Background: an optimization exercise with open tools, aiming at small area. Do not read the settings as production practice.
RTL that was checked went through simulation tests only; none was proved equivalent to the original.
Some runs may be left out. An edit can pass the tests and still lose a function that they never use.
No functional check of the RTL was part of runs 2 to 4, 6, 7, 12 and 22.
The clock port is modelled as an ideal driver; clocking choices that lean on that would not hold on a real chip.

[design.v]
module D_FF 
(
d,  
clk, 
q);
parameter WIDTH = 1;
input clk;
input [WIDTH-1:0] d;
output [WIDTH-1:0] q;
reg [WIDTH-1:0] q;
always @ (posedge clk) 
q <= d;
endmodule
module D_FFR 
(
d, 
r, 
clk, 
q);
parameter WIDTH = 1;
input r;
input clk;
input [WIDTH-1:0] d;
output [WIDTH-1:0] q;
reg [WIDTH-1:0] q;
always @ (posedge clk) 
if ( r ) 
q <= {WIDTH{1'b0}};
else
q <= d;
endmodule
module D_FFRE
(
d,
en,
r,
clk,
q
);
parameter WIDTH = 1;
input en;
input r;
input clk;
input [WIDTH-1:0] d;
output [WIDTH-1:0] q;
reg [WIDTH-1:0] q;
always @ (posedge clk)
if ( r )
q <= {WIDTH{1'b0}};
else if (en)
q <= d;
else q <= q;
endmodule
module DIV_N(clk, reset, out);
    input clk;
    input reset;
    output out;
	 parameter n=17;
	 reg[n-1:0] q;
	 assign out=&q;
    always @(posedge clk)
	 if (reset) q<=0;else q<=q+1;
endmodule
module one_pulse(
   clk,
   in,
   out
   );
   input clk;
   input in;
   output out;
   wire last_value;
   D_FFR  last_value_storage (.clk(clk), .r(0), .d(in), .q(last_value));
   assign out = ~last_value && in;
endmodule
module debouncer(
       clk, 
		 in, 
		 out, 
		 reset, 
		 en);
	input clk;
	input reset;
	input en; 
	input in;
	output out;
	reg out;
	parameter WIDTH = 3;
	reg  timer_clr;
	wire [WIDTH-1:0] timer_q;
	    D_FFRE #(WIDTH) counter(.clk(clk), .d(timer_q+1'b1), .q(timer_q), .r(timer_clr || reset), .en(en));
   wire timer_done;
	assign  timer_done=&timer_q; 
	reg [1:0] next_state_d;
	wire [1:0] current_state_q;
	always @(*)
		begin
		  	case (current_state_q)
         2'b00 : begin
				out = 1'b0;
				timer_clr = 1'b1;
				if (~in) begin
					next_state_d = 2'b01;
					end
				else begin
					next_state_d = 2'b00;
					end
				end
          2'b01 : begin
				out = 1'b1;
				timer_clr = 1'b0;
				if (timer_done) begin
					next_state_d = 2'b10;
					end
				else begin
					next_state_d = 2'b01;
					end
				end
		   	2'b10: begin
				out = 1'b1;
				timer_clr = 1'b1;
				if (in) begin
					next_state_d = 2'b11;
					end
				else begin
					next_state_d = 2'b10;
					end
				end
			2'b11 : begin
				out = 1'b1;
				timer_clr = 1'b0;
				if (timer_done) begin
					next_state_d = 2'b00;
					end
				else begin
					next_state_d = 2'b11;
					end
				end
			default : begin
				out = 1'b0;
				timer_clr = 1'b1;
				next_state_d = 2'b00;
				end
			endcase
		end
	D_FFRE #(2) state(.clk(clk), .d(next_state_d), .q(current_state_q), .r(reset), .en(1'b1));
endmodule
module button_press_unit(
   clk,
   reset,
   in,
   out
   );
   parameter WIDTH = 17;
   input clk;
   input reset;
   input in;
   output out;
	wire en;
	DIV_N  #(WIDTH)  div_inst(
	 .clk(clk), 
	 .reset(reset),
    .out(en));
   wire button_sync;
   wire ff1_out;
	D_FF ff1(.clk(clk), .d(in), .q(ff1_out));
   D_FF ff2(.clk(clk), .d(ff1_out), .q(button_sync));
   wire button_debounced;
   debouncer #(3) debounce(.clk(clk), .reset(reset), .en(en), .in(button_sync), .out(button_debounced));
   one_pulse one_pulse(.clk(clk), .in(button_debounced), .out(out));
endmodule
module mcu(clk, reset, play_button, next, play, song, reset_play, song_done);
	input clk, reset;
	input song_done, play_button, next;
	output reg play,reset_play;
	output reg [1:0] song;
	parameter RESET = 3'b000, WAIT = 3'b001, NEXT = 3'b011, PLAY = 3'b010, END = 3'b110; 
	reg [2:0] state;
	always @(posedge clk)
	begin
	    if(reset)
	     begin  
		   state <= RESET;
			play <= 0;
			song <= 0;
			reset_play <= 1;
			end
		else
		case(state)
		RESET:
		begin
			reset_play <= 0;
			state <= WAIT;
		end
		WAIT:
		begin
			if(song_done == 1)
				begin 
					state <= END;
					play <= 0;
					reset_play <= 1;
				end	
				else
					if(next == 1)
					begin
					  state <= NEXT;
					  play <= 1;
			        reset_play <= 1;
			        song <= song +1;
					end  
						else
							if(play_button == 0)
							begin
							state <= PLAY;
	                  play <= 1;
			            reset_play <= 0;	
							end
		end
		END,NEXT,PLAY:
		begin
			reset_play <= 0;
			state <= WAIT;
		end
		default:;
		endcase
	end
endmodule
module song_rom (
	clk	,
	dout,
	addr	
	);
	input clk;
	output [11:0] dout;
	input [6:0] addr;
	reg [11:0] memory;
	reg [11:0] dout;
	always @(posedge clk)
		dout <= memory;
	always @(*)
		case (addr)
		7'd0: memory = {6'd49, 6'd12};	 
		7'd1: memory = {6'd1, 6'd8};	 
		7'd2: memory = {6'd51, 6'd12};	 
		7'd3: memory = {6'd3, 6'd8};	 
		7'd4: memory = {6'd52, 6'd12};	 
		7'd5: memory = {6'd4, 6'd8};	 
		7'd6: memory = {6'd54, 6'd12};	 
		7'd7: memory = {6'd6, 6'd8};	 
		7'd8: memory = {6'd56, 6'd12};	 
		7'd9: memory = {6'd8, 6'd8};	 
		7'd10: memory = {6'd57, 6'd12};	 
		7'd11: memory = {6'd9, 6'd8};	 
		7'd12: memory = {6'd59, 6'd12};	 
		7'd13: memory = {6'd11, 6'd8};	 
		7'd14: memory = {6'd13, 6'd12};	 
		7'd15: memory = {6'd25, 6'd8};	 
		7'd16: memory = {6'd15, 6'd12};	 
		7'd17: memory = {6'd27, 6'd8};	 
		7'd18: memory = {6'd16, 6'd12};	 
		7'd19: memory = {6'd28, 6'd8};	 
		7'd20: memory = {6'd18, 6'd12};	 
		7'd21: memory = {6'd30, 6'd8};	 
		7'd22: memory = {6'd20, 6'd12};	 
		7'd23: memory = {6'd32, 6'd8};	 
		7'd24: memory = {6'd21, 6'd12};	 
		7'd25: memory = {6'd33, 6'd8};	 
		7'd26: memory = {6'd23, 6'd12};	 
		7'd27: memory = {6'd35, 6'd8};	 
		7'd28: memory = {6'd37, 6'd0};	 
		7'd29: memory = {6'd37, 6'd0};	 
		7'd30: memory = {6'd0, 6'd0};	 
		7'd31: memory = {6'd0, 6'd0};	 
		7'd32: memory = {6'd35, 6'd36};	 
		7'd33: memory = {6'd42, 6'd36};	 
		7'd34: memory = {6'd38, 6'd54};	 
		7'd35: memory = {6'd37, 6'd18};	 
		7'd36: memory = {6'd35, 6'd18};	 
		7'd37: memory = {6'd38, 6'd18};	 
		7'd38: memory = {6'd37, 6'd18};	 
		7'd39: memory = {6'd35, 6'd18};	 
		7'd40: memory = {6'd34, 6'd18};	 
		7'd41: memory = {6'd37, 6'd18};	 
		7'd42: memory = {6'd30, 6'd36};	 
		7'd43: memory = {6'd35, 6'd18};	 
		7'd44: memory = {6'd30, 6'd18};	 
		7'd45: memory = {6'd37, 6'd18};	 
		7'd46: memory = {6'd30, 6'd18};	 
		7'd47: memory = {6'd38, 6'd18};	 
		7'd48: memory = {6'd37, 6'd9};	 
		7'd49: memory = {6'd35, 6'd9};	 
		7'd50: memory = {6'd37, 6'd18};	 
		7'd51: memory = {6'd30, 6'd18};	 
		7'd52: memory = {6'd35, 6'd18};	 
		7'd53: memory = {6'd30, 6'd9};	 
		7'd54: memory = {6'd35, 6'd9};	 
		7'd55: memory = {6'd37, 6'd18};	 
		7'd56: memory = {6'd30, 6'd9};	 
		7'd57: memory = {6'd37, 6'd9};	 
		7'd58: memory = {6'd38, 6'd18};	 
		7'd59: memory = {6'd37, 6'd9};	 
		7'd60: memory = {6'd35, 6'd9};	 
		7'd61: memory = {6'd37, 6'd9};	 
		7'd62: memory = {6'd30, 6'd9};	 
		7'd63: memory = {6'd42, 6'd9};	 
		7'd64: memory = {6'd43, 6'd6};	 
		7'd65: memory = {6'd44, 6'd8};	 
		7'd66: memory = {6'd0, 6'd34};	 
		7'd67: memory = {6'd46, 6'd6};	 
		7'd68: memory = {6'd47, 6'd8};	 
		7'd69: memory = {6'd0, 6'd34};	 
		7'd70: memory = {6'd43, 6'd6};	 
		7'd71: memory = {6'd44, 6'd8};	 
		7'd72: memory = {6'd0, 6'd10};	 
		7'd73: memory = {6'd46, 6'd6};	 
		7'd74: memory = {6'd47, 6'd8};	 
		7'd75: memory = {6'd0, 6'd10};	 
		7'd76: memory = {6'd52, 6'd6};	 
		7'd77: memory = {6'd51, 6'd8};	 
		7'd78: memory = {6'd0, 6'd10};	 
		7'd79: memory = {6'd44, 6'd6};	 
		7'd80: memory = {6'd47, 6'd8};	 
		7'd81: memory = {6'd0, 6'd10};	 
		7'd82: memory = {6'd51, 6'd6};	 
		7'd83: memory = {6'd50, 6'd56};	 
		7'd84: memory = {6'd49, 6'd8};	 
		7'd85: memory = {6'd47, 6'd8};	 
		7'd86: memory = {6'd44, 6'd8};	 
		7'd87: memory = {6'd42, 6'd8};	 
		7'd88: memory = {6'd44, 6'd40};	 
		7'd89: memory = {6'd0, 6'd60};	 
		7'd90: memory = {6'd43, 6'd6};	 
		7'd91: memory = {6'd44, 6'd14};	 
		7'd92: memory = {6'd0, 6'd28};	 
		7'd93: memory = {6'd46, 6'd6};	 
		7'd94: memory = {6'd47, 6'd16};	 
		7'd95: memory = {6'd0, 6'd26};	 
		7'd96: memory = {6'd0, 6'd0};	 
		7'd97: memory = {6'd0, 6'd0};	 
		7'd98: memory = {6'd0, 6'd0};	 
		7'd99: memory = {6'd0, 6'd0};	 
		7'd100: memory = {6'd0, 6'd0};	 
		7'd101: memory = {6'd0, 6'd0};	 
		7'd102: memory = {6'd0, 6'd0};	 
		7'd103: memory = {6'd0, 6'd0};	 
		7'd104: memory = {6'd0, 6'd0};	 
		7'd105: memory = {6'd0, 6'd0};	 
		7'd106: memory = {6'd0, 6'd0};	 
		7'd107: memory = {6'd0, 6'd0};	 
		7'd108: memory = {6'd0, 6'd0};	 
		7'd109: memory = {6'd0, 6'd0};	 
		7'd110: memory = {6'd0, 6'd0};	 
		7'd111: memory = {6'd0, 6'd0};	 
		7'd112: memory = {6'd0, 6'd0};	 
		7'd113: memory = {6'd0, 6'd0};	 
		7'd114: memory = {6'd0, 6'd0};	 
		7'd115: memory = {6'd0, 6'd0};	 
		7'd116: memory = {6'd0, 6'd0};	 
		7'd117: memory = {6'd0, 6'd0};	 
		7'd118: memory = {6'd0, 6'd0};	 
		7'd119: memory = {6'd0, 6'd0};	 
		7'd120: memory = {6'd0, 6'd0};	 
		7'd121: memory = {6'd0, 6'd0};	 
		7'd122: memory = {6'd0, 6'd0};	 
		7'd123: memory = {6'd0, 6'd0};	 
		7'd124: memory = {6'd0, 6'd0};	 
		7'd125: memory = {6'd0, 6'd0};	 
		7'd126: memory = {6'd0, 6'd0};	 
		7'd127: memory = {6'd0, 6'd0};	 
		default: memory = 12'd0;
		endcase
endmodule
module song_reader
(
clk,
reset,
play,
song,
song_done,
note,
duration,
new_note,
note_done
);
input clk, reset, play, note_done;
input [1:0] song;
output wire [5:0] note;
output wire [5:0] duration;
output wire song_done;
output reg new_note;
reg [1:0] state;
wire [11:0] sig;
reg [6:0] sound_addr;
reg [6:0] real_addr;
reg song_temp_done;
parameter RESET=2'b00, NEW_NOTE=2'b01, WAIT=2'b11, NEXT_NOTE=2'b10;
always @(posedge clk)
begin
	if(reset)
	begin
		state <= RESET;
	end
	else
	case(state)
		RESET:
		begin
			new_note <=0;
			sound_addr <= 0;
			real_addr <= 0;
			song_temp_done <= 1;
			if(play == 1)
				state <= NEW_NOTE;
			else
				state <= RESET;
		end
		NEW_NOTE:
		begin
			new_note <= 1;
			sound_addr <= sound_addr + 1;
			real_addr <= sound_addr + song * 32;
			if(sound_addr == 31)
			begin
				song_temp_done <= 1;
				sound_addr <= 0;
			end
			else
				song_temp_done <= 0;
			state <= WAIT;
		end
		WAIT:
		begin
			new_note <= 0;
			if(play == 1)
				begin
					if(note_done == 1)
						state <= NEXT_NOTE;
					else
						state <= WAIT;
				end
			else
				begin
					state <= RESET;
				end
		end
		NEXT_NOTE:
		begin
			new_note <= 0;
			state <= NEW_NOTE;
		end
		default:
		begin
			state <= RESET;
		end
	endcase 
end
song_rom new_rom(.clk(clk), .dout(sig), .addr(real_addr));
one_pulse song_end_pulse(.clk(clk), .in(song_temp_done), .out(song_done));
assign note = sig[11:6];
assign duration = sig[5:0];
endmodule
module frequency_rom (
	clk	,
	dout	,
	addr	
	);
	input clk;
	output [19:0] dout;
	input [5:0] addr;
	reg [19:0] memory;
	reg [19:0] dout;
	always @(posedge clk)
		dout <= memory;
	always @(*)
		case (addr)
		6'd0: memory = {10'd0, 10'd0};	 
		6'd1: memory = {10'd9, 10'd395};	 
		6'd2: memory = {10'd9, 10'd963};	 
		6'd3: memory = {10'd10, 10'd573};	 
		6'd4: memory = {10'd11, 10'd182};	 
		6'd5: memory = {10'd11, 10'd838};	 
		6'd6: memory = {10'd12, 10'd557};	 
		6'd7: memory = {10'd13, 10'd275};	 
		6'd8: memory = {10'd14, 10'd81};	 
		6'd9: memory = {10'd14, 10'd912};	 
		6'd10: memory = {10'd15, 10'd805};	 
		6'd11: memory = {10'd16, 10'd742};	 
		6'd12: memory = {10'd17, 10'd723};	 
		6'd13: memory = {10'd18, 10'd791};	 
		6'd14: memory = {10'd19, 10'd903};	 
		6'd15: memory = {10'd21, 10'd122};	 
		6'd16: memory = {10'd22, 10'd365};	 
		6'd17: memory = {10'd23, 10'd652};	 
		6'd18: memory = {10'd25, 10'd90};	 
		6'd19: memory = {10'd26, 10'd551};	 
		6'd20: memory = {10'd28, 10'd163};	 
		6'd21: memory = {10'd29, 10'd800};	 
		6'd22: memory = {10'd31, 10'd587};	 
		6'd23: memory = {10'd33, 10'd461};	 
		6'd24: memory = {10'd35, 10'd423};	 
		6'd25: memory = {10'd37, 10'd559};	 
		6'd26: memory = {10'd39, 10'd783};	 
		6'd27: memory = {10'd42, 10'd245};	 
		6'd28: memory = {10'd44, 10'd731};	 
		6'd29: memory = {10'd47, 10'd281};	 
		6'd30: memory = {10'd50, 10'd180};	 
		6'd31: memory = {10'd53, 10'd79};	 
		6'd32: memory = {10'd56, 10'd327};	 
		6'd33: memory = {10'd59, 10'd576};	 
		6'd34: memory = {10'd63, 10'd150};	 
		6'd35: memory = {10'd66, 10'd922};	 
		6'd36: memory = {10'd70, 10'd846};	 
		6'd37: memory = {10'd75, 10'd95};	 
		6'd38: memory = {10'd79, 10'd543};	 
		6'd39: memory = {10'd84, 10'd491};	 
		6'd40: memory = {10'd89, 10'd439};	 
		6'd41: memory = {10'd94, 10'd562};	 
		6'd42: memory = {10'd100, 10'd360};	 
		6'd43: memory = {10'd106, 10'd158};	 
		6'd44: memory = {10'd112, 10'd655};	 
		6'd45: memory = {10'd119, 10'd128};	 
		6'd46: memory = {10'd126, 10'd300};	 
		6'd47: memory = {10'd133, 10'd821};	 
		6'd48: memory = {10'd141, 10'd669};	 
		6'd49: memory = {10'd150, 10'd191};	 
		6'd50: memory = {10'd159, 10'd62};	 
		6'd51: memory = {10'd168, 10'd983};	 
		6'd52: memory = {10'd178, 10'd879};	 
		6'd53: memory = {10'd189, 10'd101};	 
		6'd54: memory = {10'd200, 10'd720};	 
		6'd55: memory = {10'd212, 10'd316};	 
		6'd56: memory = {10'd225, 10'd286};	 
		6'd57: memory = {10'd238, 10'd256};	 
		6'd58: memory = {10'd252, 10'd600};	 
		6'd59: memory = {10'd267, 10'd619};	 
		6'd60: memory = {10'd283, 10'd314};	 
		6'd61: memory = {10'd300, 10'd382};	 
		6'd62: memory = {10'd318, 10'd125};	 
		6'd63: memory = {10'd337, 10'd942};	 
		default: memory = 20'd0;
		endcase
endmodule
module sine_rom (
  clk, dout, addr,i
);
	input clk;
	input i;
	output [15 : 0] dout;
	input [9 : 0] addr;
	reg [15:0] memory;
	reg [15:0] dout;
	always @(posedge clk)
		begin
			if(i)
				dout <= ~memory;
			else
				dout <= memory;
		end
	always @(*)
		case (addr)
		10'd0: memory = 16'd0;
		10'd1: memory = 16'd50;
		10'd2: memory = 16'd101;
		10'd3: memory = 16'd151;
		10'd4: memory = 16'd201;
		10'd5: memory = 16'd251;
		10'd6: memory = 16'd302;
		10'd7: memory = 16'd352;
		10'd8: memory = 16'd402;
		10'd9: memory = 16'd452;
		10'd10: memory = 16'd503;
		10'd11: memory = 16'd553;
		10'd12: memory = 16'd603;
		10'd13: memory = 16'd653;
		10'd14: memory = 16'd704;
		10'd15: memory = 16'd754;
		10'd16: memory = 16'd804;
		10'd17: memory = 16'd854;
		10'd18: memory = 16'd905;
		10'd19: memory = 16'd955;
		10'd20: memory = 16'd1005;
		10'd21: memory = 16'd1055;
		10'd22: memory = 16'd1106;
		10'd23: memory = 16'd1156;
		10'd24: memory = 16'd1206;
		10'd25: memory = 16'd1256;
		10'd26: memory = 16'd1307;
		10'd27: memory = 16'd1357;
		10'd28: memory = 16'd1407;
		10'd29: memory = 16'd1457;
		10'd30: memory = 16'd1507;
		10'd31: memory = 16'd1558;
		10'd32: memory = 16'd1608;
		10'd33: memory = 16'd1658;
		10'd34: memory = 16'd1708;
		10'd35: memory = 16'd1758;
		10'd36: memory = 16'd1809;
		10'd37: memory = 16'd1859;
		10'd38: memory = 16'd1909;
		10'd39: memory = 16'd1959;
		10'd40: memory = 16'd2009;
		10'd41: memory = 16'd2059;
		10'd42: memory = 16'd2110;
		10'd43: memory = 16'd2160;
		10'd44: memory = 16'd2210;
		10'd45: memory = 16'd2260;
		10'd46: memory = 16'd2310;
		10'd47: memory = 16'd2360;
		10'd48: memory = 16'd2410;
		10'd49: memory = 16'd2461;
		10'd50: memory = 16'd2511;
		10'd51: memory = 16'd2561;
		10'd52: memory = 16'd2611;
		10'd53: memory = 16'd2661;
		10'd54: memory = 16'd2711;
		10'd55: memory = 16'd2761;
		10'd56: memory = 16'd2811;
		10'd57: memory = 16'd2861;
		10'd58: memory = 16'd2911;
		10'd59: memory = 16'd2962;
		10'd60: memory = 16'd3012;
		10'd61: memory = 16'd3062;
		10'd62: memory = 16'd3112;
		10'd63: memory = 16'd3162;
		10'd64: memory = 16'd3212;
		10'd65: memory = 16'd3262;
		10'd66: memory = 16'd3312;
		10'd67: memory = 16'd3362;
		10'd68: memory = 16'd3412;
		10'd69: memory = 16'd3462;
		10'd70: memory = 16'd3512;
		10'd71: memory = 16'd3562;
		10'd72: memory = 16'd3612;
		10'd73: memory = 16'd3662;
		10'd74: memory = 16'd3712;
		10'd75: memory = 16'd3761;
		10'd76: memory = 16'd3811;
		10'd77: memory = 16'd3861;
		10'd78: memory = 16'd3911;
		10'd79: memory = 16'd3961;
		10'd80: memory = 16'd4011;
		10'd81: memory = 16'd4061;
		10'd82: memory = 16'd4111;
		10'd83: memory = 16'd4161;
		10'd84: memory = 16'd4210;
		10'd85: memory = 16'd4260;
		10'd86: memory = 16'd4310;
		10'd87: memory = 16'd4360;
		10'd88: memory = 16'd4410;
		10'd89: memory = 16'd4460;
		10'd90: memory = 16'd4509;
		10'd91: memory = 16'd4559;
		10'd92: memory = 16'd4609;
		10'd93: memory = 16'd4659;
		10'd94: memory = 16'd4708;
		10'd95: memory = 16'd4758;
		10'd96: memory = 16'd4808;
		10'd97: memory = 16'd4858;
		10'd98: memory = 16'd4907;
		10'd99: memory = 16'd4957;
		10'd100: memory = 16'd5007;
		10'd101: memory = 16'd5056;
		10'd102: memory = 16'd5106;
		10'd103: memory = 16'd5156;
		10'd104: memory = 16'd5205;
		10'd105: memory = 16'd5255;
		10'd106: memory = 16'd5305;
		10'd107: memory = 16'd5354;
		10'd108: memory = 16'd5404;
		10'd109: memory = 16'd5453;
		10'd110: memory = 16'd5503;
		10'd111: memory = 16'd5552;
		10'd112: memory = 16'd5602;
		10'd113: memory = 16'd5651;
		10'd114: memory = 16'd5701;
		10'd115: memory = 16'd5750;
		10'd116: memory = 16'd5800;
		10'd117: memory = 16'd5849;
		10'd118: memory = 16'd5899;
		10'd119: memory = 16'd5948;
		10'd120: memory = 16'd5998;
		10'd121: memory = 16'd6047;
		10'd122: memory = 16'd6096;
		10'd123: memory = 16'd6146;
		10'd124: memory = 16'd6195;
		10'd125: memory = 16'd6245;
		10'd126: memory = 16'd6294;
		10'd127: memory = 16'd6343;
		10'd128: memory = 16'd6393;
		10'd129: memory = 16'd6442;
		10'd130: memory = 16'd6491;
		10'd131: memory = 16'd6540;
		10'd132: memory = 16'd6590;
		10'd133: memory = 16'd6639;
		10'd134: memory = 16'd6688;
		10'd135: memory = 16'd6737;
		10'd136: memory = 16'd6786;
		10'd137: memory = 16'd6836;
		10'd138: memory = 16'd6885;
		10'd139: memory = 16'd6934;
		10'd140: memory = 16'd6983;
		10'd141: memory = 16'd7032;
		10'd142: memory = 16'd7081;
		10'd143: memory = 16'd7130;
		10'd144: memory = 16'd7179;
		10'd145: memory = 16'd7228;
		10'd146: memory = 16'd7277;
		10'd147: memory = 16'd7326;
		10'd148: memory = 16'd7375;
		10'd149: memory = 16'd7424;
		10'd150: memory = 16'd7473;
		10'd151: memory = 16'd7522;
		10'd152: memory = 16'd7571;
		10'd153: memory = 16'd7620;
		10'd154: memory = 16'd7669;
		10'd155: memory = 16'd7718;
		10'd156: memory = 16'd7767;
		10'd157: memory = 16'd7815;
		10'd158: memory = 16'd7864;
		10'd159: memory = 16'd7913;
		10'd160: memory = 16'd7962;
		10'd161: memory = 16'd8010;
		10'd162: memory = 16'd8059;
		10'd163: memory = 16'd8108;
		10'd164: memory = 16'd8157;
		10'd165: memory = 16'd8205;
		10'd166: memory = 16'd8254;
		10'd167: memory = 16'd8303;
		10'd168: memory = 16'd8351;
		10'd169: memory = 16'd8400;
		10'd170: memory = 16'd8448;
		10'd171: memory = 16'd8497;
		10'd172: memory = 16'd8545;
		10'd173: memory = 16'd8594;
		10'd174: memory = 16'd8642;
		10'd175: memory = 16'd8691;
		10'd176: memory = 16'd8739;
		10'd177: memory = 16'd8788;
		10'd178: memory = 16'd8836;
		10'd179: memory = 16'd8885;
		10'd180: memory = 16'd8933;
		10'd181: memory = 16'd8981;
		10'd182: memory = 16'd9030;
		10'd183: memory = 16'd9078;
		10'd184: memory = 16'd9126;
		10'd185: memory = 16'd9175;
		10'd186: memory = 16'd9223;
		10'd187: memory = 16'd9271;
		10'd188: memory = 16'd9319;
		10'd189: memory = 16'd9367;
		10'd190: memory = 16'd9416;
		10'd191: memory = 16'd9464;
		10'd192: memory = 16'd9512;
		10'd193: memory = 16'd9560;
		10'd194: memory = 16'd9608;
		10'd195: memory = 16'd9656;
		10'd196: memory = 16'd9704;
		10'd197: memory = 16'd9752;
		10'd198: memory = 16'd9800;
		10'd199: memory = 16'd9848;
		10'd200: memory = 16'd9896;
		10'd201: memory = 16'd9944;
		10'd202: memory = 16'd9992;
		10'd203: memory = 16'd10039;
		10'd204: memory = 16'd10087;
		10'd205: memory = 16'd10135;
		10'd206: memory = 16'd10183;
		10'd207: memory = 16'd10231;
		10'd208: memory = 16'd10278;
		10'd209: memory = 16'd10326;
		10'd210: memory = 16'd10374;
		10'd211: memory = 16'd10421;
		10'd212: memory = 16'd10469;
		10'd213: memory = 16'd10517;
		10'd214: memory = 16'd10564;
		10'd215: memory = 16'd10612;
		10'd216: memory = 16'd10659;
		10'd217: memory = 16'd10707;
		10'd218: memory = 16'd10754;
		10'd219: memory = 16'd10802;
		10'd220: memory = 16'd10849;
		10'd221: memory = 16'd10897;
		10'd222: memory = 16'd10944;
		10'd223: memory = 16'd10992;
		10'd224: memory = 16'd11039;
		10'd225: memory = 16'd11086;
		10'd226: memory = 16'd11133;
		10'd227: memory = 16'd11181;
		10'd228: memory = 16'd11228;
		10'd229: memory = 16'd11275;
		10'd230: memory = 16'd11322;
		10'd231: memory = 16'd11370;
		10'd232: memory = 16'd11417;
		10'd233: memory = 16'd11464;
		10'd234: memory = 16'd11511;
		10'd235: memory = 16'd11558;
		10'd236: memory = 16'd11605;
		10'd237: memory = 16'd11652;
		10'd238: memory = 16'd11699;
		10'd239: memory = 16'd11746;
		10'd240: memory = 16'd11793;
		10'd241: memory = 16'd11840;
		10'd242: memory = 16'd11886;
		10'd243: memory = 16'd11933;
		10'd244: memory = 16'd11980;
		10'd245: memory = 16'd12027;
		10'd246: memory = 16'd12074;
		10'd247: memory = 16'd12120;
		10'd248: memory = 16'd12167;
		10'd249: memory = 16'd12214;
		10'd250: memory = 16'd12260;
		10'd251: memory = 16'd12307;
		10'd252: memory = 16'd12353;
		10'd253: memory = 16'd12400;
		10'd254: memory = 16'd12446;
		10'd255: memory = 16'd12493;
		10'd256: memory = 16'd12539;
		10'd257: memory = 16'd12586;
		10'd258: memory = 16'd12632;
		10'd259: memory = 16'd12679;
		10'd260: memory = 16'd12725;
		10'd261: memory = 16'd12771;
		10'd262: memory = 16'd12817;
		10'd263: memory = 16'd12864;
		10'd264: memory = 16'd12910;
		10'd265: memory = 16'd12956;
		10'd266: memory = 16'd13002;
		10'd267: memory = 16'd13048;
		10'd268: memory = 16'd13094;
		10'd269: memory = 16'd13141;
		10'd270: memory = 16'd13187;
		10'd271: memory = 16'd13233;
		10'd272: memory = 16'd13279;
		10'd273: memory = 16'd13324;
		10'd274: memory = 16'd13370;
		10'd275: memory = 16'd13416;
		10'd276: memory = 16'd13462;
		10'd277: memory = 16'd13508;
		10'd278: memory = 16'd13554;
		10'd279: memory = 16'd13599;
		10'd280: memory = 16'd13645;
		10'd281: memory = 16'd13691;
		10'd282: memory = 16'd13736;
		10'd283: memory = 16'd13782;
		10'd284: memory = 16'd13828;
		10'd285: memory = 16'd13873;
		10'd286: memory = 16'd13919;
		10'd287: memory = 16'd13964;
		10'd288: memory = 16'd14010;
		10'd289: memory = 16'd14055;
		10'd290: memory = 16'd14101;
		10'd291: memory = 16'd14146;
		10'd292: memory = 16'd14191;
		10'd293: memory = 16'd14236;
		10'd294: memory = 16'd14282;
		10'd295: memory = 16'd14327;
		10'd296: memory = 16'd14372;
		10'd297: memory = 16'd14417;
		10'd298: memory = 16'd14462;
		10'd299: memory = 16'd14507;
		10'd300: memory = 16'd14553;
		10'd301: memory = 16'd14598;
		10'd302: memory = 16'd14643;
		10'd303: memory = 16'd14688;
		10'd304: memory = 16'd14732;
		10'd305: memory = 16'd14777;
		10'd306: memory = 16'd14822;
		10'd307: memory = 16'd14867;
		10'd308: memory = 16'd14912;
		10'd309: memory = 16'd14956;
		10'd310: memory = 16'd15001;
		10'd311: memory = 16'd15046;
		10'd312: memory = 16'd15090;
		10'd313: memory = 16'd15135;
		10'd314: memory = 16'd15180;
		10'd315: memory = 16'd15224;
		10'd316: memory = 16'd15269;
		10'd317: memory = 16'd15313;
		10'd318: memory = 16'd15358;
		10'd319: memory = 16'd15402;
		10'd320: memory = 16'd15446;
		10'd321: memory = 16'd15491;
		10'd322: memory = 16'd15535;
		10'd323: memory = 16'd15579;
		10'd324: memory = 16'd15623;
		10'd325: memory = 16'd15667;
		10'd326: memory = 16'd15712;
		10'd327: memory = 16'd15756;
		10'd328: memory = 16'd15800;
		10'd329: memory = 16'd15844;
		10'd330: memory = 16'd15888;
		10'd331: memory = 16'd15932;
		10'd332: memory = 16'd15976;
		10'd333: memory = 16'd16019;
		10'd334: memory = 16'd16063;
		10'd335: memory = 16'd16107;
		10'd336: memory = 16'd16151;
		10'd337: memory = 16'd16195;
		10'd338: memory = 16'd16238;
		10'd339: memory = 16'd16282;
		10'd340: memory = 16'd16325;
		10'd341: memory = 16'd16369;
		10'd342: memory = 16'd16413;
		10'd343: memory = 16'd16456;
		10'd344: memory = 16'd16499;
		10'd345: memory = 16'd16543;
		10'd346: memory = 16'd16586;
		10'd347: memory = 16'd16630;
		10'd348: memory = 16'd16673;
		10'd349: memory = 16'd16716;
		10'd350: memory = 16'd16759;
		10'd351: memory = 16'd16802;
		10'd352: memory = 16'd16846;
		10'd353: memory = 16'd16889;
		10'd354: memory = 16'd16932;
		10'd355: memory = 16'd16975;
		10'd356: memory = 16'd17018;
		10'd357: memory = 16'd17061;
		10'd358: memory = 16'd17104;
		10'd359: memory = 16'd17146;
		10'd360: memory = 16'd17189;
		10'd361: memory = 16'd17232;
		10'd362: memory = 16'd17275;
		10'd363: memory = 16'd17317;
		10'd364: memory = 16'd17360;
		10'd365: memory = 16'd17403;
		10'd366: memory = 16'd17445;
		10'd367: memory = 16'd17488;
		10'd368: memory = 16'd17530;
		10'd369: memory = 16'd17573;
		10'd370: memory = 16'd17615;
		10'd371: memory = 16'd17657;
		10'd372: memory = 16'd17700;
		10'd373: memory = 16'd17742;
		10'd374: memory = 16'd17784;
		10'd375: memory = 16'd17827;
		10'd376: memory = 16'd17869;
		10'd377: memory = 16'd17911;
		10'd378: memory = 16'd17953;
		10'd379: memory = 16'd17995;
		10'd380: memory = 16'd18037;
		10'd381: memory = 16'd18079;
		10'd382: memory = 16'd18121;
		10'd383: memory = 16'd18163;
		10'd384: memory = 16'd18204;
		10'd385: memory = 16'd18246;
		10'd386: memory = 16'd18288;
		10'd387: memory = 16'd18330;
		10'd388: memory = 16'd18371;
		10'd389: memory = 16'd18413;
		10'd390: memory = 16'd18454;
		10'd391: memory = 16'd18496;
		10'd392: memory = 16'd18537;
		10'd393: memory = 16'd18579;
		10'd394: memory = 16'd18620;
		10'd395: memory = 16'd18661;
		10'd396: memory = 16'd18703;
		10'd397: memory = 16'd18744;
		10'd398: memory = 16'd18785;
		10'd399: memory = 16'd18826;
		10'd400: memory = 16'd18868;
		10'd401: memory = 16'd18909;
		10'd402: memory = 16'd18950;
		10'd403: memory = 16'd18991;
		10'd404: memory = 16'd19032;
		10'd405: memory = 16'd19072;
		10'd406: memory = 16'd19113;
		10'd407: memory = 16'd19154;
		10'd408: memory = 16'd19195;
		10'd409: memory = 16'd19236;
		10'd410: memory = 16'd19276;
		10'd411: memory = 16'd19317;
		10'd412: memory = 16'd19357;
		10'd413: memory = 16'd19398;
		10'd414: memory = 16'd19438;
		10'd415: memory = 16'd19479;
		10'd416: memory = 16'd19519;
		10'd417: memory = 16'd19560;
		10'd418: memory = 16'd19600;
		10'd419: memory = 16'd19640;
		10'd420: memory = 16'd19680;
		10'd421: memory = 16'd19721;
		10'd422: memory = 16'd19761;
		10'd423: memory = 16'd19801;
		10'd424: memory = 16'd19841;
		10'd425: memory = 16'd19881;
		10'd426: memory = 16'd19921;
		10'd427: memory = 16'd19961;
		10'd428: memory = 16'd20000;
		10'd429: memory = 16'd20040;
		10'd430: memory = 16'd20080;
		10'd431: memory = 16'd20120;
		10'd432: memory = 16'd20159;
		10'd433: memory = 16'd20199;
		10'd434: memory = 16'd20238;
		10'd435: memory = 16'd20278;
		10'd436: memory = 16'd20317;
		10'd437: memory = 16'd20357;
		10'd438: memory = 16'd20396;
		10'd439: memory = 16'd20436;
		10'd440: memory = 16'd20475;
		10'd441: memory = 16'd20514;
		10'd442: memory = 16'd20553;
		10'd443: memory = 16'd20592;
		10'd444: memory = 16'd20631;
		10'd445: memory = 16'd20670;
		10'd446: memory = 16'd20709;
		10'd447: memory = 16'd20748;
		10'd448: memory = 16'd20787;
		10'd449: memory = 16'd20826;
		10'd450: memory = 16'd20865;
		10'd451: memory = 16'd20904;
		10'd452: memory = 16'd20942;
		10'd453: memory = 16'd20981;
		10'd454: memory = 16'd21019;
		10'd455: memory = 16'd21058;
		10'd456: memory = 16'd21096;
		10'd457: memory = 16'd21135;
		10'd458: memory = 16'd21173;
		10'd459: memory = 16'd21212;
		10'd460: memory = 16'd21250;
		10'd461: memory = 16'd21288;
		10'd462: memory = 16'd21326;
		10'd463: memory = 16'd21364;
		10'd464: memory = 16'd21403;
		10'd465: memory = 16'd21441;
		10'd466: memory = 16'd21479;
		10'd467: memory = 16'd21516;
		10'd468: memory = 16'd21554;
		10'd469: memory = 16'd21592;
		10'd470: memory = 16'd21630;
		10'd471: memory = 16'd21668;
		10'd472: memory = 16'd21705;
		10'd473: memory = 16'd21743;
		10'd474: memory = 16'd21781;
		10'd475: memory = 16'd21818;
		10'd476: memory = 16'd21856;
		10'd477: memory = 16'd21893;
		10'd478: memory = 16'd21930;
		10'd479: memory = 16'd21968;
		10'd480: memory = 16'd22005;
		10'd481: memory = 16'd22042;
		10'd482: memory = 16'd22079;
		10'd483: memory = 16'd22116;
		10'd484: memory = 16'd22154;
		10'd485: memory = 16'd22191;
		10'd486: memory = 16'd22227;
		10'd487: memory = 16'd22264;
		10'd488: memory = 16'd22301;
		10'd489: memory = 16'd22338;
		10'd490: memory = 16'd22375;
		10'd491: memory = 16'd22411;
		10'd492: memory = 16'd22448;
		10'd493: memory = 16'd22485;
		10'd494: memory = 16'd22521;
		10'd495: memory = 16'd22558;
		10'd496: memory = 16'd22594;
		10'd497: memory = 16'd22631;
		10'd498: memory = 16'd22667;
		10'd499: memory = 16'd22703;
		10'd500: memory = 16'd22739;
		10'd501: memory = 16'd22776;
		10'd502: memory = 16'd22812;
		10'd503: memory = 16'd22848;
		10'd504: memory = 16'd22884;
		10'd505: memory = 16'd22920;
		10'd506: memory = 16'd22956;
		10'd507: memory = 16'd22991;
		10'd508: memory = 16'd23027;
		10'd509: memory = 16'd23063;
		10'd510: memory = 16'd23099;
		10'd511: memory = 16'd23134;
		10'd512: memory = 16'd23170;
		10'd513: memory = 16'd23205;
		10'd514: memory = 16'd23241;
		10'd515: memory = 16'd23276;
		10'd516: memory = 16'd23311;
		10'd517: memory = 16'd23347;
		10'd518: memory = 16'd23382;
		10'd519: memory = 16'd23417;
		10'd520: memory = 16'd23452;
		10'd521: memory = 16'd23487;
		10'd522: memory = 16'd23522;
		10'd523: memory = 16'd23557;
		10'd524: memory = 16'd23592;
		10'd525: memory = 16'd23627;
		10'd526: memory = 16'd23662;
		10'd527: memory = 16'd23697;
		10'd528: memory = 16'd23731;
		10'd529: memory = 16'd23766;
		10'd530: memory = 16'd23801;
		10'd531: memory = 16'd23835;
		10'd532: memory = 16'd23870;
		10'd533: memory = 16'd23904;
		10'd534: memory = 16'd23938;
		10'd535: memory = 16'd23973;
		10'd536: memory = 16'd24007;
		10'd537: memory = 16'd24041;
		10'd538: memory = 16'd24075;
		10'd539: memory = 16'd24109;
		10'd540: memory = 16'd24143;
		10'd541: memory = 16'd24177;
		10'd542: memory = 16'd24211;
		10'd543: memory = 16'd24245;
		10'd544: memory = 16'd24279;
		10'd545: memory = 16'd24312;
		10'd546: memory = 16'd24346;
		10'd547: memory = 16'd24380;
		10'd548: memory = 16'd24413;
		10'd549: memory = 16'd24447;
		10'd550: memory = 16'd24480;
		10'd551: memory = 16'd24514;
		10'd552: memory = 16'd24547;
		10'd553: memory = 16'd24580;
		10'd554: memory = 16'd24613;
		10'd555: memory = 16'd24647;
		10'd556: memory = 16'd24680;
		10'd557: memory = 16'd24713;
		10'd558: memory = 16'd24746;
		10'd559: memory = 16'd24779;
		10'd560: memory = 16'd24811;
		10'd561: memory = 16'd24844;
		10'd562: memory = 16'd24877;
		10'd563: memory = 16'd24910;
		10'd564: memory = 16'd24942;
		10'd565: memory = 16'd24975;
		10'd566: memory = 16'd25007;
		10'd567: memory = 16'd25040;
		10'd568: memory = 16'd25072;
		10'd569: memory = 16'd25105;
		10'd570: memory = 16'd25137;
		10'd571: memory = 16'd25169;
		10'd572: memory = 16'd25201;
		10'd573: memory = 16'd25233;
		10'd574: memory = 16'd25265;
		10'd575: memory = 16'd25297;
		10'd576: memory = 16'd25329;
		10'd577: memory = 16'd25361;
		10'd578: memory = 16'd25393;
		10'd579: memory = 16'd25425;
		10'd580: memory = 16'd25456;
		10'd581: memory = 16'd25488;
		10'd582: memory = 16'd25519;
		10'd583: memory = 16'd25551;
		10'd584: memory = 16'd25582;
		10'd585: memory = 16'd25614;
		10'd586: memory = 16'd25645;
		10'd587: memory = 16'd25676;
		10'd588: memory = 16'd25708;
		10'd589: memory = 16'd25739;
		10'd590: memory = 16'd25770;
		10'd591: memory = 16'd25801;
		10'd592: memory = 16'd25832;
		10'd593: memory = 16'd25863;
		10'd594: memory = 16'd25893;
		10'd595: memory = 16'd25924;
		10'd596: memory = 16'd25955;
		10'd597: memory = 16'd25986;
		10'd598: memory = 16'd26016;
		10'd599: memory = 16'd26047;
		10'd600: memory = 16'd26077;
		10'd601: memory = 16'd26108;
		10'd602: memory = 16'd26138;
		10'd603: memory = 16'd26168;
		10'd604: memory = 16'd26198;
		10'd605: memory = 16'd26229;
		10'd606: memory = 16'd26259;
		10'd607: memory = 16'd26289;
		10'd608: memory = 16'd26319;
		10'd609: memory = 16'd26349;
		10'd610: memory = 16'd26378;
		10'd611: memory = 16'd26408;
		10'd612: memory = 16'd26438;
		10'd613: memory = 16'd26468;
		10'd614: memory = 16'd26497;
		10'd615: memory = 16'd26527;
		10'd616: memory = 16'd26556;
		10'd617: memory = 16'd26586;
		10'd618: memory = 16'd26615;
		10'd619: memory = 16'd26644;
		10'd620: memory = 16'd26674;
		10'd621: memory = 16'd26703;
		10'd622: memory = 16'd26732;
		10'd623: memory = 16'd26761;
		10'd624: memory = 16'd26790;
		10'd625: memory = 16'd26819;
		10'd626: memory = 16'd26848;
		10'd627: memory = 16'd26876;
		10'd628: memory = 16'd26905;
		10'd629: memory = 16'd26934;
		10'd630: memory = 16'd26962;
		10'd631: memory = 16'd26991;
		10'd632: memory = 16'd27019;
		10'd633: memory = 16'd27048;
		10'd634: memory = 16'd27076;
		10'd635: memory = 16'd27104;
		10'd636: memory = 16'd27133;
		10'd637: memory = 16'd27161;
		10'd638: memory = 16'd27189;
		10'd639: memory = 16'd27217;
		10'd640: memory = 16'd27245;
		10'd641: memory = 16'd27273;
		10'd642: memory = 16'd27300;
		10'd643: memory = 16'd27328;
		10'd644: memory = 16'd27356;
		10'd645: memory = 16'd27384;
		10'd646: memory = 16'd27411;
		10'd647: memory = 16'd27439;
		10'd648: memory = 16'd27466;
		10'd649: memory = 16'd27493;
		10'd650: memory = 16'd27521;
		10'd651: memory = 16'd27548;
		10'd652: memory = 16'd27575;
		10'd653: memory = 16'd27602;
		10'd654: memory = 16'd27629;
		10'd655: memory = 16'd27656;
		10'd656: memory = 16'd27683;
		10'd657: memory = 16'd27710;
		10'd658: memory = 16'd27737;
		10'd659: memory = 16'd27764;
		10'd660: memory = 16'd27790;
		10'd661: memory = 16'd27817;
		10'd662: memory = 16'd27843;
		10'd663: memory = 16'd27870;
		10'd664: memory = 16'd27896;
		10'd665: memory = 16'd27923;
		10'd666: memory = 16'd27949;
		10'd667: memory = 16'd27975;
		10'd668: memory = 16'd28001;
		10'd669: memory = 16'd28027;
		10'd670: memory = 16'd28053;
		10'd671: memory = 16'd28079;
		10'd672: memory = 16'd28105;
		10'd673: memory = 16'd28131;
		10'd674: memory = 16'd28157;
		10'd675: memory = 16'd28182;
		10'd676: memory = 16'd28208;
		10'd677: memory = 16'd28234;
		10'd678: memory = 16'd28259;
		10'd679: memory = 16'd28284;
		10'd680: memory = 16'd28310;
		10'd681: memory = 16'd28335;
		10'd682: memory = 16'd28360;
		10'd683: memory = 16'd28385;
		10'd684: memory = 16'd28411;
		10'd685: memory = 16'd28436;
		10'd686: memory = 16'd28460;
		10'd687: memory = 16'd28485;
		10'd688: memory = 16'd28510;
		10'd689: memory = 16'd28535;
		10'd690: memory = 16'd28560;
		10'd691: memory = 16'd28584;
		10'd692: memory = 16'd28609;
		10'd693: memory = 16'd28633;
		10'd694: memory = 16'd28658;
		10'd695: memory = 16'd28682;
		10'd696: memory = 16'd28706;
		10'd697: memory = 16'd28730;
		10'd698: memory = 16'd28755;
		10'd699: memory = 16'd28779;
		10'd700: memory = 16'd28803;
		10'd701: memory = 16'd28827;
		10'd702: memory = 16'd28850;
		10'd703: memory = 16'd28874;
		10'd704: memory = 16'd28898;
		10'd705: memory = 16'd28922;
		10'd706: memory = 16'd28945;
		10'd707: memory = 16'd28969;
		10'd708: memory = 16'd28992;
		10'd709: memory = 16'd29016;
		10'd710: memory = 16'd29039;
		10'd711: memory = 16'd29062;
		10'd712: memory = 16'd29085;
		10'd713: memory = 16'd29108;
		10'd714: memory = 16'd29131;
		10'd715: memory = 16'd29154;
		10'd716: memory = 16'd29177;
		10'd717: memory = 16'd29200;
		10'd718: memory = 16'd29223;
		10'd719: memory = 16'd29246;
		10'd720: memory = 16'd29268;
		10'd721: memory = 16'd29291;
		10'd722: memory = 16'd29313;
		10'd723: memory = 16'd29336;
		10'd724: memory = 16'd29358;
		10'd725: memory = 16'd29380;
		10'd726: memory = 16'd29403;
		10'd727: memory = 16'd29425;
		10'd728: memory = 16'd29447;
		10'd729: memory = 16'd29469;
		10'd730: memory = 16'd29491;
		10'd731: memory = 16'd29513;
		10'd732: memory = 16'd29534;
		10'd733: memory = 16'd29556;
		10'd734: memory = 16'd29578;
		10'd735: memory = 16'd29599;
		10'd736: memory = 16'd29621;
		10'd737: memory = 16'd29642;
		10'd738: memory = 16'd29664;
		10'd739: memory = 16'd29685;
		10'd740: memory = 16'd29706;
		10'd741: memory = 16'd29728;
		10'd742: memory = 16'd29749;
		10'd743: memory = 16'd29770;
		10'd744: memory = 16'd29791;
		10'd745: memory = 16'd29812;
		10'd746: memory = 16'd29832;
		10'd747: memory = 16'd29853;
		10'd748: memory = 16'd29874;
		10'd749: memory = 16'd29894;
		10'd750: memory = 16'd29915;
		10'd751: memory = 16'd29936;
		10'd752: memory = 16'd29956;
		10'd753: memory = 16'd29976;
		10'd754: memory = 16'd29997;
		10'd755: memory = 16'd30017;
		10'd756: memory = 16'd30037;
		10'd757: memory = 16'd30057;
		10'd758: memory = 16'd30077;
		10'd759: memory = 16'd30097;
		10'd760: memory = 16'd30117;
		10'd761: memory = 16'd30136;
		10'd762: memory = 16'd30156;
		10'd763: memory = 16'd30176;
		10'd764: memory = 16'd30195;
		10'd765: memory = 16'd30215;
		10'd766: memory = 16'd30234;
		10'd767: memory = 16'd30253;
		10'd768: memory = 16'd30273;
		10'd769: memory = 16'd30292;
		10'd770: memory = 16'd30311;
		10'd771: memory = 16'd30330;
		10'd772: memory = 16'd30349;
		10'd773: memory = 16'd30368;
		10'd774: memory = 16'd30387;
		10'd775: memory = 16'd30406;
		10'd776: memory = 16'd30424;
		10'd777: memory = 16'd30443;
		10'd778: memory = 16'd30462;
		10'd779: memory = 16'd30480;
		10'd780: memory = 16'd30498;
		10'd781: memory = 16'd30517;
		10'd782: memory = 16'd30535;
		10'd783: memory = 16'd30553;
		10'd784: memory = 16'd30571;
		10'd785: memory = 16'd30589;
		10'd786: memory = 16'd30607;
		10'd787: memory = 16'd30625;
		10'd788: memory = 16'd30643;
		10'd789: memory = 16'd30661;
		10'd790: memory = 16'd30679;
		10'd791: memory = 16'd30696;
		10'd792: memory = 16'd30714;
		10'd793: memory = 16'd30731;
		10'd794: memory = 16'd30749;
		10'd795: memory = 16'd30766;
		10'd796: memory = 16'd30783;
		10'd797: memory = 16'd30800;
		10'd798: memory = 16'd30818;
		10'd799: memory = 16'd30835;
		10'd800: memory = 16'd30852;
		10'd801: memory = 16'd30868;
		10'd802: memory = 16'd30885;
		10'd803: memory = 16'd30902;
		10'd804: memory = 16'd30919;
		10'd805: memory = 16'd30935;
		10'd806: memory = 16'd30952;
		10'd807: memory = 16'd30968;
		10'd808: memory = 16'd30985;
		10'd809: memory = 16'd31001;
		10'd810: memory = 16'd31017;
		10'd811: memory = 16'd31033;
		10'd812: memory = 16'd31050;
		10'd813: memory = 16'd31066;
		10'd814: memory = 16'd31082;
		10'd815: memory = 16'd31097;
		10'd816: memory = 16'd31113;
		10'd817: memory = 16'd31129;
		10'd818: memory = 16'd31145;
		10'd819: memory = 16'd31160;
		10'd820: memory = 16'd31176;
		10'd821: memory = 16'd31191;
		10'd822: memory = 16'd31206;
		10'd823: memory = 16'd31222;
		10'd824: memory = 16'd31237;
		10'd825: memory = 16'd31252;
		10'd826: memory = 16'd31267;
		10'd827: memory = 16'd31282;
		10'd828: memory = 16'd31297;
		10'd829: memory = 16'd31312;
		10'd830: memory = 16'd31327;
		10'd831: memory = 16'd31341;
		10'd832: memory = 16'd31356;
		10'd833: memory = 16'd31371;
		10'd834: memory = 16'd31385;
		10'd835: memory = 16'd31400;
		10'd836: memory = 16'd31414;
		10'd837: memory = 16'd31428;
		10'd838: memory = 16'd31442;
		10'd839: memory = 16'd31456;
		10'd840: memory = 16'd31470;
		10'd841: memory = 16'd31484;
		10'd842: memory = 16'd31498;
		10'd843: memory = 16'd31512;
		10'd844: memory = 16'd31526;
		10'd845: memory = 16'd31539;
		10'd846: memory = 16'd31553;
		10'd847: memory = 16'd31567;
		10'd848: memory = 16'd31580;
		10'd849: memory = 16'd31593;
		10'd850: memory = 16'd31607;
		10'd851: memory = 16'd31620;
		10'd852: memory = 16'd31633;
		10'd853: memory = 16'd31646;
		10'd854: memory = 16'd31659;
		10'd855: memory = 16'd31672;
		10'd856: memory = 16'd31685;
		10'd857: memory = 16'd31698;
		10'd858: memory = 16'd31710;
		10'd859: memory = 16'd31723;
		10'd860: memory = 16'd31736;
		10'd861: memory = 16'd31748;
		10'd862: memory = 16'd31760;
		10'd863: memory = 16'd31773;
		10'd864: memory = 16'd31785;
		10'd865: memory = 16'd31797;
		10'd866: memory = 16'd31809;
		10'd867: memory = 16'd31821;
		10'd868: memory = 16'd31833;
		10'd869: memory = 16'd31845;
		10'd870: memory = 16'd31857;
		10'd871: memory = 16'd31869;
		10'd872: memory = 16'd31880;
		10'd873: memory = 16'd31892;
		10'd874: memory = 16'd31903;
		10'd875: memory = 16'd31915;
		10'd876: memory = 16'd31926;
		10'd877: memory = 16'd31937;
		10'd878: memory = 16'd31949;
		10'd879: memory = 16'd31960;
		10'd880: memory = 16'd31971;
		10'd881: memory = 16'd31982;
		10'd882: memory = 16'd31993;
		10'd883: memory = 16'd32004;
		10'd884: memory = 16'd32014;
		10'd885: memory = 16'd32025;
		10'd886: memory = 16'd32036;
		10'd887: memory = 16'd32046;
		10'd888: memory = 16'd32057;
		10'd889: memory = 16'd32067;
		10'd890: memory = 16'd32077;
		10'd891: memory = 16'd32087;
		10'd892: memory = 16'd32098;
		10'd893: memory = 16'd32108;
		10'd894: memory = 16'd32118;
		10'd895: memory = 16'd32128;
		10'd896: memory = 16'd32137;
		10'd897: memory = 16'd32147;
		10'd898: memory = 16'd32157;
		10'd899: memory = 16'd32166;
		10'd900: memory = 16'd32176;
		10'd901: memory = 16'd32185;
		10'd902: memory = 16'd32195;
		10'd903: memory = 16'd32204;
		10'd904: memory = 16'd32213;
		10'd905: memory = 16'd32223;
		10'd906: memory = 16'd32232;
		10'd907: memory = 16'd32241;
		10'd908: memory = 16'd32250;
		10'd909: memory = 16'd32258;
		10'd910: memory = 16'd32267;
		10'd911: memory = 16'd32276;
		10'd912: memory = 16'd32285;
		10'd913: memory = 16'd32293;
		10'd914: memory = 16'd32302;
		10'd915: memory = 16'd32310;
		10'd916: memory = 16'd32318;
		10'd917: memory = 16'd32327;
		10'd918: memory = 16'd32335;
		10'd919: memory = 16'd32343;
		10'd920: memory = 16'd32351;
		10'd921: memory = 16'd32359;
		10'd922: memory = 16'd32367;
		10'd923: memory = 16'd32375;
		10'd924: memory = 16'd32382;
		10'd925: memory = 16'd32390;
		10'd926: memory = 16'd32397;
		10'd927: memory = 16'd32405;
		10'd928: memory = 16'd32412;
		10'd929: memory = 16'd32420;
		10'd930: memory = 16'd32427;
		10'd931: memory = 16'd32434;
		10'd932: memory = 16'd32441;
		10'd933: memory = 16'd32448;
		10'd934: memory = 16'd32455;
		10'd935: memory = 16'd32462;
		10'd936: memory = 16'd32469;
		10'd937: memory = 16'd32476;
		10'd938: memory = 16'd32482;
		10'd939: memory = 16'd32489;
		10'd940: memory = 16'd32495;
		10'd941: memory = 16'd32502;
		10'd942: memory = 16'd32508;
		10'd943: memory = 16'd32514;
		10'd944: memory = 16'd32521;
		10'd945: memory = 16'd32527;
		10'd946: memory = 16'd32533;
		10'd947: memory = 16'd32539;
		10'd948: memory = 16'd32545;
		10'd949: memory = 16'd32550;
		10'd950: memory = 16'd32556;
		10'd951: memory = 16'd32562;
		10'd952: memory = 16'd32567;
		10'd953: memory = 16'd32573;
		10'd954: memory = 16'd32578;
		10'd955: memory = 16'd32584;
		10'd956: memory = 16'd32589;
		10'd957: memory = 16'd32594;
		10'd958: memory = 16'd32599;
		10'd959: memory = 16'd32604;
		10'd960: memory = 16'd32609;
		10'd961: memory = 16'd32614;
		10'd962: memory = 16'd32619;
		10'd963: memory = 16'd32624;
		10'd964: memory = 16'd32628;
		10'd965: memory = 16'd32633;
		10'd966: memory = 16'd32637;
		10'd967: memory = 16'd32642;
		10'd968: memory = 16'd32646;
		10'd969: memory = 16'd32650;
		10'd970: memory = 16'd32655;
		10'd971: memory = 16'd32659;
		10'd972: memory = 16'd32663;
		10'd973: memory = 16'd32667;
		10'd974: memory = 16'd32671;
		10'd975: memory = 16'd32674;
		10'd976: memory = 16'd32678;
		10'd977: memory = 16'd32682;
		10'd978: memory = 16'd32685;
		10'd979: memory = 16'd32689;
		10'd980: memory = 16'd32692;
		10'd981: memory = 16'd32696;
		10'd982: memory = 16'd32699;
		10'd983: memory = 16'd32702;
		10'd984: memory = 16'd32705;
		10'd985: memory = 16'd32708;
		10'd986: memory = 16'd32711;
		10'd987: memory = 16'd32714;
		10'd988: memory = 16'd32717;
		10'd989: memory = 16'd32720;
		10'd990: memory = 16'd32722;
		10'd991: memory = 16'd32725;
		10'd992: memory = 16'd32728;
		10'd993: memory = 16'd32730;
		10'd994: memory = 16'd32732;
		10'd995: memory = 16'd32735;
		10'd996: memory = 16'd32737;
		10'd997: memory = 16'd32739;
		10'd998: memory = 16'd32741;
		10'd999: memory = 16'd32743;
		10'd1000: memory = 16'd32745;
		10'd1001: memory = 16'd32747;
		10'd1002: memory = 16'd32748;
		10'd1003: memory = 16'd32750;
		10'd1004: memory = 16'd32752;
		10'd1005: memory = 16'd32753;
		10'd1006: memory = 16'd32755;
		10'd1007: memory = 16'd32756;
		10'd1008: memory = 16'd32757;
		10'd1009: memory = 16'd32758;
		10'd1010: memory = 16'd32759;
		10'd1011: memory = 16'd32760;
		10'd1012: memory = 16'd32761;
		10'd1013: memory = 16'd32762;
		10'd1014: memory = 16'd32763;
		10'd1015: memory = 16'd32764;
		10'd1016: memory = 16'd32765;
		10'd1017: memory = 16'd32765;
		10'd1018: memory = 16'd32766;
		10'd1019: memory = 16'd32766;
		10'd1020: memory = 16'd32766;
		10'd1021: memory = 16'd32767;
		10'd1022: memory = 16'd32767;
		10'd1023: memory = 16'd32767;
		default: memory = 16'd0;
		endcase
endmodule
module sine_reader(clk, reset, step_size, generate_next_sample, new_sample_ready, sample_out);
	input clk, reset, generate_next_sample;
	output new_sample_ready;
	input  [19:0] step_size;
	output [15:0] sample_out;
	reg	[21:0] raw_addr;
   reg [9:0] final_addr;
	wire [15:0] sample_temp_out;
   always @ (posedge clk)
      begin
         if ( reset )
            raw_addr <= {22{1'b0}};
         else if(generate_next_sample == 1)
            raw_addr <= raw_addr + step_size;
         else
            raw_addr <= raw_addr;
        if(raw_addr[20] == 1)
           begin
              if(raw_addr[19:10] == 0)
                 final_addr <= 1023;
              else
                 final_addr <= ~raw_addr[19:10] + 1;
           end
        else
           final_addr <= raw_addr[19:10];
     end
	sine_rom rom(.clk(clk), .dout(sample_out), .addr(final_addr), .i(raw_addr[21]));
	D_FFRE _sample_ready(.d(generate_next_sample), .en(1), .r(0), .clk(clk), .q(new_sample_ready));
endmodule
module note_player(
   clk,
   reset,
   play_enable,
   note_to_load,
   duration_to_load,
   done_with_note,
   load_new_note,
   beat,
   generate_next_sample,
   sample_out,
   new_sample_ready);
   input clk;
   input reset;
   input play_enable;
   input [5:0] note_to_load;
   input [5:0] duration_to_load;
   input load_new_note;
   output done_with_note;
   input beat;
   input generate_next_sample;
   output [15:0] sample_out;
   output new_sample_ready;
	wire[19:0] step_size;
	reg [5:0] count_number;
	sine_reader  sine_reader_inst(
   .clk(clk),
   .reset(reset),
    .step_size(step_size),
   .generate_next_sample(generate_next_sample), 
   .new_sample_ready(new_sample_ready),
   .sample_out(sample_out)
   );
	parameter RESET=0,PLAY=1,LOAD=2,DONE=3;
	reg [1:0] state;
	reg   done_with_note;
	reg   timer_clear;
	reg timer_done;
	reg[5:0] note;
	always @( posedge clk)
	begin
		 if (reset)	  
		     begin
    		    state<=RESET;
			    note<=6'b0;
				 done_with_note<=0;
				 timer_clear<=1;
			end
		 else
		 case (state)
		 	 RESET,LOAD,DONE:
			       if (~play_enable) 
					     begin 
							state<=RESET;
							note<=6'b0;
							done_with_note<=0;
				         timer_clear<=1;
						  end
					 else if(~load_new_note)	
					          begin 
							     state<=PLAY; 
								  done_with_note<=0;
				              timer_clear<=0;
							    end
					      else 
 							    begin 
								  state<=LOAD;
								  note<=note_to_load;
                          done_with_note<=0;
				              timer_clear<=1;
								 end
			 PLAY:
			      if(timer_done)  
					   begin 
						  state<=DONE;
						  note<=note_to_load;
						  done_with_note<=1;
				        timer_clear<=1;
					end
				 else if (~play_enable) 
					     begin 
							state<=RESET;
							note<=6'b0;
							done_with_note<=0;
				         timer_clear<=1;
						  end
					 else if(~load_new_note)	
					          begin 
							     state<=PLAY; 
								  done_with_note<=0;
				              timer_clear<=0;
							    end
					      else 
 							    begin 
								  state<=LOAD;
								  note<=note_to_load;
                          done_with_note<=0;
				              timer_clear<=1;
								 end
		    default: 
			   begin 
			    state<=RESET;
			    note<=6'b0;
				 done_with_note<=0;
				 timer_clear<=1;
				end
		endcase
		if(timer_clear)
		begin
			count_number <= 0;
			timer_done <= 0;
		end
		else
		begin
			if(beat)
				count_number <= count_number + 1;
				timer_done <= 0;
			if(count_number == duration_to_load)
			begin
				count_number <= 0;
				timer_done <= 1;
			end
			else
			   timer_done <= 0;
		end
	end
			frequency_rom rom_inst(.clk(clk), .dout(step_size), .addr(note));
	endmodule
module beat_generator(clk, ci,co,clear);
	parameter CounterBits = 3;
	parameter N = 5;
	input clk, ci;
	input clear;
	reg[CounterBits-1:0] count;	
   output reg co;
	always @(posedge clk)
	begin
	    if(clear)
	       begin
	          count <=0;
	          co <= 0;
	       end
	    else
	       begin 
	         if(~ci)
	            count <= count;
	         else
	         begin   
	            if((count+1) == N)
	               count <= 0;
	            else
	               count <= count +1;
	         end
	     co <= ci && (count == N-1);
	   end
	end
endmodule
module codec_conditioner(
   clk, reset,
   new_sample_in,
	latch_new_sample_in, 
   valid_sample,
   New_Frame,
	generate_next_sample );
   input clk;
   input reset;
   input [15:0] new_sample_in;
   input latch_new_sample_in;
   output generate_next_sample;
   input New_Frame;
   output [15:0] valid_sample;
   wire previous_new_frame;
   D_FFRE #(1) New_Frame_state(
      .clk(clk),
      .r(reset),
      .en(1'b1),
      .d(New_Frame),
      .q(previous_new_frame));
   assign generate_next_sample = New_Frame && ~previous_new_frame;
   wire [15:0] next_sample_latched;
   D_FFRE #(16) next_sample_latch(
      .clk(clk),
      .r(reset),
      .en(latch_new_sample_in),
      .d(new_sample_in),
      .q(next_sample_latched) );
   wire [15:0] latched_current_sample;
   D_FFRE #(16) current_sample_latch(
      .clk(clk),
      .r(reset),
      .en(generate_next_sample),
      .d(next_sample_latched),
      .q(latched_current_sample)   );
   assign valid_sample = (generate_next_sample) ? next_sample_latched 
	                                             : latched_current_sample;
endmodule
module music_player(
   clk,
   reset,
   play_button,
   next,       
   New_Frame, 
   sample_out,
  	play,
	song );
   parameter BEAT_COUNT = 1000;
   input clk;
   input reset;
   input play_button;
   input next;
   input New_Frame;
   output [15:0] sample_out;
   output play;
	output[1:0]song;
   wire reset_play;
   wire song_done;
   mcu mcu(
      .clk(clk),
      .reset(reset),
      .play_button(play_button),
      .next(next),
      .play(play),
      .reset_play(reset_play),
      .song(song),
      .song_done(song_done)  );
   wire [5:0] note_to_play;
   wire [5:0] duration_for_note;
   wire new_note;
   wire note_done;
   song_reader song_reader(
      .clk(clk),
      .reset(reset || reset_play),
      .play(play),
      .song(song),
      .song_done(song_done),
      .note(note_to_play),
      .duration(duration_for_note),
      .new_note(new_note),
      .note_done(note_done) );
   wire beat;
   wire generate_next_sample;
   wire [15:0] note_sample;
   wire note_sample_ready;
   note_player note_player(
      .clk(clk),
      .reset(reset || reset_play),
      .play_enable(play),
      .note_to_load(note_to_play),
      .duration_to_load(duration_for_note),
      .load_new_note(new_note),
      .done_with_note(note_done),
      .beat(beat),
      .generate_next_sample(generate_next_sample),
      .sample_out(note_sample),
      .new_sample_ready(note_sample_ready)	     );
   beat_generator #(.N(1000),.CounterBits(10)) beat_generator(
      .clk(clk),
      .ci(generate_next_sample),
      .co(beat),
      .clear(reset));
    wire new_sample_generated = generate_next_sample;
    codec_conditioner codec_conditioner(
       .clk(clk),
       .reset(reset),
       .new_sample_in(note_sample),
       .latch_new_sample_in(note_sample_ready),
       .generate_next_sample(generate_next_sample),
       .New_Frame(New_Frame),
       .valid_sample(sample_out) );
endmodule
module music_player_top(
	 play_button,   
	 next_button,   
	 reset_n,       
	 clk,
	 New_Frame,
	 sample_out,
	 play_led,
	 song_led);
	input 	clk;
	input 	play_button;
	input 	next_button;
	input    reset_n;
	input  New_Frame;
	output [15:0] sample_out;
	wire reset = ~reset_n;
	output [1:0] song_led;
	output play_led;
	wire next;
	button_press_unit next_button_press_unit(
	   .clk(clk),
	   .reset(reset),
	   .in(next_button),
	   .out(next));
	wire play;
	wire[1:0]song;
	music_player music_player_inst(
      .clk(clk),
      .reset(reset),
      .play_button(play_button),
      .next(next), 
      .New_Frame(New_Frame), 
      .sample_out(sample_out),
  	   .play(play),
		.song(song));
  assign	play_led=~play;
  assign song_led=~song;  
   endmodule
[run.sh]
#!/bin/bash
# synth_recipe.tcl (not shown) runs the flow's synth.tcl, then flattens the netlist and writes it again
# the make line also repeats each setting of config.mk as NAME=value (left out here)
make -C /OpenROAD-flow-scripts/flow DESIGN_CONFIG=/design/flow/config.mk WORK_HOME=/design/flow/orfs CLKGATE_MAP_FILE= SYNTH_SCRIPT=/design/flow/synth_recipe.tcl finish
[config.mk]
export PLATFORM = sky130hd
export DESIGN_NAME = music_player_top
export DESIGN_NICKNAME = music_player_top
export VERILOG_FILES = /design/flow/design.v
export SDC_FILE = /design/flow/constraint.sdc
export NUM_CORES = 8
export LEC_CHECK = 0
export CAP_MARGIN = 20
export CORE_MARGIN = 2
export CORE_UTILIZATION = 30
export SLEW_MARGIN = 20
export SYNTH_MEMORY_MAX_BITS = 32768
[constraint.sdc]
create_clock -name core_clock -period 10.0 [get_ports {clk}]
set_input_delay 2.0000 -clock core_clock [delete_from_list [all_inputs] [get_ports {clk}]]
set_output_delay 2.0000 -clock core_clock [all_outputs]
set_load 0.01 [all_outputs]
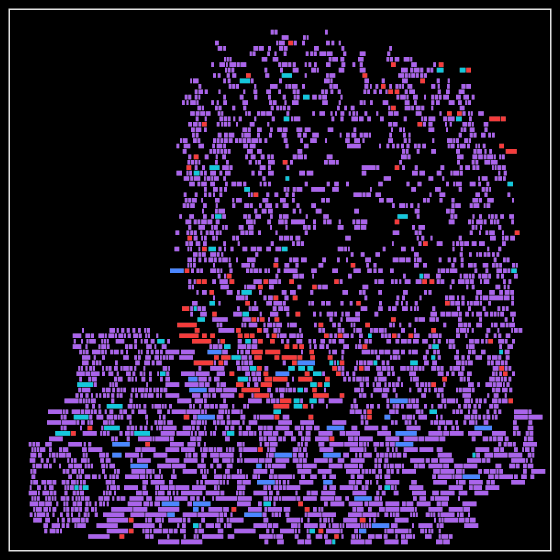
*Cell sizes after repair, run 1*
legend:
  drive 6 and up:
    color: blue
    cells: 30
    most_used: clkbuf_16
  drive 1 or less:
    color: purple
    cells: 2,729
    most_used: a21oi_1
  drive 3 to 4:
    color: red
    cells: 145
    most_used: buf_4
  drive 2:
    color: cyan
    cells: 65
    most_used: a31o_2
Design Area, Final: 23,200 um^2
slack of the critical path: 3.54 ns

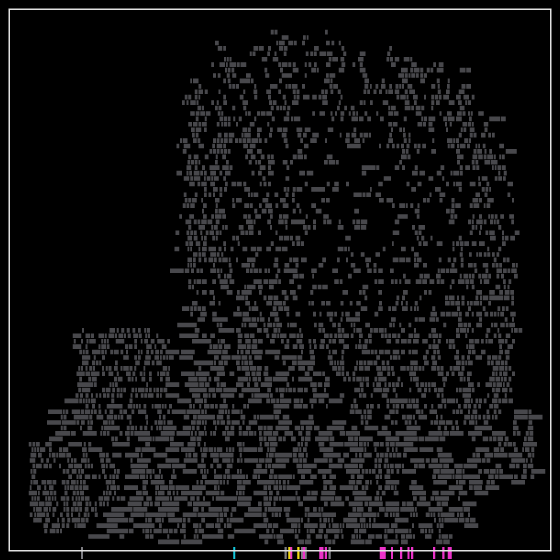
*Ports around the boundary, run 1*
Pins as bars across the die edge, other pins in gray.
legend:
  sample_out:
    color: magenta
    pins: 16
    direction: output
    edge: south
  song_led:
    color: yellow
    pins: 2
    direction: output
    edge: south
  play_led:
    color: cyan
    pins: 1
    direction: output
    edge: south
all pins by edge: south

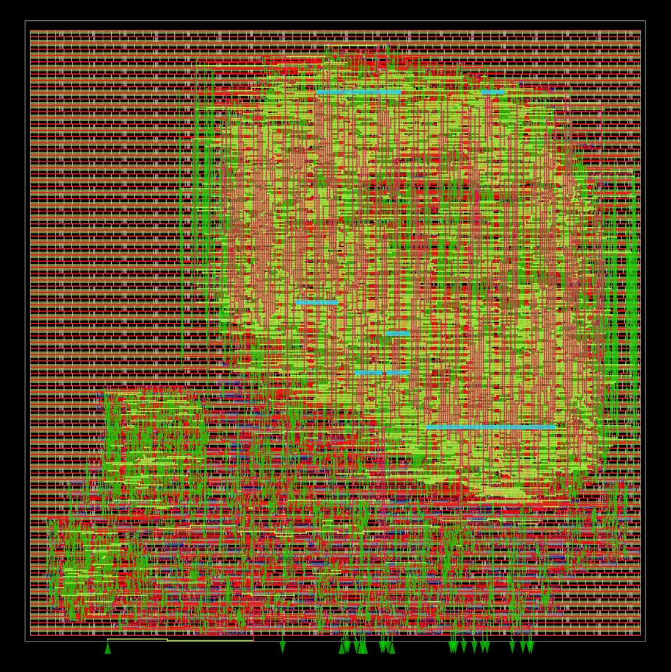
*Routing view, run 1*
Top Metal Used: met5
final wirelength: 131,000 um
met1 WL: 48,400 um
GRT Total Usage: 34.4%

==> results.json, run 1 <==
{
  "status": "complete, no violations",
  "slew_headroom_pct": 10.6,
  "critPathMaxStageDelay_ns": 1.20,
  "async_flop_share_pct": 0,
  "hold_class": "reg2reg",
  "gp_congestion": 1.12,
  "syn-num-nets": 3183,
  "post_cts.resized_instances": 0,
  "drc_errors": 0,
  "grt_pass1_vias": 25400,
  "yosys-top-cells-area": "dfxtp_1 17%, a21oi_1 7.8%, o21ai_0 7.8%, nand2_1 5.6%, ha_1 4.0%",
  "synth_top_cell_by_area": "dfxtp_1",
  "synth_cell_type_count": 109,
  "wl_met3_um": 21400,
  "fin_crit_ns": 6.46,
  "ant_nets": 0,
  "core_area_um2": 70300,
  "wire_per_inst_um": 33.5,
  "dr.pass1.iters": 15,
  "skew_ns": 0.0436,
  "die_w_um": 271,
  "cap_violations": 0,
  "crit_path_end_kind": "flop",
  "synth.top_cells.by_count": "335 x a21oi_1, 335 x o21ai_0, 321 x nand2_1, 218 x nor2_1, 181 x dfxtp_1",
  "start_kind": "flop",
  "rsz0062_at_grt": "false",
  "dr.first_iter.drc_count": 5993,
  "area_growth_pct": 8.53,
  "instances_no_fill": 3926,
  "syn_area_um2": 21400,
  "critical_path.top_delay_family": "simple AND/OR/NAND/NOR gates",
  "final_hold_viol_count": 0,
  "syn_inst": 3109,
  "met2_usage_pct": 45.9,
  "grt_antenna_before_repair": 17,
  "worstPathRequired_ns": 10.36,
  "fin_util_pct": 33.0,
  "period_share_pct": 64.6,
  "portBuffers": 23,
  "clkLatencyLatePin_ns": 0.48,
  "wl_met2_um": 49700,
  "grt_max_degree": 91
}
[run 1: cells by family (layout without fill, tap and decap cells)]
logic type               Yosys count  after routing  share of synthesized area (%)
other                              0             17                              0
XOR/XNOR                          76             76                           3.44
AND/OR/NAND/NOR                 1018           1018                           23.0
AO/OA/AOI/OAI                   1318           1318                           40.0
buffers and inverters            377            237                           7.46
adder cells (fa/ha/maj)           71             71                           4.17
multiplexers                      52             52                           2.72
flip-flops                       197            197                           19.2
[run 1: path summary, 6_finish.rpt]
check	startpoint	to	cells past startpoint
worst max-delay path	flop	flop	16
worst min-delay path	next_button_press_unit.ff1.q$_DFF_P_	next_button_press_unit.ff2.q$_DFF_P_	0
worst max register to register	flop	flop	16
worst min register to register	next_button_press_unit.ff1.q$_DFF_P_	next_button_press_unit.ff2.q$_DFF_P_	0
[run 1: state kept, by name, summed over array words and instances (netlist names), 6 cells and up, named ones only]
name                                                        count
music_player_inst.song_reader.sound_addr                        7
music_player_inst.note_player.count_number                      6
music_player_inst.note_player.sine_reader_inst.rom.dout        16
music_player_inst.beat_generator.count                         10
next_button_press_unit.div_inst.q                              17
music_player_inst.note_player.sine_reader_inst.raw_addr        22
music_player_inst.note_player.rom_inst.dout                    19
music_player_inst.note_player.note                              6
music_player_inst.codec_conditioner.current_sample_latch.q     16
music_player_inst.song_reader.new_rom.dout                     12
music_player_inst.codec_conditioner.next_sample_latch.q        16
music_player_inst.note_player.sine_reader_inst.rom.memory      15
music_player_inst.song_reader.real_addr                         7
[run 1: layout by cell type, fill, tap and decap left out, types with 67 or more instances in the layout]
cell / count
ha_1: 67
nor3_1: 97
buf_4: 120
o21ai_0: 333
dfxtp_1: 179
o211ai_1: 72
nor2_1: 214
nand2_1: 320
nand3_1: 117
a21oi_1: 334
a31oi_1: 76
[run 1: final cells by class]
type / instances / area (um^2)
Inverter: 59 / 223
Tap cell: 940 / 1180
Sequential cell: 197 / 4110
Clock inverter: 10 / 109
Timing Repair Buffer: 146 / 1190
Clock buffer: 22 / 495
Fill cell: 7586 / 47100
Multi-Input combinational cell: 2535 / 15800
Antenna cell: 17 / 42.5
## Run 2: files that changed since run 1, shown whole
==> design.v <==
module D_FF 
(
d,  
clk, 
q);
parameter WIDTH = 1;
input clk;
input [WIDTH-1:0] d;
output [WIDTH-1:0] q;
reg [WIDTH-1:0] q;
always @ (posedge clk) 
q <= d;
endmodule
module rca(a, b, ci, s, co);
   parameter W = 8;
   input [W-1:0] a, b;
   input ci;
   output [W-1:0] s;
   output co;
   wire [W:0] c;
   assign c[0] = ci;
   genvar i;
   generate for (i = 0; i < W; i = i + 1) begin : bit_
      assign s[i] = a[i] ^ b[i] ^ c[i];
      assign c[i+1] = (a[i] & b[i]) | (c[i] & (a[i] ^ b[i]));
   end endgenerate
   assign co = c[W];
endmodule
module inc(a, ci, s);
   parameter W = 8;
   input [W-1:0] a;
   input ci;
   output [W-1:0] s;
   wire [W:0] c;
   assign c[0] = ci;
   genvar i;
   generate for (i = 0; i < W; i = i + 1) begin : bit_
      assign s[i] = a[i] ^ c[i];
      assign c[i+1] = a[i] & c[i];
   end endgenerate
endmodule
module DIV_N(clk, reset, out);
   input clk;
   input reset;
   output out;
   parameter n = 17;
   reg [n-1:0] q;
   wire [n-1:0] q1;
   inc #(n) u_inc(.a(q), .ci(1'b1), .s(q1));
   assign out = &q;
   always @(posedge clk)
      if (reset) q <= 0; else q <= q1;
endmodule
module button_press_unit(clk, reset, in, out);
   input clk;
   input reset;
   input in;
   output out;
   reg ff1, ff2;
   always @(posedge clk) begin
      ff1 <= in;
      ff2 <= ff1;
   end
   wire en;
   DIV_N #(17) div_inst(.clk(clk), .reset(reset), .out(en));
   reg [1:0] state;
   reg [2:0] timer;
   wire timer_done = &timer;
   wire timer_clr = ~state[0];
   wire [2:0] timer1;
   inc #(3) u_tinc(.a(timer), .ci(1'b1), .s(timer1));
   always @(posedge clk) begin
      if (reset | timer_clr) timer <= 3'd0;
      else if (en) timer <= timer1;
      if (reset) state <= 2'b00;
      else case (state)
         2'b00: if (~ff2) state <= 2'b01;
         2'b01: if (timer_done) state <= 2'b10;
         2'b10: if (ff2) state <= 2'b11;
         2'b11: if (timer_done) state <= 2'b00;
      endcase
   end
   wire debounced = state[0] | state[1];
   reg last;
   always @(posedge clk) last <= debounced;
   assign out = debounced & ~last;
endmodule
module mcu(clk, reset, play_button, next, play, song, reset_play, song_done);
   input clk, reset;
   input song_done, play_button, next;
   output reg play, reset_play;
   output reg [1:0] song;
   reg waiting;
   always @(posedge clk) begin
      if (reset) begin
         waiting <= 1'b0;
         play <= 1'b0;
         song <= 2'd0;
         reset_play <= 1'b1;
      end else if (~waiting) begin
         waiting <= 1'b1;
         reset_play <= 1'b0;
      end else if (song_done) begin
         waiting <= 1'b0;
         play <= 1'b0;
         reset_play <= 1'b1;
      end else if (next) begin
         waiting <= 1'b0;
         play <= 1'b1;
         reset_play <= 1'b1;
         song <= {song[1] ^ song[0], ~song[0]};
      end else if (~play_button) begin
         waiting <= 1'b0;
         play <= 1'b1;
         reset_play <= 1'b0;
      end
   end
endmodule
module song_rom(dout, addr);
  output [11:0] dout;
  input [6:0] addr;
  assign dout =
    (addr[6] ?
      (addr[5] ?
        12'h0 :
        (addr[4] ?
          (addr[3] ?
            (addr[2] ?
              (addr[1] ?
                (addr[0] ?
                  12'h1a :
                  12'hbd0) :
                (addr[0] ?
                  12'hb86 :
                  12'h1c)) :
              (addr[1] ?
                (addr[0] ?
                  12'hb0e :
                  12'hac6) :
                (addr[0] ?
                  12'h3c :
                  12'hb28))) :
            (addr[2] ?
              (addr[1] ?
                (addr[0] ?
                  12'ha88 :
                  12'hb08) :
                (addr[0] ?
                  12'hbc8 :
                  12'hc48)) :
              (addr[1] ?
                (addr[0] ?
                  12'hcb8 :
                  12'hcc6) :
                (addr[0] ?
                  12'ha :
                  12'hbc8)))) :
          (addr[3] ?
            (addr[2] ?
              (addr[1] ?
                (addr[0] ?
                  12'hb06 :
                  12'ha) :
                (addr[0] ?
                  12'hcc8 :
                  12'hd06)) :
              (addr[1] ?
                (addr[0] ?
                  12'ha :
                  12'hbc8) :
                (addr[0] ?
                  12'hb86 :
                  12'ha))) :
            (addr[2] ?
              (addr[1] ?
                (addr[0] ?
                  12'hb08 :
                  12'hac6) :
                (addr[0] ?
                  12'h22 :
                  12'hbc8)) :
              (addr[1] ?
                (addr[0] ?
                  12'hb86 :
                  12'h22) :
                (addr[0] ?
                  12'hb08 :
                  12'hac6)))))) :
      (addr[5] ?
        (addr[4] ?
          (addr[3] ?
            (addr[2] ?
              (addr[1] ?
                (addr[0] ?
                  12'ha89 :
                  12'h789) :
                (addr[0] ?
                  12'h949 :
                  12'h8c9)) :
              (addr[1] ?
                (addr[0] ?
                  12'h949 :
                  12'h992) :
                (addr[0] ?
                  12'h949 :
                  12'h789))) :
            (addr[2] ?
              (addr[1] ?
                (addr[0] ?
                  12'h952 :
                  12'h8c9) :
                (addr[0] ?
                  12'h789 :
                  12'h8d2)) :
              (addr[1] ?
                (addr[0] ?
                  12'h792 :
                  12'h952) :
                (addr[0] ?
                  12'h8c9 :
                  12'h949)))) :
          (addr[3] ?
            (addr[2] ?
              (addr[1] ?
                (addr[0] ?
                  12'h992 :
                  12'h792) :
                (addr[0] ?
                  12'h952 :
                  12'h792)) :
              (addr[1] ?
                (addr[0] ?
                  12'h8d2 :
                  12'h7a4) :
                (addr[0] ?
                  12'h952 :
                  12'h892))) :
            (addr[2] ?
              (addr[1] ?
                (addr[0] ?
                  12'h8d2 :
                  12'h952) :
                (addr[0] ?
                  12'h992 :
                  12'h8d2)) :
              (addr[1] ?
                (addr[0] ?
                  12'h952 :
                  12'h9b6) :
                (addr[0] ?
                  12'haa4 :
                  12'h8e4))))) :
        (addr[4] ?
          (addr[3] ?
            (addr[2] ?
              (addr[1] ?
                12'h0 :
                12'h940) :
              (addr[1] ?
                (addr[0] ?
                  12'h8c8 :
                  12'h5cc) :
                (addr[0] ?
                  12'h848 :
                  12'h54c))) :
            (addr[2] ?
              (addr[1] ?
                (addr[0] ?
                  12'h808 :
                  12'h50c) :
                (addr[0] ?
                  12'h788 :
                  12'h48c)) :
              (addr[1] ?
                (addr[0] ?
                  12'h708 :
                  12'h40c) :
                (addr[0] ?
                  12'h6c8 :
                  12'h3cc)))) :
          (addr[3] ?
            (addr[2] ?
              (addr[1] ?
                (addr[0] ?
                  12'h648 :
                  12'h34c) :
                (addr[0] ?
                  12'h2c8 :
                  12'hecc)) :
              (addr[1] ?
                (addr[0] ?
                  12'h248 :
                  12'he4c) :
                (addr[0] ?
                  12'h208 :
                  12'he0c))) :
            (addr[2] ?
              (addr[1] ?
                (addr[0] ?
                  12'h188 :
                  12'hd8c) :
                (addr[0] ?
                  12'h108 :
                  12'hd0c)) :
              (addr[1] ?
                (addr[0] ?
                  12'hc8 :
                  12'hccc) :
                (addr[0] ?
                  12'h48 :
                  12'hc4c)))))));
endmodule
module song_reader(clk, reset, play, song, song_done, note, duration, new_note, note_done);
   input clk, reset, play, note_done;
   input [1:0] song;
   output [5:0] note;
   output [5:0] duration;
   output song_done;
   output reg new_note;
   localparam RESET = 2'b00, NEW_NOTE = 2'b01, WAIT = 2'b11, NEXT_NOTE = 2'b10;
   reg [1:0] state;
   reg [4:0] sound_m1;       
   reg song_temp_done;
   reg ld_zero, ld_note;     
   reg [1:0] song_d;         
   reg [6:0] rom_addr;       
   wire [4:0] sound_p1;
   inc #(5) u_sinc(.a(sound_m1), .ci(1'b1), .s(sound_p1));
   always @(posedge clk) begin
      ld_zero <= ~reset & (state == RESET);
      ld_note <= ~reset & (state == NEW_NOTE);
      song_d <= song;
      if (ld_zero) rom_addr <= 7'd0;
      else if (ld_note) rom_addr <= {song_d, sound_m1};
      if (reset)
         state <= RESET;
      else case (state)
         RESET: begin
            new_note <= 1'b0;
            sound_m1 <= 5'd31;
            song_temp_done <= 1'b1;
            if (play) state <= NEW_NOTE;
         end
         NEW_NOTE: begin
            new_note <= 1'b1;
            sound_m1 <= sound_p1;
            song_temp_done <= (sound_m1 == 5'd30);
            state <= WAIT;
         end
         WAIT: begin
            new_note <= 1'b0;
            if (~play) state <= RESET;
            else if (note_done) state <= NEXT_NOTE;
         end
         NEXT_NOTE: begin
            new_note <= 1'b0;
            state <= NEW_NOTE;
         end
      endcase
   end
   wire [11:0] sig;
   song_rom new_rom(.dout(sig), .addr(rom_addr));
   assign note = sig[11:6];
   assign duration = sig[5:0];
   reg std_last;
   always @(posedge clk) std_last <= song_temp_done;
   assign song_done = song_temp_done & ~std_last;
endmodule
module frequency_rom(dout, addr);
  output [19:0] dout;
  input [5:0] addr;
  assign dout =
    (addr[5] ?
      (addr[4] ?
        (addr[3] ?
          (addr[2] ?
            (addr[1] ?
              (addr[0] ?
                20'h547ae :
                20'h4f87d) :
              (addr[0] ?
                20'h4b17e :
                20'h46d3a)) :
            (addr[1] ?
              (addr[0] ?
                20'h42e6b :
                20'h3f258) :
              (addr[0] ?
                20'h3b900 :
                20'h3851e))) :
          (addr[2] ?
            (addr[1] ?
              (addr[0] ?
                20'h3513c :
                20'h322d0) :
              (addr[0] ?
                20'h2f465 :
                20'h2cb6f)) :
            (addr[1] ?
              (addr[0] ?
                20'h2a3d7 :
                20'h27c3e) :
              (addr[0] ?
                20'h258bf :
                20'h2369d)))) :
        (addr[3] ?
          (addr[2] ?
            (addr[1] ?
              (addr[0] ?
                20'h21735 :
                20'h1f92c) :
              (addr[0] ?
                20'h1dc80 :
                20'h1c28f)) :
            (addr[1] ?
              (addr[0] ?
                20'h1a89e :
                20'h19168) :
              (addr[0] ?
                20'h17a32 :
                20'h165b7))) :
          (addr[2] ?
            (addr[1] ?
              (addr[0] ?
                20'h151eb :
                20'h13e1f) :
              (addr[0] ?
                20'h12c5f :
                20'h11b4e)) :
            (addr[1] ?
              (addr[0] ?
                20'h10b9a :
                20'hfc96) :
              (addr[0] ?
                20'hee40 :
                20'he147))))) :
      (addr[4] ?
        (addr[3] ?
          (addr[2] ?
            (addr[1] ?
              (addr[0] ?
                20'hd44f :
                20'hc8b4) :
              (addr[0] ?
                20'hbd19 :
                20'hb2db)) :
            (addr[1] ?
              (addr[0] ?
                20'ha8f5 :
                20'h9f0f) :
              (addr[0] ?
                20'h962f :
                20'h8da7))) :
          (addr[2] ?
            (addr[1] ?
              (addr[0] ?
                20'h85cd :
                20'h7e4b) :
              (addr[0] ?
                20'h7720 :
                20'h70a3)) :
            (addr[1] ?
              (addr[0] ?
                20'h6a27 :
                20'h645a) :
              (addr[0] ?
                20'h5e8c :
                20'h596d)))) :
        (addr[3] ?
          (addr[2] ?
            (addr[1] ?
              (addr[0] ?
                20'h547a :
                20'h4f87) :
              (addr[0] ?
                20'h4b17 :
                20'h46d3)) :
            (addr[1] ?
              (addr[0] ?
                20'h42e6 :
                20'h3f25) :
              (addr[0] ?
                20'h3b90 :
                20'h3851))) :
          (addr[2] ?
            (addr[1] ?
              (addr[0] ?
                20'h3513 :
                20'h322d) :
              (addr[0] ?
                20'h2f46 :
                20'h2cb6)) :
            (addr[1] ?
              (addr[0] ?
                20'h2a3d :
                20'h27c3) :
              (addr[0] ?
                20'h258b :
                20'h0))))));
endmodule
module sine_rom(seg, sel, coef);
  input [3:0] seg;
  input [1:0] sel;
  output [19:0] coef;
  wire [5:0] addr = {seg, sel};
  assign coef =
    (addr[5] ?
      (addr[4] ?
        (addr[3] ?
          (addr[2] ?
            (addr[1] ?
              (addr[0] ?
                20'hfb13c :
                20'h9cf8) :
              (addr[0] ?
                20'hfb240 :
                20'hfff7c)) :
            (addr[1] ?
              (addr[0] ?
                20'hec826 :
                20'h133e6) :
              (addr[0] ?
                20'hfb697 :
                20'hffe9b))) :
          (addr[2] ?
            (addr[1] ?
              (addr[0] ?
                20'hd4da6 :
                20'h1beec) :
              (addr[0] ?
                20'hfbdee :
                20'hffdaa)) :
            (addr[1] ?
              (addr[0] ?
                20'hb5045 :
                20'h238d4) :
              (addr[0] ?
                20'hfc7af :
                20'hffce3)))) :
        (addr[3] ?
          (addr[2] ?
            (addr[1] ?
              (addr[0] ?
                20'h8e39a :
                20'h29cce) :
              (addr[0] ?
                20'hfd3c7 :
                20'hffc1a)) :
            (addr[1] ?
              (addr[0] ?
                20'h61f7c :
                20'h2e707) :
              (addr[0] ?
                20'hfe1b0 :
                20'hffb69))) :
          (addr[2] ?
            (addr[1] ?
              (addr[0] ?
                20'h31f21 :
                20'h314c9) :
              (addr[0] ?
                20'hff082 :
                20'hffb13)) :
            (addr[1] ?
              (addr[0] ?
                20'hfffe0 :
                20'h32438) :
              (addr[0] ?
                20'hffff8 :
                20'hffae2))))) :
      (addr[4] ?
        (addr[3] ?
          (addr[2] ?
            (addr[1] ?
              (addr[0] ?
                20'hfb13c :
                20'h9cf8) :
              (addr[0] ?
                20'hfb240 :
                20'hfff7c)) :
            (addr[1] ?
              (addr[0] ?
                20'hec826 :
                20'h133e6) :
              (addr[0] ?
                20'hfb697 :
                20'hffe9b))) :
          (addr[2] ?
            (addr[1] ?
              (addr[0] ?
                20'hd4da6 :
                20'h1beec) :
              (addr[0] ?
                20'hfbdee :
                20'hffdaa)) :
            (addr[1] ?
              (addr[0] ?
                20'hb5045 :
                20'h238d4) :
              (addr[0] ?
                20'hfc7af :
                20'hffce3)))) :
        (addr[3] ?
          (addr[2] ?
            (addr[1] ?
              (addr[0] ?
                20'h8e39a :
                20'h29cce) :
              (addr[0] ?
                20'hfd3c7 :
                20'hffc1a)) :
            (addr[1] ?
              (addr[0] ?
                20'h61f7c :
                20'h2e707) :
              (addr[0] ?
                20'hfe1b0 :
                20'hffb69))) :
          (addr[2] ?
            (addr[1] ?
              (addr[0] ?
                20'h31f21 :
                20'h314c9) :
              (addr[0] ?
                20'hff082 :
                20'hffb13)) :
            (addr[1] ?
              (addr[0] ?
                20'h11 :
                20'h32438) :
              (addr[0] ?
                20'hffff8 :
                20'hffae2))))));
endmodule
module sine_reader(clk, reset, rst_phase, step_size, gen, sample);
   input clk, reset, rst_phase, gen;
   input [19:0] step_size;
   output [15:0] sample;
   reg rst_d;
   reg [21:0] acc_phase;
   wire [21:0] phase_next;
   rca #(22) u_padd(.a(rst_d ? 22'd0 : acc_phase), .b(gen ? {2'b00, step_size} : 22'd0), .ci(1'b0), .s(phase_next), .co());
   always @(posedge clk) begin
      rst_d <= rst_phase;
      acc_phase <= phase_next;
   end
   reg sgn;
   reg [10:0] idx;
   always @(posedge clk)
      if (reset) begin
         sgn <= 1'b0;
         idx <= 11'd0;
      end else if (gen) begin
         sgn <= acc_phase[21] & ~rst_d;
         idx <= acc_phase[20:10];
      end
   wire h = idx[10];
   wire [10:0] n;
   inc #(11) u_ninc(.a({1'b0, idx[9:0] ^ {10{h}}}), .ci(h), .s(n));
   wire [3:0] seg = n[10:7];
   wire [6:0] x = n[6:0];
   reg [1:0] stage;
   reg [2:0] sub;
   reg [18:0] acc;
   reg [18:0] p;
   wire done = (stage == 2'd3) & (sub == 3'd0);
   wire [19:0] coef;
   sine_rom coef_rom(.seg(seg), .sel(stage), .coef(coef));
   wire [7:0] xs = {x, 1'b0};
   wire xbit = xs[sub];
   wire [19:0] opb = (sub == 3'd0) ? coef : (xbit ? {acc[18], acc} : 20'd0);
   wire [19:0] sum;
   rca #(20) u_add(.a({p[18], p}), .b(opb), .ci(1'b0), .s(sum), .co());
   wire [4:0] cnt1;
   inc #(5) u_cinc(.a({stage, sub}), .ci(1'b1), .s(cnt1));
   always @(posedge clk)
      if (reset | gen) begin
         stage <= 2'd0;
         sub <= 3'd0;
         p <= 19'd0;
      end else if (~done) begin
         {stage, sub} <= cnt1;
         if (sub == 3'd0) begin
            acc <= sum[18:0];
            p <= 19'd0;
         end else
            p <= sum[19:1];
      end
   assign sample = {sgn, sum[19:5] ^ {15{sgn}}};
endmodule
module note_player(clk, reset, play_enable, note_to_load, duration_to_load,
                   done_with_note, load_new_note, beat, step_size);
   input clk;
   input reset;
   input play_enable;
   input [5:0] note_to_load;
   input [5:0] duration_to_load;
   input load_new_note;
   output reg done_with_note;
   input beat;
   output [19:0] step_size;
   reg playing;
   reg timer_done;
   reg [5:0] note;
   reg [5:0] note_d;
   reg [5:0] count_number;
   wire [5:0] count_p;
   inc #(6) u_cinc(.a(count_number), .ci(beat), .s(count_p));
   always @(posedge clk) begin
      note_d <= note;
      if (reset) begin
         playing <= 1'b0;
         note <= 6'd0;
         done_with_note <= 1'b0;
      end else if (playing & timer_done) begin
         playing <= 1'b0;
         note <= note_to_load;
         done_with_note <= 1'b1;
      end else if (~play_enable) begin
         playing <= 1'b0;
         note <= 6'd0;
         done_with_note <= 1'b0;
      end else if (~load_new_note) begin
         playing <= 1'b1;
         done_with_note <= 1'b0;
      end else begin
         playing <= 1'b0;
         note <= note_to_load;
         done_with_note <= 1'b0;
      end
      if (~playing) begin
         count_number <= 6'd0;
         timer_done <= 1'b0;
      end else if (count_number == duration_to_load) begin
         count_number <= 6'd0;
         timer_done <= 1'b1;
      end else begin
         count_number <= count_p;
         timer_done <= 1'b0;
      end
   end
   frequency_rom rom_inst(.dout(step_size), .addr(note_d));
endmodule
module beat_generator(clk, ci, co, clear);
   parameter CounterBits = 3;
   parameter N = 5;
   input clk, ci;
   input clear;
   reg [CounterBits-1:0] count;
   output reg co;
   wire [CounterBits-1:0] count1;
   inc #(CounterBits) u_inc(.a(count), .ci(1'b1), .s(count1));
   always @(posedge clk)
      if (clear) begin
         count <= 0;
         co <= 1'b0;
      end else begin
         if (ci) count <= (count == N-1) ? 0 : count1;
         co <= ci && (count == N-1);
      end
endmodule
module codec_conditioner(clk, reset, new_sample_in, generate_next_sample, New_Frame, valid_sample);
   input clk;
   input reset;
   input [15:0] new_sample_in;
   output generate_next_sample;
   input New_Frame;
   output [15:0] valid_sample;
   reg previous_new_frame;
   reg [15:0] current;
   always @(posedge clk) begin
      previous_new_frame <= reset ? 1'b0 : New_Frame;
      if (reset) current <= 16'd0;
      else if (generate_next_sample) current <= new_sample_in;
   end
   assign generate_next_sample = New_Frame & ~previous_new_frame;
   assign valid_sample = generate_next_sample ? new_sample_in : current;
endmodule
module music_player(clk, reset, play_button, next, New_Frame, sample_out, play, song);
   input clk;
   input reset;
   input play_button;
   input next;
   input New_Frame;
   output [15:0] sample_out;
   output play;
   output [1:0] song;
   wire reset_play;
   wire song_done;
   mcu mcu(.clk(clk), .reset(reset), .play_button(play_button), .next(next),
      .play(play), .reset_play(reset_play), .song(song), .song_done(song_done));
   wire rst_play = reset | reset_play;
   wire [5:0] note_to_play;
   wire [5:0] duration_for_note;
   wire new_note;
   wire note_done;
   song_reader song_reader(.clk(clk), .reset(rst_play), .play(play), .song(song),
      .song_done(song_done), .note(note_to_play), .duration(duration_for_note),
      .new_note(new_note), .note_done(note_done));
   wire beat;
   wire gen;
   wire [19:0] step_size;
   note_player note_player(.clk(clk), .reset(rst_play), .play_enable(play),
      .note_to_load(note_to_play), .duration_to_load(duration_for_note),
      .load_new_note(new_note), .done_with_note(note_done), .beat(beat),
      .step_size(step_size));
   wire [15:0] note_sample;
   sine_reader sine_reader(.clk(clk), .reset(reset), .rst_phase(rst_play),
      .step_size(step_size), .gen(gen), .sample(note_sample));
   beat_generator #(.N(1000), .CounterBits(10)) beat_generator(.clk(clk),
      .ci(gen), .co(beat), .clear(reset));
   codec_conditioner codec_conditioner(.clk(clk), .reset(reset),
      .new_sample_in(note_sample), .generate_next_sample(gen),
      .New_Frame(New_Frame), .valid_sample(sample_out));
endmodule
module music_player_top(
	 play_button,   
	 next_button,   
	 reset_n,       
	 clk,
	 New_Frame,
	 sample_out,
	 play_led,
	 song_led);
	input 	clk;
	input 	play_button;
	input 	next_button;
	input    reset_n;
	input  New_Frame;
	output [15:0] sample_out;
	wire reset = ~reset_n;
	output [1:0] song_led;
	output play_led;
	wire next;
	button_press_unit next_button_press_unit(
	   .clk(clk),
	   .reset(reset),
	   .in(next_button),
	   .out(next));
	wire play;
	wire[1:0]song;
	music_player music_player_inst(
      .clk(clk),
      .reset(reset),
      .play_button(play_button),
      .next(next), 
      .New_Frame(New_Frame), 
      .sample_out(sample_out),
  	   .play(play),
		.song(song));
  assign	play_led=~play;
  assign song_led=~song;  
   endmodule
==> config.mk <==
export PLATFORM = sky130hd
export DESIGN_NAME = music_player_top
export DESIGN_NICKNAME = music_player_top
export VERILOG_FILES = /design/flow/design.v
export SDC_FILE = /design/flow/constraint.sdc
export NUM_CORES = 8
export LEC_CHECK = 0
export ABC_AREA = 1
export CAP_MARGIN = 20
export CORE_MARGIN = 2
export CORE_UTILIZATION = 40
export SLEW_MARGIN = 20
==> run 2 against run 1 <==
  * The layout now fails its checks (setup timing)
  * Maximum frequency decreased by 46%
  * Final area down 40%
  * Global-route usage fell by 13 points
  * Utilization grew 16 points
  * Sequential share of layout area up 10 points
  * Synthesized cell count is 50% lower
  * Critical path type is now reg2out
==> results.json, run 2 <==
{
  "status": "finished with violations",
  "so_faults": "setup timing",
  "synth_cell_type_count": 55,
  "syn-num-nets": 1678,
  "worstMarginPinSlew_ns": 0.928,
  "dp_hpwl_um": 23600,
  "reg2reg_depth": 44,
  "gp_congestion": 0.909,
  "wl_met2_um": 14200,
  "worstPathRequired_ns": 8.00,
  "whs_path_depth": 0,
  "antenna_cells": 0,
  "ant_nets": 0,
  "met2_usage_pct": 33.7,
  "grt_antenna_before_repair": 0,
  "reg_top3": "music_player_inst.sine_reader.acc_phase (22), music_player_inst.sine_reader.acc (19), music_player_inst.sine_reader.p (19)",
  "hp-start": "next_button_press_unit.ff1$_DFF_P_",
  "fin_crit_ns": 12.05,
  "top_layer": "met4",
  "cp_max_fo": 4,
  "dr.pass1.iters": 6,
  "drc_errors": 0,
  "syn_inst": 1557,
  "dr.first_iter.drc_count": 1021,
  "slew_headroom_pct": 38.1,
  "grt_pass1_vias": 10200,
  "critPathLaunch": "music_player_inst.sine_reader.idx[10]$_SDFFE_PN0P_",
  "period_share_pct": 120,
  "start_kind": "flop",
  "fin_ws_ns": -2.05,
  "clkLatencyLatePin_ns": 0.45,
  "rsz0062_at_grt": "true",
  "r2r-start": "music_player_inst.sine_reader.idx[10]$_SDFFE_PN0P_",
  "layout_common_cells": "366 x nand2_1, 175 x inv_1, 149 x dfxtp_1",
  "regMostFlops": "music_player_inst.sine_reader.acc_phase",
  "synth.top_cells.by_count": "370 x nand2_1, 185 x inv_1, 152 x dfxtp_1, 128 x nand3_1, 124 x nor2_1",
  "yosys-top-cells-area": "dfxtp_1 27%, nand2_1 12%, ha_1 8.8%, edfxtp_1 6.8%, fa_1 6.3%",
  "crit_path_end_kind": "primary output",
  "core_area_um2": 27900,
  "area_growth_pct": 20.7,
  "synth.most_common_cell": "nand2_1",
  "final_hold_viol_count": 0,
  "grt_max_degree": 39,
  "async_flop_share_pct": 0,
  "skew_ns": 0.0302,
  "wl_met3_um": 1700,
  "portBuffers": 23,
  "syn_area_um2": 11400,
  "die_w_um": 173,
  "hold_class": "reg2reg",
  "largest_reg_flops": 22,
  "setup_viol": 7,
  "critPathMaxStageDelay_ns": 0.37,
  "final_common_cell": "nand2_1"
}
-- run 2: cell types whose count changed in the layout (fill, tap and decap cells not counted), sizes merged, moves of 38 or more --
cell | before | now
nor2 | 219 | 131
a31oi | 77 | 27
o211ai | 73 | 23
inv | 60 | 201
nor3 | 105 | 11
o21ai | 345 | 107
mux2i | 43 | 0
a311oi | 39 | 1
a211oi | 61 | 13
a21oi | 338 | 78
nand2 | 322 | 378
and2 | 52 | 0
nor2b | 43 | 0
-- run 2: worst paths after layout --
kind                                                                endpoint  slack (ns)
setup / recovery                                              sample_out[14]       -2.05
hold / removal                            next_button_press_unit.ff2$_DFF_P_        0.33
setup reg to reg  music_player_inst.codec_conditioner.current[14]$_SDFF_PN0_        0.41
hold reg to reg                           next_button_press_unit.ff2$_DFF_P_        0.33
-- run 2: final cells by class --
type	count	area, um^2
fill	2772	14100
multi-input combinational	1111	6830
sequential	178	3830
timing repair buffer	166	1280
inverter	198	746
tap	378	473
clock buffer	17	425
clock inverter	15	220
-- run 2: timing repair --
item                       CTS  global route
resized for setup           52            12
setup buffers                6             1
setup endpoints to repair   11            11
pin swaps                   11             3
-- run 2: cell families (layout without fill, tap and decap cells) --
family	after synthesis	count (layout)	synth area share (%)
fa+ha+maj	116	116	15.1
flops	178	178	33.4
xor+xnor	18	18	1.38
compound gates	300	300	15.6
buf+inv	268	396	9.39
simple gates	677	677	25.1
-- run 2: worst max-delay path: cells and delay by family (launching register included) --
| family | cells | cell delay (ns) |
|---|---|---|
| buf+inv | 6 | 0.41 |
| xor+xnor | 1 | 0.15 |
| simple gates | 5 | 0.43 |
| compound gates | 4 | 0.55 |
| fa+ha+maj | 28 | 7.69 |
| flops | 1 | 0.37 |
-- run 2: metrics by stage --
stage	instances	utilization (%)	area, um^2	hold WS [ns]	setup WS (ns)
2_1_floorplan	1557	-	11700	0.310	-1.39
3_3_place_gp	2024	46.6	13000	0.310	-2.10
3_5_place_dp	2024	46.6	13000	0.313	-2.25
4_1_cts	2062	49.3	13800	0.331	-2.12
5_1_grt	2063	49.4	13800	0.350	-2.40
6_report	2063	49.4	13800	0.329	-2.05
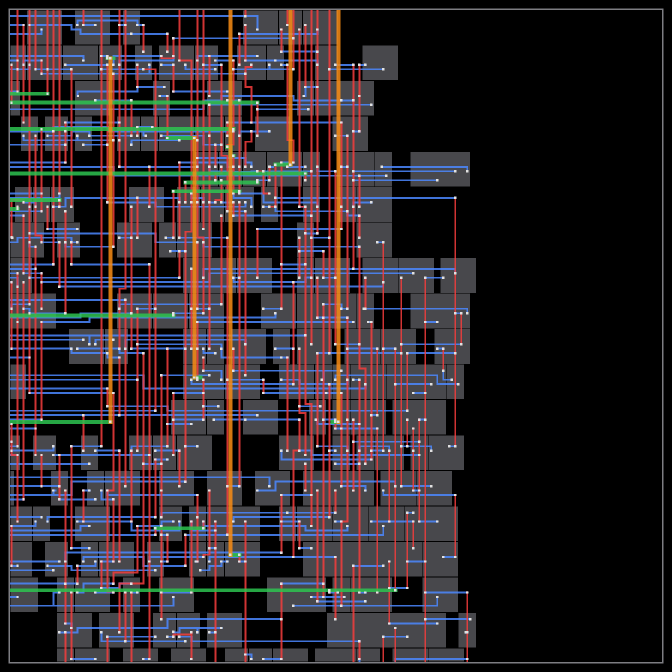
*Zoomed window, run 2*
Region (105, 105) to (155, 155) um. Cells in gray, sequential cells in the stronger gray; small squares are vias.
legend:
  met1:
    color: blue
  met4:
    color: orange
  met2:
    color: red
  met3:
    color: green
sequential cells in the window: 0
cells with their middle in the window: 156
most frequent: buf_4 (63), nand2_1 (19), inv_1 (13)

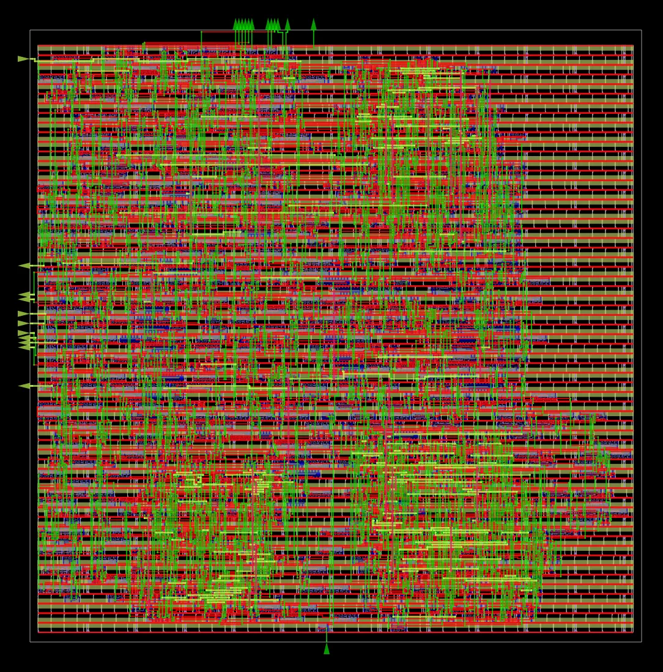
*Routing view, run 2*
met1 WL: 15,600 um
post-DR wirelength/cell: 15.5 um
final wirelength: 32,100 um
GRT Total Usage: 21.5%

==> inputs of run 3 (changes only) <==
--- a/design.v
+++ b/design.v
@@ -44,12 +44,12 @@
    input reset;
    output out;
    parameter n = 17;
-   reg [n-1:0] q;
-   wire [n-1:0] q1;
-   inc #(n) u_inc(.a(q), .ci(1'b1), .s(q1));
-   assign out = &q;
+   reg [16:0] q;
+   wire low_zero = ~|q[15:0];
+   assign out = q[16] & low_zero;
    always @(posedge clk)
-      if (reset) q <= 0; else q <= q1;
+      if (reset) q <= 17'd0;
+      else q <= {q[15:0], q[16] ^ q[13] ^ low_zero};
 endmodule
 module button_press_unit(clk, reset, in, out);
    input clk;
@@ -639,36 +639,36 @@
    reg rst_d;
    reg [21:0] acc_phase;
    wire [21:0] phase_next;
-   rca #(22) u_padd(.a(rst_d ? 22'd0 : acc_phase), .b(gen ? {2'b00, step_size} : 22'd0), .ci(1'b0), .s(phase_next), .co());
+   rca #(22) u_padd(.a(rst_d ? 22'd0 : acc_phase), .b(gen ? {2'b00, step_size} : 22'd0),
+                    .ci(1'b0), .s(phase_next), .co());
    always @(posedge clk) begin
       rst_d <= rst_phase;
       acc_phase <= phase_next;
    end
+   wire h = acc_phase[20];
+   wire [10:0] n_next;
+   inc #(11) u_ninc(.a({1'b0, acc_phase[19:10] ^ {10{h}}}), .ci(h), .s(n_next));
    reg sgn;
-   reg [10:0] idx;
+   reg [10:0] n;
    always @(posedge clk)
       if (reset) begin
          sgn <= 1'b0;
-         idx <= 11'd0;
+         n <= 11'd0;
       end else if (gen) begin
          sgn <= acc_phase[21] & ~rst_d;
-         idx <= acc_phase[20:10];
+         n <= n_next;
       end
-   wire h = idx[10];
-   wire [10:0] n;
-   inc #(11) u_ninc(.a({1'b0, idx[9:0] ^ {10{h}}}), .ci(h), .s(n));
    wire [3:0] seg = n[10:7];
-   wire [6:0] x = n[6:0];
+   wire [7:0] xs = {n[6:0], 1'b0};
    reg [1:0] stage;
    reg [2:0] sub;
    reg [18:0] acc;
    reg [18:0] p;
-   wire done = (stage == 2'd3) & (sub == 3'd0);
+   wire done = (stage == 2'd3) & (sub == 3'd1);
+   wire load = (sub == 3'd0) & (stage != 2'd3);
    wire [19:0] coef;
    sine_rom coef_rom(.seg(seg), .sel(stage), .coef(coef));
-   wire [7:0] xs = {x, 1'b0};
-   wire xbit = xs[sub];
-   wire [19:0] opb = (sub == 3'd0) ? coef : (xbit ? {acc[18], acc} : 20'd0);
+   wire [19:0] opb = (sub == 3'd0) ? coef : (xs[sub] ? {acc[18], acc} : 20'd0);
    wire [19:0] sum;
    rca #(20) u_add(.a({p[18], p}), .b(opb), .ci(1'b0), .s(sum), .co());
    wire [4:0] cnt1;
@@ -680,13 +680,13 @@
          p <= 19'd0;
       end else if (~done) begin
          {stage, sub} <= cnt1;
-         if (sub == 3'd0) begin
+         if (load) begin
             acc <= sum[18:0];
             p <= 19'd0;
          end else
             p <= sum[19:1];
       end
-   assign sample = {sgn, sum[19:5] ^ {15{sgn}}};
+   assign sample = {sgn, p[18:4] ^ {15{sgn}}};
 endmodule
 module note_player(clk, reset, play_enable, note_to_load, duration_to_load,
                    done_with_note, load_new_note, beat, step_size);
@@ -742,21 +742,20 @@
    frequency_rom rom_inst(.dout(step_size), .addr(note_d));
 endmodule
 module beat_generator(clk, ci, co, clear);
-   parameter CounterBits = 3;
-   parameter N = 5;
+   parameter CounterBits = 10;
+   parameter N = 1000;
    input clk, ci;
    input clear;
-   reg [CounterBits-1:0] count;
    output reg co;
-   wire [CounterBits-1:0] count1;
-   inc #(CounterBits) u_inc(.a(count), .ci(1'b1), .s(count1));
+   reg [9:0] count;
+   wire last = (count == 10'h2b2);
    always @(posedge clk)
       if (clear) begin
-         count <= 0;
+         count <= 10'd0;
          co <= 1'b0;
       end else begin
-         if (ci) count <= (count == N-1) ? 0 : count1;
-         co <= ci && (count == N-1);
+         if (ci) count <= last ? 10'd0 : {count[8:0], ~(count[9] ^ count[6])};
+         co <= ci & last;
       end
 endmodule
 module codec_conditioner(clk, reset, new_sample_in, generate_next_sample, New_Frame, valid_sample);
@@ -770,8 +769,7 @@
    reg [15:0] current;
    always @(posedge clk) begin
       previous_new_frame <= reset ? 1'b0 : New_Frame;
-      if (reset) current <= 16'd0;
-      else if (generate_next_sample) current <= new_sample_in;
+      current <= reset ? 16'd0 : valid_sample;
    end
    assign generate_next_sample = New_Frame & ~previous_new_frame;
    assign valid_sample = generate_next_sample ? new_sample_in : current;
--- a/config.mk
+++ b/config.mk
@@ -6,7 +6,7 @@
 export NUM_CORES = 8
 export LEC_CHECK = 0
 export ABC_AREA = 1
-export CAP_MARGIN = 20
+export CAP_MARGIN = 0
 export CORE_MARGIN = 2
 export CORE_UTILIZATION = 40
-export SLEW_MARGIN = 20
+export SLEW_MARGIN = 0
==> run 3 against run 2 <==
  * Now clean on timing, DRC and antenna
  * Critical path depth decreased by 16
  * Cell count fell by 7.7%
  * Non-clock buffer count is 112 lower
  * Critical endpoint is now music_player_inst.sine_reader.acc_phase[20]$_DFF_P_
  * Highest routed layer unchanged
==> results.json, run 3 <==
{
  "status": "complete, no violations",
  "hold_class": "reg2reg",
  "dr.pass1.iters": 5,
  "instances_no_fill": 1905,
  "synth_compound_area_share_pct": 16.3,
  "setup_viol": 0,
  "critPathMaxStageDelay_ns": 0.50,
  "fin_util_pct": 45.3,
  "synth.area.mux_share_pct": 0,
  "whs_ns": 0.354,
  "synth.most_common_cell": "nand2_1",
  "worstPathRequired_ns": 10.32,
  "synth_cell_type_count": 54,
  "synth-xor-area-share_pct": 2.29,
  "fillers": 2749,
  "final_common_cell": "nand2_1",
  "clkLatencyLatePin_ns": 0.44,
  "rsz0062_at_grt": "false",
  "die_w_um": 170,
  "reg_top3": "music_player_inst.sine_reader.acc_phase (22), music_player_inst.sine_reader.acc (19), music_player_inst.sine_reader.p (19)",
  "fin_ws_ns": 0.294,
  "area_growth_pct": 10.8,
  "synth_top_family_by_area": "simple AND/OR/NAND/NOR gates",
  "worstMarginPinSlew_ns": 0.903,
  "syn_inst": 1510,
  "whs_path_depth": 0,
  "yosys-top-cells-area": "dfxtp_1 27%, nand2_1 14%, edfxtp_1 7.0%, fa_1 6.5%, ha_1 6.3%",
  "final_hold_viol_count": 0,
  "slew_headroom_pct": 39.6
}
run 3: path summary, 6_finish.rpt:
kind	from	to	slack, ns
worst max-delay path	New_Frame	music_player_inst.sine_reader.acc_phase[20]$_DFF_P_	0.29
worst min-delay path	music_player_inst.mcu.song[1]$_SDFFE_PN0P_	music_player_inst.song_reader.song_d[1]$_DFF_P_	0.35
worst max register to register	music_player_inst.sine_reader.stage[0]$_SDFFE_PP0N_	music_player_inst.sine_reader.p[18]$_SDFFE_PP0N_	0.62
worst min register to register	music_player_inst.mcu.song[1]$_SDFFE_PN0P_	music_player_inst.song_reader.song_d[1]$_DFF_P_	0.35
run 3: area by class of cell:
type	instances	area [um^2]	area share [%]
timing repair buffer	54	463	3.77
clock inverter	14	154	1.25
multi-input combinational	1089	6260	50.9
sequential	178	3830	31.1
tap	372	465	3.79
inverter	180	692	5.63
clock buffer	18	429	3.49
run 3: worst max-delay path, delay by kind of cell:
kind / cells / cell delay, ns
AO/OA/AOI/OAI: 1 / 0.10
adder cells (fa/ha/maj): 21 / 7.06
buffers and inverters: 5 / 0.75
AND/OR/NAND/NOR: 1 / 0.09
run 3: metal layers:
layer  track usage (%)  vias up  share of wire (%)
met1              29.7     4620                 47
met4              8.06        0                2.7
met5                 0        -                  0
met3              3.26       73                5.9
li1                  -     4982                  -
met2              33.7      385                 44
run 3: timing repair:
action / CTS / global route
gates resized for setup: 2 / 12
gates cloned: 0 / 0
hold buffers: 0 / 0
setup endpoints to repair: 2 / 5
buffers inserted: 0 / 3
run 3: logic make-up (layout without fill, tap and decap cells):
logic type,after synthesis,count (layout)
adder cells (fa/ha/maj),92,92
XOR/XNOR,29,29
buffers and inverters,243,266
AND/OR/NAND/NOR,667,667
flip-flops,178,178
AO/OA/AOI/OAI,301,301
run 3: through the flow:
step           TNS, ns  cell area (um^2)
6_report             0             12300
5_1_grt              0             12300
4_1_cts              0             12200
3_5_place_dp     -1.74             11700
3_3_place_gp     -1.38             11700
2_1_floorplan        0             11100
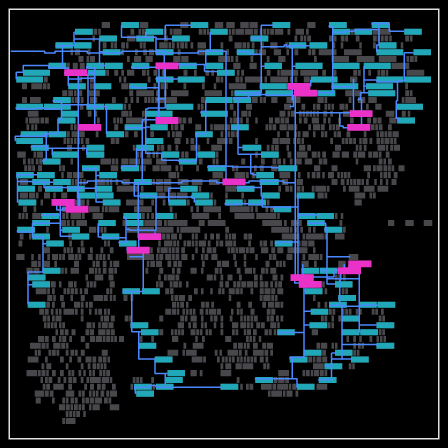
*Clock distribution, run 3*
legend:
  cells driving clock nets:
    color: magenta
    count: 17
  flip-flops:
    color: cyan
    count: 178
  clock wires:
    color: blue
    length: 2,330 um
routed clock nets: 18
flops lie: spread over the die

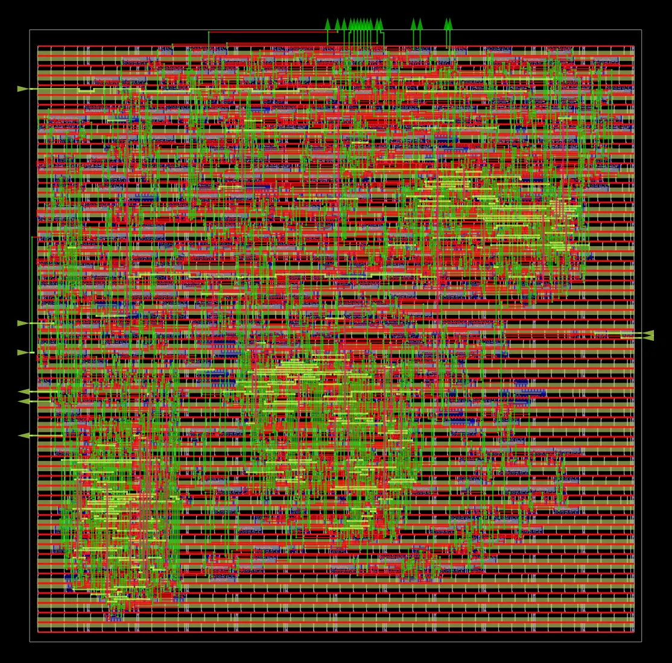
*Routing view, run 3*
DR vias: 10,100
post-DR wirelength/cell: 15.7 um
final wirelength: 29,900 um
GRT Total Usage: 21.4%

==> inputs of run 4 (changes only) <==
--- a/config.mk
+++ b/config.mk
@@ -6,7 +6,9 @@
 export NUM_CORES = 8
 export LEC_CHECK = 0
 export ABC_AREA = 1
-export CAP_MARGIN = 0
+export CAP_MARGIN = 20
 export CORE_MARGIN = 2
 export CORE_UTILIZATION = 40
-export SLEW_MARGIN = 0
+export CTS_BUF_LIST = sky130_fd_sc_hd__clkbuf_8
+export CTS_CLUSTER_SIZE = 10
+export SLEW_MARGIN = 20
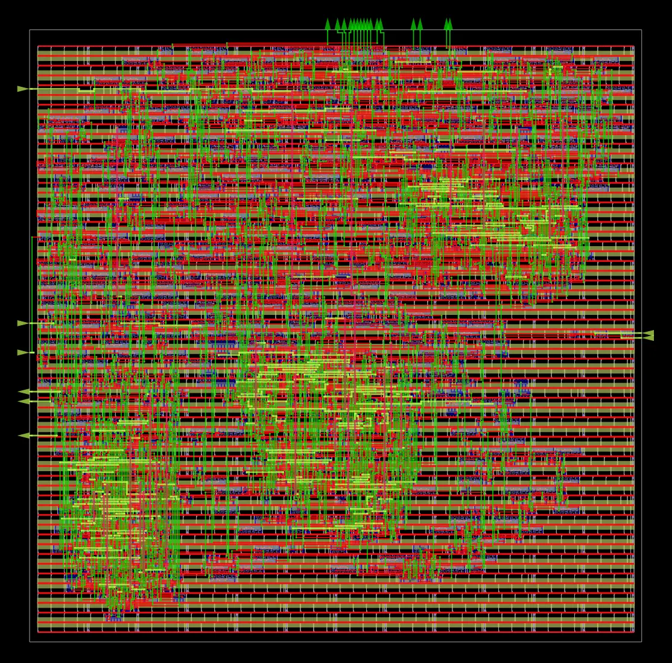
*Routing view, run 4*
GRT Total Usage: 21.4%
met1 WL: 14,200 um
Top Metal Used: met4
WL met3: 1770 um

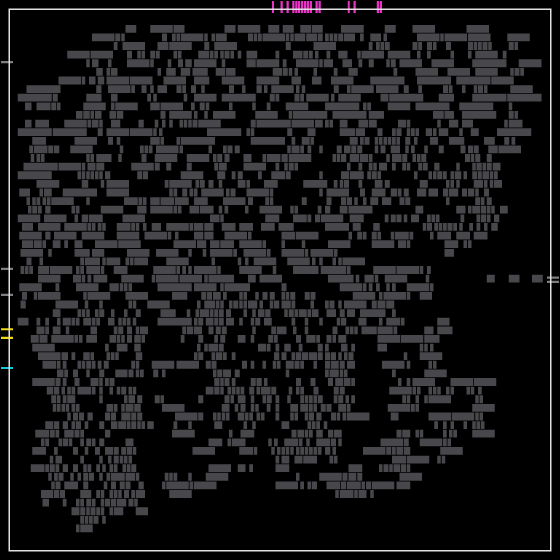
*Ports around the boundary, run 4*
Pins as bars across the die edge, other pins in gray.
legend:
  play_led:
    color: cyan
    pins: 1
    direction: output
    edge: west
  song_led:
    color: yellow
    pins: 2
    direction: output
    edge: west
  sample_out:
    color: magenta
    pins: 16
    direction: output
    edge: north
all pins by edge: 16 north, 6 west, 2 east
die span in y: 170 um
Die X: 170 um

==> run 4 against run 3 <==
  * Highest routed layer unchanged
  * Critical endpoint unchanged
  * Critical path depth is the same
  * Sequential cell count is the same
  * Count of clock-buffer cells in the layout shrank 1
  * Still clean
  * Routed wire length shrank 0.27%
  * Die area is the same
  * Non-clock buffer count shrank 3
  * First-iteration DRC count grew 7.1%
  * Maximum frequency is essentially flat
  * Utilization shrank 0.79 points
  * Worst setup slack lost 0.0035 ns
==> results.json, run 4 <==
{
  "syn_area_um2": 11100,
  "critPathMaxStageDelay_ns": 0.50,
  "grt_max_degree": 41,
  "met3_usage_pct": 3.52,
  "skew_ns": 0.0153,
  "cts_hold_buf": 0,
  "antenna_cells": 0,
  "wirelength_um": 29800,
  "drc_errors": 0,
  "fin_util_pct": 44.6,
  "synth.top_cells.by_count": "407 x nand2_1, 165 x inv_1, 152 x dfxtp_1, 131 x nor2_1, 102 x a21oi_1",
  "largest_reg_flops": 22,
  "synth_cell_type_count": 54,
  "portBuffers": 23,
  "reg_top3": "music_player_inst.sine_reader.acc_phase (22), music_player_inst.sine_reader.acc (19), music_player_inst.sine_reader.p (19)",
  "finish.instance_area_um2": 12100,
  "yosys-top-cells-area": "dfxtp_1 27%, nand2_1 14%, edfxtp_1 7.0%, fa_1 6.5%, ha_1 6.3%",
  "hold_class": "reg2reg",
  "async_flop_share_pct": 0,
  "final_hold_viol_count": 0,
  "clkLatencyLatePin_ns": 0.48,
  "rsz0062_at_grt": "false",
  "gp_congestion": 0.958,
  "critical_path.top_delay_family": "adder cells",
  "post_cts_buffers": 0,
  "instances_no_fill": 1902,
  "fillers": 2774,
  "met1_usage_pct": 29.9,
  "status": "complete, no violations",
  "syn-num-nets": 1607,
  "fin_crit_ns": 9.71,
  "dr.pass1.iters": 6,
  "grt_antenna_before_repair": 0,
  "final_common_cell": "nand2_1",
  "layout_common_cells": "406 x nand2_1, 164 x inv_1, 149 x dfxtp_1",
  "regMostFlops": "music_player_inst.sine_reader.acc_phase",
  "start_kind": "input port",
  "ant_nets": 0,
  "setup_viol": 0,
  "wire_per_inst_um": 15.7,
  "whs_ns": 0.357,
  "path_buf_inv": 5,
  "busiest_layer": "met2",
  "core_area_um2": 27100,
  "worstPathRequired_ns": 10.36,
  "synth_top_cell_by_area": "dfxtp_1",
  "grt_pass1_vias": 9489,
  "dp_cells": 1870,
  "synth.most_common_cell": "nand2_1",
  "worstMarginPinSlew_ns": 0.903
}
run 4: kinds of logic after synthesis:
group | Yosys count | synth area share (%)
AOI/OAI and AO/OA | 301 | 16.3
xor gates and xnor gates | 29 | 2.29
adders and majority gates | 92 | 12.8
buffers and inverters | 243 | 9.30
DFF | 178 | 34.5
and+or+nand+nor | 667 | 24.8
run 4: per-stage QoR:
step / TNS [ns] / setup slack (ns)
6_report: 0 / 0.290
5_1_grt: 0 / 0.0239
4_1_cts: 0 / 0.00724
3_5_place_dp: -1.74 / -0.543
3_3_place_gp: -1.38 / -0.449
2_1_floorplan: 0 / 0.0197
run 4: worst register-to-register path: cells and delay by family (launching register included):
family,cells,cell delay (ns)
buffers and inverters,3,0.32
AOI/OAI and AO/OA,4,0.46
xor gates and xnor gates,1,0.19
adders and majority gates,20,7.58
and+or+nand+nor,4,0.31
DFF,1,0.41
run 4: path summary, 6_finish.rpt:
kind / start / endpoint / slack (ns) / depth (start not counted)
worst max-delay path: New_Frame / music_player_inst.sine_reader.acc_phase[20]$_DFF_P_ / 0.29 / 28
worst min-delay path: music_player_inst.mcu.song[0]$_SDFFE_PN0P_ / music_player_inst.song_reader.song_d[0]$_DFF_P_ / 0.36 / 0
worst max register to register: music_player_inst.sine_reader.stage[0]$_SDFFE_PP0N_ / music_player_inst.sine_reader.p[18]$_SDFFE_PP0N_ / 0.64 / 32
worst min register to register: music_player_inst.mcu.song[0]$_SDFFE_PN0P_ / music_player_inst.song_reader.song_d[0]$_DFF_P_ / 0.36 / 0
run 4: cell type report:
type,instances,area [um^2],share of cell area [%]
well taps,372,465,3.85
flip-flops and latches,178,3830,31.7
inverters,180,694,5.75
clock buffers,17,234,1.94
repair buffers,51,440,3.65
multi-input cells,1089,6260,51.8
clock inverters,15,158,1.31
run 4: layer usage:
layer	vias up	wire length [um]	share of wire, %
met5	-	0	0
met4	0	722	2.4
met3	60	1770	5.9
met2	371	13200	44
met1	4671	14200	47
li1	4981	-	-
==> inputs of run 5 (changes only) <==
--- a/design.v
+++ b/design.v
@@ -769,7 +769,8 @@
    reg [15:0] current;
    always @(posedge clk) begin
       previous_new_frame <= reset ? 1'b0 : New_Frame;
-      current <= reset ? 16'd0 : valid_sample;
+      if (reset) current <= 16'd0;
+      else if (generate_next_sample) current <= new_sample_in;
    end
    assign generate_next_sample = New_Frame & ~previous_new_frame;
    assign valid_sample = generate_next_sample ? new_sample_in : current;
--- a/config.mk
+++ b/config.mk
@@ -9,6 +9,4 @@
 export CAP_MARGIN = 20
 export CORE_MARGIN = 2
 export CORE_UTILIZATION = 40
-export CTS_BUF_LIST = sky130_fd_sc_hd__clkbuf_8
-export CTS_CLUSTER_SIZE = 10
 export SLEW_MARGIN = 20
==> run 5 against run 4 <==
  * Sequential cell count stayed put
  * Maximum frequency increased by 0.62%
  * Register-to-register slack got worse by 0.14 ns
  * Highest routed layer unchanged
==> results.json, run 5 <==
{
  "yosys-top-cells-area": "dfxtp_1 28%, nand2_1 14%, edfxtp_1 7.1%, fa_1 6.5%, ha_1 6.4%",
  "final_common_cell": "nand2_1",
  "fin_ws_ns": 0.350,
  "skew_ns": 0.0141,
  "track_usage_pct": 20.6,
  "setup_viol": 0,
  "clkLatencyLatePin_ns": 0.44,
  "drc_errors": 0,
  "cts_hold_buf": 0,
  "r2r_setup_slack_ns": 0.50,
  "crit_path_end_kind": "flop",
  "ant_nets": 0,
  "regArea_um2": 3830,
  "wirelength_um": 29400,
  "start_kind": "input port",
  "rsz0062_at_grt": "false",
  "pre_cts_slack_ns": -0.625,
  "place_area_um2": 11600,
  "synth_top_cell_by_area": "dfxtp_1",
  "critPathLaunch": "New_Frame",
  "regMostFlops": "music_player_inst.sine_reader.acc_phase",
  "finish.instance_area_um2": 12300,
  "grt_max_degree": 47,
  "hold_class": "reg2reg",
  "grt_antenna_before_repair": 0,
  "syn_area_um2": 11000,
  "antenna_cells": 0,
  "period_share_pct": 96.5,
  "syn-num-nets": 1596,
  "die_y_um": 170,
  "area_growth_pct": 11.4,
  "layout_common_cells": "404 x nand2_1, 167 x inv_1, 149 x dfxtp_1",
  "slew_headroom_pct": 40.1,
  "instances_no_fill": 1864,
  "synth.most_common_cell": "nand2_1",
  "core_area_um2": 27000,
  "largest_reg_flops": 22,
  "fin_util_pct": 45.4,
  "synth.top_cells.by_count": "404 x nand2_1, 168 x inv_1, 152 x dfxtp_1, 114 x nor2_1, 109 x a21oi_1",
  "dr.pass1.iters": 5,
  "status": "complete, no violations"
}
-- run 5: changes by cell type after synthesis, moves of 4 or more --
cell / change
nor2_1: -17
a21oi_1: +7
clkbuf_1: +7
buf_6: -6
o22ai_1: -4
o311ai_0: +4
-- run 5: final timing paths --
check | end | cells past startpoint
worst min register to register | next_button_press_unit.ff2$_DFF_P_ | 0
worst max register to register | music_player_inst.sine_reader.p[18]$_SDFFE_PP0N_ | 34
worst max-delay path | music_player_inst.sine_reader.acc_phase[20]$_DFF_P_ | 28
worst min-delay path | next_button_press_unit.ff2$_DFF_P_ | 0
-- run 5: worst max-delay path: stages --
cell             delay, ns
clkdlybuf4s15_1       0.22
inv_1                 0.08
nor2_4                0.15
o211ai_1              0.10
inv_1                 0.06
ha_1                  0.13
inv_1                 0.05
fa_1                  0.40
fa_2                  0.37
fa_1                  0.39
fa_1                  0.39
fa_1                  0.39
fa_1                  0.39
fa_2                  0.35
fa_1                  0.38
fa_1                  0.38
fa_1                  0.39
fa_2                  0.35
fa_2                  0.34
fa_2                  0.34
fa_1                  0.39
fa_1                  0.39
fa_1                  0.39
fa_1                  0.39
fa_1                  0.36
inv_1                 0.06
ha_1                  0.14
ha_1                  0.22
-- run 5: routing by layer --
layer / routed length (um) / track usage, %
met1: 14000 / 28.9
met2: 13200 / 32.5
met3: 1400 / 2.35
met4: 853 / 8.32
met5: 0 / 0
-- run 5: final cells by class --
| type | instances | area share [%] |
|---|---|---|
| clock inverter | 15 | 1.48 |
| timing repair buffer | 58 | 4.12 |
| sequential | 178 | 31.2 |
| tap | 341 | 3.48 |
| inverter | 182 | 5.60 |
| multi-input combinational | 1073 | 50.7 |
| clock buffer | 17 | 3.47 |
-- run 5: logic make-up after synthesis --
kind of cell | Yosys count | share of synthesized area, %
simple gates | 644 | 24.2
compound gates | 308 | 16.8
buf+inv | 248 | 9.06
flops | 178 | 34.7
fa+ha+maj | 92 | 12.9
xor+xnor | 29 | 2.31
-- run 5: timing repair --
action	in CTS	in global routing
hold endpoints to repair	0	0
setup endpoints to repair	3	4
pin swaps	1	2
resized for setup	3	8
setup buffers	0	1
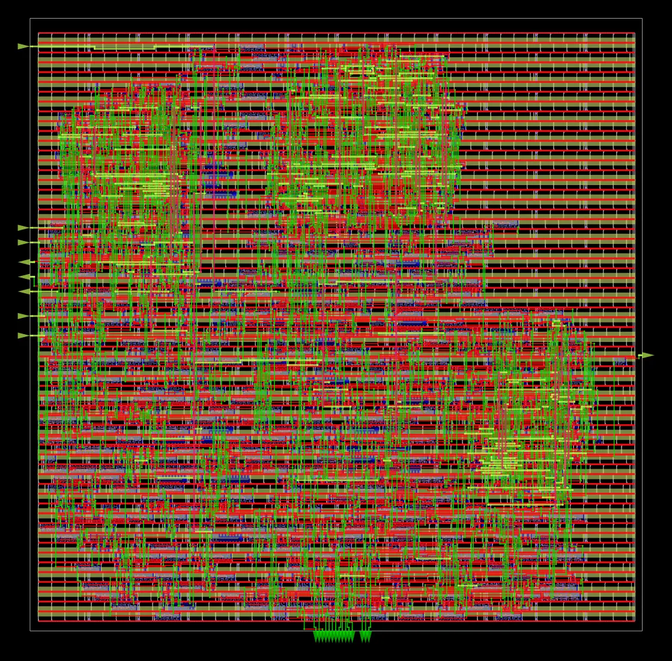
*Routing view, run 5*
post-DR wirelength/cell: 15.8 um
WL met3: 1400 um

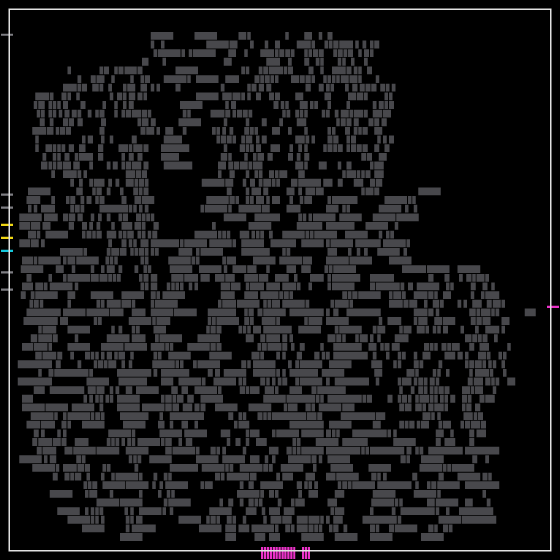
*Ports around the boundary, run 5*
Pins as bars across the die edge, other pins in gray.
legend:
  play_led:
    color: cyan
    pins: 1
    direction: output
    edge: west
  song_led:
    color: yellow
    pins: 2
    direction: output
    edge: west
  sample_out:
    color: magenta
    pins: 16
    direction: output
    edge: 15 south, 1 east
all pins by edge: 15 south, 8 west, 1 east

==> inputs of run 6 (changes only) <==
--- a/design.v
+++ b/design.v
@@ -321,17 +321,16 @@
    reg [1:0] state;
    reg [4:0] sound_m1;       
    reg song_temp_done;
-   reg ld_zero, ld_note;     
+   reg ld_zero;              
    reg [1:0] song_d;         
    reg [6:0] rom_addr;       
    wire [4:0] sound_p1;
    inc #(5) u_sinc(.a(sound_m1), .ci(1'b1), .s(sound_p1));
    always @(posedge clk) begin
       ld_zero <= ~reset & (state == RESET);
-      ld_note <= ~reset & (state == NEW_NOTE);
       song_d <= song;
       if (ld_zero) rom_addr <= 7'd0;
-      else if (ld_note) rom_addr <= {song_d, sound_m1};
+      else if ((state == WAIT) & new_note) rom_addr <= {song_d, sound_m1};
       if (reset)
          state <= RESET;
       else case (state)
@@ -769,8 +768,7 @@
    reg [15:0] current;
    always @(posedge clk) begin
       previous_new_frame <= reset ? 1'b0 : New_Frame;
-      if (reset) current <= 16'd0;
-      else if (generate_next_sample) current <= new_sample_in;
+      current <= reset ? 16'd0 : valid_sample;
    end
    assign generate_next_sample = New_Frame & ~previous_new_frame;
    assign valid_sample = generate_next_sample ? new_sample_in : current;
==> flow/run.sh (new file) <==
#!/bin/bash
# Own layout flow: the standard flow (standard.sh), with only the ABC
# script of synthesis replaced by an area-oriented one (flow/abc_area.script).
# Everything else -- registers, port buffers, CTS, repair, routing -- is the
# standard flow's.  Each tool's output goes to the ORFS logs under orfs/logs;
# make's own output goes to flow_make.log here.
set -euo pipefail
S=$PWD/scripts_area
rm -rf "$S"
cp -r "$FLOW_HOME/scripts" "$S"
cp flow/abc_area.script "$S/abc_area.script"
bash standard.sh SCRIPTS_DIR="$S" finish > flow_make.log 2>&1
==> flow/abc_area.script (new file) <==
strash
&get -n
&deepsyn -T 60
&put
amap
topo
==> standard.sh (new file) <==
#!/bin/bash
# synth_recipe.tcl (not shown) runs the flow's synth.tcl, then flattens the netlist and writes it again
# the make line also repeats each setting of config.mk as NAME=value (left out here)
make -C /OpenROAD-flow-scripts/flow DESIGN_CONFIG=/design/flow/config.mk WORK_HOME=/design/flow/orfs CLKGATE_MAP_FILE= SYNTH_SCRIPT=/design/flow/synth_recipe.tcl "${@:-finish}"
--- a/config.mk
+++ b/config.mk
@@ -9,4 +9,5 @@
 export CAP_MARGIN = 20
 export CORE_MARGIN = 2
 export CORE_UTILIZATION = 40
+export CTS_BUF_LIST = sky130_fd_sc_hd__clkbuf_8
 export SLEW_MARGIN = 20
removed: run.sh
==> run 6 against run 5 <==
  * Die area fell by 8.4%
  * Area after synthesis shrank 8.6%
  * Worst setup slack gained 0.069 ns
==> results.json, run 6 <==
{
  "setup_viol": 0,
  "r2r-end": "music_player_inst.sine_reader.p[18]$_SDFFE_PP0N_",
  "regMostFlops": "music_player_inst.sine_reader.acc_phase",
  "slew_headroom_pct": 39.3,
  "synth_cell_type_count": 48,
  "synth.most_common_cell": "clkinv_1",
  "crit_path_top_delay_cell": "fa_2",
  "async_flop_share_pct": 0,
  "fin_ws_ns": 0.419,
  "reg_top3": "music_player_inst.sine_reader.acc_phase (22), music_player_inst.sine_reader.acc (19), music_player_inst.sine_reader.p (19)",
  "vias": 9283,
  "start_kind": "input port",
  "hold_class": "reg2reg",
  "critPathLaunch": "New_Frame",
  "synth_top_cell_by_area": "dfxtp_1",
  "pre_cts_slack_ns": -0.466,
  "min_to": "next_button_press_unit.ff2$_DFF_P_",
  "period_share_pct": 95.8,
  "die_y_um": 163,
  "cp-endpoint": "music_player_inst.sine_reader.acc_phase[21]$_DFF_P_",
  "dr.first_iter.drc_count": 1144,
  "grt_pass1_vias": 9046,
  "portBuffers": 23,
  "worstMarginPinSlew_ns": 0.903,
  "cp.depth": 34,
  "grt_max_degree": 41,
  "drc_errors": 0,
  "syn_inst": 1203,
  "crit_path_end_kind": "flop",
  "grt_antenna_before_repair": 0,
  "path_buf_inv": 7,
  "dp_hpwl_um": 22200,
  "critical_path.top_delay_family": "adder cells",
  "fin_crit_ns": 9.58,
  "fin_util_pct": 47.0,
  "status": "complete, no violations",
  "antenna_cells": 0,
  "hp-start": "next_button_press_unit.ff1$_DFF_P_",
  "whs_path_depth": 0,
  "critPathMaxStageDelay_ns": 0.35,
  "core_area_um2": 25000,
  "area_growth_pct": 16.6,
  "r2r-start": "music_player_inst.sine_reader.n[8]$_SDFFE_PN0N_",
  "cpMostUsedCell": "fa_2",
  "die_w_um": 163,
  "synth.top_cells.by_count": "183 x clkinv_1, 166 x nor2_1, 151 x dfxtp_1, 109 x o21ai_0, 88 x nand2_1",
  "final_common_cell": "clkinv_1",
  "dr.pass1.iters": 9,
  "yosys-top-cells-area": "dfxtp_1 30%, edfxtp_1 7.8%, ha_1 7.5%, fa_1 7.2%, clkinv_1 6.8%",
  "r2r_setup_slack_ns": 0.58,
  "cts_hold_buf": 0,
  "reg2reg_depth": 31
}
-- run 6: cell types whose count changed in the layout (fill, tap and decap cells not counted), moves of 27 or more --
cell	previous run	this run
nor2b_1	0	41
nand3_1	79	16
nand2_1	404	88
nor2_1	113	160
o22ai_1	14	52
a21oi_1	109	58
inv_1	167	0
clkinv_1	8	177
xor2_1	27	0
-- run 6: final cells by class --
| cell class | count | area [um^2] | area share, % |
|---|---|---|---|
| Clock buffer | 17 | 234 | 1.99 |
| Clock inverter | 15 | 216 | 1.84 |
| Inverter | 183 | 704 | 6.00 |
| Multi-Input combinational cell | 843 | 5720 | 48.7 |
| Sequential cell | 177 | 3810 | 32.4 |
| Tap cell | 330 | 413 | 3.52 |
| Timing Repair Buffer | 78 | 646 | 5.50 |
-- run 6: cell families (layout without fill, tap and decap cells) --
logic type                 after synthesis  in the layout  share of synthesized area, %
AOI/OAI and AO/OA                      361            361                          23.4
DFF                                    177            177                          37.8
and+or+nand+nor                        385            385                          17.3
xor gates and xnor gates                 1              1                        0.0870
adders and majority gates               96             96                          14.6
buffers and inverters                  183            293                          6.82
-- run 6: what timing repair did --
item                       in CTS  in global routing
setup buffers                   0                  4
resized for setup               0                 10
setup endpoints to repair       0                  7
hold endpoints to repair        0                  0
-- run 6: metal layers --
metal	part of all wire [%]	GRT usage, %
met5	0	0
met1	47	32.7
met3	7.2	4.20
met2	43	34.6
met4	3.1	8.21
-- run 6: through the flow --
| step | cell area (um^2) | std cells | hold WS [ns] | TNS [ns] |
|---|---|---|---|---|
| 3_3_place_gp | 11200 | 1607 | 0.312 | -1.44 |
| 2_1_floorplan | 10200 | 1203 | 0.310 | -0.0960 |
| 5_1_grt | 11700 | 1643 | 0.360 | -0.00548 |
| 6_report | 11700 | 1643 | 0.345 | 0 |
| 3_5_place_dp | 11200 | 1607 | 0.321 | -1.51 |
| 4_1_cts | 11700 | 1639 | 0.349 | 0 |
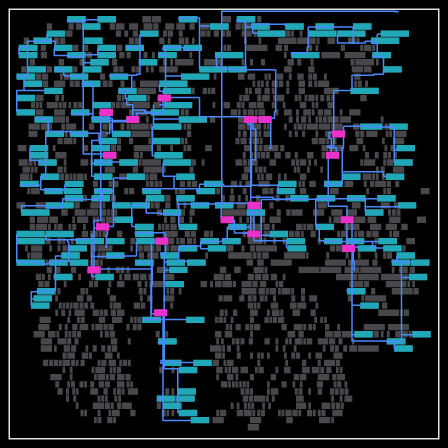
*Clock distribution, run 6*
legend:
  flip-flops:
    color: cyan
    count: 177
  clock wires:
    color: blue
    length: 2,320 um
  cells driving clock nets:
    color: magenta
    count: 17
routed clock nets: 18
Clk Latency, worst-skew pair: 0.48 ns
worst clock skew: 0.0139 ns

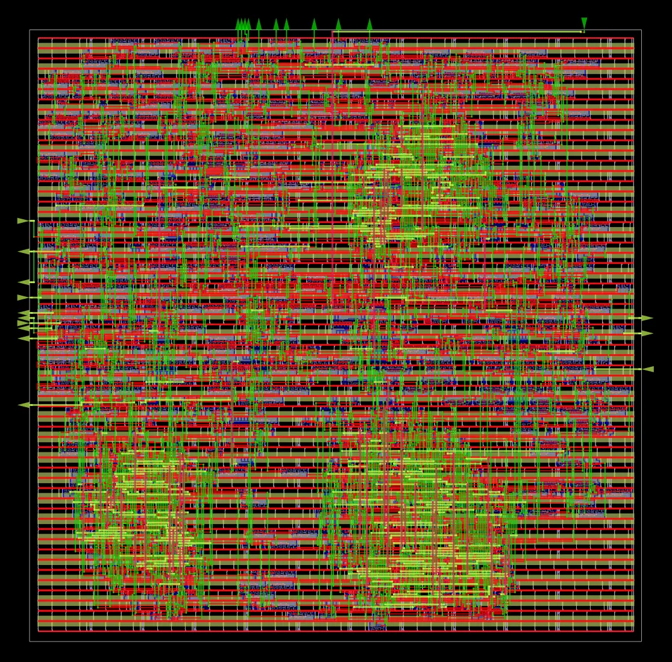
*Routing view, run 6*
GRT Total Usage: 22.9%
final wirelength: 29,400 um

==> inputs of run 7 (changes only) <==
--- a/config.mk
+++ b/config.mk
@@ -10,4 +10,5 @@
 export CORE_MARGIN = 2
 export CORE_UTILIZATION = 40
 export CTS_BUF_LIST = sky130_fd_sc_hd__clkbuf_8
+export GPL_TIMING_DRIVEN = 0
 export SLEW_MARGIN = 20
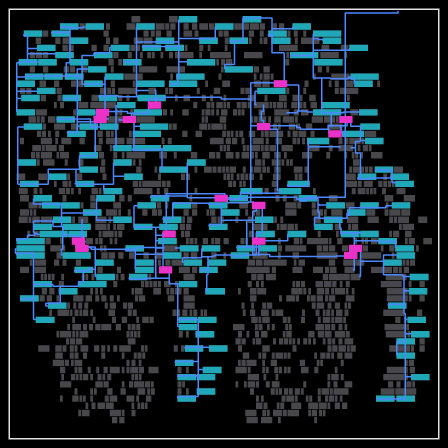
*Clock distribution, run 7*
legend:
  clock wires:
    color: blue
    length: 2,300 um
  cells driving clock nets:
    color: magenta
    count: 17
  flip-flops:
    color: cyan
    count: 177
flops lie: spread over the die
worst clock skew: 0.0174 ns

==> run 7 against run 6 <==
  * First-iteration DRC count up 3.1%
  * Worst setup slack worse by 0.21 ns
  * Critical path depth did not move
  * Final area down 1.3%
  * Sequential share of layout area grew 0.56 points
  * Global-route usage decreased by 0.34 points
  * Synthesized cell count stayed put
==> results.json, run 7 <==
{
  "grt_max_degree": 27,
  "cap_violations": 0,
  "fin_tns_setup_ns": 0,
  "setup_viol": 0,
  "hold_class": "reg2reg",
  "instances_no_fill": 1614,
  "cpMostUsedCell": "fa_2",
  "pre_cts_slack_ns": -1.45,
  "wirelength_um": 29200,
  "worstPathRequired_ns": 10.41,
  "critical_path.top_delay_family": "adder cells",
  "slew_headroom_pct": 40.5,
  "whs_ns": 0.359,
  "grt_antenna_before_repair": 0,
  "cts_hold_buf": 0,
  "post_cts.resized_instances": 7,
  "vias": 9377,
  "antenna_cells": 0,
  "largest_reg_flops": 22,
  "start_kind": "input port",
  "track_usage_pct": 22.5,
  "yosys-top-cells-area": "dfxtp_1 30%, edfxtp_1 7.8%, ha_1 7.5%, fa_1 7.2%, clkinv_1 6.8%",
  "fillers": 2494,
  "reg_top3": "music_player_inst.sine_reader.acc_phase (22), music_player_inst.sine_reader.acc (19), music_player_inst.sine_reader.p (19)",
  "area_growth_pct": 15.1,
  "status": "complete, no violations",
  "final_hold_viol_count": 0
}
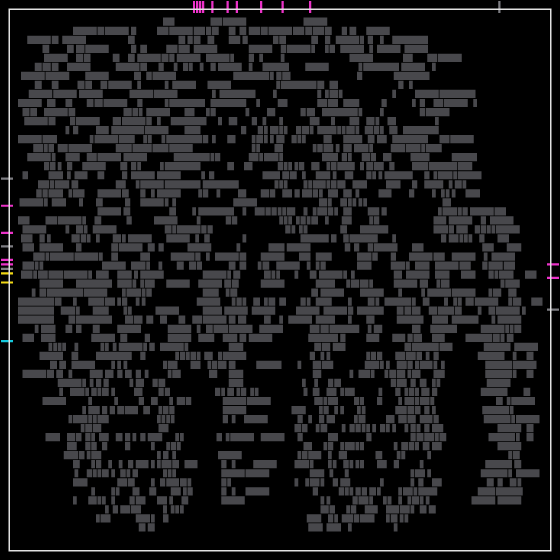
*Ports around the boundary, run 7*
Pins as bars across the die edge, other pins in gray.
legend:
  song_led:
    color: yellow
    pins: 2
    direction: output
    edge: west
  play_led:
    color: cyan
    pins: 1
    direction: output
    edge: west
  sample_out:
    color: magenta
    pins: 16
    direction: output
    edge: 10 north, 4 west, 2 east
IO buf count: 23
die span in y: 163 um

==> run 7: layout make-up <==
| cell class | count | area [um^2] | share of cell area, % |
|---|---|---|---|
| clock buffers | 17 | 234 | 2.02 |
| clock inverters | 15 | 199 | 1.72 |
| inverters | 183 | 726 | 6.26 |
| multi-input cells | 844 | 5750 | 49.6 |
| flip-flops and latches | 177 | 3820 | 33.0 |
| well taps | 330 | 413 | 3.56 |
| repair buffers | 47 | 433 | 3.73 |
| repair inverters | 1 | 7.51 | 0.0648 |
==> run 7: cells by family after synthesis <==
group / after synthesis / share of synthesized area [%]
simple gates: 385 / 17.3
compound gates: 361 / 23.4
buf+inv: 183 / 6.82
flops: 177 / 37.8
fa+ha+maj: 96 / 14.6
xor+xnor: 1 / 0.0870
==> run 7: worst paths after layout <==
| check | cells after the start | start | to | slack (ns) |
|---|---|---|---|---|
| worst min register to register | 0 | music_player_inst.note_player.note[0]$_SDFFE_PN0P_ | music_player_inst.note_player.note_d[0]$_DFF_P_ | 0.36 |
| worst max-delay path | 34 | New_Frame | music_player_inst.sine_reader.acc_phase[21]$_DFF_P_ | 0.21 |
| worst max register to register | 32 | music_player_inst.note_player.note_d[0]$_DFF_P_ | music_player_inst.sine_reader.acc_phase[21]$_DFF_P_ | 0.33 |
| worst min-delay path | 0 | music_player_inst.note_player.note[0]$_SDFFE_PN0P_ | music_player_inst.note_player.note_d[0]$_DFF_P_ | 0.36 |
==> run 7: through the flow <==
| step | cell area [um^2] | util [%] |
|---|---|---|
| 6_report | 11600 | 46.4 |
| 5_1_grt | 11600 | 46.4 |
| 4_1_cts | 11400 | 45.6 |
| 3_5_place_dp | 10900 | 43.7 |
| 3_3_place_gp | 10800 | 43.4 |
| 2_1_floorplan | 10200 | - |
==> run 7: routing by layer <==
metal	vias up	GRT usage [%]	wire (um)
met2	435	33.0	12600
met3	72	4.30	2200
met4	0	7.44	775
met1	4440	33.2	13600
met5	-	0	0
li1	4430	-	-
==> inputs of run 8 (changes only) <==
--- a/design.v
+++ b/design.v
@@ -635,14 +635,20 @@
    input clk, reset, rst_phase, gen;
    input [19:0] step_size;
    output [15:0] sample;
-   reg rst_d;
+   reg rst_d, gen_d, carry;
    reg [21:0] acc_phase;
-   wire [21:0] phase_next;
-   rca #(22) u_padd(.a(rst_d ? 22'd0 : acc_phase), .b(gen ? {2'b00, step_size} : 22'd0),
-                    .ci(1'b0), .s(phase_next), .co());
+   wire [10:0] lo_next;
+   wire [10:0] hi_sum;
+   wire lo_co;
+   rca #(11) u_lo(.a(rst_d ? 11'd0 : acc_phase[10:0]), .b(gen ? step_size[10:0] : 11'd0),
+                  .ci(1'b0), .s(lo_next), .co(lo_co));
+   rca #(11) u_hi(.a(acc_phase[21:11]), .b(gen_d ? {2'b00, step_size[19:11]} : 11'd0),
+                  .ci(gen_d & carry), .s(hi_sum), .co());
    always @(posedge clk) begin
       rst_d <= rst_phase;
-      acc_phase <= phase_next;
+      gen_d <= gen;
+      carry <= lo_co;
+      acc_phase <= {rst_d ? 11'd0 : hi_sum, lo_next};
    end
    wire h = acc_phase[20];
    wire [10:0] n_next;
@@ -688,7 +694,7 @@
    assign sample = {sgn, p[18:4] ^ {15{sgn}}};
 endmodule
 module note_player(clk, reset, play_enable, note_to_load, duration_to_load,
-                   done_with_note, load_new_note, beat, step_size);
+                   done_with_note, load_new_note, beat, gen, step_size);
    input clk;
    input reset;
    input play_enable;
@@ -697,6 +703,7 @@
    input load_new_note;
    output reg done_with_note;
    input beat;
+   input gen;
    output [19:0] step_size;
    reg playing;
    reg timer_done;
@@ -706,7 +713,7 @@
    wire [5:0] count_p;
    inc #(6) u_cinc(.a(count_number), .ci(beat), .s(count_p));
    always @(posedge clk) begin
-      note_d <= note;
+      if (~gen) note_d <= note;    
       if (reset) begin
          playing <= 1'b0;
          note <= 6'd0;
@@ -799,7 +806,7 @@
    wire [19:0] step_size;
    note_player note_player(.clk(clk), .reset(rst_play), .play_enable(play),
       .note_to_load(note_to_play), .duration_to_load(duration_for_note),
-      .load_new_note(new_note), .done_with_note(note_done), .beat(beat),
+      .load_new_note(new_note), .done_with_note(note_done), .beat(beat), .gen(gen),
       .step_size(step_size));
    wire [15:0] note_sample;
    sine_reader sine_reader(.clk(clk), .reset(reset), .rst_phase(rst_play),
==> run 8 against run 7 <==
  * Still clean
  * Die area grew 0.58%
  * Cell count shrank 0.87%
  * Worst setup slack gained 0.31 ns
  * Via count shrank 3.0%
  * Sequential share of layout area grew 1.4 points
  * Area after synthesis grew 0.60%
  * Critical path type is now reg2reg
  * Highest routed layer unchanged
==> results.json, run 8 <==
{
  "track_usage_pct": 21.6,
  "place_area_um2": 10800,
  "area_growth_pct": 12.1,
  "crit_path_end_kind": "flop",
  "skew_ns": 0.0198,
  "antenna_cells": 0,
  "grt_pass1_vias": 8652,
  "grt_antenna_before_repair": 0,
  "instances_no_fill": 1600,
  "dr.pass1.iters": 7,
  "status": "complete, no violations",
  "critical_path.top_delay_family": "adder cells",
  "cpMostUsedCell": "fa_1",
  "dp_hpwl_um": 20800,
  "grt_max_degree": 42,
  "reg_top3": "music_player_inst.sine_reader.acc_phase (22), music_player_inst.sine_reader.acc (19), music_player_inst.sine_reader.p (19)",
  "cp_max_fo": 8,
  "slew_headroom_pct": 33.8,
  "critPathMaxStageDelay_ns": 0.46,
  "clkLatencyLatePin_ns": 0.47,
  "crit_path_top_delay_cell": "fa_1",
  "hold_class": "reg2reg",
  "setup_viol": 0,
  "wire_per_inst_um": 17.6,
  "period_share_pct": 94.8,
  "syn-num-nets": 1309,
  "dp_cells": 1565,
  "portBuffers": 23,
  "drc_errors": 0,
  "gp_congestion": 0.937
}
-- run 8: per-stage QoR --
| step | TNS (ns) | util (%) | setup WS [ns] |
|---|---|---|---|
| after floorplan | 0 | - | 0.657 |
| after global placement | -0.729 | 43.0 | -0.296 |
| after detailed placement | -0.467 | 43.3 | -0.252 |
| after CTS | 0 | 45.2 | 0.00385 |
| after global routing | 0 | 45.4 | 0.0359 |
| final | 0 | 45.4 | 0.521 |
-- run 8: worst paths after layout --
kind,start,end,slack [ns],cells past startpoint
worst min register to register,next_button_press_unit.ff1$_DFF_P_,next_button_press_unit.ff2$_DFF_P_,0.34,0
worst max register to register,music_player_inst.sine_reader.n[7]$_SDFFE_PN0P_,music_player_inst.sine_reader.p[18]$_SDFFE_PP0N_,0.52,29
worst max-delay path,music_player_inst.sine_reader.n[7]$_SDFFE_PN0P_,music_player_inst.sine_reader.p[18]$_SDFFE_PP0N_,0.52,29
worst min-delay path,next_button_press_unit.ff1$_DFF_P_,next_button_press_unit.ff2$_DFF_P_,0.34,0
-- run 8: area by class of cell --
cell class	instances	area, um^2
Fill cell	2471	13700
Multi-Input combinational cell	841	5570
Sequential cell	179	3910
Inverter	188	714
Tap cell	330	413
Timing Repair Buffer	30	303
Clock buffer	17	234
Clock inverter	15	214
-- run 8: kinds of logic (layout without fill, tap and decap cells) --
group,Yosys count,count (layout),synth area share (%)
and+or+nand+nor,401,401,17.3
AOI/OAI and AO/OA,341,341,22.4
buffers and inverters,188,250,6.97
DFF,179,179,38.5
adders and majority gates,96,96,14.5
xor gates and xnor gates,3,3,0.259
-- run 8: what timing repair did --
item                                    CTS  global route
pin swaps                                 0             1
endpoints found under the setup margin    4             4
buffers inserted                          0             3
resized for setup                        11            14
-- run 8: metal layers --
metal | vias to the layer above | share of wire, % | wire, um | track usage, %
met4 | 0 | 3.7 | 1040 | 9.90
met5 | - | 0 | 0 | 0
met3 | 106 | 7.1 | 1990 | 3.68
met2 | 436 | 42 | 11900 | 31.8
met1 | 4185 | 47 | 13200 | 30.7
li1 | 4373 | - | - | -
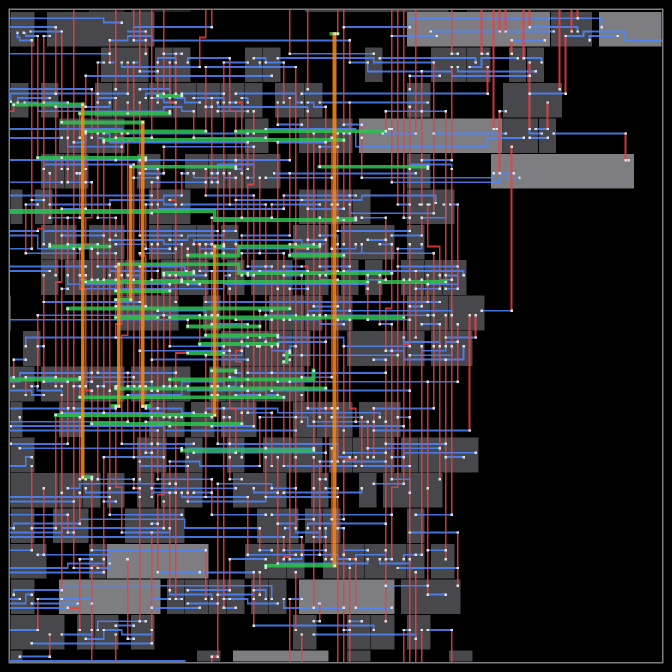
*Zoomed window, run 8*
Region (97, 97) to (147, 147) um. Cells in gray, sequential cells in the stronger gray; small squares are vias.
legend:
  met2:
    color: red
  met3:
    color: green
  met1:
    color: blue
  met4:
    color: orange
netlist names of flops here include: music_player_inst.sine_reader.acc (3), music_player_inst.sine_reader.stage (2)
cells with their middle in the window: 161
most frequent: nor2_1 (34), clkinv_1 (22), o21ai_0 (15)
sequential cells in the window: 7

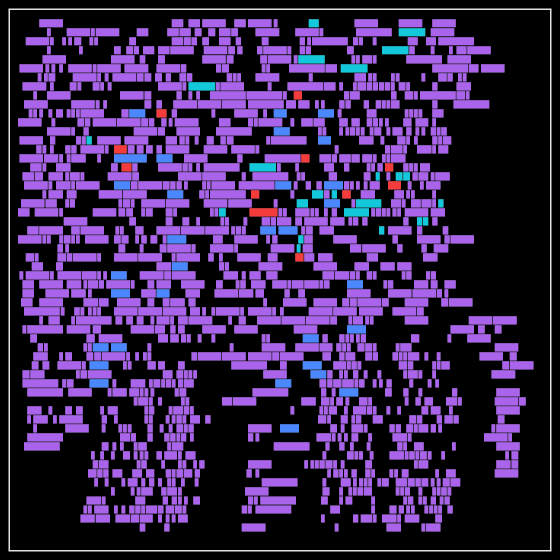
*Cell sizes after repair, run 8*
legend:
  drive 1 or less:
    color: purple
    cells: 1,205
    most_used: nor2_1
  drive 2:
    color: cyan
    cells: 23
    most_used: clkinv_2
  drive 6 and up:
    color: blue
    cells: 31
    most_used: clkbuf_8
  drive 3 to 4:
    color: red
    cells: 11
    most_used: buf_4

==> inputs of run 9 (changes only) <==
==> flow/run.sh (replaced) <==
#!/bin/bash
# Own layout flow: the standard flow (standard.sh) with three changes:
#  - synthesis maps with an area-oriented ABC script (flow/abc_area.script);
#  - port buffers are the smallest buffer (buf_1) instead of the default pick;
#  - CTS inserts no dummy loads.
# Registers, floorplan, power grid, tap cells, repair and routing are the
# standard flow's.  Each tool's output goes to the ORFS logs under orfs/logs;
# make's own output goes to flow_make.log here.
set -euo pipefail
S=$PWD/scripts_area
rm -rf "$S"
cp -r "$FLOW_HOME/scripts" "$S"
cp flow/abc_area.script "$S/abc_area.script"
bash standard.sh SCRIPTS_DIR="$S" \
  BUFFER_PORTS_ARGS="-buffer_cell sky130_fd_sc_hd__buf_1" \
  CTS_ARGS="-sink_clustering_enable -repair_clock_nets -dont_use_dummy_load -buf_list sky130_fd_sc_hd__clkbuf_8" \
  finish > flow_make.log 2>&1
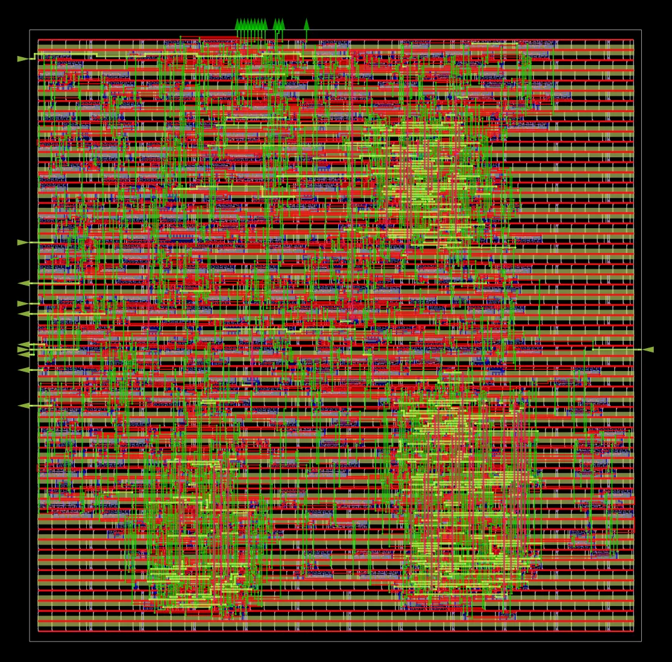
*Routing view, run 9*
routed wl met2: 11,700 um
final wirelength: 28,000 um
GRT Total Usage: 21.5%
WL met3: 2150 um
DR vias: 9,168

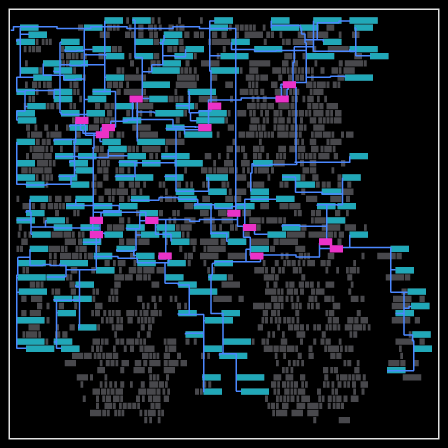
*Clock distribution, run 9*
legend:
  cells driving clock nets:
    color: magenta
    count: 17
  clock wires:
    color: blue
    length: 2,220 um
  flip-flops:
    color: cyan
    count: 179
flops lie: spread over the die

==> run 9 against run 8 <==
  * Highest routed layer unchanged
  * Cell count decreased by 0.63%
  * Global-route usage down 0.081 points
  * Die area did not move
  * Still clean
  * Via count up 0.75%
  * Critical path type unchanged
==> results.json, run 9 <==
{
  "fin_util_pct": 44.1,
  "area_growth_pct": 8.96,
  "syn_inst": 1208,
  "start_kind": "flop",
  "drc_errors": 0,
  "regMostFlops": "music_player_inst.sine_reader.acc_phase",
  "grt_antenna_before_repair": 0,
  "r2r-start": "music_player_inst.sine_reader.n[7]$_SDFFE_PN0P_",
  "synth_cell_type_count": 52,
  "regArea_um2": 3910,
  "grt_pass1_vias": 8773,
  "path_buf_inv": 2,
  "dr.first_iter.drc_count": 1022,
  "die_y_um": 163,
  "syn-num-nets": 1309,
  "critPathMaxStageDelay_ns": 0.47,
  "core_area_um2": 25000,
  "worstPathRequired_ns": 10.32,
  "wire_per_inst_um": 17.6,
  "dr.pass1.iters": 6,
  "r2r_setup_slack_ns": 0.53,
  "multi_input_area_um2": 5560,
  "final_hold_viol_count": 0,
  "reg_top3": "music_player_inst.sine_reader.acc_phase (22), music_player_inst.sine_reader.acc (19), music_player_inst.sine_reader.p (19)",
  "slew_headroom_pct": 27.6,
  "cpMostUsedCell": "fa_1",
  "synth_top_cell_by_area": "dfxtp_1",
  "gp_congestion": 0.952,
  "cp.depth": 32,
  "clkLatencyLatePin_ns": 0.46,
  "dp_hpwl_um": 20600,
  "critical_path.top_delay_family": "adder cells",
  "status": "complete, no violations",
  "syn_area_um2": 10100,
  "antenna_cells": 0,
  "rsz0062_at_grt": "false",
  "skew_ns": 0.0428
}
run 9: worst min path at each step:
stage                                                   from                                 end  slack, ns  cells after the start
after floorplan           next_button_press_unit.ff1$_DFF_P_  next_button_press_unit.ff2$_DFF_P_       0.31                      0
after global placement    next_button_press_unit.ff1$_DFF_P_  next_button_press_unit.ff2$_DFF_P_       0.31                      0
after detailed placement  next_button_press_unit.ff1$_DFF_P_  next_button_press_unit.ff2$_DFF_P_       0.32                      0
after CTS                 next_button_press_unit.ff1$_DFF_P_  next_button_press_unit.ff2$_DFF_P_       0.34                      0
after global routing      next_button_press_unit.ff1$_DFF_P_  next_button_press_unit.ff2$_DFF_P_       0.35                      0
final                     next_button_press_unit.ff1$_DFF_P_  next_button_press_unit.ff2$_DFF_P_       0.34                      0
run 9: cells by family (layout without fill, tap and decap cells):
family | after synthesis | in the layout | synth area share, %
AND/OR/NAND/NOR | 401 | 401 | 17.3
AO/OA/AOI/OAI | 341 | 341 | 22.4
buffers and inverters | 188 | 240 | 6.97
flip-flops | 179 | 179 | 38.5
adder cells (fa/ha/maj) | 96 | 96 | 14.5
XOR/XNOR | 3 | 3 | 0.259
run 9: what timing repair did:
item	in CTS	in global routing
hold buffers	0	0
cloned	0	0
gates resized for setup	7	16
buffers inserted	0	8
setup endpoints to repair	3	5
hold endpoints to repair	0	0
run 9: layout make-up:
class | count | area share (%)
flip-flops and latches | 179 | 35.4
clock buffers | 17 | 2.12
inverters | 188 | 6.52
well taps | 330 | 3.74
multi-input cells | 841 | 50.4
repair buffers | 35 | 1.78
run 9: stage by stage:
step                      instances  instance area [um^2]  worst slack [ns]
after global placement         1561                 10600            -0.292
after global routing           1590                 11000            0.0435
after floorplan                1208                 10100             0.657
after CTS                      1582                 10900            0.0307
after detailed placement       1565                 10700            -0.171
final                          1590                 11000             0.530
run 9: layer usage:
metal,part of all wire [%],routed length [um],GRT usage (%),vias up
met1,46,13000,30.1,4229
met4,4.1,1150,9.13,0
met3,7.7,2150,4.72,96
met2,42,11700,31.9,442
li1,-,-,-,4401
met5,0,0,0,-
==> inputs of run 10 (changes only) <==
==> flow/abc_area.script (replaced) <==
strash
&get -n
&deepsyn -J 100
&put
amap
topo
==> run 10 against run 9 <==
  * Sequential share of layout area unchanged
  * Critical path type unchanged
  * Synthesized cell count is the same
  * First-iteration DRC count did not move
==> results.json, run 10 <==
{
  "setup_viol": 0,
  "regArea_um2": 3910,
  "wirelength_um": 28000,
  "synth_cell_type_count": 52,
  "rsz0062_at_grt": "false",
  "grt_antenna_before_repair": 0,
  "syn-num-nets": 1309,
  "multi_input_area_um2": 5560,
  "worstMarginPinSlew_ns": 1.08,
  "syn_inst": 1208,
  "cpMostUsedCell": "fa_1",
  "status": "complete, no violations",
  "final_common_cell": "nor2_1",
  "final_hold_viol_count": 0,
  "ant_nets": 0,
  "cp_max_fo": 8,
  "start_kind": "flop",
  "yosys-top-cells-area": "dfxtp_1 29%, edfxtp_1 9.5%, nor2_1 7.8%, ha_1 7.4%, fa_1 7.1%",
  "post_cts_buffers": 0,
  "die_y_um": 163,
  "critPathMaxStageDelay_ns": 0.47,
  "worstPathRequired_ns": 10.32,
  "cap_violations": 0,
  "dr.first_iter.drc_count": 1022,
  "grt_pass1_vias": 8773,
  "antenna_cells": 0,
  "pre_cts_slack_ns": -0.171,
  "die_w_um": 163,
  "async_flop_share_pct": 0,
  "fillers": 2481,
  "wire_per_inst_um": 17.6,
  "synth.most_common_cell": "nor2_1",
  "slew_headroom_pct": 27.6,
  "synth_top_cell_by_area": "dfxtp_1",
  "fin_crit_ns": 9.47,
  "cts_hold_buf": 0,
  "dr.pass1.iters": 6,
  "grt_max_degree": 42,
  "regMostFlops": "music_player_inst.sine_reader.acc_phase",
  "period_share_pct": 94.7,
  "gp_congestion": 0.952,
  "dp_hpwl_um": 20600,
  "syn_area_um2": 10100,
  "skew_ns": 0.0428
}
## run 10: cell counts in the layout (fill, tap and decap cells not counted)
Identical to the previous run, type by type.
## run 10: metrics by stage
step | cells | hold WS [ns] | TNS [ns] | instance area, um^2
2_1_floorplan | 1208 | 0.310 | 0 | 10100
3_3_place_gp | 1561 | 0.313 | -0.735 | 10600
3_5_place_dp | 1565 | 0.317 | -0.336 | 10700
4_1_cts | 1582 | 0.339 | 0 | 10900
5_1_grt | 1590 | 0.352 | 0 | 11000
6_report | 1590 | 0.335 | 0 | 11000
## run 10: path summary, 6_finish.rpt
kind / from / endpoint / slack [ns] / cells after the start
min reg2reg: next_button_press_unit.ff1$_DFF_P_ / next_button_press_unit.ff2$_DFF_P_ / 0.34 / 0
max: music_player_inst.sine_reader.n[7]$_SDFFE_PN0P_ / music_player_inst.sine_reader.p[18]$_SDFFE_PP0N_ / 0.53 / 32
max reg2reg: music_player_inst.sine_reader.n[7]$_SDFFE_PN0P_ / music_player_inst.sine_reader.p[18]$_SDFFE_PP0N_ / 0.53 / 32
min: next_button_press_unit.ff1$_DFF_P_ / next_button_press_unit.ff2$_DFF_P_ / 0.34 / 0
## run 10: layout make-up
class                   count  share of cell area, %
multi-input cells         841                   50.4
flip-flops and latches    179                   35.4
inverters                 188                   6.52
well taps                 330                   3.74
clock buffers              17                   2.12
repair buffers             35                   1.78
## run 10: logic make-up (layout without fill, tap and decap cells)
| group | after synthesis | in the layout | synth area share (%) |
|---|---|---|---|
| compound gates | 341 | 341 | 22.4 |
| flops | 179 | 179 | 38.5 |
| fa+ha+maj | 96 | 96 | 14.5 |
| buf+inv | 188 | 240 | 6.97 |
| simple gates | 401 | 401 | 17.3 |
| xor+xnor | 3 | 3 | 0.259 |
## run 10: critical path, delay by kind of cell, from the launching register on
family / cells / cell delay [ns]
AOI/OAI and AO/OA: 7 / 0.76
adders and majority gates: 19 / 7.20
buffers and inverters: 2 / 0.30
DFF: 1 / 0.47
and+or+nand+nor: 4 / 0.63
## run 10: metal layers
layer | global-route usage [%] | part of all wire [%] | vias up
li1 | - | - | 4401
met1 | 30.1 | 46 | 4229
met2 | 31.9 | 42 | 442
met3 | 4.72 | 7.7 | 96
met4 | 9.13 | 4.1 | 0
met5 | 0 | 0 | -
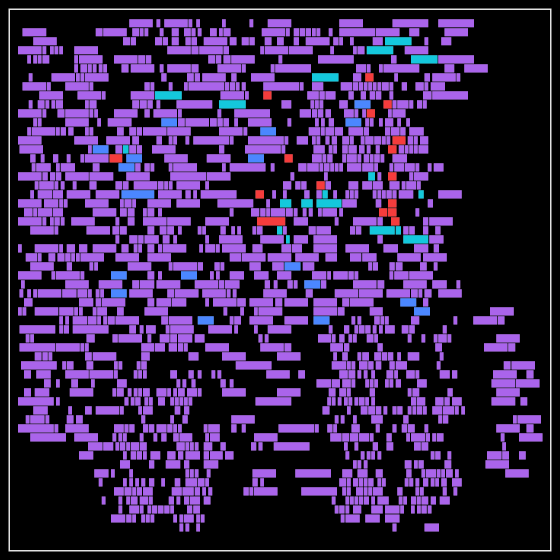
*Cell sizes after repair, run 10*
legend:
  drive 1 or less:
    color: purple
    cells: 1,208
    most_used: nor2_1
  drive 2:
    color: cyan
    cells: 18
    most_used: fa_2
  drive 3 to 4:
    color: red
    cells: 16
    most_used: buf_4
  drive 6 and up:
    color: blue
    cells: 18
    most_used: clkbuf_8
nonclk buf count: 35
Design Area, Final: 11,000 um^2
slack of the critical path: 0.530 ns
Area Growth Syn to Fin: 8.96%

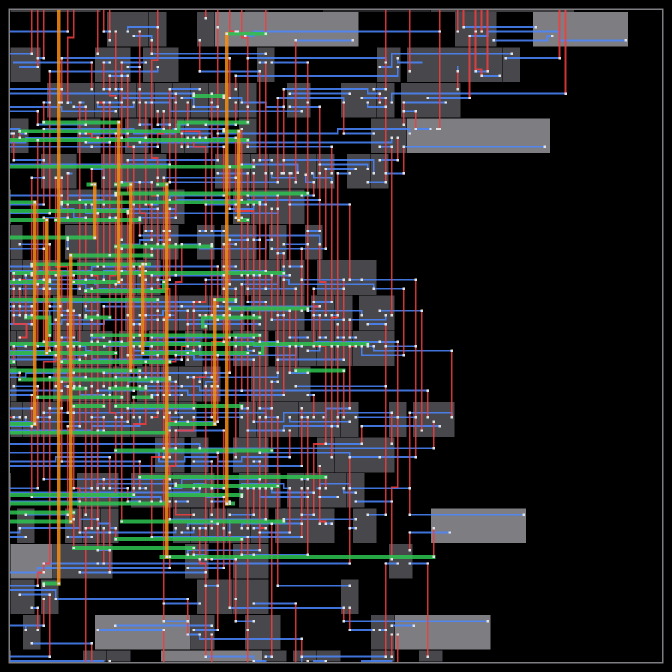
*Zoomed window, run 10*
Region (97, 97) to (147, 147) um. Cells in gray, sequential cells in the stronger gray; small squares are vias.
legend:
  met1:
    color: blue
  met2:
    color: red
  met4:
    color: orange
  met3:
    color: green
most frequent: nor2_1 (29), clkinv_1 (23), o21ai_0 (10)
sequential cells in the window: 6
cells with their middle in the window: 143
netlist names of flops here include: music_player_inst.sine_reader.n (3), music_player_inst.sine_reader.acc (2)

### Ports around the boundary, run 10

Pins as bars across the die edge, other pins in gray.
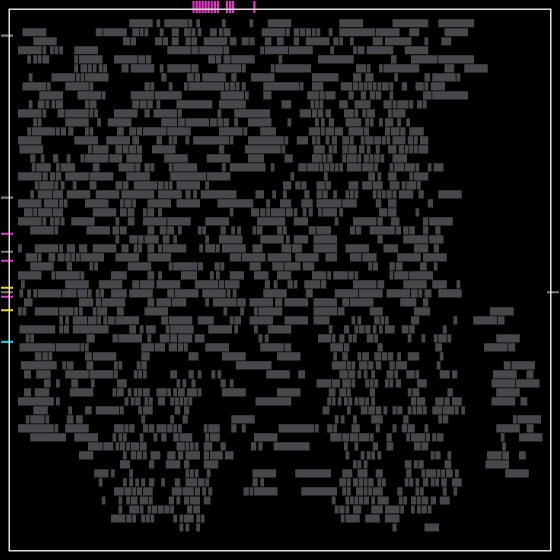

==> inputs of run 11 (changes only) <==
--- a/config.mk
+++ b/config.mk
@@ -8,7 +8,7 @@
 export ABC_AREA = 1
 export CAP_MARGIN = 20
 export CORE_MARGIN = 2
-export CORE_UTILIZATION = 40
+export CORE_UTILIZATION = 60
 export CTS_BUF_LIST = sky130_fd_sc_hd__clkbuf_8
 export GPL_TIMING_DRIVEN = 0
 export SLEW_MARGIN = 20
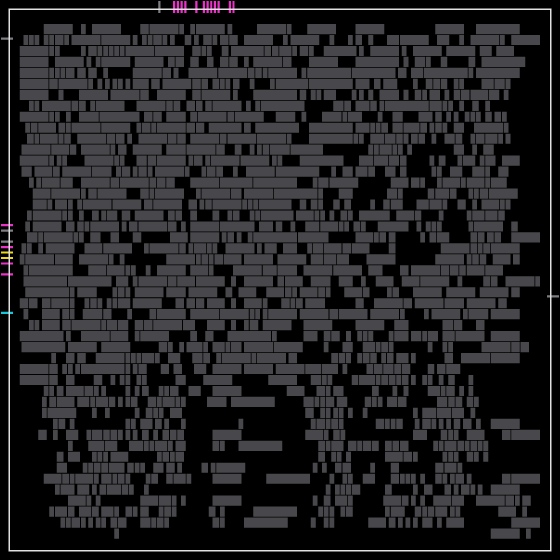
*Ports around the boundary, run 11*
Pins as bars across the die edge, other pins in gray.
legend:
  song_led:
    color: yellow
    pins: 2
    direction: output
    edge: west
  sample_out:
    color: magenta
    pins: 16
    direction: output
    edge: 12 north, 4 west
  play_led:
    color: cyan
    pins: 1
    direction: output
    edge: west
all pins by edge: 13 north, 10 west, 1 east

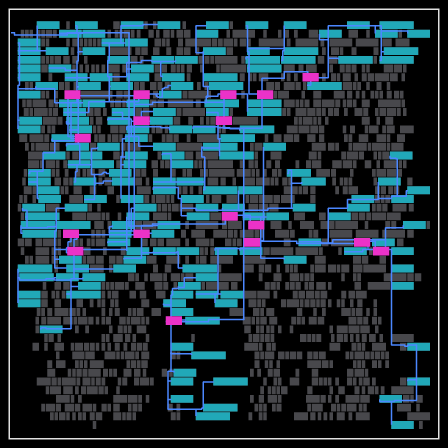
*Clock distribution, run 11*
legend:
  flip-flops:
    color: cyan
    count: 179
  clock wires:
    color: blue
    length: 1,920 um
  cells driving clock nets:
    color: magenta
    count: 17
routed clock nets: 18

==> run 11 against run 10 <==
  * Non-clock buffer count decreased by 3
  * Critical path depth decreased by 2
  * Register-to-register slack got worse by 0.06 ns
==> results.json, run 11 <==
{
  "status": "complete, no violations",
  "cp_max_fo": 7,
  "final_hold_viol_count": 0,
  "critPathLaunch": "music_player_inst.sine_reader.n[8]$_SDFFE_PN0P_",
  "nNetsFinal": 1360,
  "synth.most_common_cell": "nor2_1",
  "instances_no_fill": 1477,
  "crit_path_end_kind": "flop",
  "cts_hold_buf": 0,
  "critical_path.top_delay_family": "adder cells",
  "regMostFlops": "music_player_inst.sine_reader.acc_phase",
  "grt_antenna_before_repair": 0,
  "cts-root-buf": "clkbuf_8",
  "grt_max_degree": 33,
  "syn_inst": 1208,
  "synth_cell_type_count": 52,
  "die_y_um": 134,
  "yosys-top-cells-area": "dfxtp_1 29%, edfxtp_1 9.5%, nor2_1 7.8%, ha_1 7.4%, fa_1 7.1%",
  "fillers": 1337,
  "crit_path_top_delay_cell": "nor2_1",
  "syn_area_um2": 10100,
  "period_share_pct": 95.3,
  "rsz0062_at_grt": "false",
  "track_usage_pct": 30.5,
  "worstMarginPinSlew_ns": 0.990,
  "synth_top_cell_by_area": "dfxtp_1",
  "path_buf_inv": 3,
  "setup_viol": 0,
  "hold_class": "reg2reg",
  "synth.top_cells.by_count": "210 x nor2_1, 188 x clkinv_1, 147 x dfxtp_1, 85 x o21ai_0, 78 x nand2_1",
  "portBuffers": 23,
  "dp_cells": 1455,
  "antenna_cells": 0,
  "fin_crit_ns": 9.53,
  "slew_headroom_pct": 33.7,
  "syn-num-nets": 1309,
  "worstPathRequired_ns": 10.30,
  "layout_common_cells": "206 x nor2_1, 181 x clkinv_1, 143 x dfxtp_1",
  "core_area_um2": 16500,
  "skew_ns": 0.0334,
  "hp-start": "music_player_inst.mcu.song[1]$_SDFFE_PN0P_",
  "die_w_um": 134,
  "reg_top3": "music_player_inst.sine_reader.acc_phase (22), music_player_inst.sine_reader.acc (19), music_player_inst.sine_reader.p (19)",
  "wirelength_um": 27100,
  "fin_util_pct": 65.9,
  "wire_per_inst_um": 18.3,
  "r2r-start": "music_player_inst.sine_reader.n[8]$_SDFFE_PN0P_",
  "avgSynthCellArea_um2": 8.38,
  "pre_cts_slack_ns": -0.300,
  "drc_errors": 0,
  "largest_reg_flops": 22
}
-- run 11: cell counts after synthesis --
Identical to the previous run, type by type.
-- run 11: worst paths after layout --
path | to | slack (ns) | cells past startpoint
min reg2reg | music_player_inst.song_reader.song_d[1]$_DFF_P_ | 0.34 | 0
max | music_player_inst.sine_reader.p[18]$_SDFFE_PP0N_ | 0.47 | 30
max reg2reg | music_player_inst.sine_reader.p[18]$_SDFFE_PP0N_ | 0.47 | 30
min | music_player_inst.song_reader.song_d[1]$_DFF_P_ | 0.34 | 0
-- run 11: cells by family (layout without fill, tap and decap cells) --
group	count (synthesis)	count (layout)	share of synthesized area, %
buffers and inverters	188	237	6.97
adder cells (fa/ha/maj)	96	96	14.5
XOR/XNOR	3	3	0.259
AO/OA/AOI/OAI	341	341	22.4
flip-flops	179	179	38.5
AND/OR/NAND/NOR	401	401	17.3
-- run 11: metal layers --
metal	global-route usage [%]	share of wire (%)	wire length, um
met1	43.6	44	11900
met2	44.8	43	11700
met3	7.11	9.4	2530
met4	12.6	3.6	977
met5	0	0	0
-- run 11: metrics by stage --
step	area, um^2	setup TNS, ns
after floorplan	10100	0
after global placement	10500	-0.468
after detailed placement	10600	-0.635
after CTS	10800	0
after global routing	10900	0
final	10900	0
-- run 11: layout make-up --
| class | instances | area (um^2) | share of cell area (%) |
|---|---|---|---|
| Tap cell | 220 | 275 | 2.53 |
| Multi-Input combinational cell | 841 | 5580 | 51.2 |
| Inverter | 188 | 714 | 6.56 |
| Clock buffer | 17 | 234 | 2.15 |
| Sequential cell | 179 | 3910 | 35.9 |
| Timing Repair Buffer | 32 | 186 | 1.71 |
-- run 11: what timing repair did --
item,4_1_cts,5_1_grt
gates resized for setup,12,14
pin swaps,0,1
setup endpoints to repair,5,5
setup buffers,2,3
==> inputs of run 12 (changes only) <==
--- a/design.v
+++ b/design.v
@@ -44,12 +44,14 @@
    input reset;
    output out;
    parameter n = 17;
-   reg [16:0] q;
-   wire low_zero = ~|q[15:0];
-   assign out = q[16] & low_zero;
+   localparam [16:0] ODD = 17'h0aaaa;
+   reg [16:0] p;
+   wire low_zero = (p[15:0] == ODD[15:0]);         
+   wire fb = p[16] ^ ~p[13] ^ low_zero;             
+   assign out = p[16] & low_zero;                   
    always @(posedge clk)
-      if (reset) q <= 17'd0;
-      else q <= {q[15:0], q[16] ^ q[13] ^ low_zero};
+      if (reset) p <= ODD;
+      else p <= {~p[15:0], fb};
 endmodule
 module button_press_unit(clk, reset, in, out);
    input clk;
--- a/config.mk
+++ b/config.mk
@@ -8,7 +8,7 @@
 export ABC_AREA = 1
 export CAP_MARGIN = 20
 export CORE_MARGIN = 2
-export CORE_UTILIZATION = 60
+export CORE_UTILIZATION = 40
 export CTS_BUF_LIST = sky130_fd_sc_hd__clkbuf_8
 export GPL_TIMING_DRIVEN = 0
 export SLEW_MARGIN = 20
==> run 12 against run 11 <==
  * Still clean on timing, DRC and antenna
  * Maximum frequency is 0.46% lower
  * Worst setup slack worse by 0.044 ns
  * Clock skew grew 0.013 ns
  * Critical path type unchanged
  * Highest routed layer unchanged
==> results.json, run 12 <==
{
  "dr.first_iter.drc_count": 943,
  "die_y_um": 163,
  "clkLatencyLatePin_ns": 0.49,
  "async_flop_share_pct": 0,
  "grt_pass1_vias": 8655,
  "start_kind": "flop",
  "critPathMaxStageDelay_ns": 0.45,
  "syn-num-nets": 1282,
  "path_buf_inv": 2,
  "fin_ws_ns": 0.424,
  "grt_antenna_before_repair": 0,
  "setup_viol": 0,
  "fin_tns_setup_ns": 0,
  "synth_cell_type_count": 50,
  "track_usage_pct": 21.6,
  "cts-root-buf": "clkbuf_8",
  "dp_hpwl_um": 20500,
  "final_common_cell": "nor2_1",
  "met3_usage_pct": 4.53,
  "regMostFlops": "music_player_inst.sine_reader.acc_phase",
  "met2_usage_pct": 31.1,
  "layout_common_cells": "187 x nor2_1, 176 x clkinv_1, 143 x dfxtp_1",
  "period_share_pct": 95.8,
  "status": "complete, no violations",
  "worstMarginPinSlew_ns": 0.922,
  "cap_violations": 0,
  "nNetsFinal": 1343,
  "crit_path_end_kind": "flop",
  "hold_class": "reg2reg",
  "instances_no_fill": 1570,
  "syn_inst": 1181,
  "crit_path_top_delay_cell": "fa_1",
  "drc_errors": 0,
  "skew_ns": 0.0461,
  "area_growth_pct": 10.0,
  "largest_reg_flops": 22,
  "gp_congestion": 1.01,
  "wire_per_inst_um": 17.8,
  "synth.most_common_cell": "nor2_1",
  "critical_path.top_delay_family": "adder cells",
  "fin_util_pct": 44.3,
  "portBuffers": 23,
  "rsz0062_at_grt": "false",
  "synth_top_cell_by_area": "dfxtp_1",
  "yosys-top-cells-area": "dfxtp_1 29%, edfxtp_1 9.6%, ha_1 7.5%, nor2_1 7.4%, fa_1 7.2%"
}
-- run 12: cell count changes after synthesis, sizes merged, moves of 5 or more --
cell,before,now
a211oi,12,7
nand2,78,90
a21oi,64,53
nor2b,43,26
o221ai,5,12
clkinv,188,183
or4,4,9
a222oi,10,23
nand3,14,19
o22ai,50,40
nor2,210,197
-- run 12: cell type report --
class	count	area, um^2
fill	2569	13900
multi-input combinational	819	5530
sequential	179	3910
inverter	183	697
tap	330	413
timing repair buffer	42	278
clock buffer	17	234
-- run 12: cells by family after synthesis --
kind of cell	synth area share, %
compound gates	22.5
fa+ha+maj	14.6
buf+inv	6.83
flops	38.8
simple gates	17.2
-- run 12: repair_timing --
item / CTS / global route
endpoints found under the setup margin: 5 / 5
pin swaps: 1 / 3
buffers inserted: 0 / 13
endpoints found under the hold margin: 0 / 0
resized for setup: 14 / 16
-- run 12: path summary, 6_finish.rpt --
check	cells after the start	slack (ns)	end	startpoint
setup / recovery	29	0.42	music_player_inst.sine_reader.p[18]$_SDFFE_PP0N_	music_player_inst.sine_reader.n[7]$_SDFFE_PN0P_
hold / removal	0	0.34	next_button_press_unit.ff2$_DFF_P_	next_button_press_unit.ff1$_DFF_P_
setup reg to reg	29	0.42	music_player_inst.sine_reader.p[18]$_SDFFE_PP0N_	music_player_inst.sine_reader.n[7]$_SDFFE_PN0P_
hold reg to reg	0	0.34	next_button_press_unit.ff2$_DFF_P_	next_button_press_unit.ff1$_DFF_P_
-- run 12: metrics by stage --
step                      instance area, um^2
after floorplan                         10100
after global placement                  10600
after detailed placement                10600
after CTS                               10900
after global routing                    11100
final                                   11100
-- run 12: routing by layer --
layer | wire length [um] | vias up
met5 | 0 | -
met4 | 981 | 0
met3 | 2010 | 79
met2 | 11600 | 401
met1 | 13200 | 4253
li1 | - | 4362
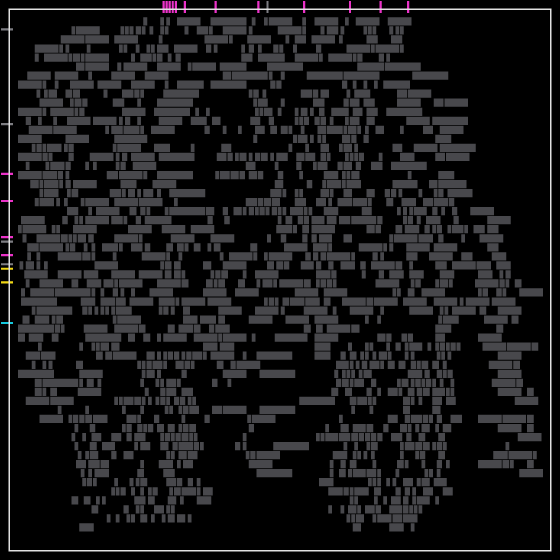
*Ports around the boundary, run 12*
Pins as bars across the die edge, other pins in gray.
legend:
  song_led:
    color: yellow
    pins: 2
    direction: output
    edge: west
  sample_out:
    color: magenta
    pins: 16
    direction: output
    edge: 12 north, 4 west
  play_led:
    color: cyan
    pins: 1
    direction: output
    edge: west
all pins by edge: 13 north, 11 west

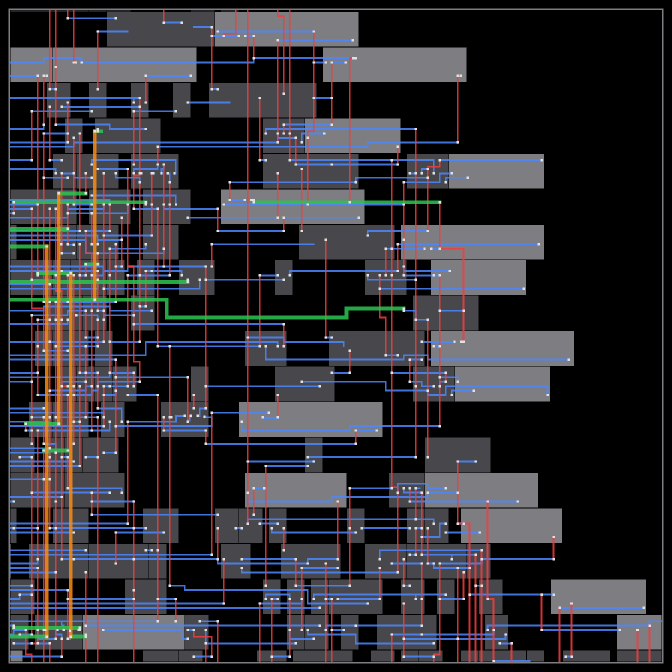
*Zoomed window, run 12*
Region (97, 97) to (147, 147) um. Cells in gray, sequential cells in the stronger gray; small squares are vias.
legend:
  met2:
    color: red
  met4:
    color: orange
  met3:
    color: green
  met1:
    color: blue
cells with their middle in the window: 105
sequential cells in the window: 16
most frequent: clkinv_1 (14), nand2_1 (12), ha_1 (8)
netlist names of flops here include: music_player_inst.sine_reader.acc (7), music_player_inst.sine_reader.p (4), music_player_inst.sine_reader.stage (2)

==> inputs of run 13 (changes only) <==
--- a/design.v
+++ b/design.v
@@ -370,134 +370,162 @@
 module frequency_rom(dout, addr);
   output [19:0] dout;
   input [5:0] addr;
-  assign dout =
+  wire [6:0] d =
     (addr[5] ?
       (addr[4] ?
         (addr[3] ?
           (addr[2] ?
             (addr[1] ?
               (addr[0] ?
-                20'h547ae :
-                20'h4f87d) :
+                7'h2 :
+                7'h1) :
               (addr[0] ?
-                20'h4b17e :
-                20'h46d3a)) :
+                7'h0 :
+                7'h1b)) :
             (addr[1] ?
               (addr[0] ?
-                20'h42e6b :
-                20'h3f258) :
+                7'h1a :
+                7'h19) :
               (addr[0] ?
-                20'h3b900 :
-                20'h3851e))) :
+                7'h18 :
+                7'h17))) :
           (addr[2] ?
             (addr[1] ?
               (addr[0] ?
-                20'h3513c :
-                20'h322d0) :
+                7'h16 :
+                7'h15) :
               (addr[0] ?
-                20'h2f465 :
-                20'h2cb6f)) :
+                7'h14 :
+                7'h13)) :
             (addr[1] ?
               (addr[0] ?
-                20'h2a3d7 :
-                20'h27c3e) :
+                7'h12 :
+                7'h11) :
               (addr[0] ?
-                20'h258bf :
-                20'h2369d)))) :
+                7'h10 :
+                7'h2b)))) :
         (addr[3] ?
           (addr[2] ?
             (addr[1] ?
               (addr[0] ?
-                20'h21735 :
-                20'h1f92c) :
+                7'h2a :
+                7'h29) :
               (addr[0] ?
-                20'h1dc80 :
-                20'h1c28f)) :
+                7'h28 :
+                7'h27)) :
             (addr[1] ?
               (addr[0] ?
-                20'h1a89e :
-                20'h19168) :
+                7'h26 :
+                7'h25) :
               (addr[0] ?
-                20'h17a32 :
-                20'h165b7))) :
+                7'h24 :
+                7'h23))) :
           (addr[2] ?
             (addr[1] ?
               (addr[0] ?
-                20'h151eb :
-                20'h13e1f) :
+                7'h22 :
+                7'h21) :
               (addr[0] ?
-                20'h12c5f :
-                20'h11b4e)) :
+                7'h20 :
+                7'h3b)) :
             (addr[1] ?
               (addr[0] ?
-                20'h10b9a :
-                20'hfc96) :
+                7'h3a :
+                7'h39) :
               (addr[0] ?
-                20'hee40 :
-                20'he147))))) :
+                7'h38 :
+                7'h37))))) :
       (addr[4] ?
         (addr[3] ?
           (addr[2] ?
             (addr[1] ?
               (addr[0] ?
-                20'hd44f :
-                20'hc8b4) :
+                7'h36 :
+                7'h35) :
               (addr[0] ?
-                20'hbd19 :
-                20'hb2db)) :
+                7'h34 :
+                7'h33)) :
             (addr[1] ?
               (addr[0] ?
-                20'ha8f5 :
-                20'h9f0f) :
+                7'h32 :
+                7'h31) :
               (addr[0] ?
-                20'h962f :
-                20'h8da7))) :
+                7'h30 :
+                7'h4b))) :
           (addr[2] ?
             (addr[1] ?
               (addr[0] ?
-                20'h85cd :
-                20'h7e4b) :
+                7'h4a :
+                7'h49) :
               (addr[0] ?
-                20'h7720 :
-                20'h70a3)) :
+                7'h48 :
+                7'h47)) :
             (addr[1] ?
               (addr[0] ?
-                20'h6a27 :
-                20'h645a) :
+                7'h46 :
+                7'h45) :
               (addr[0] ?
-                20'h5e8c :
-                20'h596d)))) :
+                7'h44 :
+                7'h43)))) :
         (addr[3] ?
           (addr[2] ?
             (addr[1] ?
               (addr[0] ?
-                20'h547a :
-                20'h4f87) :
+                7'h42 :
+                7'h41) :
               (addr[0] ?
-                20'h4b17 :
-                20'h46d3)) :
+                7'h40 :
+                7'h5b)) :
             (addr[1] ?
               (addr[0] ?
-                20'h42e6 :
-                20'h3f25) :
-              (addr[0] ?
-                20'h3b90 :
-                20'h3851))) :
+                7'h5a :
+                7'h59) :
+              (addr[0] ?
+                7'h58 :
+                7'h57))) :
           (addr[2] ?
             (addr[1] ?
               (addr[0] ?
-                20'h3513 :
-                20'h322d) :
-              (addr[0] ?
-                20'h2f46 :
-                20'h2cb6)) :
-            (addr[1] ?
-              (addr[0] ?
-                20'h2a3d :
-                20'h27c3) :
-              (addr[0] ?
-                20'h258b :
-                20'h0))))));
+                7'h56 :
+                7'h55) :
+              (addr[0] ?
+                7'h54 :
+                7'h53)) :
+            (addr[1] ?
+              (addr[0] ?
+                7'h52 :
+                7'h51) :
+              (addr[0] ?
+                7'h50 :
+                7'hf))))));
+  wire [3:0] r = d[3:0];
+  wire [19:0] l =
+    (r[3] ?
+      (r[2] ?
+        20'h0 :
+        (r[1] ?
+          (r[0] ?
+            20'h8da74 :
+            20'h85cd6) :
+          (r[0] ?
+            20'h7e4b0 :
+            20'h77200))) :
+      (r[2] ?
+        (r[1] ?
+          (r[0] ?
+            20'h70a3c :
+            20'h6a278) :
+          (r[0] ?
+            20'h645a0 :
+            20'h5e8ca)) :
+        (r[1] ?
+          (r[0] ?
+            20'h596de :
+            20'h547ae) :
+          (r[0] ?
+            20'h4f87d :
+            20'h4b17e))));
+  assign dout = l >> d[6:4];
 endmodule
 module sine_rom(seg, sel, coef);
   input [3:0] seg;
--- a/flow/run.sh
+++ b/flow/run.sh
@@ -14,4 +14,5 @@
 bash standard.sh SCRIPTS_DIR="$S" \
   BUFFER_PORTS_ARGS="-buffer_cell sky130_fd_sc_hd__buf_1" \
   CTS_ARGS="-sink_clustering_enable -repair_clock_nets -dont_use_dummy_load -buf_list sky130_fd_sc_hd__clkbuf_8" \
+  RECOVER_POWER=100 \
   finish > flow_make.log 2>&1
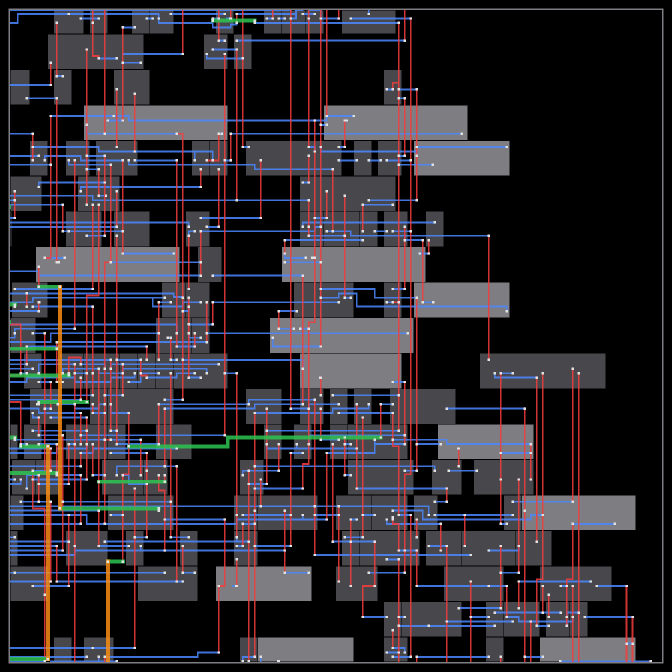
*Zoomed window, run 13*
Region (96, 96) to (146, 146) um. Cells in gray, sequential cells in the stronger gray; small squares are vias.
legend:
  met4:
    color: orange
  met2:
    color: red
  met1:
    color: blue
  met3:
    color: green
netlist names of flops here include: music_player_inst.sine_reader.acc (5), music_player_inst.sine_reader.n (2), music_player_inst.sine_reader.p (2)
cells with their middle in the window: 120
most frequent: nand2_1 (16), clkinv_1 (15), o21ai_0 (13)
sequential cells in the window: 13

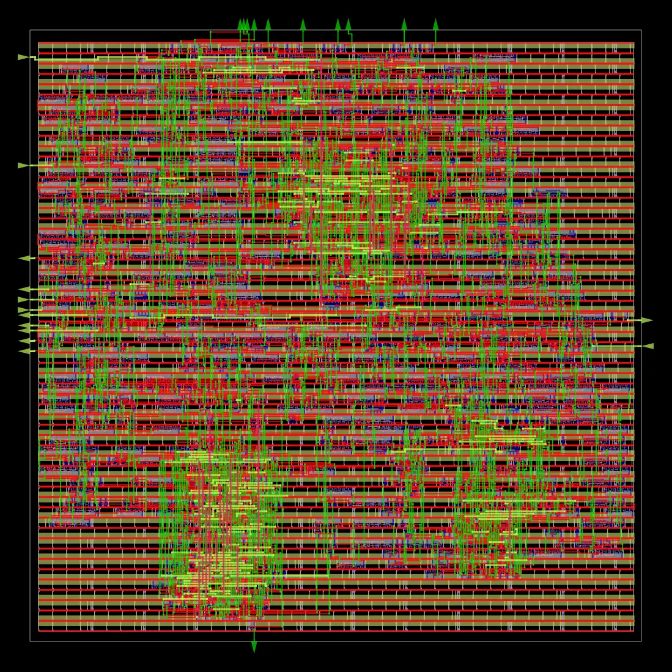
*Routing view, run 13*
routed wl met2: 10,600 um
GRT Total Usage: 18.9%
final wirelength: 24,000 um
met1 WL: 11,500 um

==> run 13 against run 12 <==
  * Cell count down 3.9%
  * Global-route usage shrank 2.7 points
  * Highest routed layer unchanged
  * Sequential cell count unchanged
  * Count of clock-buffer cells in the layout unchanged
  * Still clean on timing, DRC and antenna
==> results.json, run 13 <==
{
  "status": "complete, no violations",
  "hold_class": "reg2reg",
  "critPathLaunch": "music_player_inst.sine_reader.stage[0]$_SDFFE_PP0N_",
  "synth_cell_type_count": 51,
  "start_kind": "flop",
  "async_flop_share_pct": 0,
  "fin_crit_ns": 9.49,
  "cpMostUsedCell": "fa_1",
  "clkLatencyLatePin_ns": 0.46,
  "fin_util_pct": 44.5,
  "synth.top_cells.by_count": "214 x clkinv_1, 153 x nor2_1, 147 x dfxtp_1, 79 x nand2_1, 74 x o21ai_0",
  "crit_path_end_kind": "flop",
  "die_y_um": 161,
  "final_common_cell": "clkinv_1",
  "crit_path_top_delay_cell": "dfxtp_2",
  "largest_reg_flops": 22,
  "wire_per_inst_um": 15.9,
  "worstPathRequired_ns": 10.32,
  "area_growth_pct": 9.43,
  "core_area_um2": 24300,
  "path_buf_inv": 3,
  "synth.most_common_cell": "clkinv_1",
  "r2r-start": "music_player_inst.sine_reader.stage[0]$_SDFFE_PP0N_",
  "critPathMaxStageDelay_ns": 0.50,
  "fillers": 2407,
  "cts_hold_buf": 0,
  "critical_path.top_delay_family": "adder cells",
  "grt_pass1_vias": 8153,
  "cp_max_fo": 11,
  "drc_errors": 0,
  "synth.area.mux_share_pct": 0,
  "setup_viol": 0,
  "post_cts_buffers": 2,
  "dr.pass1.iters": 6,
  "syn_area_um2": 9880,
  "synth_top_cell_by_area": "dfxtp_1",
  "syn_inst": 1135,
  "layout_common_cells": "201 x clkinv_1, 148 x nor2_1, 142 x dfxtp_1"
}
==> run 13: cell types whose count changed after synthesis, sizes merged, moves of 9 or more <==
| cell | previous run | this run |
|---|---|---|
| o22a | 1 | 10 |
| o21ai | 83 | 74 |
| nand3 | 19 | 2 |
| nor2 | 197 | 153 |
| nand2 | 90 | 79 |
| clkinv | 183 | 214 |
==> run 13: path summary, 6_finish.rpt <==
check	endpoint	slack [ns]
worst max register to register	music_player_inst.sine_reader.p[18]$_SDFFE_PP0N_	0.51
worst max-delay path	music_player_inst.sine_reader.p[18]$_SDFFE_PP0N_	0.51
worst min-delay path	next_button_press_unit.ff2$_DFF_P_	0.33
worst min register to register	next_button_press_unit.ff2$_DFF_P_	0.33
==> run 13: cell type report <==
cell class	count	area, um^2	area share, %
plain buffers	1	3.75	0.0347
clock buffers	17	234	2.16
inverters	214	833	7.70
multi-input cells	741	5260	48.7
flip-flops and latches	179	3920	36.2
well taps	324	405	3.75
repair buffers	33	161	1.49
==> run 13: routing by layer <==
metal | vias up | GRT usage (%) | part of all wire, %
met4 | 0 | 5.52 | 2.2
met5 | - | 0 | 0
met1 | 3906 | 26.4 | 48
met3 | 57 | 3.67 | 6.1
li1 | 4141 | - | -
met2 | 327 | 29.8 | 44
==> run 13: per-stage QoR <==
stage / area (um^2) / hold WS, ns / worst slack [ns] / setup TNS [ns]
finish: 10800 / 0.330 / 0.511 / 0
global placement: 10400 / 0.312 / -1.02 / -4.76
global route: 10800 / 0.340 / 0.0487 / 0
floorplan: 9880 / 0.310 / 0.317 / 0
CTS: 10700 / 0.334 / 0.00996 / 0
detailed placement: 10400 / 0.315 / -1.05 / -5.31
==> run 13: logic make-up after synthesis <==
family | after synthesis
flip-flops | 179
AO/OA/AOI/OAI | 321
AND/OR/NAND/NOR | 319
adder cells (fa/ha/maj) | 99
buffers and inverters | 215
XOR/XNOR | 2
==> inputs of run 14 (changes only) <==
--- a/flow/run.sh
+++ b/flow/run.sh
@@ -14,5 +14,4 @@
 bash standard.sh SCRIPTS_DIR="$S" \
   BUFFER_PORTS_ARGS="-buffer_cell sky130_fd_sc_hd__buf_1" \
   CTS_ARGS="-sink_clustering_enable -repair_clock_nets -dont_use_dummy_load -buf_list sky130_fd_sc_hd__clkbuf_8" \
-  RECOVER_POWER=100 \
   finish > flow_make.log 2>&1
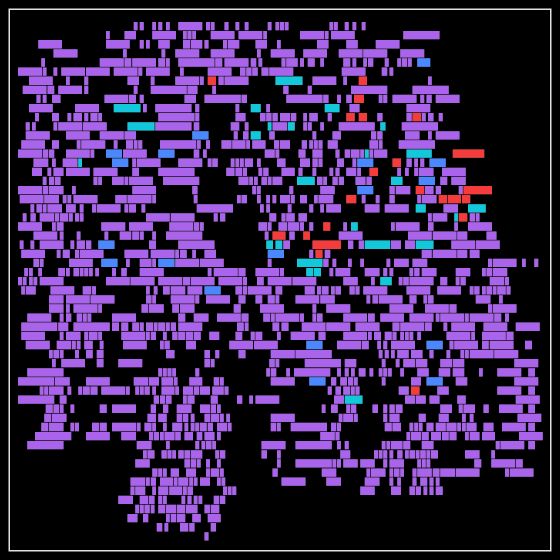
*Cell sizes after repair, run 14*
legend:
  drive 6 and up:
    color: blue
    cells: 18
    most_used: clkbuf_8
  drive 1 or less:
    color: purple
    cells: 1,118
    most_used: clkinv_1
  drive 2:
    color: cyan
    cells: 27
    most_used: nor2_2
  drive 3 to 4:
    color: red
    cells: 22
    most_used: buf_4
nonclk buf count: 34
Area Growth Syn to Fin: 9.60%
Design Area, Final: 10,800 um^2
slack of the critical path: 0.549 ns

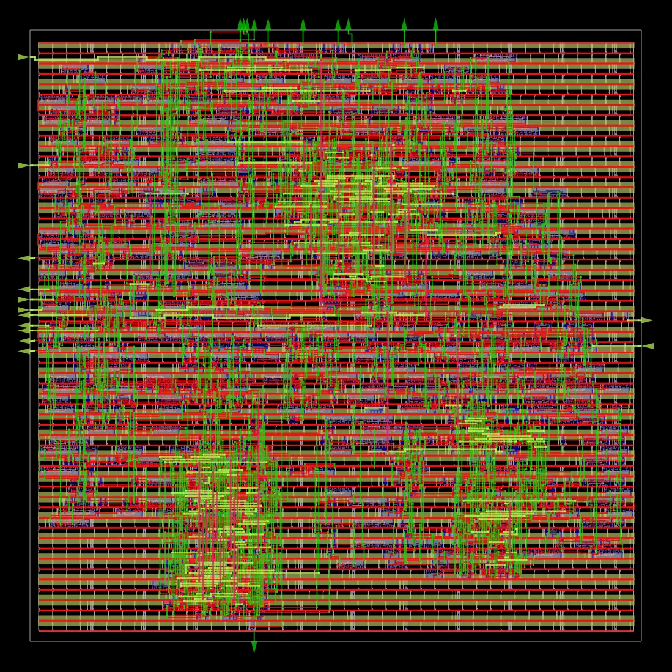
*Routing view, run 14*
met1 WL: 11,400 um
WL met3: 1610 um
post-DR wirelength/cell: 15.9 um
final wirelength: 23,900 um
DR vias: 8,442

==> run 14 against run 13 <==
  * Global-route usage is the same
  * Non-clock buffer count is the same
  * Maximum frequency grew 0.40%
  * Synthesized cell count is the same
  * Die area is the same
  * Worst hold slack is essentially flat
  * Highest routed layer unchanged
  * Still clean on timing, DRC and antenna
==> results.json, run 14 <==
{
  "synth_cell_type_count": 51,
  "syn_area_um2": 9880,
  "fillers": 2405,
  "core_area_um2": 24300,
  "status": "complete, no violations",
  "final_hold_viol_count": 0,
  "avgSynthCellArea_um2": 8.71,
  "clock_buffer_count": 17,
  "period_share_pct": 94.5,
  "r2r-start": "music_player_inst.sine_reader.stage[0]$_SDFFE_PP0N_",
  "layout_common_cells": "201 x clkinv_1, 147 x nor2_1, 142 x dfxtp_1",
  "worstMarginPinSlew_ns": 1.01,
  "post_cts_buffers": 2,
  "seq_cells": 179,
  "largest_reg_flops": 22,
  "rsz0062_at_grt": "false",
  "syn_inst": 1135,
  "regArea_um2": 3920,
  "cp_max_fo": 11,
  "die_w_um": 161,
  "async_flop_share_pct": 0,
  "final-clk-cell-share_pct": 2.16,
  "r2r_setup_slack_ns": 0.55,
  "cts_hold_buf": 0,
  "slew_headroom_pct": 32.0,
  "inv_count": 214,
  "n_tap_cell": 324,
  "reg2reg_depth": 28,
  "grt_max_degree": 35,
  "crit_path_end_kind": "flop",
  "synth_top_cell_by_area": "dfxtp_1",
  "skew_ns": 0.0462,
  "nNetsFinal": 1291,
  "fin_crit_ns": 9.45,
  "min_to": "next_button_press_unit.ff2$_DFF_P_",
  "multi_input_area_um2": 5280,
  "critPathMaxStageDelay_ns": 0.49,
  "whs_path_depth": 0,
  "hold_class": "reg2reg",
  "yosys-top-cells-area": "dfxtp_1 30%, edfxtp_1 9.7%, clkinv_1 8.1%, ha_1 7.8%, fa_1 7.5%",
  "cap_violations": 0,
  "synth.most_common_cell": "clkinv_1"
}
run 14: cell counts after synthesis:
No cell type changed its count.
run 14: how the worst max path moves through the flow:
| stage | start | end | slack, ns | depth (start not counted) |
|---|---|---|---|---|
| after floorplan | music_player_inst.sine_reader.sub[0]$_SDFFE_PP0N_ | music_player_inst.sine_reader.p[18]$_SDFFE_PP0N_ | 0.32 | 32 |
| after global placement | music_player_inst.sine_reader.sub[0]$_SDFFE_PP0N_ | music_player_inst.sine_reader.p[18]$_SDFFE_PP0N_ | -1.02 | 32 |
| after detailed placement | music_player_inst.sine_reader.sub[0]$_SDFFE_PP0N_ | music_player_inst.sine_reader.p[18]$_SDFFE_PP0N_ | -1.05 | 32 |
| after CTS | music_player_inst.sine_reader.n[7]$_SDFFE_PN0P_ | music_player_inst.sine_reader.p[18]$_SDFFE_PP0N_ | 0.01 | 31 |
| after global routing | music_player_inst.sine_reader.sub[0]$_SDFFE_PP0N_ | music_player_inst.sine_reader.p[18]$_SDFFE_PP0N_ | 0.05 | 32 |
| final | music_player_inst.sine_reader.stage[0]$_SDFFE_PP0N_ | music_player_inst.sine_reader.p[18]$_SDFFE_PP0N_ | 0.55 | 28 |
run 14: metrics by stage:
step                      instances  instance area, um^2  worst slack (ns)  hold WS, ns
after floorplan                1135                 9880             0.317        0.310
after global placement         1482                10400             -1.02        0.312
after detailed placement       1484                10400             -1.05        0.315
after CTS                      1503                10700           0.00996        0.334
after global routing           1509                10800            0.0487        0.340
final                          1509                10800             0.549        0.330
run 14: per-layer routing:
layer / wire (um) / track usage [%] / share of wire (%)
met3: 1610 / 3.67 / 6.7
met5: 0 / 0 / 0
met4: 589 / 5.52 / 2.5
met1: 11400 / 26.4 / 48
met2: 10400 / 29.8 / 43
run 14: kinds of logic (layout without fill, tap and decap cells):
family / after synthesis / after routing / synth area share (%)
AO/OA/AOI/OAI: 321 / 321 / 22.7
AND/OR/NAND/NOR: 319 / 319 / 14.1
buffers and inverters: 215 / 265 / 8.17
flip-flops: 179 / 179 / 39.5
adder cells (fa/ha/maj): 99 / 99 / 15.3
XOR/XNOR: 2 / 2 / 0.177
==> inputs of run 15 (changes only) <==
==> flow/run.sh (replaced) <==
#!/bin/bash
# Own layout flow: the standard flow (standard.sh) with these changes:
#  - synthesis maps with an area-oriented ABC script (flow/abc_area.script);
#  - synthesis extracts only full adders (extract_fa -fa): half adders are
#    left to ABC, which maps incrementers and comparators better than fixed
#    half-adder cells (and leaves none whose sum output ends up unused);
#  - port buffers are the smallest buffer (buf_1) instead of the default pick;
#  - CTS inserts no dummy loads, and clock buffers whose sinks see a slew
#    over 100 ps after CTS are upsized (flow/post_cts.tcl);
#  - power recovery (downsizing cells off the critical paths) after global
#    routing's timing repair.
# Registers, floorplan, power grid, tap cells, repair and routing are the
# standard flow's.  Each tool's output goes to the ORFS logs under orfs/logs;
# make's own output goes to flow_make.log here.
set -euo pipefail
S=$PWD/scripts_area
rm -rf "$S"
cp -r "$FLOW_HOME/scripts" "$S"
cp flow/abc_area.script "$S/abc_area.script"
grep -q '^  extract_fa {\*}\[dont_use_extract_fa_args\]$' "$S/synth.tcl"
sed -i 's/^  extract_fa {\*}\[dont_use_extract_fa_args\]$/  extract_fa -fa/' "$S/synth.tcl"
grep -q '^  extract_fa -fa$' "$S/synth.tcl"
bash standard.sh SCRIPTS_DIR="$S" \
  BUFFER_PORTS_ARGS="-buffer_cell sky130_fd_sc_hd__buf_1" \
  CTS_ARGS="-sink_clustering_enable -repair_clock_nets -dont_use_dummy_load -buf_list sky130_fd_sc_hd__clkbuf_8" \
  RECOVER_POWER=100 \
  POST_CTS_TCL="$PWD/flow/post_cts.tcl" \
  finish > flow_make.log 2>&1
==> flow/post_cts.tcl (new file) <==
estimate_parasitics -placement
set upsized 0
foreach inst [[ord::get_db_block] getInsts] {
  set master [[$inst getMaster] getName]
  if {$master ne "sky130_fd_sc_hd__clkbuf_8"} { continue }
  set name [$inst getName]
  set out [get_pins -of_objects [get_cells $name] -filter "direction==output"]
  set net [get_nets -of_objects $out]
  set worst 0.0
  foreach pin [get_pins -of_objects $net -filter "direction==input"] {
    foreach e {rise fall} {
      set s [get_property $pin slew_max_$e]
      if {$s > $worst} { set worst $s }
    }
  }
  if {$worst > 0.100} {
    puts "post_cts: $name worst sink slew [format %.3f $worst] ns, upsizing to clkbuf_16"
    replace_cell $name sky130_fd_sc_hd__clkbuf_16
    incr upsized
  }
}
puts "post_cts: upsized $upsized clock buffers"
if {$upsized > 0} {
  detailed_placement
  check_placement -verbose
  estimate_parasitics -placement
}
--- a/config.mk
+++ b/config.mk
@@ -6,9 +6,9 @@
 export NUM_CORES = 8
 export LEC_CHECK = 0
 export ABC_AREA = 1
-export CAP_MARGIN = 20
+export CAP_MARGIN = 0
 export CORE_MARGIN = 2
 export CORE_UTILIZATION = 40
 export CTS_BUF_LIST = sky130_fd_sc_hd__clkbuf_8
 export GPL_TIMING_DRIVEN = 0
-export SLEW_MARGIN = 20
+export SLEW_MARGIN = 0
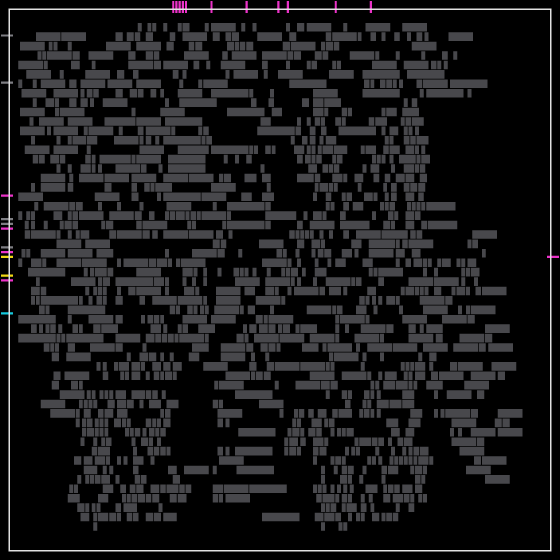
*Ports around the boundary, run 15*
Pins as bars across the die edge, other pins in gray.
legend:
  play_led:
    color: cyan
    pins: 1
    direction: output
    edge: west
  song_led:
    color: yellow
    pins: 2
    direction: output
    edge: west
  sample_out:
    color: magenta
    pins: 16
    direction: output
    edge: 11 north, 4 west, 1 east
all pins by edge: 12 west, 11 north, 1 east
Die X: 156 um
die span in y: 156 um

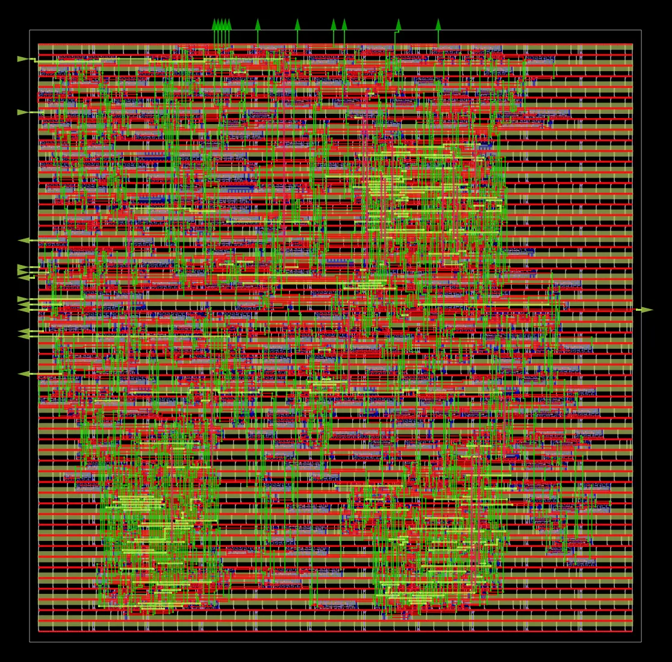
*Routing view, run 15*
post-DR wirelength/cell: 16.1 um
DR vias: 8,185
WL met3: 1380 um
final wirelength: 23,600 um

==> run 15 against run 14 <==
  * Sequential cell count is the same
  * First-iteration DRC count down 14%
  * Register-to-register slack lost 0.06 ns
  * Die area is 6.4% lower
  * Non-clock buffer count shrank 5
  * Global-route usage grew 1.2 points
==> results.json, run 15 <==
{
  "min_to": "next_button_press_unit.ff2$_DFF_P_",
  "final_common_cell": "clkinv_1",
  "gp_congestion": 0.937,
  "hold_class": "reg2reg",
  "status": "complete, no violations",
  "fin_tns_setup_ns": 0,
  "reg_top3": "music_player_inst.sine_reader.acc_phase (22), music_player_inst.sine_reader.acc (19), music_player_inst.sine_reader.p (19)",
  "grt_pass1_vias": 7672,
  "critical_path.top_delay_family": "adder cells",
  "worstPathRequired_ns": 10.28,
  "drc_errors": 0,
  "avgSynthCellArea_um2": 8.18,
  "grt_antenna_before_repair": 0,
  "nNetsFinal": 1219,
  "synth_top_cell_by_area": "dfxtp_1",
  "whs_path_depth": 0,
  "start_kind": "flop",
  "antenna_cells": 0,
  "worstMarginPinSlew_ns": 1.22,
  "synth_cell_type_count": 46,
  "cap_violations": 0,
  "skew_ns": 0.0317,
  "crit_path_end_kind": "flop",
  "area_growth_pct": 8.71,
  "reg2reg_depth": 30,
  "async_flop_share_pct": 0,
  "r2r_setup_slack_ns": 0.49,
  "critPathMaxStageDelay_ns": 0.45,
  "hp-start": "next_button_press_unit.ff1$_DFF_P_",
  "r2r-end": "music_player_inst.sine_reader.p[17]$_SDFFE_PP0N_",
  "cp_max_fo": 10,
  "cpMostUsedCell": "fa_1",
  "regMostFlops": "music_player_inst.sine_reader.acc_phase",
  "crit_path_top_delay_cell": "fa_1",
  "syn_area_um2": 9240,
  "largest_reg_flops": 22,
  "r2r-start": "music_player_inst.sine_reader.stage[0]$_SDFFE_PP0N_",
  "instances_no_fill": 1460,
  "multi_input_area_um2": 4640,
  "setup_viol": 0
}
==> run 15: layout make-up <==
class / count / area share, %
sequential: 179 / 39.0
multi-input combinational: 762 / 46.2
inverter: 188 / 7.20
tap: 285 / 3.55
timing repair buffer: 29 / 1.27
clock buffer: 17 / 2.78
==> run 15: worst reg2reg max path, delay by kind of cell (launching register included) <==
kind / cells / cell delay, ns
AO/OA/AOI/OAI: 4 / 0.61
adder cells (fa/ha/maj): 18 / 7.49
flip-flops: 1 / 0.39
AND/OR/NAND/NOR: 5 / 0.54
buffers and inverters: 3 / 0.39
==> run 15: metal layers <==
layer	share of wire [%]	track usage, %
met5	0	0
met4	1.9	6.55
met2	43	29.7
met1	49	29.7
met3	5.9	3.58
==> run 15: how the worst max path moves through the flow <==
stage                                                        start                                          endpoint  cells after the start
2_1_floorplan      music_player_inst.sine_reader.n[8]$_SDFFE_PN0P_  music_player_inst.sine_reader.p[17]$_SDFFE_PP0N_                     30
3_3_place_gp       music_player_inst.sine_reader.n[7]$_SDFFE_PN0P_  music_player_inst.sine_reader.p[17]$_SDFFE_PP0N_                     30
5_1_grt        music_player_inst.sine_reader.stage[0]$_SDFFE_PP0N_  music_player_inst.sine_reader.p[17]$_SDFFE_PP0N_                     30
3_5_place_dp       music_player_inst.sine_reader.n[7]$_SDFFE_PN0P_  music_player_inst.sine_reader.p[17]$_SDFFE_PP0N_                     30
6_report       music_player_inst.sine_reader.stage[0]$_SDFFE_PP0N_  music_player_inst.sine_reader.p[17]$_SDFFE_PP0N_                     30
==> run 15: through the flow <==
step	cell area (um^2)	setup WS, ns	utilization (%)
after floorplan	9240	0.692	-
after global placement	9680	-0.349	42.7
after detailed placement	9690	-0.187	42.8
after global routing	10000	-0.0308	44.3
final	10000	0.489	44.3
==> run 15: cell families (layout without fill, tap and decap cells) <==
group / count (synthesis) / count (layout) / synth area share, %
simple gates: 405 / 405 / 19.2
compound gates: 319 / 319 / 22.8
buf+inv: 188 / 234 / 7.64
flops: 179 / 179 / 42.3
fa+ha+maj: 37 / 37 / 8.02
other cells: 1 / 1 / 0.0406
==> inputs of run 16 (changes only) <==
==> flow/abc_area.script (replaced) <==
strash
&get -n
&deepsyn -J 100
&put
amap -F 4 -A 10
topo
--- a/config.mk
+++ b/config.mk
@@ -11,4 +11,5 @@
 export CORE_UTILIZATION = 40
 export CTS_BUF_LIST = sky130_fd_sc_hd__clkbuf_8
 export GPL_TIMING_DRIVEN = 0
+export PLACE_DENSITY = 0.8
 export SLEW_MARGIN = 0
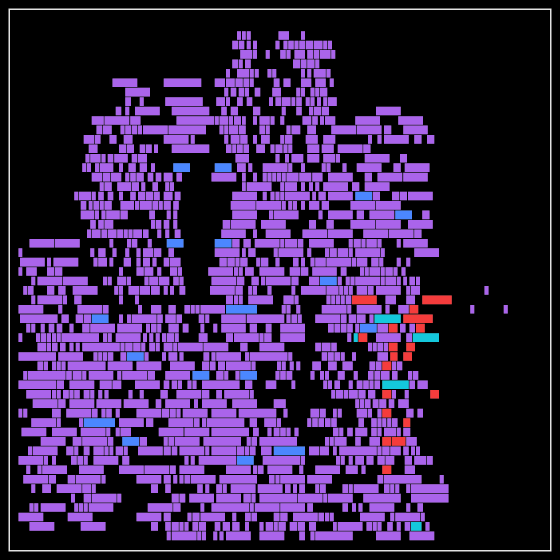
*Cell sizes after repair, run 16*
legend:
  drive 2:
    color: cyan
    cells: 5
    most_used: dfxtp_2
  drive 3 to 4:
    color: red
    cells: 19
    most_used: buf_4
  drive 1 or less:
    color: purple
    cells: 1,101
    most_used: clkinv_1
  drive 6 and up:
    color: blue
    cells: 17
    most_used: clkbuf_8
Area Growth Syn to Fin: 9.08%
slack of the critical path: 0.500 ns
Design Area, Final: 10,000 um^2
nonclk buf count: 32

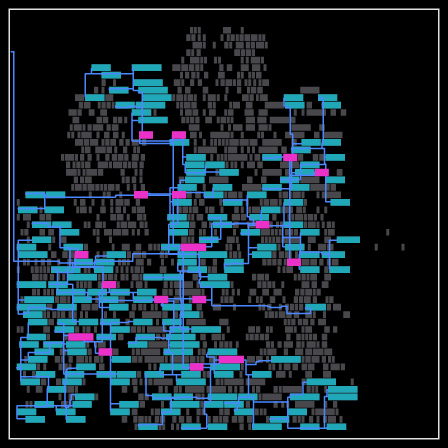
*Clock distribution, run 16*
legend:
  clock wires:
    color: blue
    length: 2,000 um
  cells driving clock nets:
    color: magenta
    count: 17
  flip-flops:
    color: cyan
    count: 179
routed clock nets: 18
flops lie: spread over the die

==> run 16 against run 15 <==
  * The layout now fails its checks (capacitance limit, slew limit)
  * Area after synthesis decreased by 0.46%
  * Count of clock-buffer cells in the layout unchanged
  * Routed wire length fell by 1.0%
  * Maximum frequency grew 0.11%
  * First-iteration DRC count up 14%
  * Sequential cell count stayed put
  * Non-clock buffer count grew 3
  * Via count rose by 4.0%
==> results.json, run 16 <==
{
  "setup_viol": 0,
  "grt_antenna_before_repair": 0,
  "clkLatencyLatePin_ns": 0.39,
  "cpMostUsedCell": "fa_1",
  "wire_per_inst_um": 16.3,
  "largest_reg_flops": 22,
  "synth.top_cells.by_count": "168 x clkinv_1, 159 x nor2_1, 147 x dfxtp_1, 86 x o21ai_0, 83 x nand2_1",
  "skew_ns": 0.0323,
  "synthAdderAreaFrac_pct": 8.06,
  "so_faults": "capacitance limit, slew limit",
  "crit_path_end_kind": "flop",
  "slew_headroom_pct": -9.50,
  "dp_hpwl_um": 16800,
  "final_common_cell": "clkinv_1",
  "cap_violations": 1,
  "synth_cell_type_count": 50,
  "ant_nets": 0,
  "synth_compound_area_share_pct": 23.3,
  "critical_path.top_delay_family": "adder cells",
  "synthSimpleGateAreaFrac_pct": 19.1,
  "nNetsFinal": 1186,
  "regMostFlops": "music_player_inst.sine_reader.acc_phase",
  "grt_max_degree": 36,
  "status": "finished with violations",
  "syn_inst": 1093,
  "path_buf_inv": 3,
  "die_y_um": 156,
  "synth_top_family_by_area": "compound AO/OA/AOI/OAI gates",
  "portBuffers": 23,
  "crit_path_top_delay_cell": "fa_1",
  "pre_cts_slack_ns": -0.494,
  "core_area_um2": 22600,
  "dp_cells": 1401,
  "hold_class": "reg2reg",
  "fin_crit_ns": 9.50,
  "vias": 8512,
  "rsz0062_at_grt": "false",
  "reg_top3": "music_player_inst.sine_reader.acc_phase (22), music_player_inst.sine_reader.acc (19), music_player_inst.sine_reader.p (19)",
  "gp_congestion": 1.04,
  "async_flop_share_pct": 0,
  "synth.area.mux_share_pct": 0,
  "critPathMaxStageDelay_ns": 0.44,
  "track_usage_pct": 19.7,
  "finalMaxSlewViolations": 21,
  "yosys-top-cells-area": "dfxtp_1 32%, edfxtp_1 10%, fa_1 8.1%, clkinv_1 6.9%, nor2_1 6.5%"
}
==> run 16: changes by cell type in the layout (fill, tap and decap cells not counted), moves of 8 or more <==
cell	previous run	this run
nand2_1	112	83
clkinv_1	182	161
nor2_1	173	158
a211oi_1	6	14
o21ai_0	93	85
==> run 16: cell type report <==
type	instances	area (um^2)	share of cell area, %
Clock buffer	17	268	2.67
Sequential cell	179	3920	39.0
Multi-Input combinational cell	746	4680	46.7
Tap cell	285	357	3.56
Inverter	168	651	6.49
Timing Repair Buffer	32	154	1.53
==> run 16: cells by family after synthesis <==
family	count (synthesis)
simple gates	386
xor+xnor	1
compound gates	321
fa+ha+maj	37
other cells	1
buf+inv	168
flops	179
==> run 16: path summary, 6_finish.rpt <==
kind | to | cells past startpoint | start
hold / removal | next_button_press_unit.ff2$_DFF_P_ | 0 | next_button_press_unit.ff1$_DFF_P_
setup reg to reg | music_player_inst.sine_reader.p[17]$_SDFFE_PP0N_ | 30 | music_player_inst.sine_reader.stage[1]$_SDFFE_PP0N_
setup / recovery | music_player_inst.sine_reader.p[17]$_SDFFE_PP0N_ | 30 | music_player_inst.sine_reader.stage[1]$_SDFFE_PP0N_
hold reg to reg | next_button_press_unit.ff2$_DFF_P_ | 0 | next_button_press_unit.ff1$_DFF_P_
==> run 16: routing by layer <==
| metal | wire length [um] | vias to the layer above | track usage (%) |
|---|---|---|---|
| li1 | - | 4007 | - |
| met3 | 1770 | 87 | 3.36 |
| met1 | 10000 | 3978 | 26.6 |
| met2 | 10600 | 440 | 31.1 |
| met4 | 863 | 0 | 8.56 |
| met5 | 0 | - | 0 |
==> run 16: metrics by stage <==
| step | TNS (ns) | cell area (um^2) |
|---|---|---|
| finish | 0 | 10000 |
| global route | 0 | 10000 |
| global placement | -2.18 | 9640 |
| detailed placement | -1.78 | 9640 |
| floorplan | 0 | 9190 |
### Zoomed window, run 16

Region (92, 92) to (142, 142) um. Cells in gray, sequential cells in the stronger gray; small squares are vias.
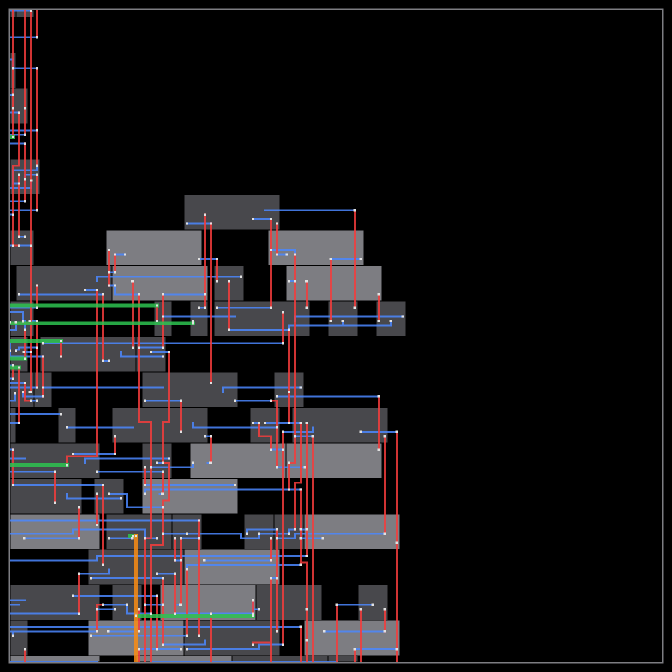

==> inputs of run 17 (changes only) <==
==> flow/abc_area.script (replaced) <==
strash
&get -n
&deepsyn -J 100
&put
amap
topo
--- a/config.mk
+++ b/config.mk
@@ -6,10 +6,10 @@
 export NUM_CORES = 8
 export LEC_CHECK = 0
 export ABC_AREA = 1
-export CAP_MARGIN = 0
+export CAP_MARGIN = 20
 export CORE_MARGIN = 2
 export CORE_UTILIZATION = 40
 export CTS_BUF_LIST = sky130_fd_sc_hd__clkbuf_8
 export GPL_TIMING_DRIVEN = 0
 export PLACE_DENSITY = 0.8
-export SLEW_MARGIN = 0
+export SLEW_MARGIN = 20
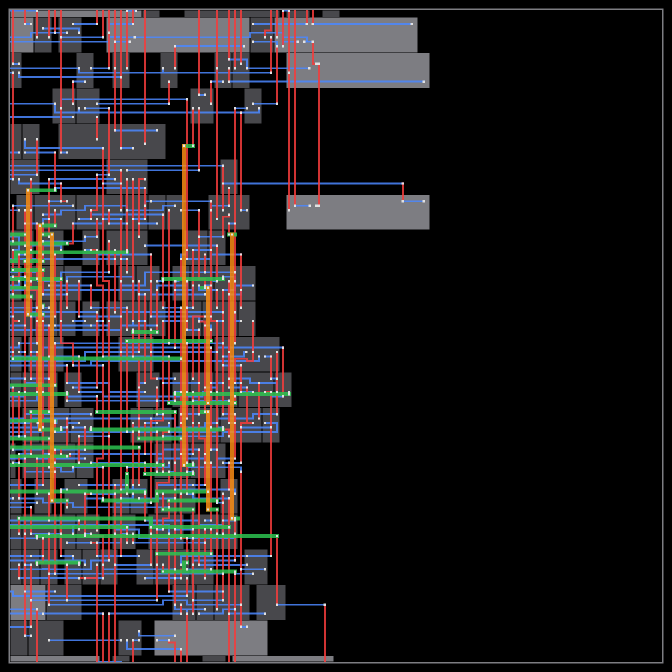
*Zoomed window, run 17*
Region (92, 92) to (142, 142) um. Cells in gray, sequential cells in the stronger gray; small squares are vias.
legend:
  met3:
    color: green
  met1:
    color: blue
  met4:
    color: orange
  met2:
    color: red
sequential cells in the window: 5
most frequent: nor2_1 (25), nand2_1 (17), o21ai_0 (13)
netlist names of flops here include: music_player_inst.sine_reader.acc (4), music_player_inst.sine_reader.n (1)
cells with their middle in the window: 114

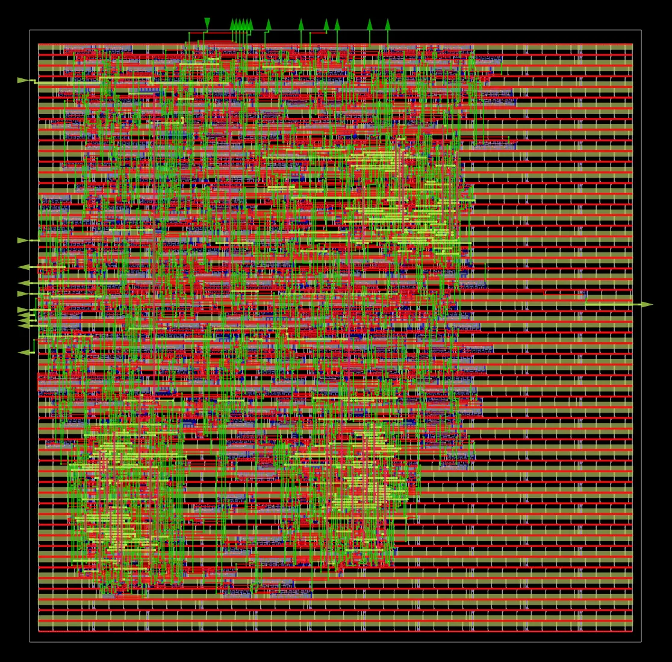
*Routing view, run 17*
post-DR wirelength/cell: 15.3 um
met1 WL: 10,200 um
DR vias: 8,315
routed wl met2: 9940 um
WL met3: 1510 um

==> run 17 against run 16 <==
  * The run now finishes clean
  * Sequential share of layout area is 0.13 points lower
  * Area after synthesis is 0.46% higher
  * Global-route usage is 0.84 points lower
  * Routed wire length is 4.3% lower
  * Worst hold slack hardly changed
  * Cell count is 2.5% higher
  * Via count is 2.3% lower
  * Synthesized cell count is 3.3% higher
  * Worst setup slack worse by 0.043 ns
  * Maximum frequency is 0.45% lower
  * Critical endpoint unchanged
  * Highest routed layer unchanged
==> results.json, run 17 <==
{
  "whs_path_depth": 0,
  "die_y_um": 156,
  "synth.top_cells.by_count": "188 x clkinv_1, 175 x nor2_1, 147 x dfxtp_1, 112 x nand2_1, 93 x o21ai_0",
  "antenna_cells": 0,
  "fillers": 2144,
  "cap_violations": 0,
  "synth_top_family_by_area": "compound AO/OA/AOI/OAI gates",
  "syn_inst": 1129,
  "dp_hpwl_um": 16700,
  "synth_cell_type_count": 46,
  "setup_viol": 0,
  "worstPathRequired_ns": 10.27,
  "hold_class": "reg2reg",
  "path_buf_inv": 3,
  "r2r-start": "music_player_inst.sine_reader.n[7]$_SDFFE_PN0P_",
  "cpMostUsedCell": "fa_1",
  "drc_errors": 0,
  "dr.first_iter.drc_count": 797,
  "clkLatencyLatePin_ns": 0.39,
  "area_growth_pct": 8.86,
  "ant_nets": 0,
  "async_flop_share_pct": 0,
  "syn-num-nets": 1171,
  "critPathMaxStageDelay_ns": 0.45,
  "status": "complete, no violations",
  "core_area_um2": 22600,
  "synthAdderAreaFrac_pct": 8.02,
  "track_usage_pct": 18.8,
  "final_hold_viol_count": 0,
  "start_kind": "flop",
  "synth_top_cell_by_area": "dfxtp_1",
  "synth-xor-area-share_pct": 0,
  "layout_common_cells": "183 x clkinv_1, 174 x nor2_1, 142 x dfxtp_1",
  "wirelength_um": 22300,
  "regMostFlops": "music_player_inst.sine_reader.acc_phase",
  "avgSynthCellArea_um2": 8.18,
  "gp_congestion": 0.972
}
-- run 17: cell types whose count changed after synthesis, sizes merged, moves of 7 or more --
cell and delta:
nor2 +16, o211ai +7, a211oi -8, clkinv +20
o21ai +7, nand2 +29, a22oi -7, and2 -7
o32ai -7
-- run 17: stage by stage --
| step | TNS [ns] | setup slack [ns] | cells | instance area, um^2 |
|---|---|---|---|---|
| 2_1_floorplan | 0 | 0.692 | 1129 | 9240 |
| 3_3_place_gp | -0.658 | -0.266 | 1437 | 9680 |
| 3_5_place_dp | -0.311 | -0.172 | 1438 | 9700 |
| 5_1_grt | 0 | 0.0540 | 1462 | 10100 |
| 6_report | 0 | 0.456 | 1462 | 10100 |
-- run 17: per-layer routing --
layer  global-route usage, %  part of all wire [%]
met5                       0                     0
met3                    3.11                   6.8
met1                    26.0                    46
met4                    7.38                   3.1
met2                    29.6                    45
-- run 17: how the worst max path moves through the flow --
stage,start,to,slack (ns),cells past startpoint
2_1_floorplan,music_player_inst.sine_reader.n[8]$_SDFFE_PN0P_,music_player_inst.sine_reader.p[17]$_SDFFE_PP0N_,0.69,30
3_3_place_gp,music_player_inst.sine_reader.n[8]$_SDFFE_PN0P_,music_player_inst.sine_reader.p[17]$_SDFFE_PP0N_,-0.27,30
3_5_place_dp,music_player_inst.sine_reader.n[8]$_SDFFE_PN0P_,music_player_inst.sine_reader.p[17]$_SDFFE_PP0N_,-0.17,30
5_1_grt,music_player_inst.sine_reader.n[9]$_SDFFE_PN0P_,music_player_inst.sine_reader.p[17]$_SDFFE_PP0N_,0.05,25
6_report,music_player_inst.sine_reader.n[7]$_SDFFE_PN0P_,music_player_inst.sine_reader.p[17]$_SDFFE_PP0N_,0.46,30
-- run 17: cells by family (layout without fill, tap and decap cells) --
| group | count (synthesis) | in the layout |
|---|---|---|
| AOI/OAI and AO/OA | 319 | 319 |
| buffers and inverters | 188 | 236 |
| and+or+nand+nor | 405 | 405 |
| adders and majority gates | 37 | 37 |
| DFF | 179 | 179 |
| other | 1 | 1 |
-- run 17: final cells by class --
type	instances	share of cell area [%]
Timing Repair Buffer	31	1.53
Sequential cell	179	38.9
Multi-Input combinational cell	762	46.2
Clock buffer	17	2.66
Inverter	188	7.17
Tap cell	285	3.55
==> inputs of run 18 (changes only) <==
==> flow/abc_area.script (replaced) <==
strash
&get -n
&deepsyn -J 100
&put
amap -F 4 -A 10
topo
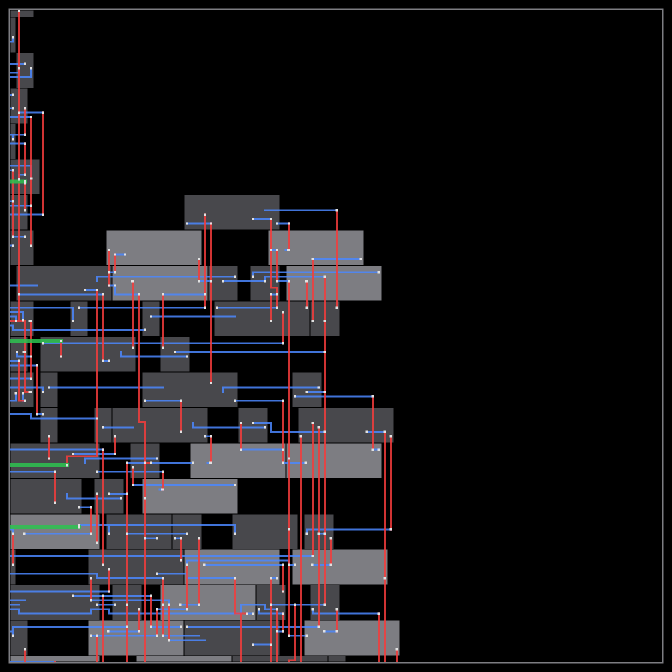
*Zoomed window, run 18*
Region (92, 92) to (142, 142) um. Cells in gray, sequential cells in the stronger gray; small squares are vias.
legend:
  met1:
    color: blue
  met2:
    color: red
  met3:
    color: green
sequential cells in the window: 13
most frequent: nor2b_1 (14), dfxtp_1 (13), fa_1 (12)
netlist names of flops here include: music_player_inst.sine_reader.acc_phase (13)
cells with their middle in the window: 53

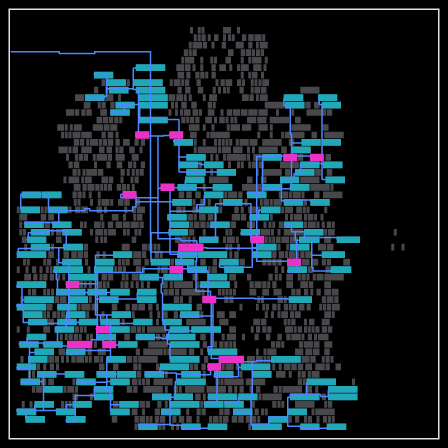
*Clock distribution, run 18*
legend:
  cells driving clock nets:
    color: magenta
    count: 17
  flip-flops:
    color: cyan
    count: 179
  clock wires:
    color: blue
    length: 1,980 um
flops lie: spread over the die
routed clock nets: 18

==> run 18 against run 17 <==
  * Sequential share of layout area is 0.090 points lower
  * Maximum frequency is 0.56% lower
  * Still clean
  * Area after synthesis is 0.46% lower
==> results.json, run 18 <==
{
  "r2r_setup_slack_ns": 0.40,
  "final_common_cell": "clkinv_1",
  "synth.most_common_cell": "clkinv_1",
  "antenna_cells": 0,
  "wire_per_inst_um": 16.4,
  "dr.pass1.iters": 9,
  "synth.top_cells.by_count": "168 x clkinv_1, 159 x nor2_1, 147 x dfxtp_1, 86 x o21ai_0, 83 x nand2_1",
  "cpMostUsedCell": "fa_1",
  "final_hold_viol_count": 0,
  "hold_class": "reg2reg",
  "async_flop_share_pct": 0,
  "pre_cts_slack_ns": -0.527,
  "die_y_um": 156,
  "r2r-start": "music_player_inst.sine_reader.stage[1]$_SDFFE_PP0N_",
  "portBuffers": 23,
  "hp-start": "next_button_press_unit.ff1$_DFF_P_",
  "status": "complete, no violations",
  "dr.first_iter.drc_count": 927,
  "instances_no_fill": 1435,
  "clkLatencyLatePin_ns": 0.39,
  "largest_reg_flops": 22,
  "nNetsFinal": 1194,
  "crit_path_end_kind": "flop",
  "regMostFlops": "music_player_inst.sine_reader.acc_phase",
  "grt_antenna_before_repair": 0,
  "place_area_um2": 9660,
  "r2r-end": "music_player_inst.sine_reader.p[17]$_SDFFE_PP0N_",
  "synth_cell_type_count": 50,
  "syn_area_um2": 9190,
  "finish.instance_area_um2": 10100,
  "yosys-top-cells-area": "dfxtp_1 32%, edfxtp_1 10%, fa_1 8.1%, clkinv_1 6.9%, nor2_1 6.5%",
  "track_usage_pct": 19.4,
  "cp_max_fo": 12,
  "skew_ns": 0.0296,
  "crit_path_top_delay_cell": "fa_1",
  "cap_violations": 0,
  "reg2reg_depth": 30,
  "grt_max_degree": 36,
  "drc_errors": 0,
  "reg_top3": "music_player_inst.sine_reader.acc_phase (22), music_player_inst.sine_reader.acc (19), music_player_inst.sine_reader.p (19)",
  "gp_congestion": 1.04,
  "syn_inst": 1093,
  "dp_hpwl_um": 17000,
  "synth_top_cell_by_area": "dfxtp_1",
  "fin_ws_ns": 0.403,
  "dp_cells": 1402,
  "area_growth_pct": 9.76,
  "wirelength_um": 23500,
  "min_to": "next_button_press_unit.ff2$_DFF_P_"
}
[run 18: cell count changes in the layout (fill, tap and decap cells not counted), sizes merged, moves of 7 or more]
cell | previous run | this run
clkinv | 184 | 162
o32ai | 4 | 11
o21ai | 93 | 86
and2 | 0 | 7
o211ai | 17 | 10
buf | 30 | 37
nand2 | 112 | 83
a22oi | 2 | 9
a211oi | 6 | 14
nor2 | 175 | 159
[run 18: metal layers]
layer	track usage, %	share of wire (%)	wire, um	up-vias
li1	-	-	-	4017
met1	26.3	44	10400	4002
met2	30.7	46	10800	386
met3	3.67	7.4	1730	62
met4	7.99	2.8	664	0
met5	0	0	0	-
[run 18: layout make-up]
class / count / area, um^2
Clock buffer: 17 / 268
Tap cell: 285 / 357
Multi-Input combinational cell: 746 / 4680
Timing Repair Buffer: 40 / 219
Inverter: 168 / 647
Sequential cell: 179 / 3920
Fill cell: 2190 / 12500
[run 18: cells by family after synthesis]
kind of cell	after synthesis	synth area share, %
other	1	0.0408
adders and majority gates	37	8.06
DFF	179	42.5
AOI/OAI and AO/OA	321	23.3
buffers and inverters	168	6.86
xor gates and xnor gates	1	0.0953
and+or+nand+nor	386	19.1
[run 18: worst max-delay path by stage]
stage,depth (start not counted),from,endpoint
after detailed placement,30,music_player_inst.sine_reader.n[8]$_SDFFE_PN0P_,music_player_inst.sine_reader.p[17]$_SDFFE_PP0N_
after floorplan,30,music_player_inst.sine_reader.n[8]$_SDFFE_PN0P_,music_player_inst.sine_reader.p[17]$_SDFFE_PP0N_
final,30,music_player_inst.sine_reader.stage[1]$_SDFFE_PP0N_,music_player_inst.sine_reader.p[17]$_SDFFE_PP0N_
after global routing,30,music_player_inst.sine_reader.stage[1]$_SDFFE_PP0N_,music_player_inst.sine_reader.p[17]$_SDFFE_PP0N_
after global placement,30,music_player_inst.sine_reader.n[8]$_SDFFE_PN0P_,music_player_inst.sine_reader.p[17]$_SDFFE_PP0N_
[run 18: per-stage QoR]
stage	TNS, ns	hold slack [ns]	utilization, %
global route	0	0.351	44.7
finish	0	0.329	44.7
detailed placement	-1.94	0.314	42.8
global placement	-2.18	0.311	42.7
floorplan	0	0.310	-
[run 18: critical path: cells and delay by family (launching register included)]
family	cells	cell delay, ns
buffers and inverters	3	0.34
and+or+nand+nor	5	0.51
AOI/OAI and AO/OA	4	0.76
adders and majority gates	18	7.49
DFF	1	0.40
==> inputs of run 19 (changes only) <==
==> flow/abc_area.script (replaced) <==
strash
&get -n
&deepsyn -J 100
&put
amap
topo
--- a/config.mk
+++ b/config.mk
@@ -11,5 +11,4 @@
 export CORE_UTILIZATION = 40
 export CTS_BUF_LIST = sky130_fd_sc_hd__clkbuf_8
 export GPL_TIMING_DRIVEN = 0
-export PLACE_DENSITY = 0.8
 export SLEW_MARGIN = 20
==> run 19 against run 18 <==
  * Worst hold slack barely moved
  * Count of clock-buffer cells in the layout did not move
  * Worst setup slack improved by 0.021 ns
  * Largest cell class unchanged
  * Still clean on timing, DRC and antenna
==> results.json, run 19 <==
{
  "critPathMaxStageDelay_ns": 0.59,
  "slew_headroom_pct": 33.3,
  "vias": 8168,
  "pre_cts_slack_ns": -0.188,
  "synth_top_cell_by_area": "dfxtp_1",
  "track_usage_pct": 20.1,
  "grt_antenna_before_repair": 0,
  "portBuffers": 23,
  "grt_max_degree": 35,
  "wirelength_um": 23500,
  "yosys-top-cells-area": "dfxtp_1 32%, edfxtp_1 10%, fa_1 8.0%, clkinv_1 7.6%, nor2_1 7.1%",
  "synth_cell_type_count": 46,
  "avgSynthCellArea_um2": 8.18,
  "regMostFlops": "music_player_inst.sine_reader.acc_phase",
  "largest_reg_flops": 22,
  "worstPathRequired_ns": 10.28,
  "cap_violations": 0,
  "nNetsFinal": 1223,
  "place_area_um2": 9700,
  "die_y_um": 156,
  "crit_path_end_kind": "flop",
  "grt_pass1_vias": 7749,
  "final_hold_viol_count": 0,
  "start_kind": "flop",
  "cp_max_fo": 20,
  "r2r_setup_slack_ns": 0.42,
  "crit_path_top_delay_cell": "dfxtp_2",
  "dp_hpwl_um": 17500,
  "hold_class": "reg2reg",
  "reg_top3": "music_player_inst.sine_reader.acc_phase (22), music_player_inst.sine_reader.acc (19), music_player_inst.sine_reader.p (19)",
  "status": "complete, no violations",
  "setup_viol": 0,
  "rsz0062_at_grt": "false",
  "syn-num-nets": 1171,
  "skew_ns": 0.0287
}
## run 19: layout make-up
| cell class | count | share of cell area (%) |
|---|---|---|
| Inverter | 188 | 7.16 |
| Tap cell | 285 | 3.53 |
| Clock buffer | 17 | 2.76 |
| Multi-Input combinational cell | 762 | 46.1 |
| Sequential cell | 179 | 38.8 |
| Timing Repair Buffer | 33 | 1.71 |
## run 19: final timing paths
| check | from | endpoint | cells past startpoint |
|---|---|---|---|
| hold / removal | next_button_press_unit.ff1$_DFF_P_ | next_button_press_unit.ff2$_DFF_P_ | 0 |
| setup / recovery | music_player_inst.sine_reader.n[9]$_SDFFE_PN0P_ | music_player_inst.sine_reader.p[17]$_SDFFE_PP0N_ | 25 |
| setup reg to reg | music_player_inst.sine_reader.n[9]$_SDFFE_PN0P_ | music_player_inst.sine_reader.p[17]$_SDFFE_PP0N_ | 25 |
| hold reg to reg | next_button_press_unit.ff1$_DFF_P_ | next_button_press_unit.ff2$_DFF_P_ | 0 |
## run 19: cells by family after synthesis
logic type | share of synthesized area (%)
AND/OR/NAND/NOR | 19.2
AO/OA/AOI/OAI | 22.8
buffers and inverters | 7.64
flip-flops | 42.3
adder cells (fa/ha/maj) | 8.02
other | 0.0406
## run 19: stage by stage
step                hold WS [ns]  utilization [%]  instances
finish                     0.329             44.6       1464
global route               0.346             44.6       1464
floorplan                  0.310                -       1129
global placement           0.318             42.7       1437
detailed placement         0.314             42.8       1438
## run 19: per-layer routing
layer / global-route usage (%) / part of all wire, %
met1: 29.1 / 49
met4: 6.38 / 2.2
met5: 0 / 0
met3: 4.28 / 6.0
met2: 30.1 / 43
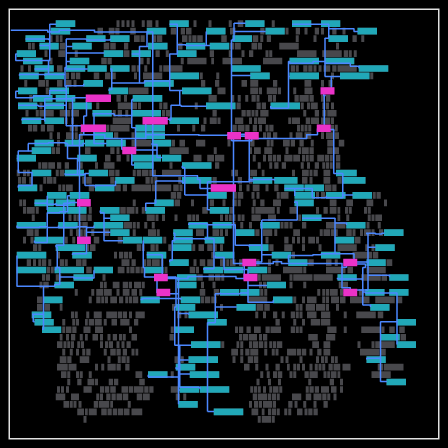
*Clock distribution, run 19*
legend:
  flip-flops:
    color: cyan
    count: 179
  clock wires:
    color: blue
    length: 2,270 um
  cells driving clock nets:
    color: magenta
    count: 17
routed clock nets: 18
flops lie: spread over the die

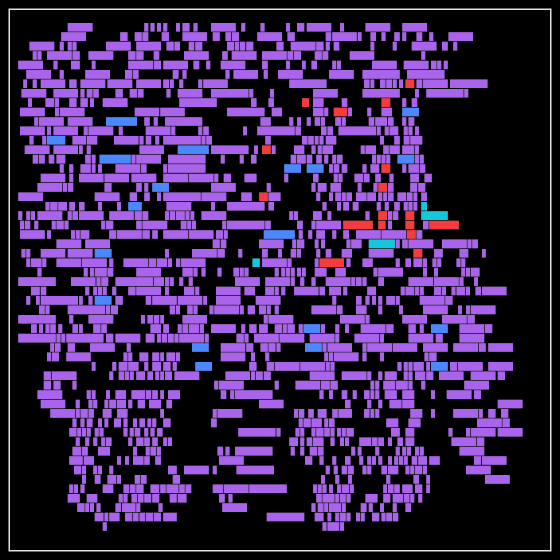
*Cell sizes after repair, run 19*
legend:
  drive 2:
    color: cyan
    cells: 4
    most_used: dfxtp_2
  drive 3 to 4:
    color: red
    cells: 17
    most_used: buf_4
  drive 1 or less:
    color: purple
    cells: 1,139
    most_used: clkinv_1
  drive 6 and up:
    color: blue
    cells: 19
    most_used: clkbuf_8
Design Area, Final: 10,100 um^2
Area Growth Syn to Fin: 9.33%
slack of the critical path: 0.424 ns

==> inputs of run 20 (changes only) <==
--- a/flow/run.sh
+++ b/flow/run.sh
@@ -7,8 +7,6 @@
 #  - port buffers are the smallest buffer (buf_1) instead of the default pick;
 #  - CTS inserts no dummy loads, and clock buffers whose sinks see a slew
 #    over 100 ps after CTS are upsized (flow/post_cts.tcl);
-#  - power recovery (downsizing cells off the critical paths) after global
-#    routing's timing repair.
 # Registers, floorplan, power grid, tap cells, repair and routing are the
 # standard flow's.  Each tool's output goes to the ORFS logs under orfs/logs;
 # make's own output goes to flow_make.log here.
@@ -23,6 +21,5 @@
 bash standard.sh SCRIPTS_DIR="$S" \
   BUFFER_PORTS_ARGS="-buffer_cell sky130_fd_sc_hd__buf_1" \
   CTS_ARGS="-sink_clustering_enable -repair_clock_nets -dont_use_dummy_load -buf_list sky130_fd_sc_hd__clkbuf_8" \
-  RECOVER_POWER=100 \
   POST_CTS_TCL="$PWD/flow/post_cts.tcl" \
   finish > flow_make.log 2>&1
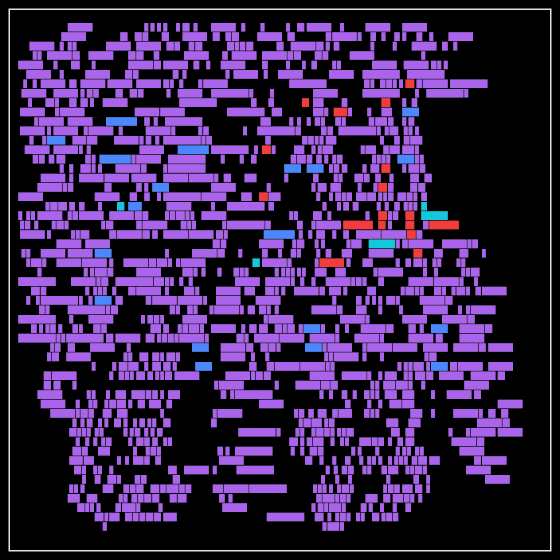
*Cell sizes after repair, run 20*
legend:
  drive 2:
    color: cyan
    cells: 5
  drive 6 and up:
    color: blue
    cells: 19
    most_used: clkbuf_8
  drive 1 or less:
    color: purple
    cells: 1,138
    most_used: clkinv_1
  drive 3 to 4:
    color: red
    cells: 17
    most_used: buf_4

==> run 20 against run 19 <==
  * Global-route usage did not move
  * Non-clock buffer count stayed put
  * Cell count did not move
  * Still clean
  * Largest cell class unchanged
  * Sequential cell count is the same
==> results.json, run 20 <==
{
  "drt-met1-wl_um": 11400,
  "ant_nets": 0,
  "grt_pass1_vias": 7749,
  "die_y_um": 156,
  "wire_per_inst_um": 16.1,
  "slew_headroom_pct": 33.3,
  "finish.instance_area_um2": 10100,
  "fillers": 2277,
  "place_area_um2": 9700,
  "fin_ws_ns": 0.409,
  "synth_cell_type_count": 46,
  "rsz0062_at_grt": "false",
  "pre_cts_slack_ns": -0.188,
  "synth.most_common_cell": "clkinv_1",
  "yosys-top-cells-area": "dfxtp_1 32%, edfxtp_1 10%, fa_1 8.0%, clkinv_1 7.6%, nor2_1 7.1%",
  "crit_path_top_delay_cell": "dfxtp_2",
  "wl_met2_um": 10200,
  "final_hold_viol_count": 0,
  "syn_inst": 1129,
  "async_flop_share_pct": 0,
  "synth_top_cell_by_area": "dfxtp_1",
  "status": "complete, no violations",
  "path_buf_inv": 2,
  "worstMarginPinSlew_ns": 1.00,
  "setup_viol": 0,
  "critPathMaxStageDelay_ns": 0.59,
  "portBuffers": 23,
  "drc_errors": 0,
  "track_usage_pct": 20.1,
  "start_kind": "flop",
  "regMostFlops": "music_player_inst.sine_reader.acc_phase",
  "cap_violations": 0,
  "largest_reg_flops": 22,
  "synth.top_cells.by_count": "188 x clkinv_1, 175 x nor2_1, 147 x dfxtp_1, 112 x nand2_1, 93 x o21ai_0",
  "nNetsFinal": 1223,
  "wirelength_um": 23500,
  "cp_max_fo": 20
}
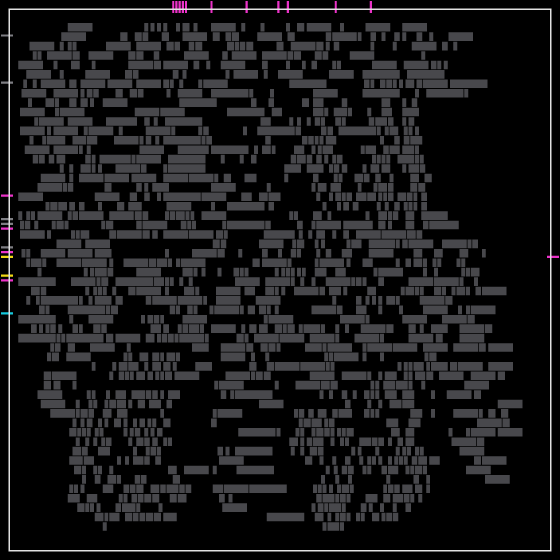
*Ports around the boundary, run 20*
Pins as bars across the die edge, other pins in gray.
legend:
  sample_out:
    color: magenta
    pins: 16
    direction: output
    edge: 11 north, 4 west, 1 east
  song_led:
    color: yellow
    pins: 2
    direction: output
    edge: west
  play_led:
    color: cyan
    pins: 1
    direction: output
    edge: west
all pins by edge: 12 west, 11 north, 1 east

[run 20: layout make-up]
cell class | instances | area (um^2) | area share (%)
clock buffer | 17 | 279 | 2.76
inverter | 188 | 723 | 7.16
multi-input combinational | 762 | 4650 | 46.1
sequential | 179 | 3910 | 38.8
tap | 285 | 357 | 3.53
timing repair buffer | 33 | 173 | 1.71
[run 20: routing by layer]
metal,vias up,GRT usage [%]
li1,4075,-
met1,3783,29.1
met2,277,30.1
met3,44,4.28
met4,0,6.38
met5,-,0
[run 20: cells by family after synthesis]
kind of cell | share of synthesized area (%)
other | 0.0406
AOI/OAI and AO/OA | 22.8
DFF | 42.3
buffers and inverters | 7.64
and+or+nand+nor | 19.2
adders and majority gates | 8.02
[run 20: worst register-to-register path, delay by kind of cell, from the launching register on]
family / cells / cell delay, ns
AND/OR/NAND/NOR: 2 / 0.49
buffers and inverters: 2 / 0.39
adder cells (fa/ha/maj): 18 / 7.53
AO/OA/AOI/OAI: 3 / 0.51
flip-flops: 1 / 0.59
[run 20: stage by stage]
step	util, %	hold WS (ns)	TNS (ns)	instances
global route	44.6	0.346	0	1464
global placement	42.7	0.318	-1.10	1437
finish	44.6	0.329	0	1464
floorplan	-	0.310	0	1129
detailed placement	42.8	0.314	-0.293	1438
[run 20: path summary, 6_finish.rpt]
| path | from | end | slack, ns | cells after the start |
|---|---|---|---|---|
| worst max register to register | music_player_inst.sine_reader.n[9]$_SDFFE_PN0P_ | music_player_inst.sine_reader.p[17]$_SDFFE_PP0N_ | 0.41 | 25 |
| worst min-delay path | next_button_press_unit.ff1$_DFF_P_ | next_button_press_unit.ff2$_DFF_P_ | 0.33 | 0 |
| worst max-delay path | music_player_inst.sine_reader.n[9]$_SDFFE_PN0P_ | music_player_inst.sine_reader.p[17]$_SDFFE_PP0N_ | 0.41 | 25 |
| worst min register to register | next_button_press_unit.ff1$_DFF_P_ | next_button_press_unit.ff2$_DFF_P_ | 0.33 | 0 |
==> inputs of run 21 (changes only) <==
--- a/flow/run.sh
+++ b/flow/run.sh
@@ -22,4 +22,5 @@
   BUFFER_PORTS_ARGS="-buffer_cell sky130_fd_sc_hd__buf_1" \
   CTS_ARGS="-sink_clustering_enable -repair_clock_nets -dont_use_dummy_load -buf_list sky130_fd_sc_hd__clkbuf_8" \
   POST_CTS_TCL="$PWD/flow/post_cts.tcl" \
+  SKIP_CTS_REPAIR_TIMING=1 \
   finish > flow_make.log 2>&1
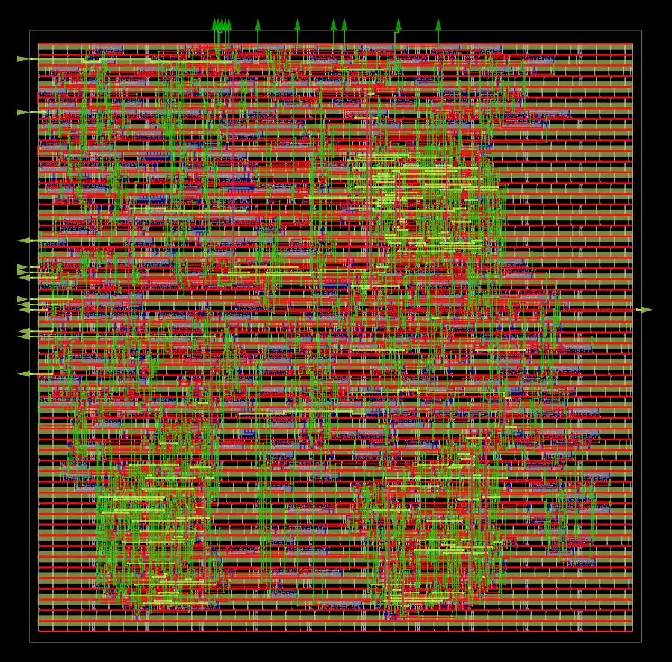
*Routing view, run 21*
routed wl met2: 10,200 um
met1 WL: 11,700 um
WL met3: 1270 um

==> run 21 against run 20 <==
  * Still clean
  * Final area up 0.33%
  * Maximum frequency up 0.13%
  * Synthesized cell count unchanged
  * Global-route usage about the same
  * Largest cell class unchanged
==> results.json, run 21 <==
{
  "avgSynthCellArea_um2": 8.18,
  "fin_crit_ns": 9.58,
  "cp_max_fo": 20,
  "path_buf_inv": 2,
  "status": "complete, no violations",
  "critPathMaxStageDelay_ns": 0.59,
  "synth_top_cell_by_area": "dfxtp_1",
  "slew_headroom_pct": 33.9,
  "finalMaxSlewViolations": 0,
  "whs_ns": 0.329,
  "die_y_um": 156,
  "hp-start": "next_button_press_unit.ff1$_DFF_P_",
  "grt_pass1_vias": 7733,
  "setup_viol": 0,
  "track_usage_pct": 20.1,
  "die_w_um": 156,
  "core_area_um2": 22600,
  "grt_antenna_before_repair": 0,
  "critical_path.top_delay_family": "adder cells",
  "area_growth_pct": 9.73,
  "portBuffers": 23,
  "final_common_cell": "clkinv_1",
  "antenna_cells": 0,
  "wirelength_um": 23600,
  "fin_tns_setup_ns": 0,
  "instances_no_fill": 1469,
  "dp_cells": 1438,
  "drc_errors": 0,
  "crit_path_top_delay_cell": "dfxtp_2",
  "r2r-start": "music_player_inst.sine_reader.n[9]$_SDFFE_PN0P_",
  "start_kind": "flop",
  "syn-num-nets": 1171,
  "yosys-top-cells-area": "dfxtp_1 32%, edfxtp_1 10%, fa_1 8.0%, clkinv_1 7.6%, nor2_1 7.1%",
  "crit_path_end_kind": "flop",
  "hold_class": "reg2reg",
  "worstPathRequired_ns": 10.28,
  "regMostFlops": "music_player_inst.sine_reader.acc_phase",
  "cpMostUsedCell": "fa_1",
  "synth.most_common_cell": "clkinv_1",
  "wire_per_inst_um": 16.1,
  "syn_inst": 1129,
  "min_to": "next_button_press_unit.ff2$_DFF_P_",
  "skew_ns": 0.0317,
  "place_area_um2": 9700,
  "syn_area_um2": 9240,
  "layout_common_cells": "182 x clkinv_1, 172 x nor2_1, 142 x dfxtp_1",
  "r2r-end": "music_player_inst.sine_reader.p[17]$_SDFFE_PP0N_",
  "async_flop_share_pct": 0,
  "gp_congestion": 0.937,
  "grt_max_degree": 35
}
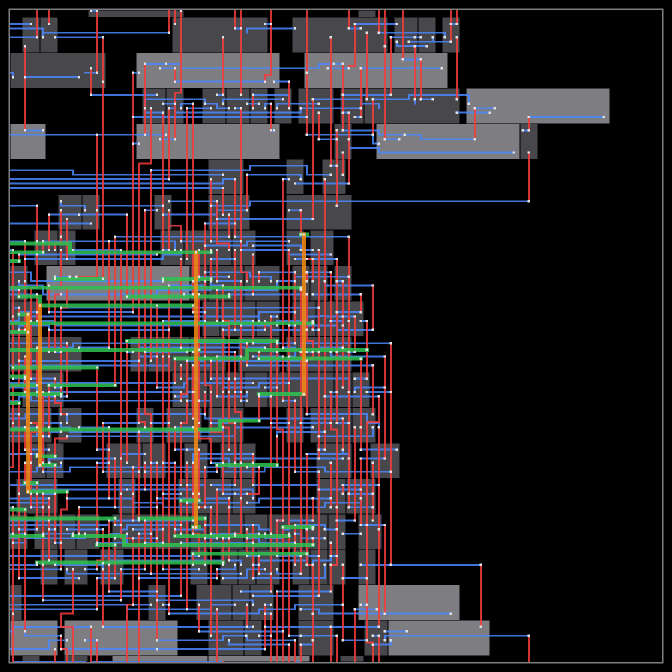
*Zoomed window, run 21*
Region (92, 92) to (142, 142) um. Cells in gray, sequential cells in the stronger gray; small squares are vias.
legend:
  met2:
    color: red
  met3:
    color: green
  met4:
    color: orange
  met1:
    color: blue
sequential cells in the window: 10
most frequent: nor2_1 (23), nand2_1 (18), o21ai_0 (13)
netlist names of flops here include: music_player_inst.sine_reader.acc (6), music_player_inst.sine_reader.n (2)
cells with their middle in the window: 133

## run 21: area by class of cell
type	instances	area (um^2)
inverters	188	721
flip-flops and latches	179	3910
multi-input cells	762	4650
well taps	285	357
repair buffers	38	210
fillers	2259	12500
clock buffers	17	279
## run 21: kinds of logic (layout without fill, tap and decap cells)
family	count (synthesis)	in the layout	synth area share, %
AND/OR/NAND/NOR	405	405	19.2
AO/OA/AOI/OAI	319	319	22.8
buffers and inverters	188	243	7.64
flip-flops	179	179	42.3
adder cells (fa/ha/maj)	37	37	8.02
other	1	1	0.0406
## run 21: how the worst max path moves through the flow
stage / from / end / slack (ns)
2_1_floorplan: music_player_inst.sine_reader.n[8]$_SDFFE_PN0P_ / music_player_inst.sine_reader.p[17]$_SDFFE_PP0N_ / 0.69
5_1_grt: music_player_inst.sine_reader.n[8]$_SDFFE_PN0P_ / music_player_inst.sine_reader.p[17]$_SDFFE_PP0N_ / 0.005
3_3_place_gp: music_player_inst.sine_reader.n[7]$_SDFFE_PN0P_ / music_player_inst.sine_reader.p[17]$_SDFFE_PP0N_ / -0.35
3_5_place_dp: music_player_inst.sine_reader.n[7]$_SDFFE_PN0P_ / music_player_inst.sine_reader.p[17]$_SDFFE_PP0N_ / -0.19
6_report: music_player_inst.sine_reader.n[9]$_SDFFE_PN0P_ / music_player_inst.sine_reader.p[17]$_SDFFE_PP0N_ / 0.42
## run 21: metal layers
layer / global-route usage [%] / vias up
met5: 0 / -
li1: - / 4079
met1: 29.0 / 3795
met4: 6.38 / 0
met2: 30.0 / 262
met3: 4.33 / 43
## run 21: stage by stage
| stage | utilization, % | setup WS (ns) |
|---|---|---|
| 2_1_floorplan | - | 0.692 |
| 3_3_place_gp | 42.7 | -0.349 |
| 3_5_place_dp | 42.8 | -0.188 |
| 5_1_grt | 44.8 | 0.00459 |
| 6_report | 44.8 | 0.421 |
## run 21: worst reg2reg max path: stages, from the launching register on
cell        delay (ns)
dfxtp_2           0.59
clkinvlp_4        0.32
nand2_1           0.22
o221ai_1          0.15
nor3_1            0.27
o32ai_1           0.17
fa_1              0.46
fa_1              0.42
fa_1              0.42
fa_1              0.43
fa_1              0.43
fa_1              0.43
fa_1              0.43
fa_1              0.42
fa_1              0.43
fa_1              0.43
fa_1              0.43
fa_1              0.42
fa_1              0.44
fa_1              0.44
fa_1              0.45
fa_1              0.41
clkinv_1          0.07
fa_1              0.20
fa_1              0.44
o22ai_1           0.19
==> inputs of run 22 (changes only) <==
--- a/design.v
+++ b/design.v
@@ -708,19 +708,13 @@
    rca #(20) u_add(.a({p[18], p}), .b(opb), .ci(1'b0), .s(sum), .co());
    wire [4:0] cnt1;
    inc #(5) u_cinc(.a({stage, sub}), .ci(1'b1), .s(cnt1));
-   always @(posedge clk)
-      if (reset | gen) begin
-         stage <= 2'd0;
-         sub <= 3'd0;
-         p <= 19'd0;
-      end else if (~done) begin
-         {stage, sub} <= cnt1;
-         if (load) begin
-            acc <= sum[18:0];
-            p <= 19'd0;
-         end else
-            p <= sum[19:1];
-      end
+   wire clr = reset | gen | load;
+   always @(posedge clk) begin
+      if (reset | gen) {stage, sub} <= 5'd0;
+      else if (~done) {stage, sub} <= cnt1;
+      if (load & ~reset & ~gen) acc <= sum[18:0];
+      if (clr | ~done) p <= clr ? 19'd0 : sum[19:1];
+   end
    assign sample = {sgn, p[18:4] ^ {15{sgn}}};
 endmodule
 module note_player(clk, reset, play_enable, note_to_load, duration_to_load,
--- a/flow/run.sh
+++ b/flow/run.sh
@@ -7,6 +7,8 @@
 #  - port buffers are the smallest buffer (buf_1) instead of the default pick;
 #  - CTS inserts no dummy loads, and clock buffers whose sinks see a slew
 #    over 100 ps after CTS are upsized (flow/post_cts.tcl);
+#  - power recovery (downsizing cells off the critical paths) after global
+#    routing's timing repair.
 # Registers, floorplan, power grid, tap cells, repair and routing are the
 # standard flow's.  Each tool's output goes to the ORFS logs under orfs/logs;
 # make's own output goes to flow_make.log here.
@@ -21,6 +23,6 @@
 bash standard.sh SCRIPTS_DIR="$S" \
   BUFFER_PORTS_ARGS="-buffer_cell sky130_fd_sc_hd__buf_1" \
   CTS_ARGS="-sink_clustering_enable -repair_clock_nets -dont_use_dummy_load -buf_list sky130_fd_sc_hd__clkbuf_8" \
+  RECOVER_POWER=100 \
   POST_CTS_TCL="$PWD/flow/post_cts.tcl" \
-  SKIP_CTS_REPAIR_TIMING=1 \
   finish > flow_make.log 2>&1
==> flow/abc_area.script (replaced) <==
strash
&get -n
&deepsyn -J 100
&put
amap -F 4 -A 10
topo
--- a/config.mk
+++ b/config.mk
@@ -11,4 +11,5 @@
 export CORE_UTILIZATION = 40
 export CTS_BUF_LIST = sky130_fd_sc_hd__clkbuf_8
 export GPL_TIMING_DRIVEN = 0
+export PLACE_DENSITY = 0.8
 export SLEW_MARGIN = 20
==> run 22 against run 21 <==
  * The layout now fails its checks (capacitance limit, slew limit)
  * Maximum frequency down 0.56%
  * Sequential cell count unchanged
  * First-iteration DRC count shrank 20%
  * Global-route usage is 1.7 points lower
  * Routed wire length shrank 7.7%
  * Count of clock-buffer cells in the layout did not move
  * Clock skew about the same
  * Final area increased by 1.2%
  * Utilization increased by 0.42 points
  * Cell count shrank 2.6%
==> results.json, run 22 <==
{
  "dr.pass1.iters": 6,
  "dr.first_iter.drc_count": 702,
  "portBuffers": 23,
  "slew_headroom_pct": -6.70,
  "rsz0062_at_grt": "false",
  "syn-num-nets": 1136,
  "core_area_um2": 22700,
  "clkLatencyLatePin_ns": 0.38,
  "worstPathRequired_ns": 10.13,
  "yosys-top-cells-area": "dfxtp_1 28%, edfxtp_1 16%, nor2_1 8.7%, fa_1 8.0%, clkinv_1 6.9%",
  "syn_inst": 1094,
  "cpMostUsedCell": "fa_2",
  "pre_cts_slack_ns": -0.951,
  "skew_ns": 0.0320,
  "fin_ws_ns": 0.367,
  "cap_violations": 4,
  "gp_congestion": 0.940,
  "period_share_pct": 96.3,
  "fin_crit_ns": 9.63,
  "setup_viol": 0,
  "dp_cells": 1407,
  "wirelength_um": 21800,
  "start_kind": "flop",
  "grt_antenna_before_repair": 0,
  "hold_class": "reg2reg",
  "async_flop_share_pct": 0,
  "antenna_cells": 0,
  "finish.instance_area_um2": 10300,
  "whs_ns": 0.332,
  "status": "finished with violations",
  "grt_max_degree": 43,
  "syn_area_um2": 9300,
  "fin_tns_setup_ns": 0,
  "worstMarginPinSlew_ns": 1.60,
  "synth_top_cell_by_area": "dfxtp_1",
  "layout_common_cells": "212 x nor2_1, 166 x clkinv_1, 125 x dfxtp_1",
  "critical_path.top_delay_family": "adder cells",
  "so_faults": "capacitance limit, slew limit",
  "fin_util_pct": 45.2,
  "critPathMaxStageDelay_ns": 0.40,
  "die_y_um": 156,
  "die_w_um": 156,
  "largest_reg_flops": 22,
  "synth.top_cells.by_count": "216 x nor2_1, 172 x clkinv_1, 128 x dfxtp_1, 92 x o21ai_0, 58 x nand2_1",
  "fillers": 2184,
  "crit_path_top_delay_cell": "fa_2",
  "place_area_um2": 9880,
  "whs_path_depth": 0,
  "finalMaxSlewViolations": 114
}
-- run 22: changes by cell type in the layout (fill, tap and decap cells not counted), moves of 17 or more --
cell and change:
dfxtp_1 -17, edfxtp_1 +19, nor2_1 +40, fa_1 -18
nand2_1 -54, o22ai_1 -18, fa_2 +18
-- run 22: final cells by class --
cell class | instances | area, um^2 | area share [%]
multi-input combinational | 743 | 4710 | 45.9
sequential | 179 | 4100 | 40.0
inverter | 172 | 661 | 6.44
tap | 285 | 357 | 3.48
clock buffer | 17 | 256 | 2.50
timing repair buffer | 35 | 173 | 1.68
-- run 22: worst max-delay path by stage --
| stage | startpoint | end | slack [ns] | cells past startpoint |
|---|---|---|---|---|
| global route | music_player_inst.note_player.note_d[1]$_DFFE_PN_ | music_player_inst.sine_reader.acc_phase[10]$_DFF_P_ | 0.01 | 27 |
| global placement | music_player_inst.sine_reader.stage[0]$_SDFFE_PP0N_ | music_player_inst.sine_reader.p[18]$_SDFFCE_PP0P_ | -0.93 | 36 |
| finish | music_player_inst.sine_reader.stage[1]$_SDFFE_PP0N_ | music_player_inst.sine_reader.p[18]$_SDFFCE_PP0P_ | 0.37 | 35 |
| floorplan | music_player_inst.sine_reader.stage[0]$_SDFFE_PP0N_ | music_player_inst.sine_reader.p[18]$_SDFFCE_PP0P_ | 0.02 | 36 |
| detailed placement | music_player_inst.sine_reader.stage[0]$_SDFFE_PP0N_ | music_player_inst.sine_reader.p[18]$_SDFFCE_PP0P_ | -0.95 | 36 |
-- run 22: kinds of logic after synthesis --
logic type / count (synthesis) / share of synthesized area (%)
fa+ha+maj: 37 / 7.97
simple gates: 386 / 17.9
xor+xnor: 1 / 0.0942
other cells: 1 / 0.0403
buf+inv: 172 / 6.94
compound gates: 318 / 23.0
flops: 179 / 44.0
-- run 22: per-layer routing --
metal | track usage, % | up-vias | wire [um]
met5 | 0 | - | 0
met3 | 2.74 | 35 | 1180
li1 | - | 3983 | -
met4 | 6.60 | 0 | 361
met2 | 31.4 | 264 | 10500
met1 | 23.8 | 3829 | 9740
-- run 22: worst reg2reg max path, delay by kind of cell, from the launching register on --
| family | cells | cell delay, ns |
|---|---|---|
| AO/OA/AOI/OAI | 6 | 0.82 |
| buffers and inverters | 3 | 0.28 |
| flip-flops | 1 | 0.39 |
| AND/OR/NAND/NOR | 8 | 1.09 |
| adder cells (fa/ha/maj) | 18 | 6.79 |
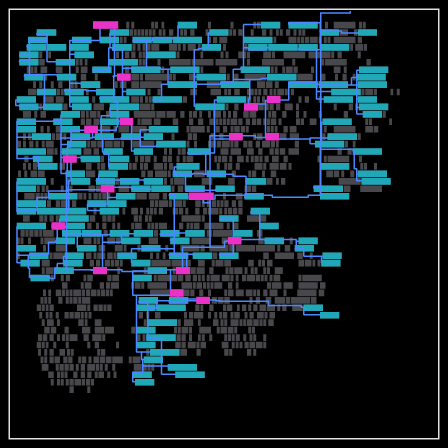
*Clock distribution, run 22*
legend:
  cells driving clock nets:
    color: magenta
    count: 17
  clock wires:
    color: blue
    length: 1,960 um
  flip-flops:
    color: cyan
    count: 179
routed clock nets: 18

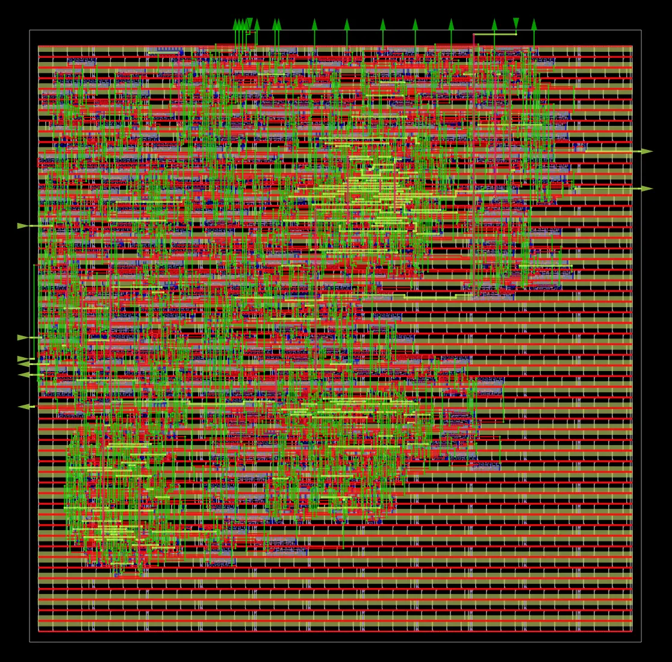
*Routing view, run 22*
post-DR wirelength/cell: 15.3 um
DR vias: 8,111
WL met3: 1180 um
GRT Total Usage: 18.4%
met1 WL: 9740 um

==> separate check: timing with driven ports <==
No port has a modelled driver above. Below, the same layouts with a new extraction and two added sets of constraints.
Step 1 sets driving cells, clkbuf_16 on the clock port and buf_2 on the other inputs (assumed; they add their load-dependent delay and slew).
Step 2 adds t to the input delays and takes it off the output delays; t is the mean of the earliest and latest rising clock arrival at the registers after step 1. Input paths then give back, and output paths get back, about the clock's delay inside the block.
a / b / c = ideal ports / drivers / drivers and shift; a / b = the first two.
run	t (ns)	setup slack, ns	worst hold slack (ns)	worst register clock-pin slew, ns	pins driven straight from the clock port
run 1	0.516	3.538 / 3.538 / 3.538	0.380 / 0.380 / 0.380	0.11 / 0.11	1
run 2	0.487	-2.049 / -2.098 / -1.611	0.329 / 0.329 / 0.329	0.10 / 0.10	1
run 3	0.482	0.294 / 0.312 / -0.170	0.354 / 0.354 / 0.354	0.07 / 0.07	1
run 4	0.511	0.290 / 0.302 / -0.209	0.357 / 0.357 / 0.357	0.10 / 0.10	1
run 5	0.472	0.350 / 0.369 / -0.103	0.331 / 0.331 / 0.331	0.08 / 0.08	1
run 6	0.510	0.419 / 0.425 / -0.085	0.345 / 0.345 / 0.345	0.12 / 0.12	1
run 7	0.512	0.211 / 0.230 / -0.282	0.359 / 0.359 / 0.359	0.12 / 0.12	1
run 8	0.499	0.521 / 0.521 / 0.521	0.341 / 0.341 / 0.341	0.12 / 0.12	1
run 9	0.488	0.530 / 0.530 / 0.530	0.335 / 0.335 / 0.335	0.12 / 0.12	1
run 10	0.488	0.530 / 0.530 / 0.530	0.335 / 0.335 / 0.335	0.12 / 0.12	1
run 11	0.493	0.469 / 0.469 / 0.469	0.336 / 0.336 / 0.336	0.12 / 0.12	1
run 12	0.509	0.424 / 0.424 / 0.424	0.337 / 0.337 / 0.337	0.12 / 0.12	1
run 13	0.485	0.511 / 0.511 / 0.511	0.330 / 0.330 / 0.330	0.11 / 0.11	1
run 14	0.488	0.549 / 0.549 / 0.549	0.330 / 0.330 / 0.330	0.11 / 0.11	1
run 15	0.425	0.489 / 0.489 / 0.489	0.330 / 0.330 / 0.330	0.09 / 0.09	1
run 16	0.420	0.500 / 0.500 / 0.500	0.334 / 0.334 / 0.334	0.10 / 0.10	1
run 17	0.418	0.456 / 0.456 / 0.456	0.333 / 0.333 / 0.333	0.10 / 0.10	1
run 18	0.419	0.403 / 0.403 / 0.403	0.329 / 0.329 / 0.329	0.10 / 0.10	1
run 19	0.422	0.424 / 0.424 / 0.424	0.329 / 0.329 / 0.329	0.10 / 0.10	1
run 20	0.422	0.409 / 0.409 / 0.409	0.329 / 0.329 / 0.329	0.10 / 0.10	1
run 21	0.420	0.421 / 0.421 / 0.421	0.329 / 0.329 / 0.329	0.10 / 0.10	1
run 22	0.416	0.367 / 0.367 / 0.367	0.332 / 0.332 / 0.332	0.10 / 0.10	1
Met with ideal ports but missed after step 2: setup timing in 5 of these runs. For run 6, which loses most, drivers alone change the setup slack by +0.006 ns; drivers and shift together by -0.504 ns.
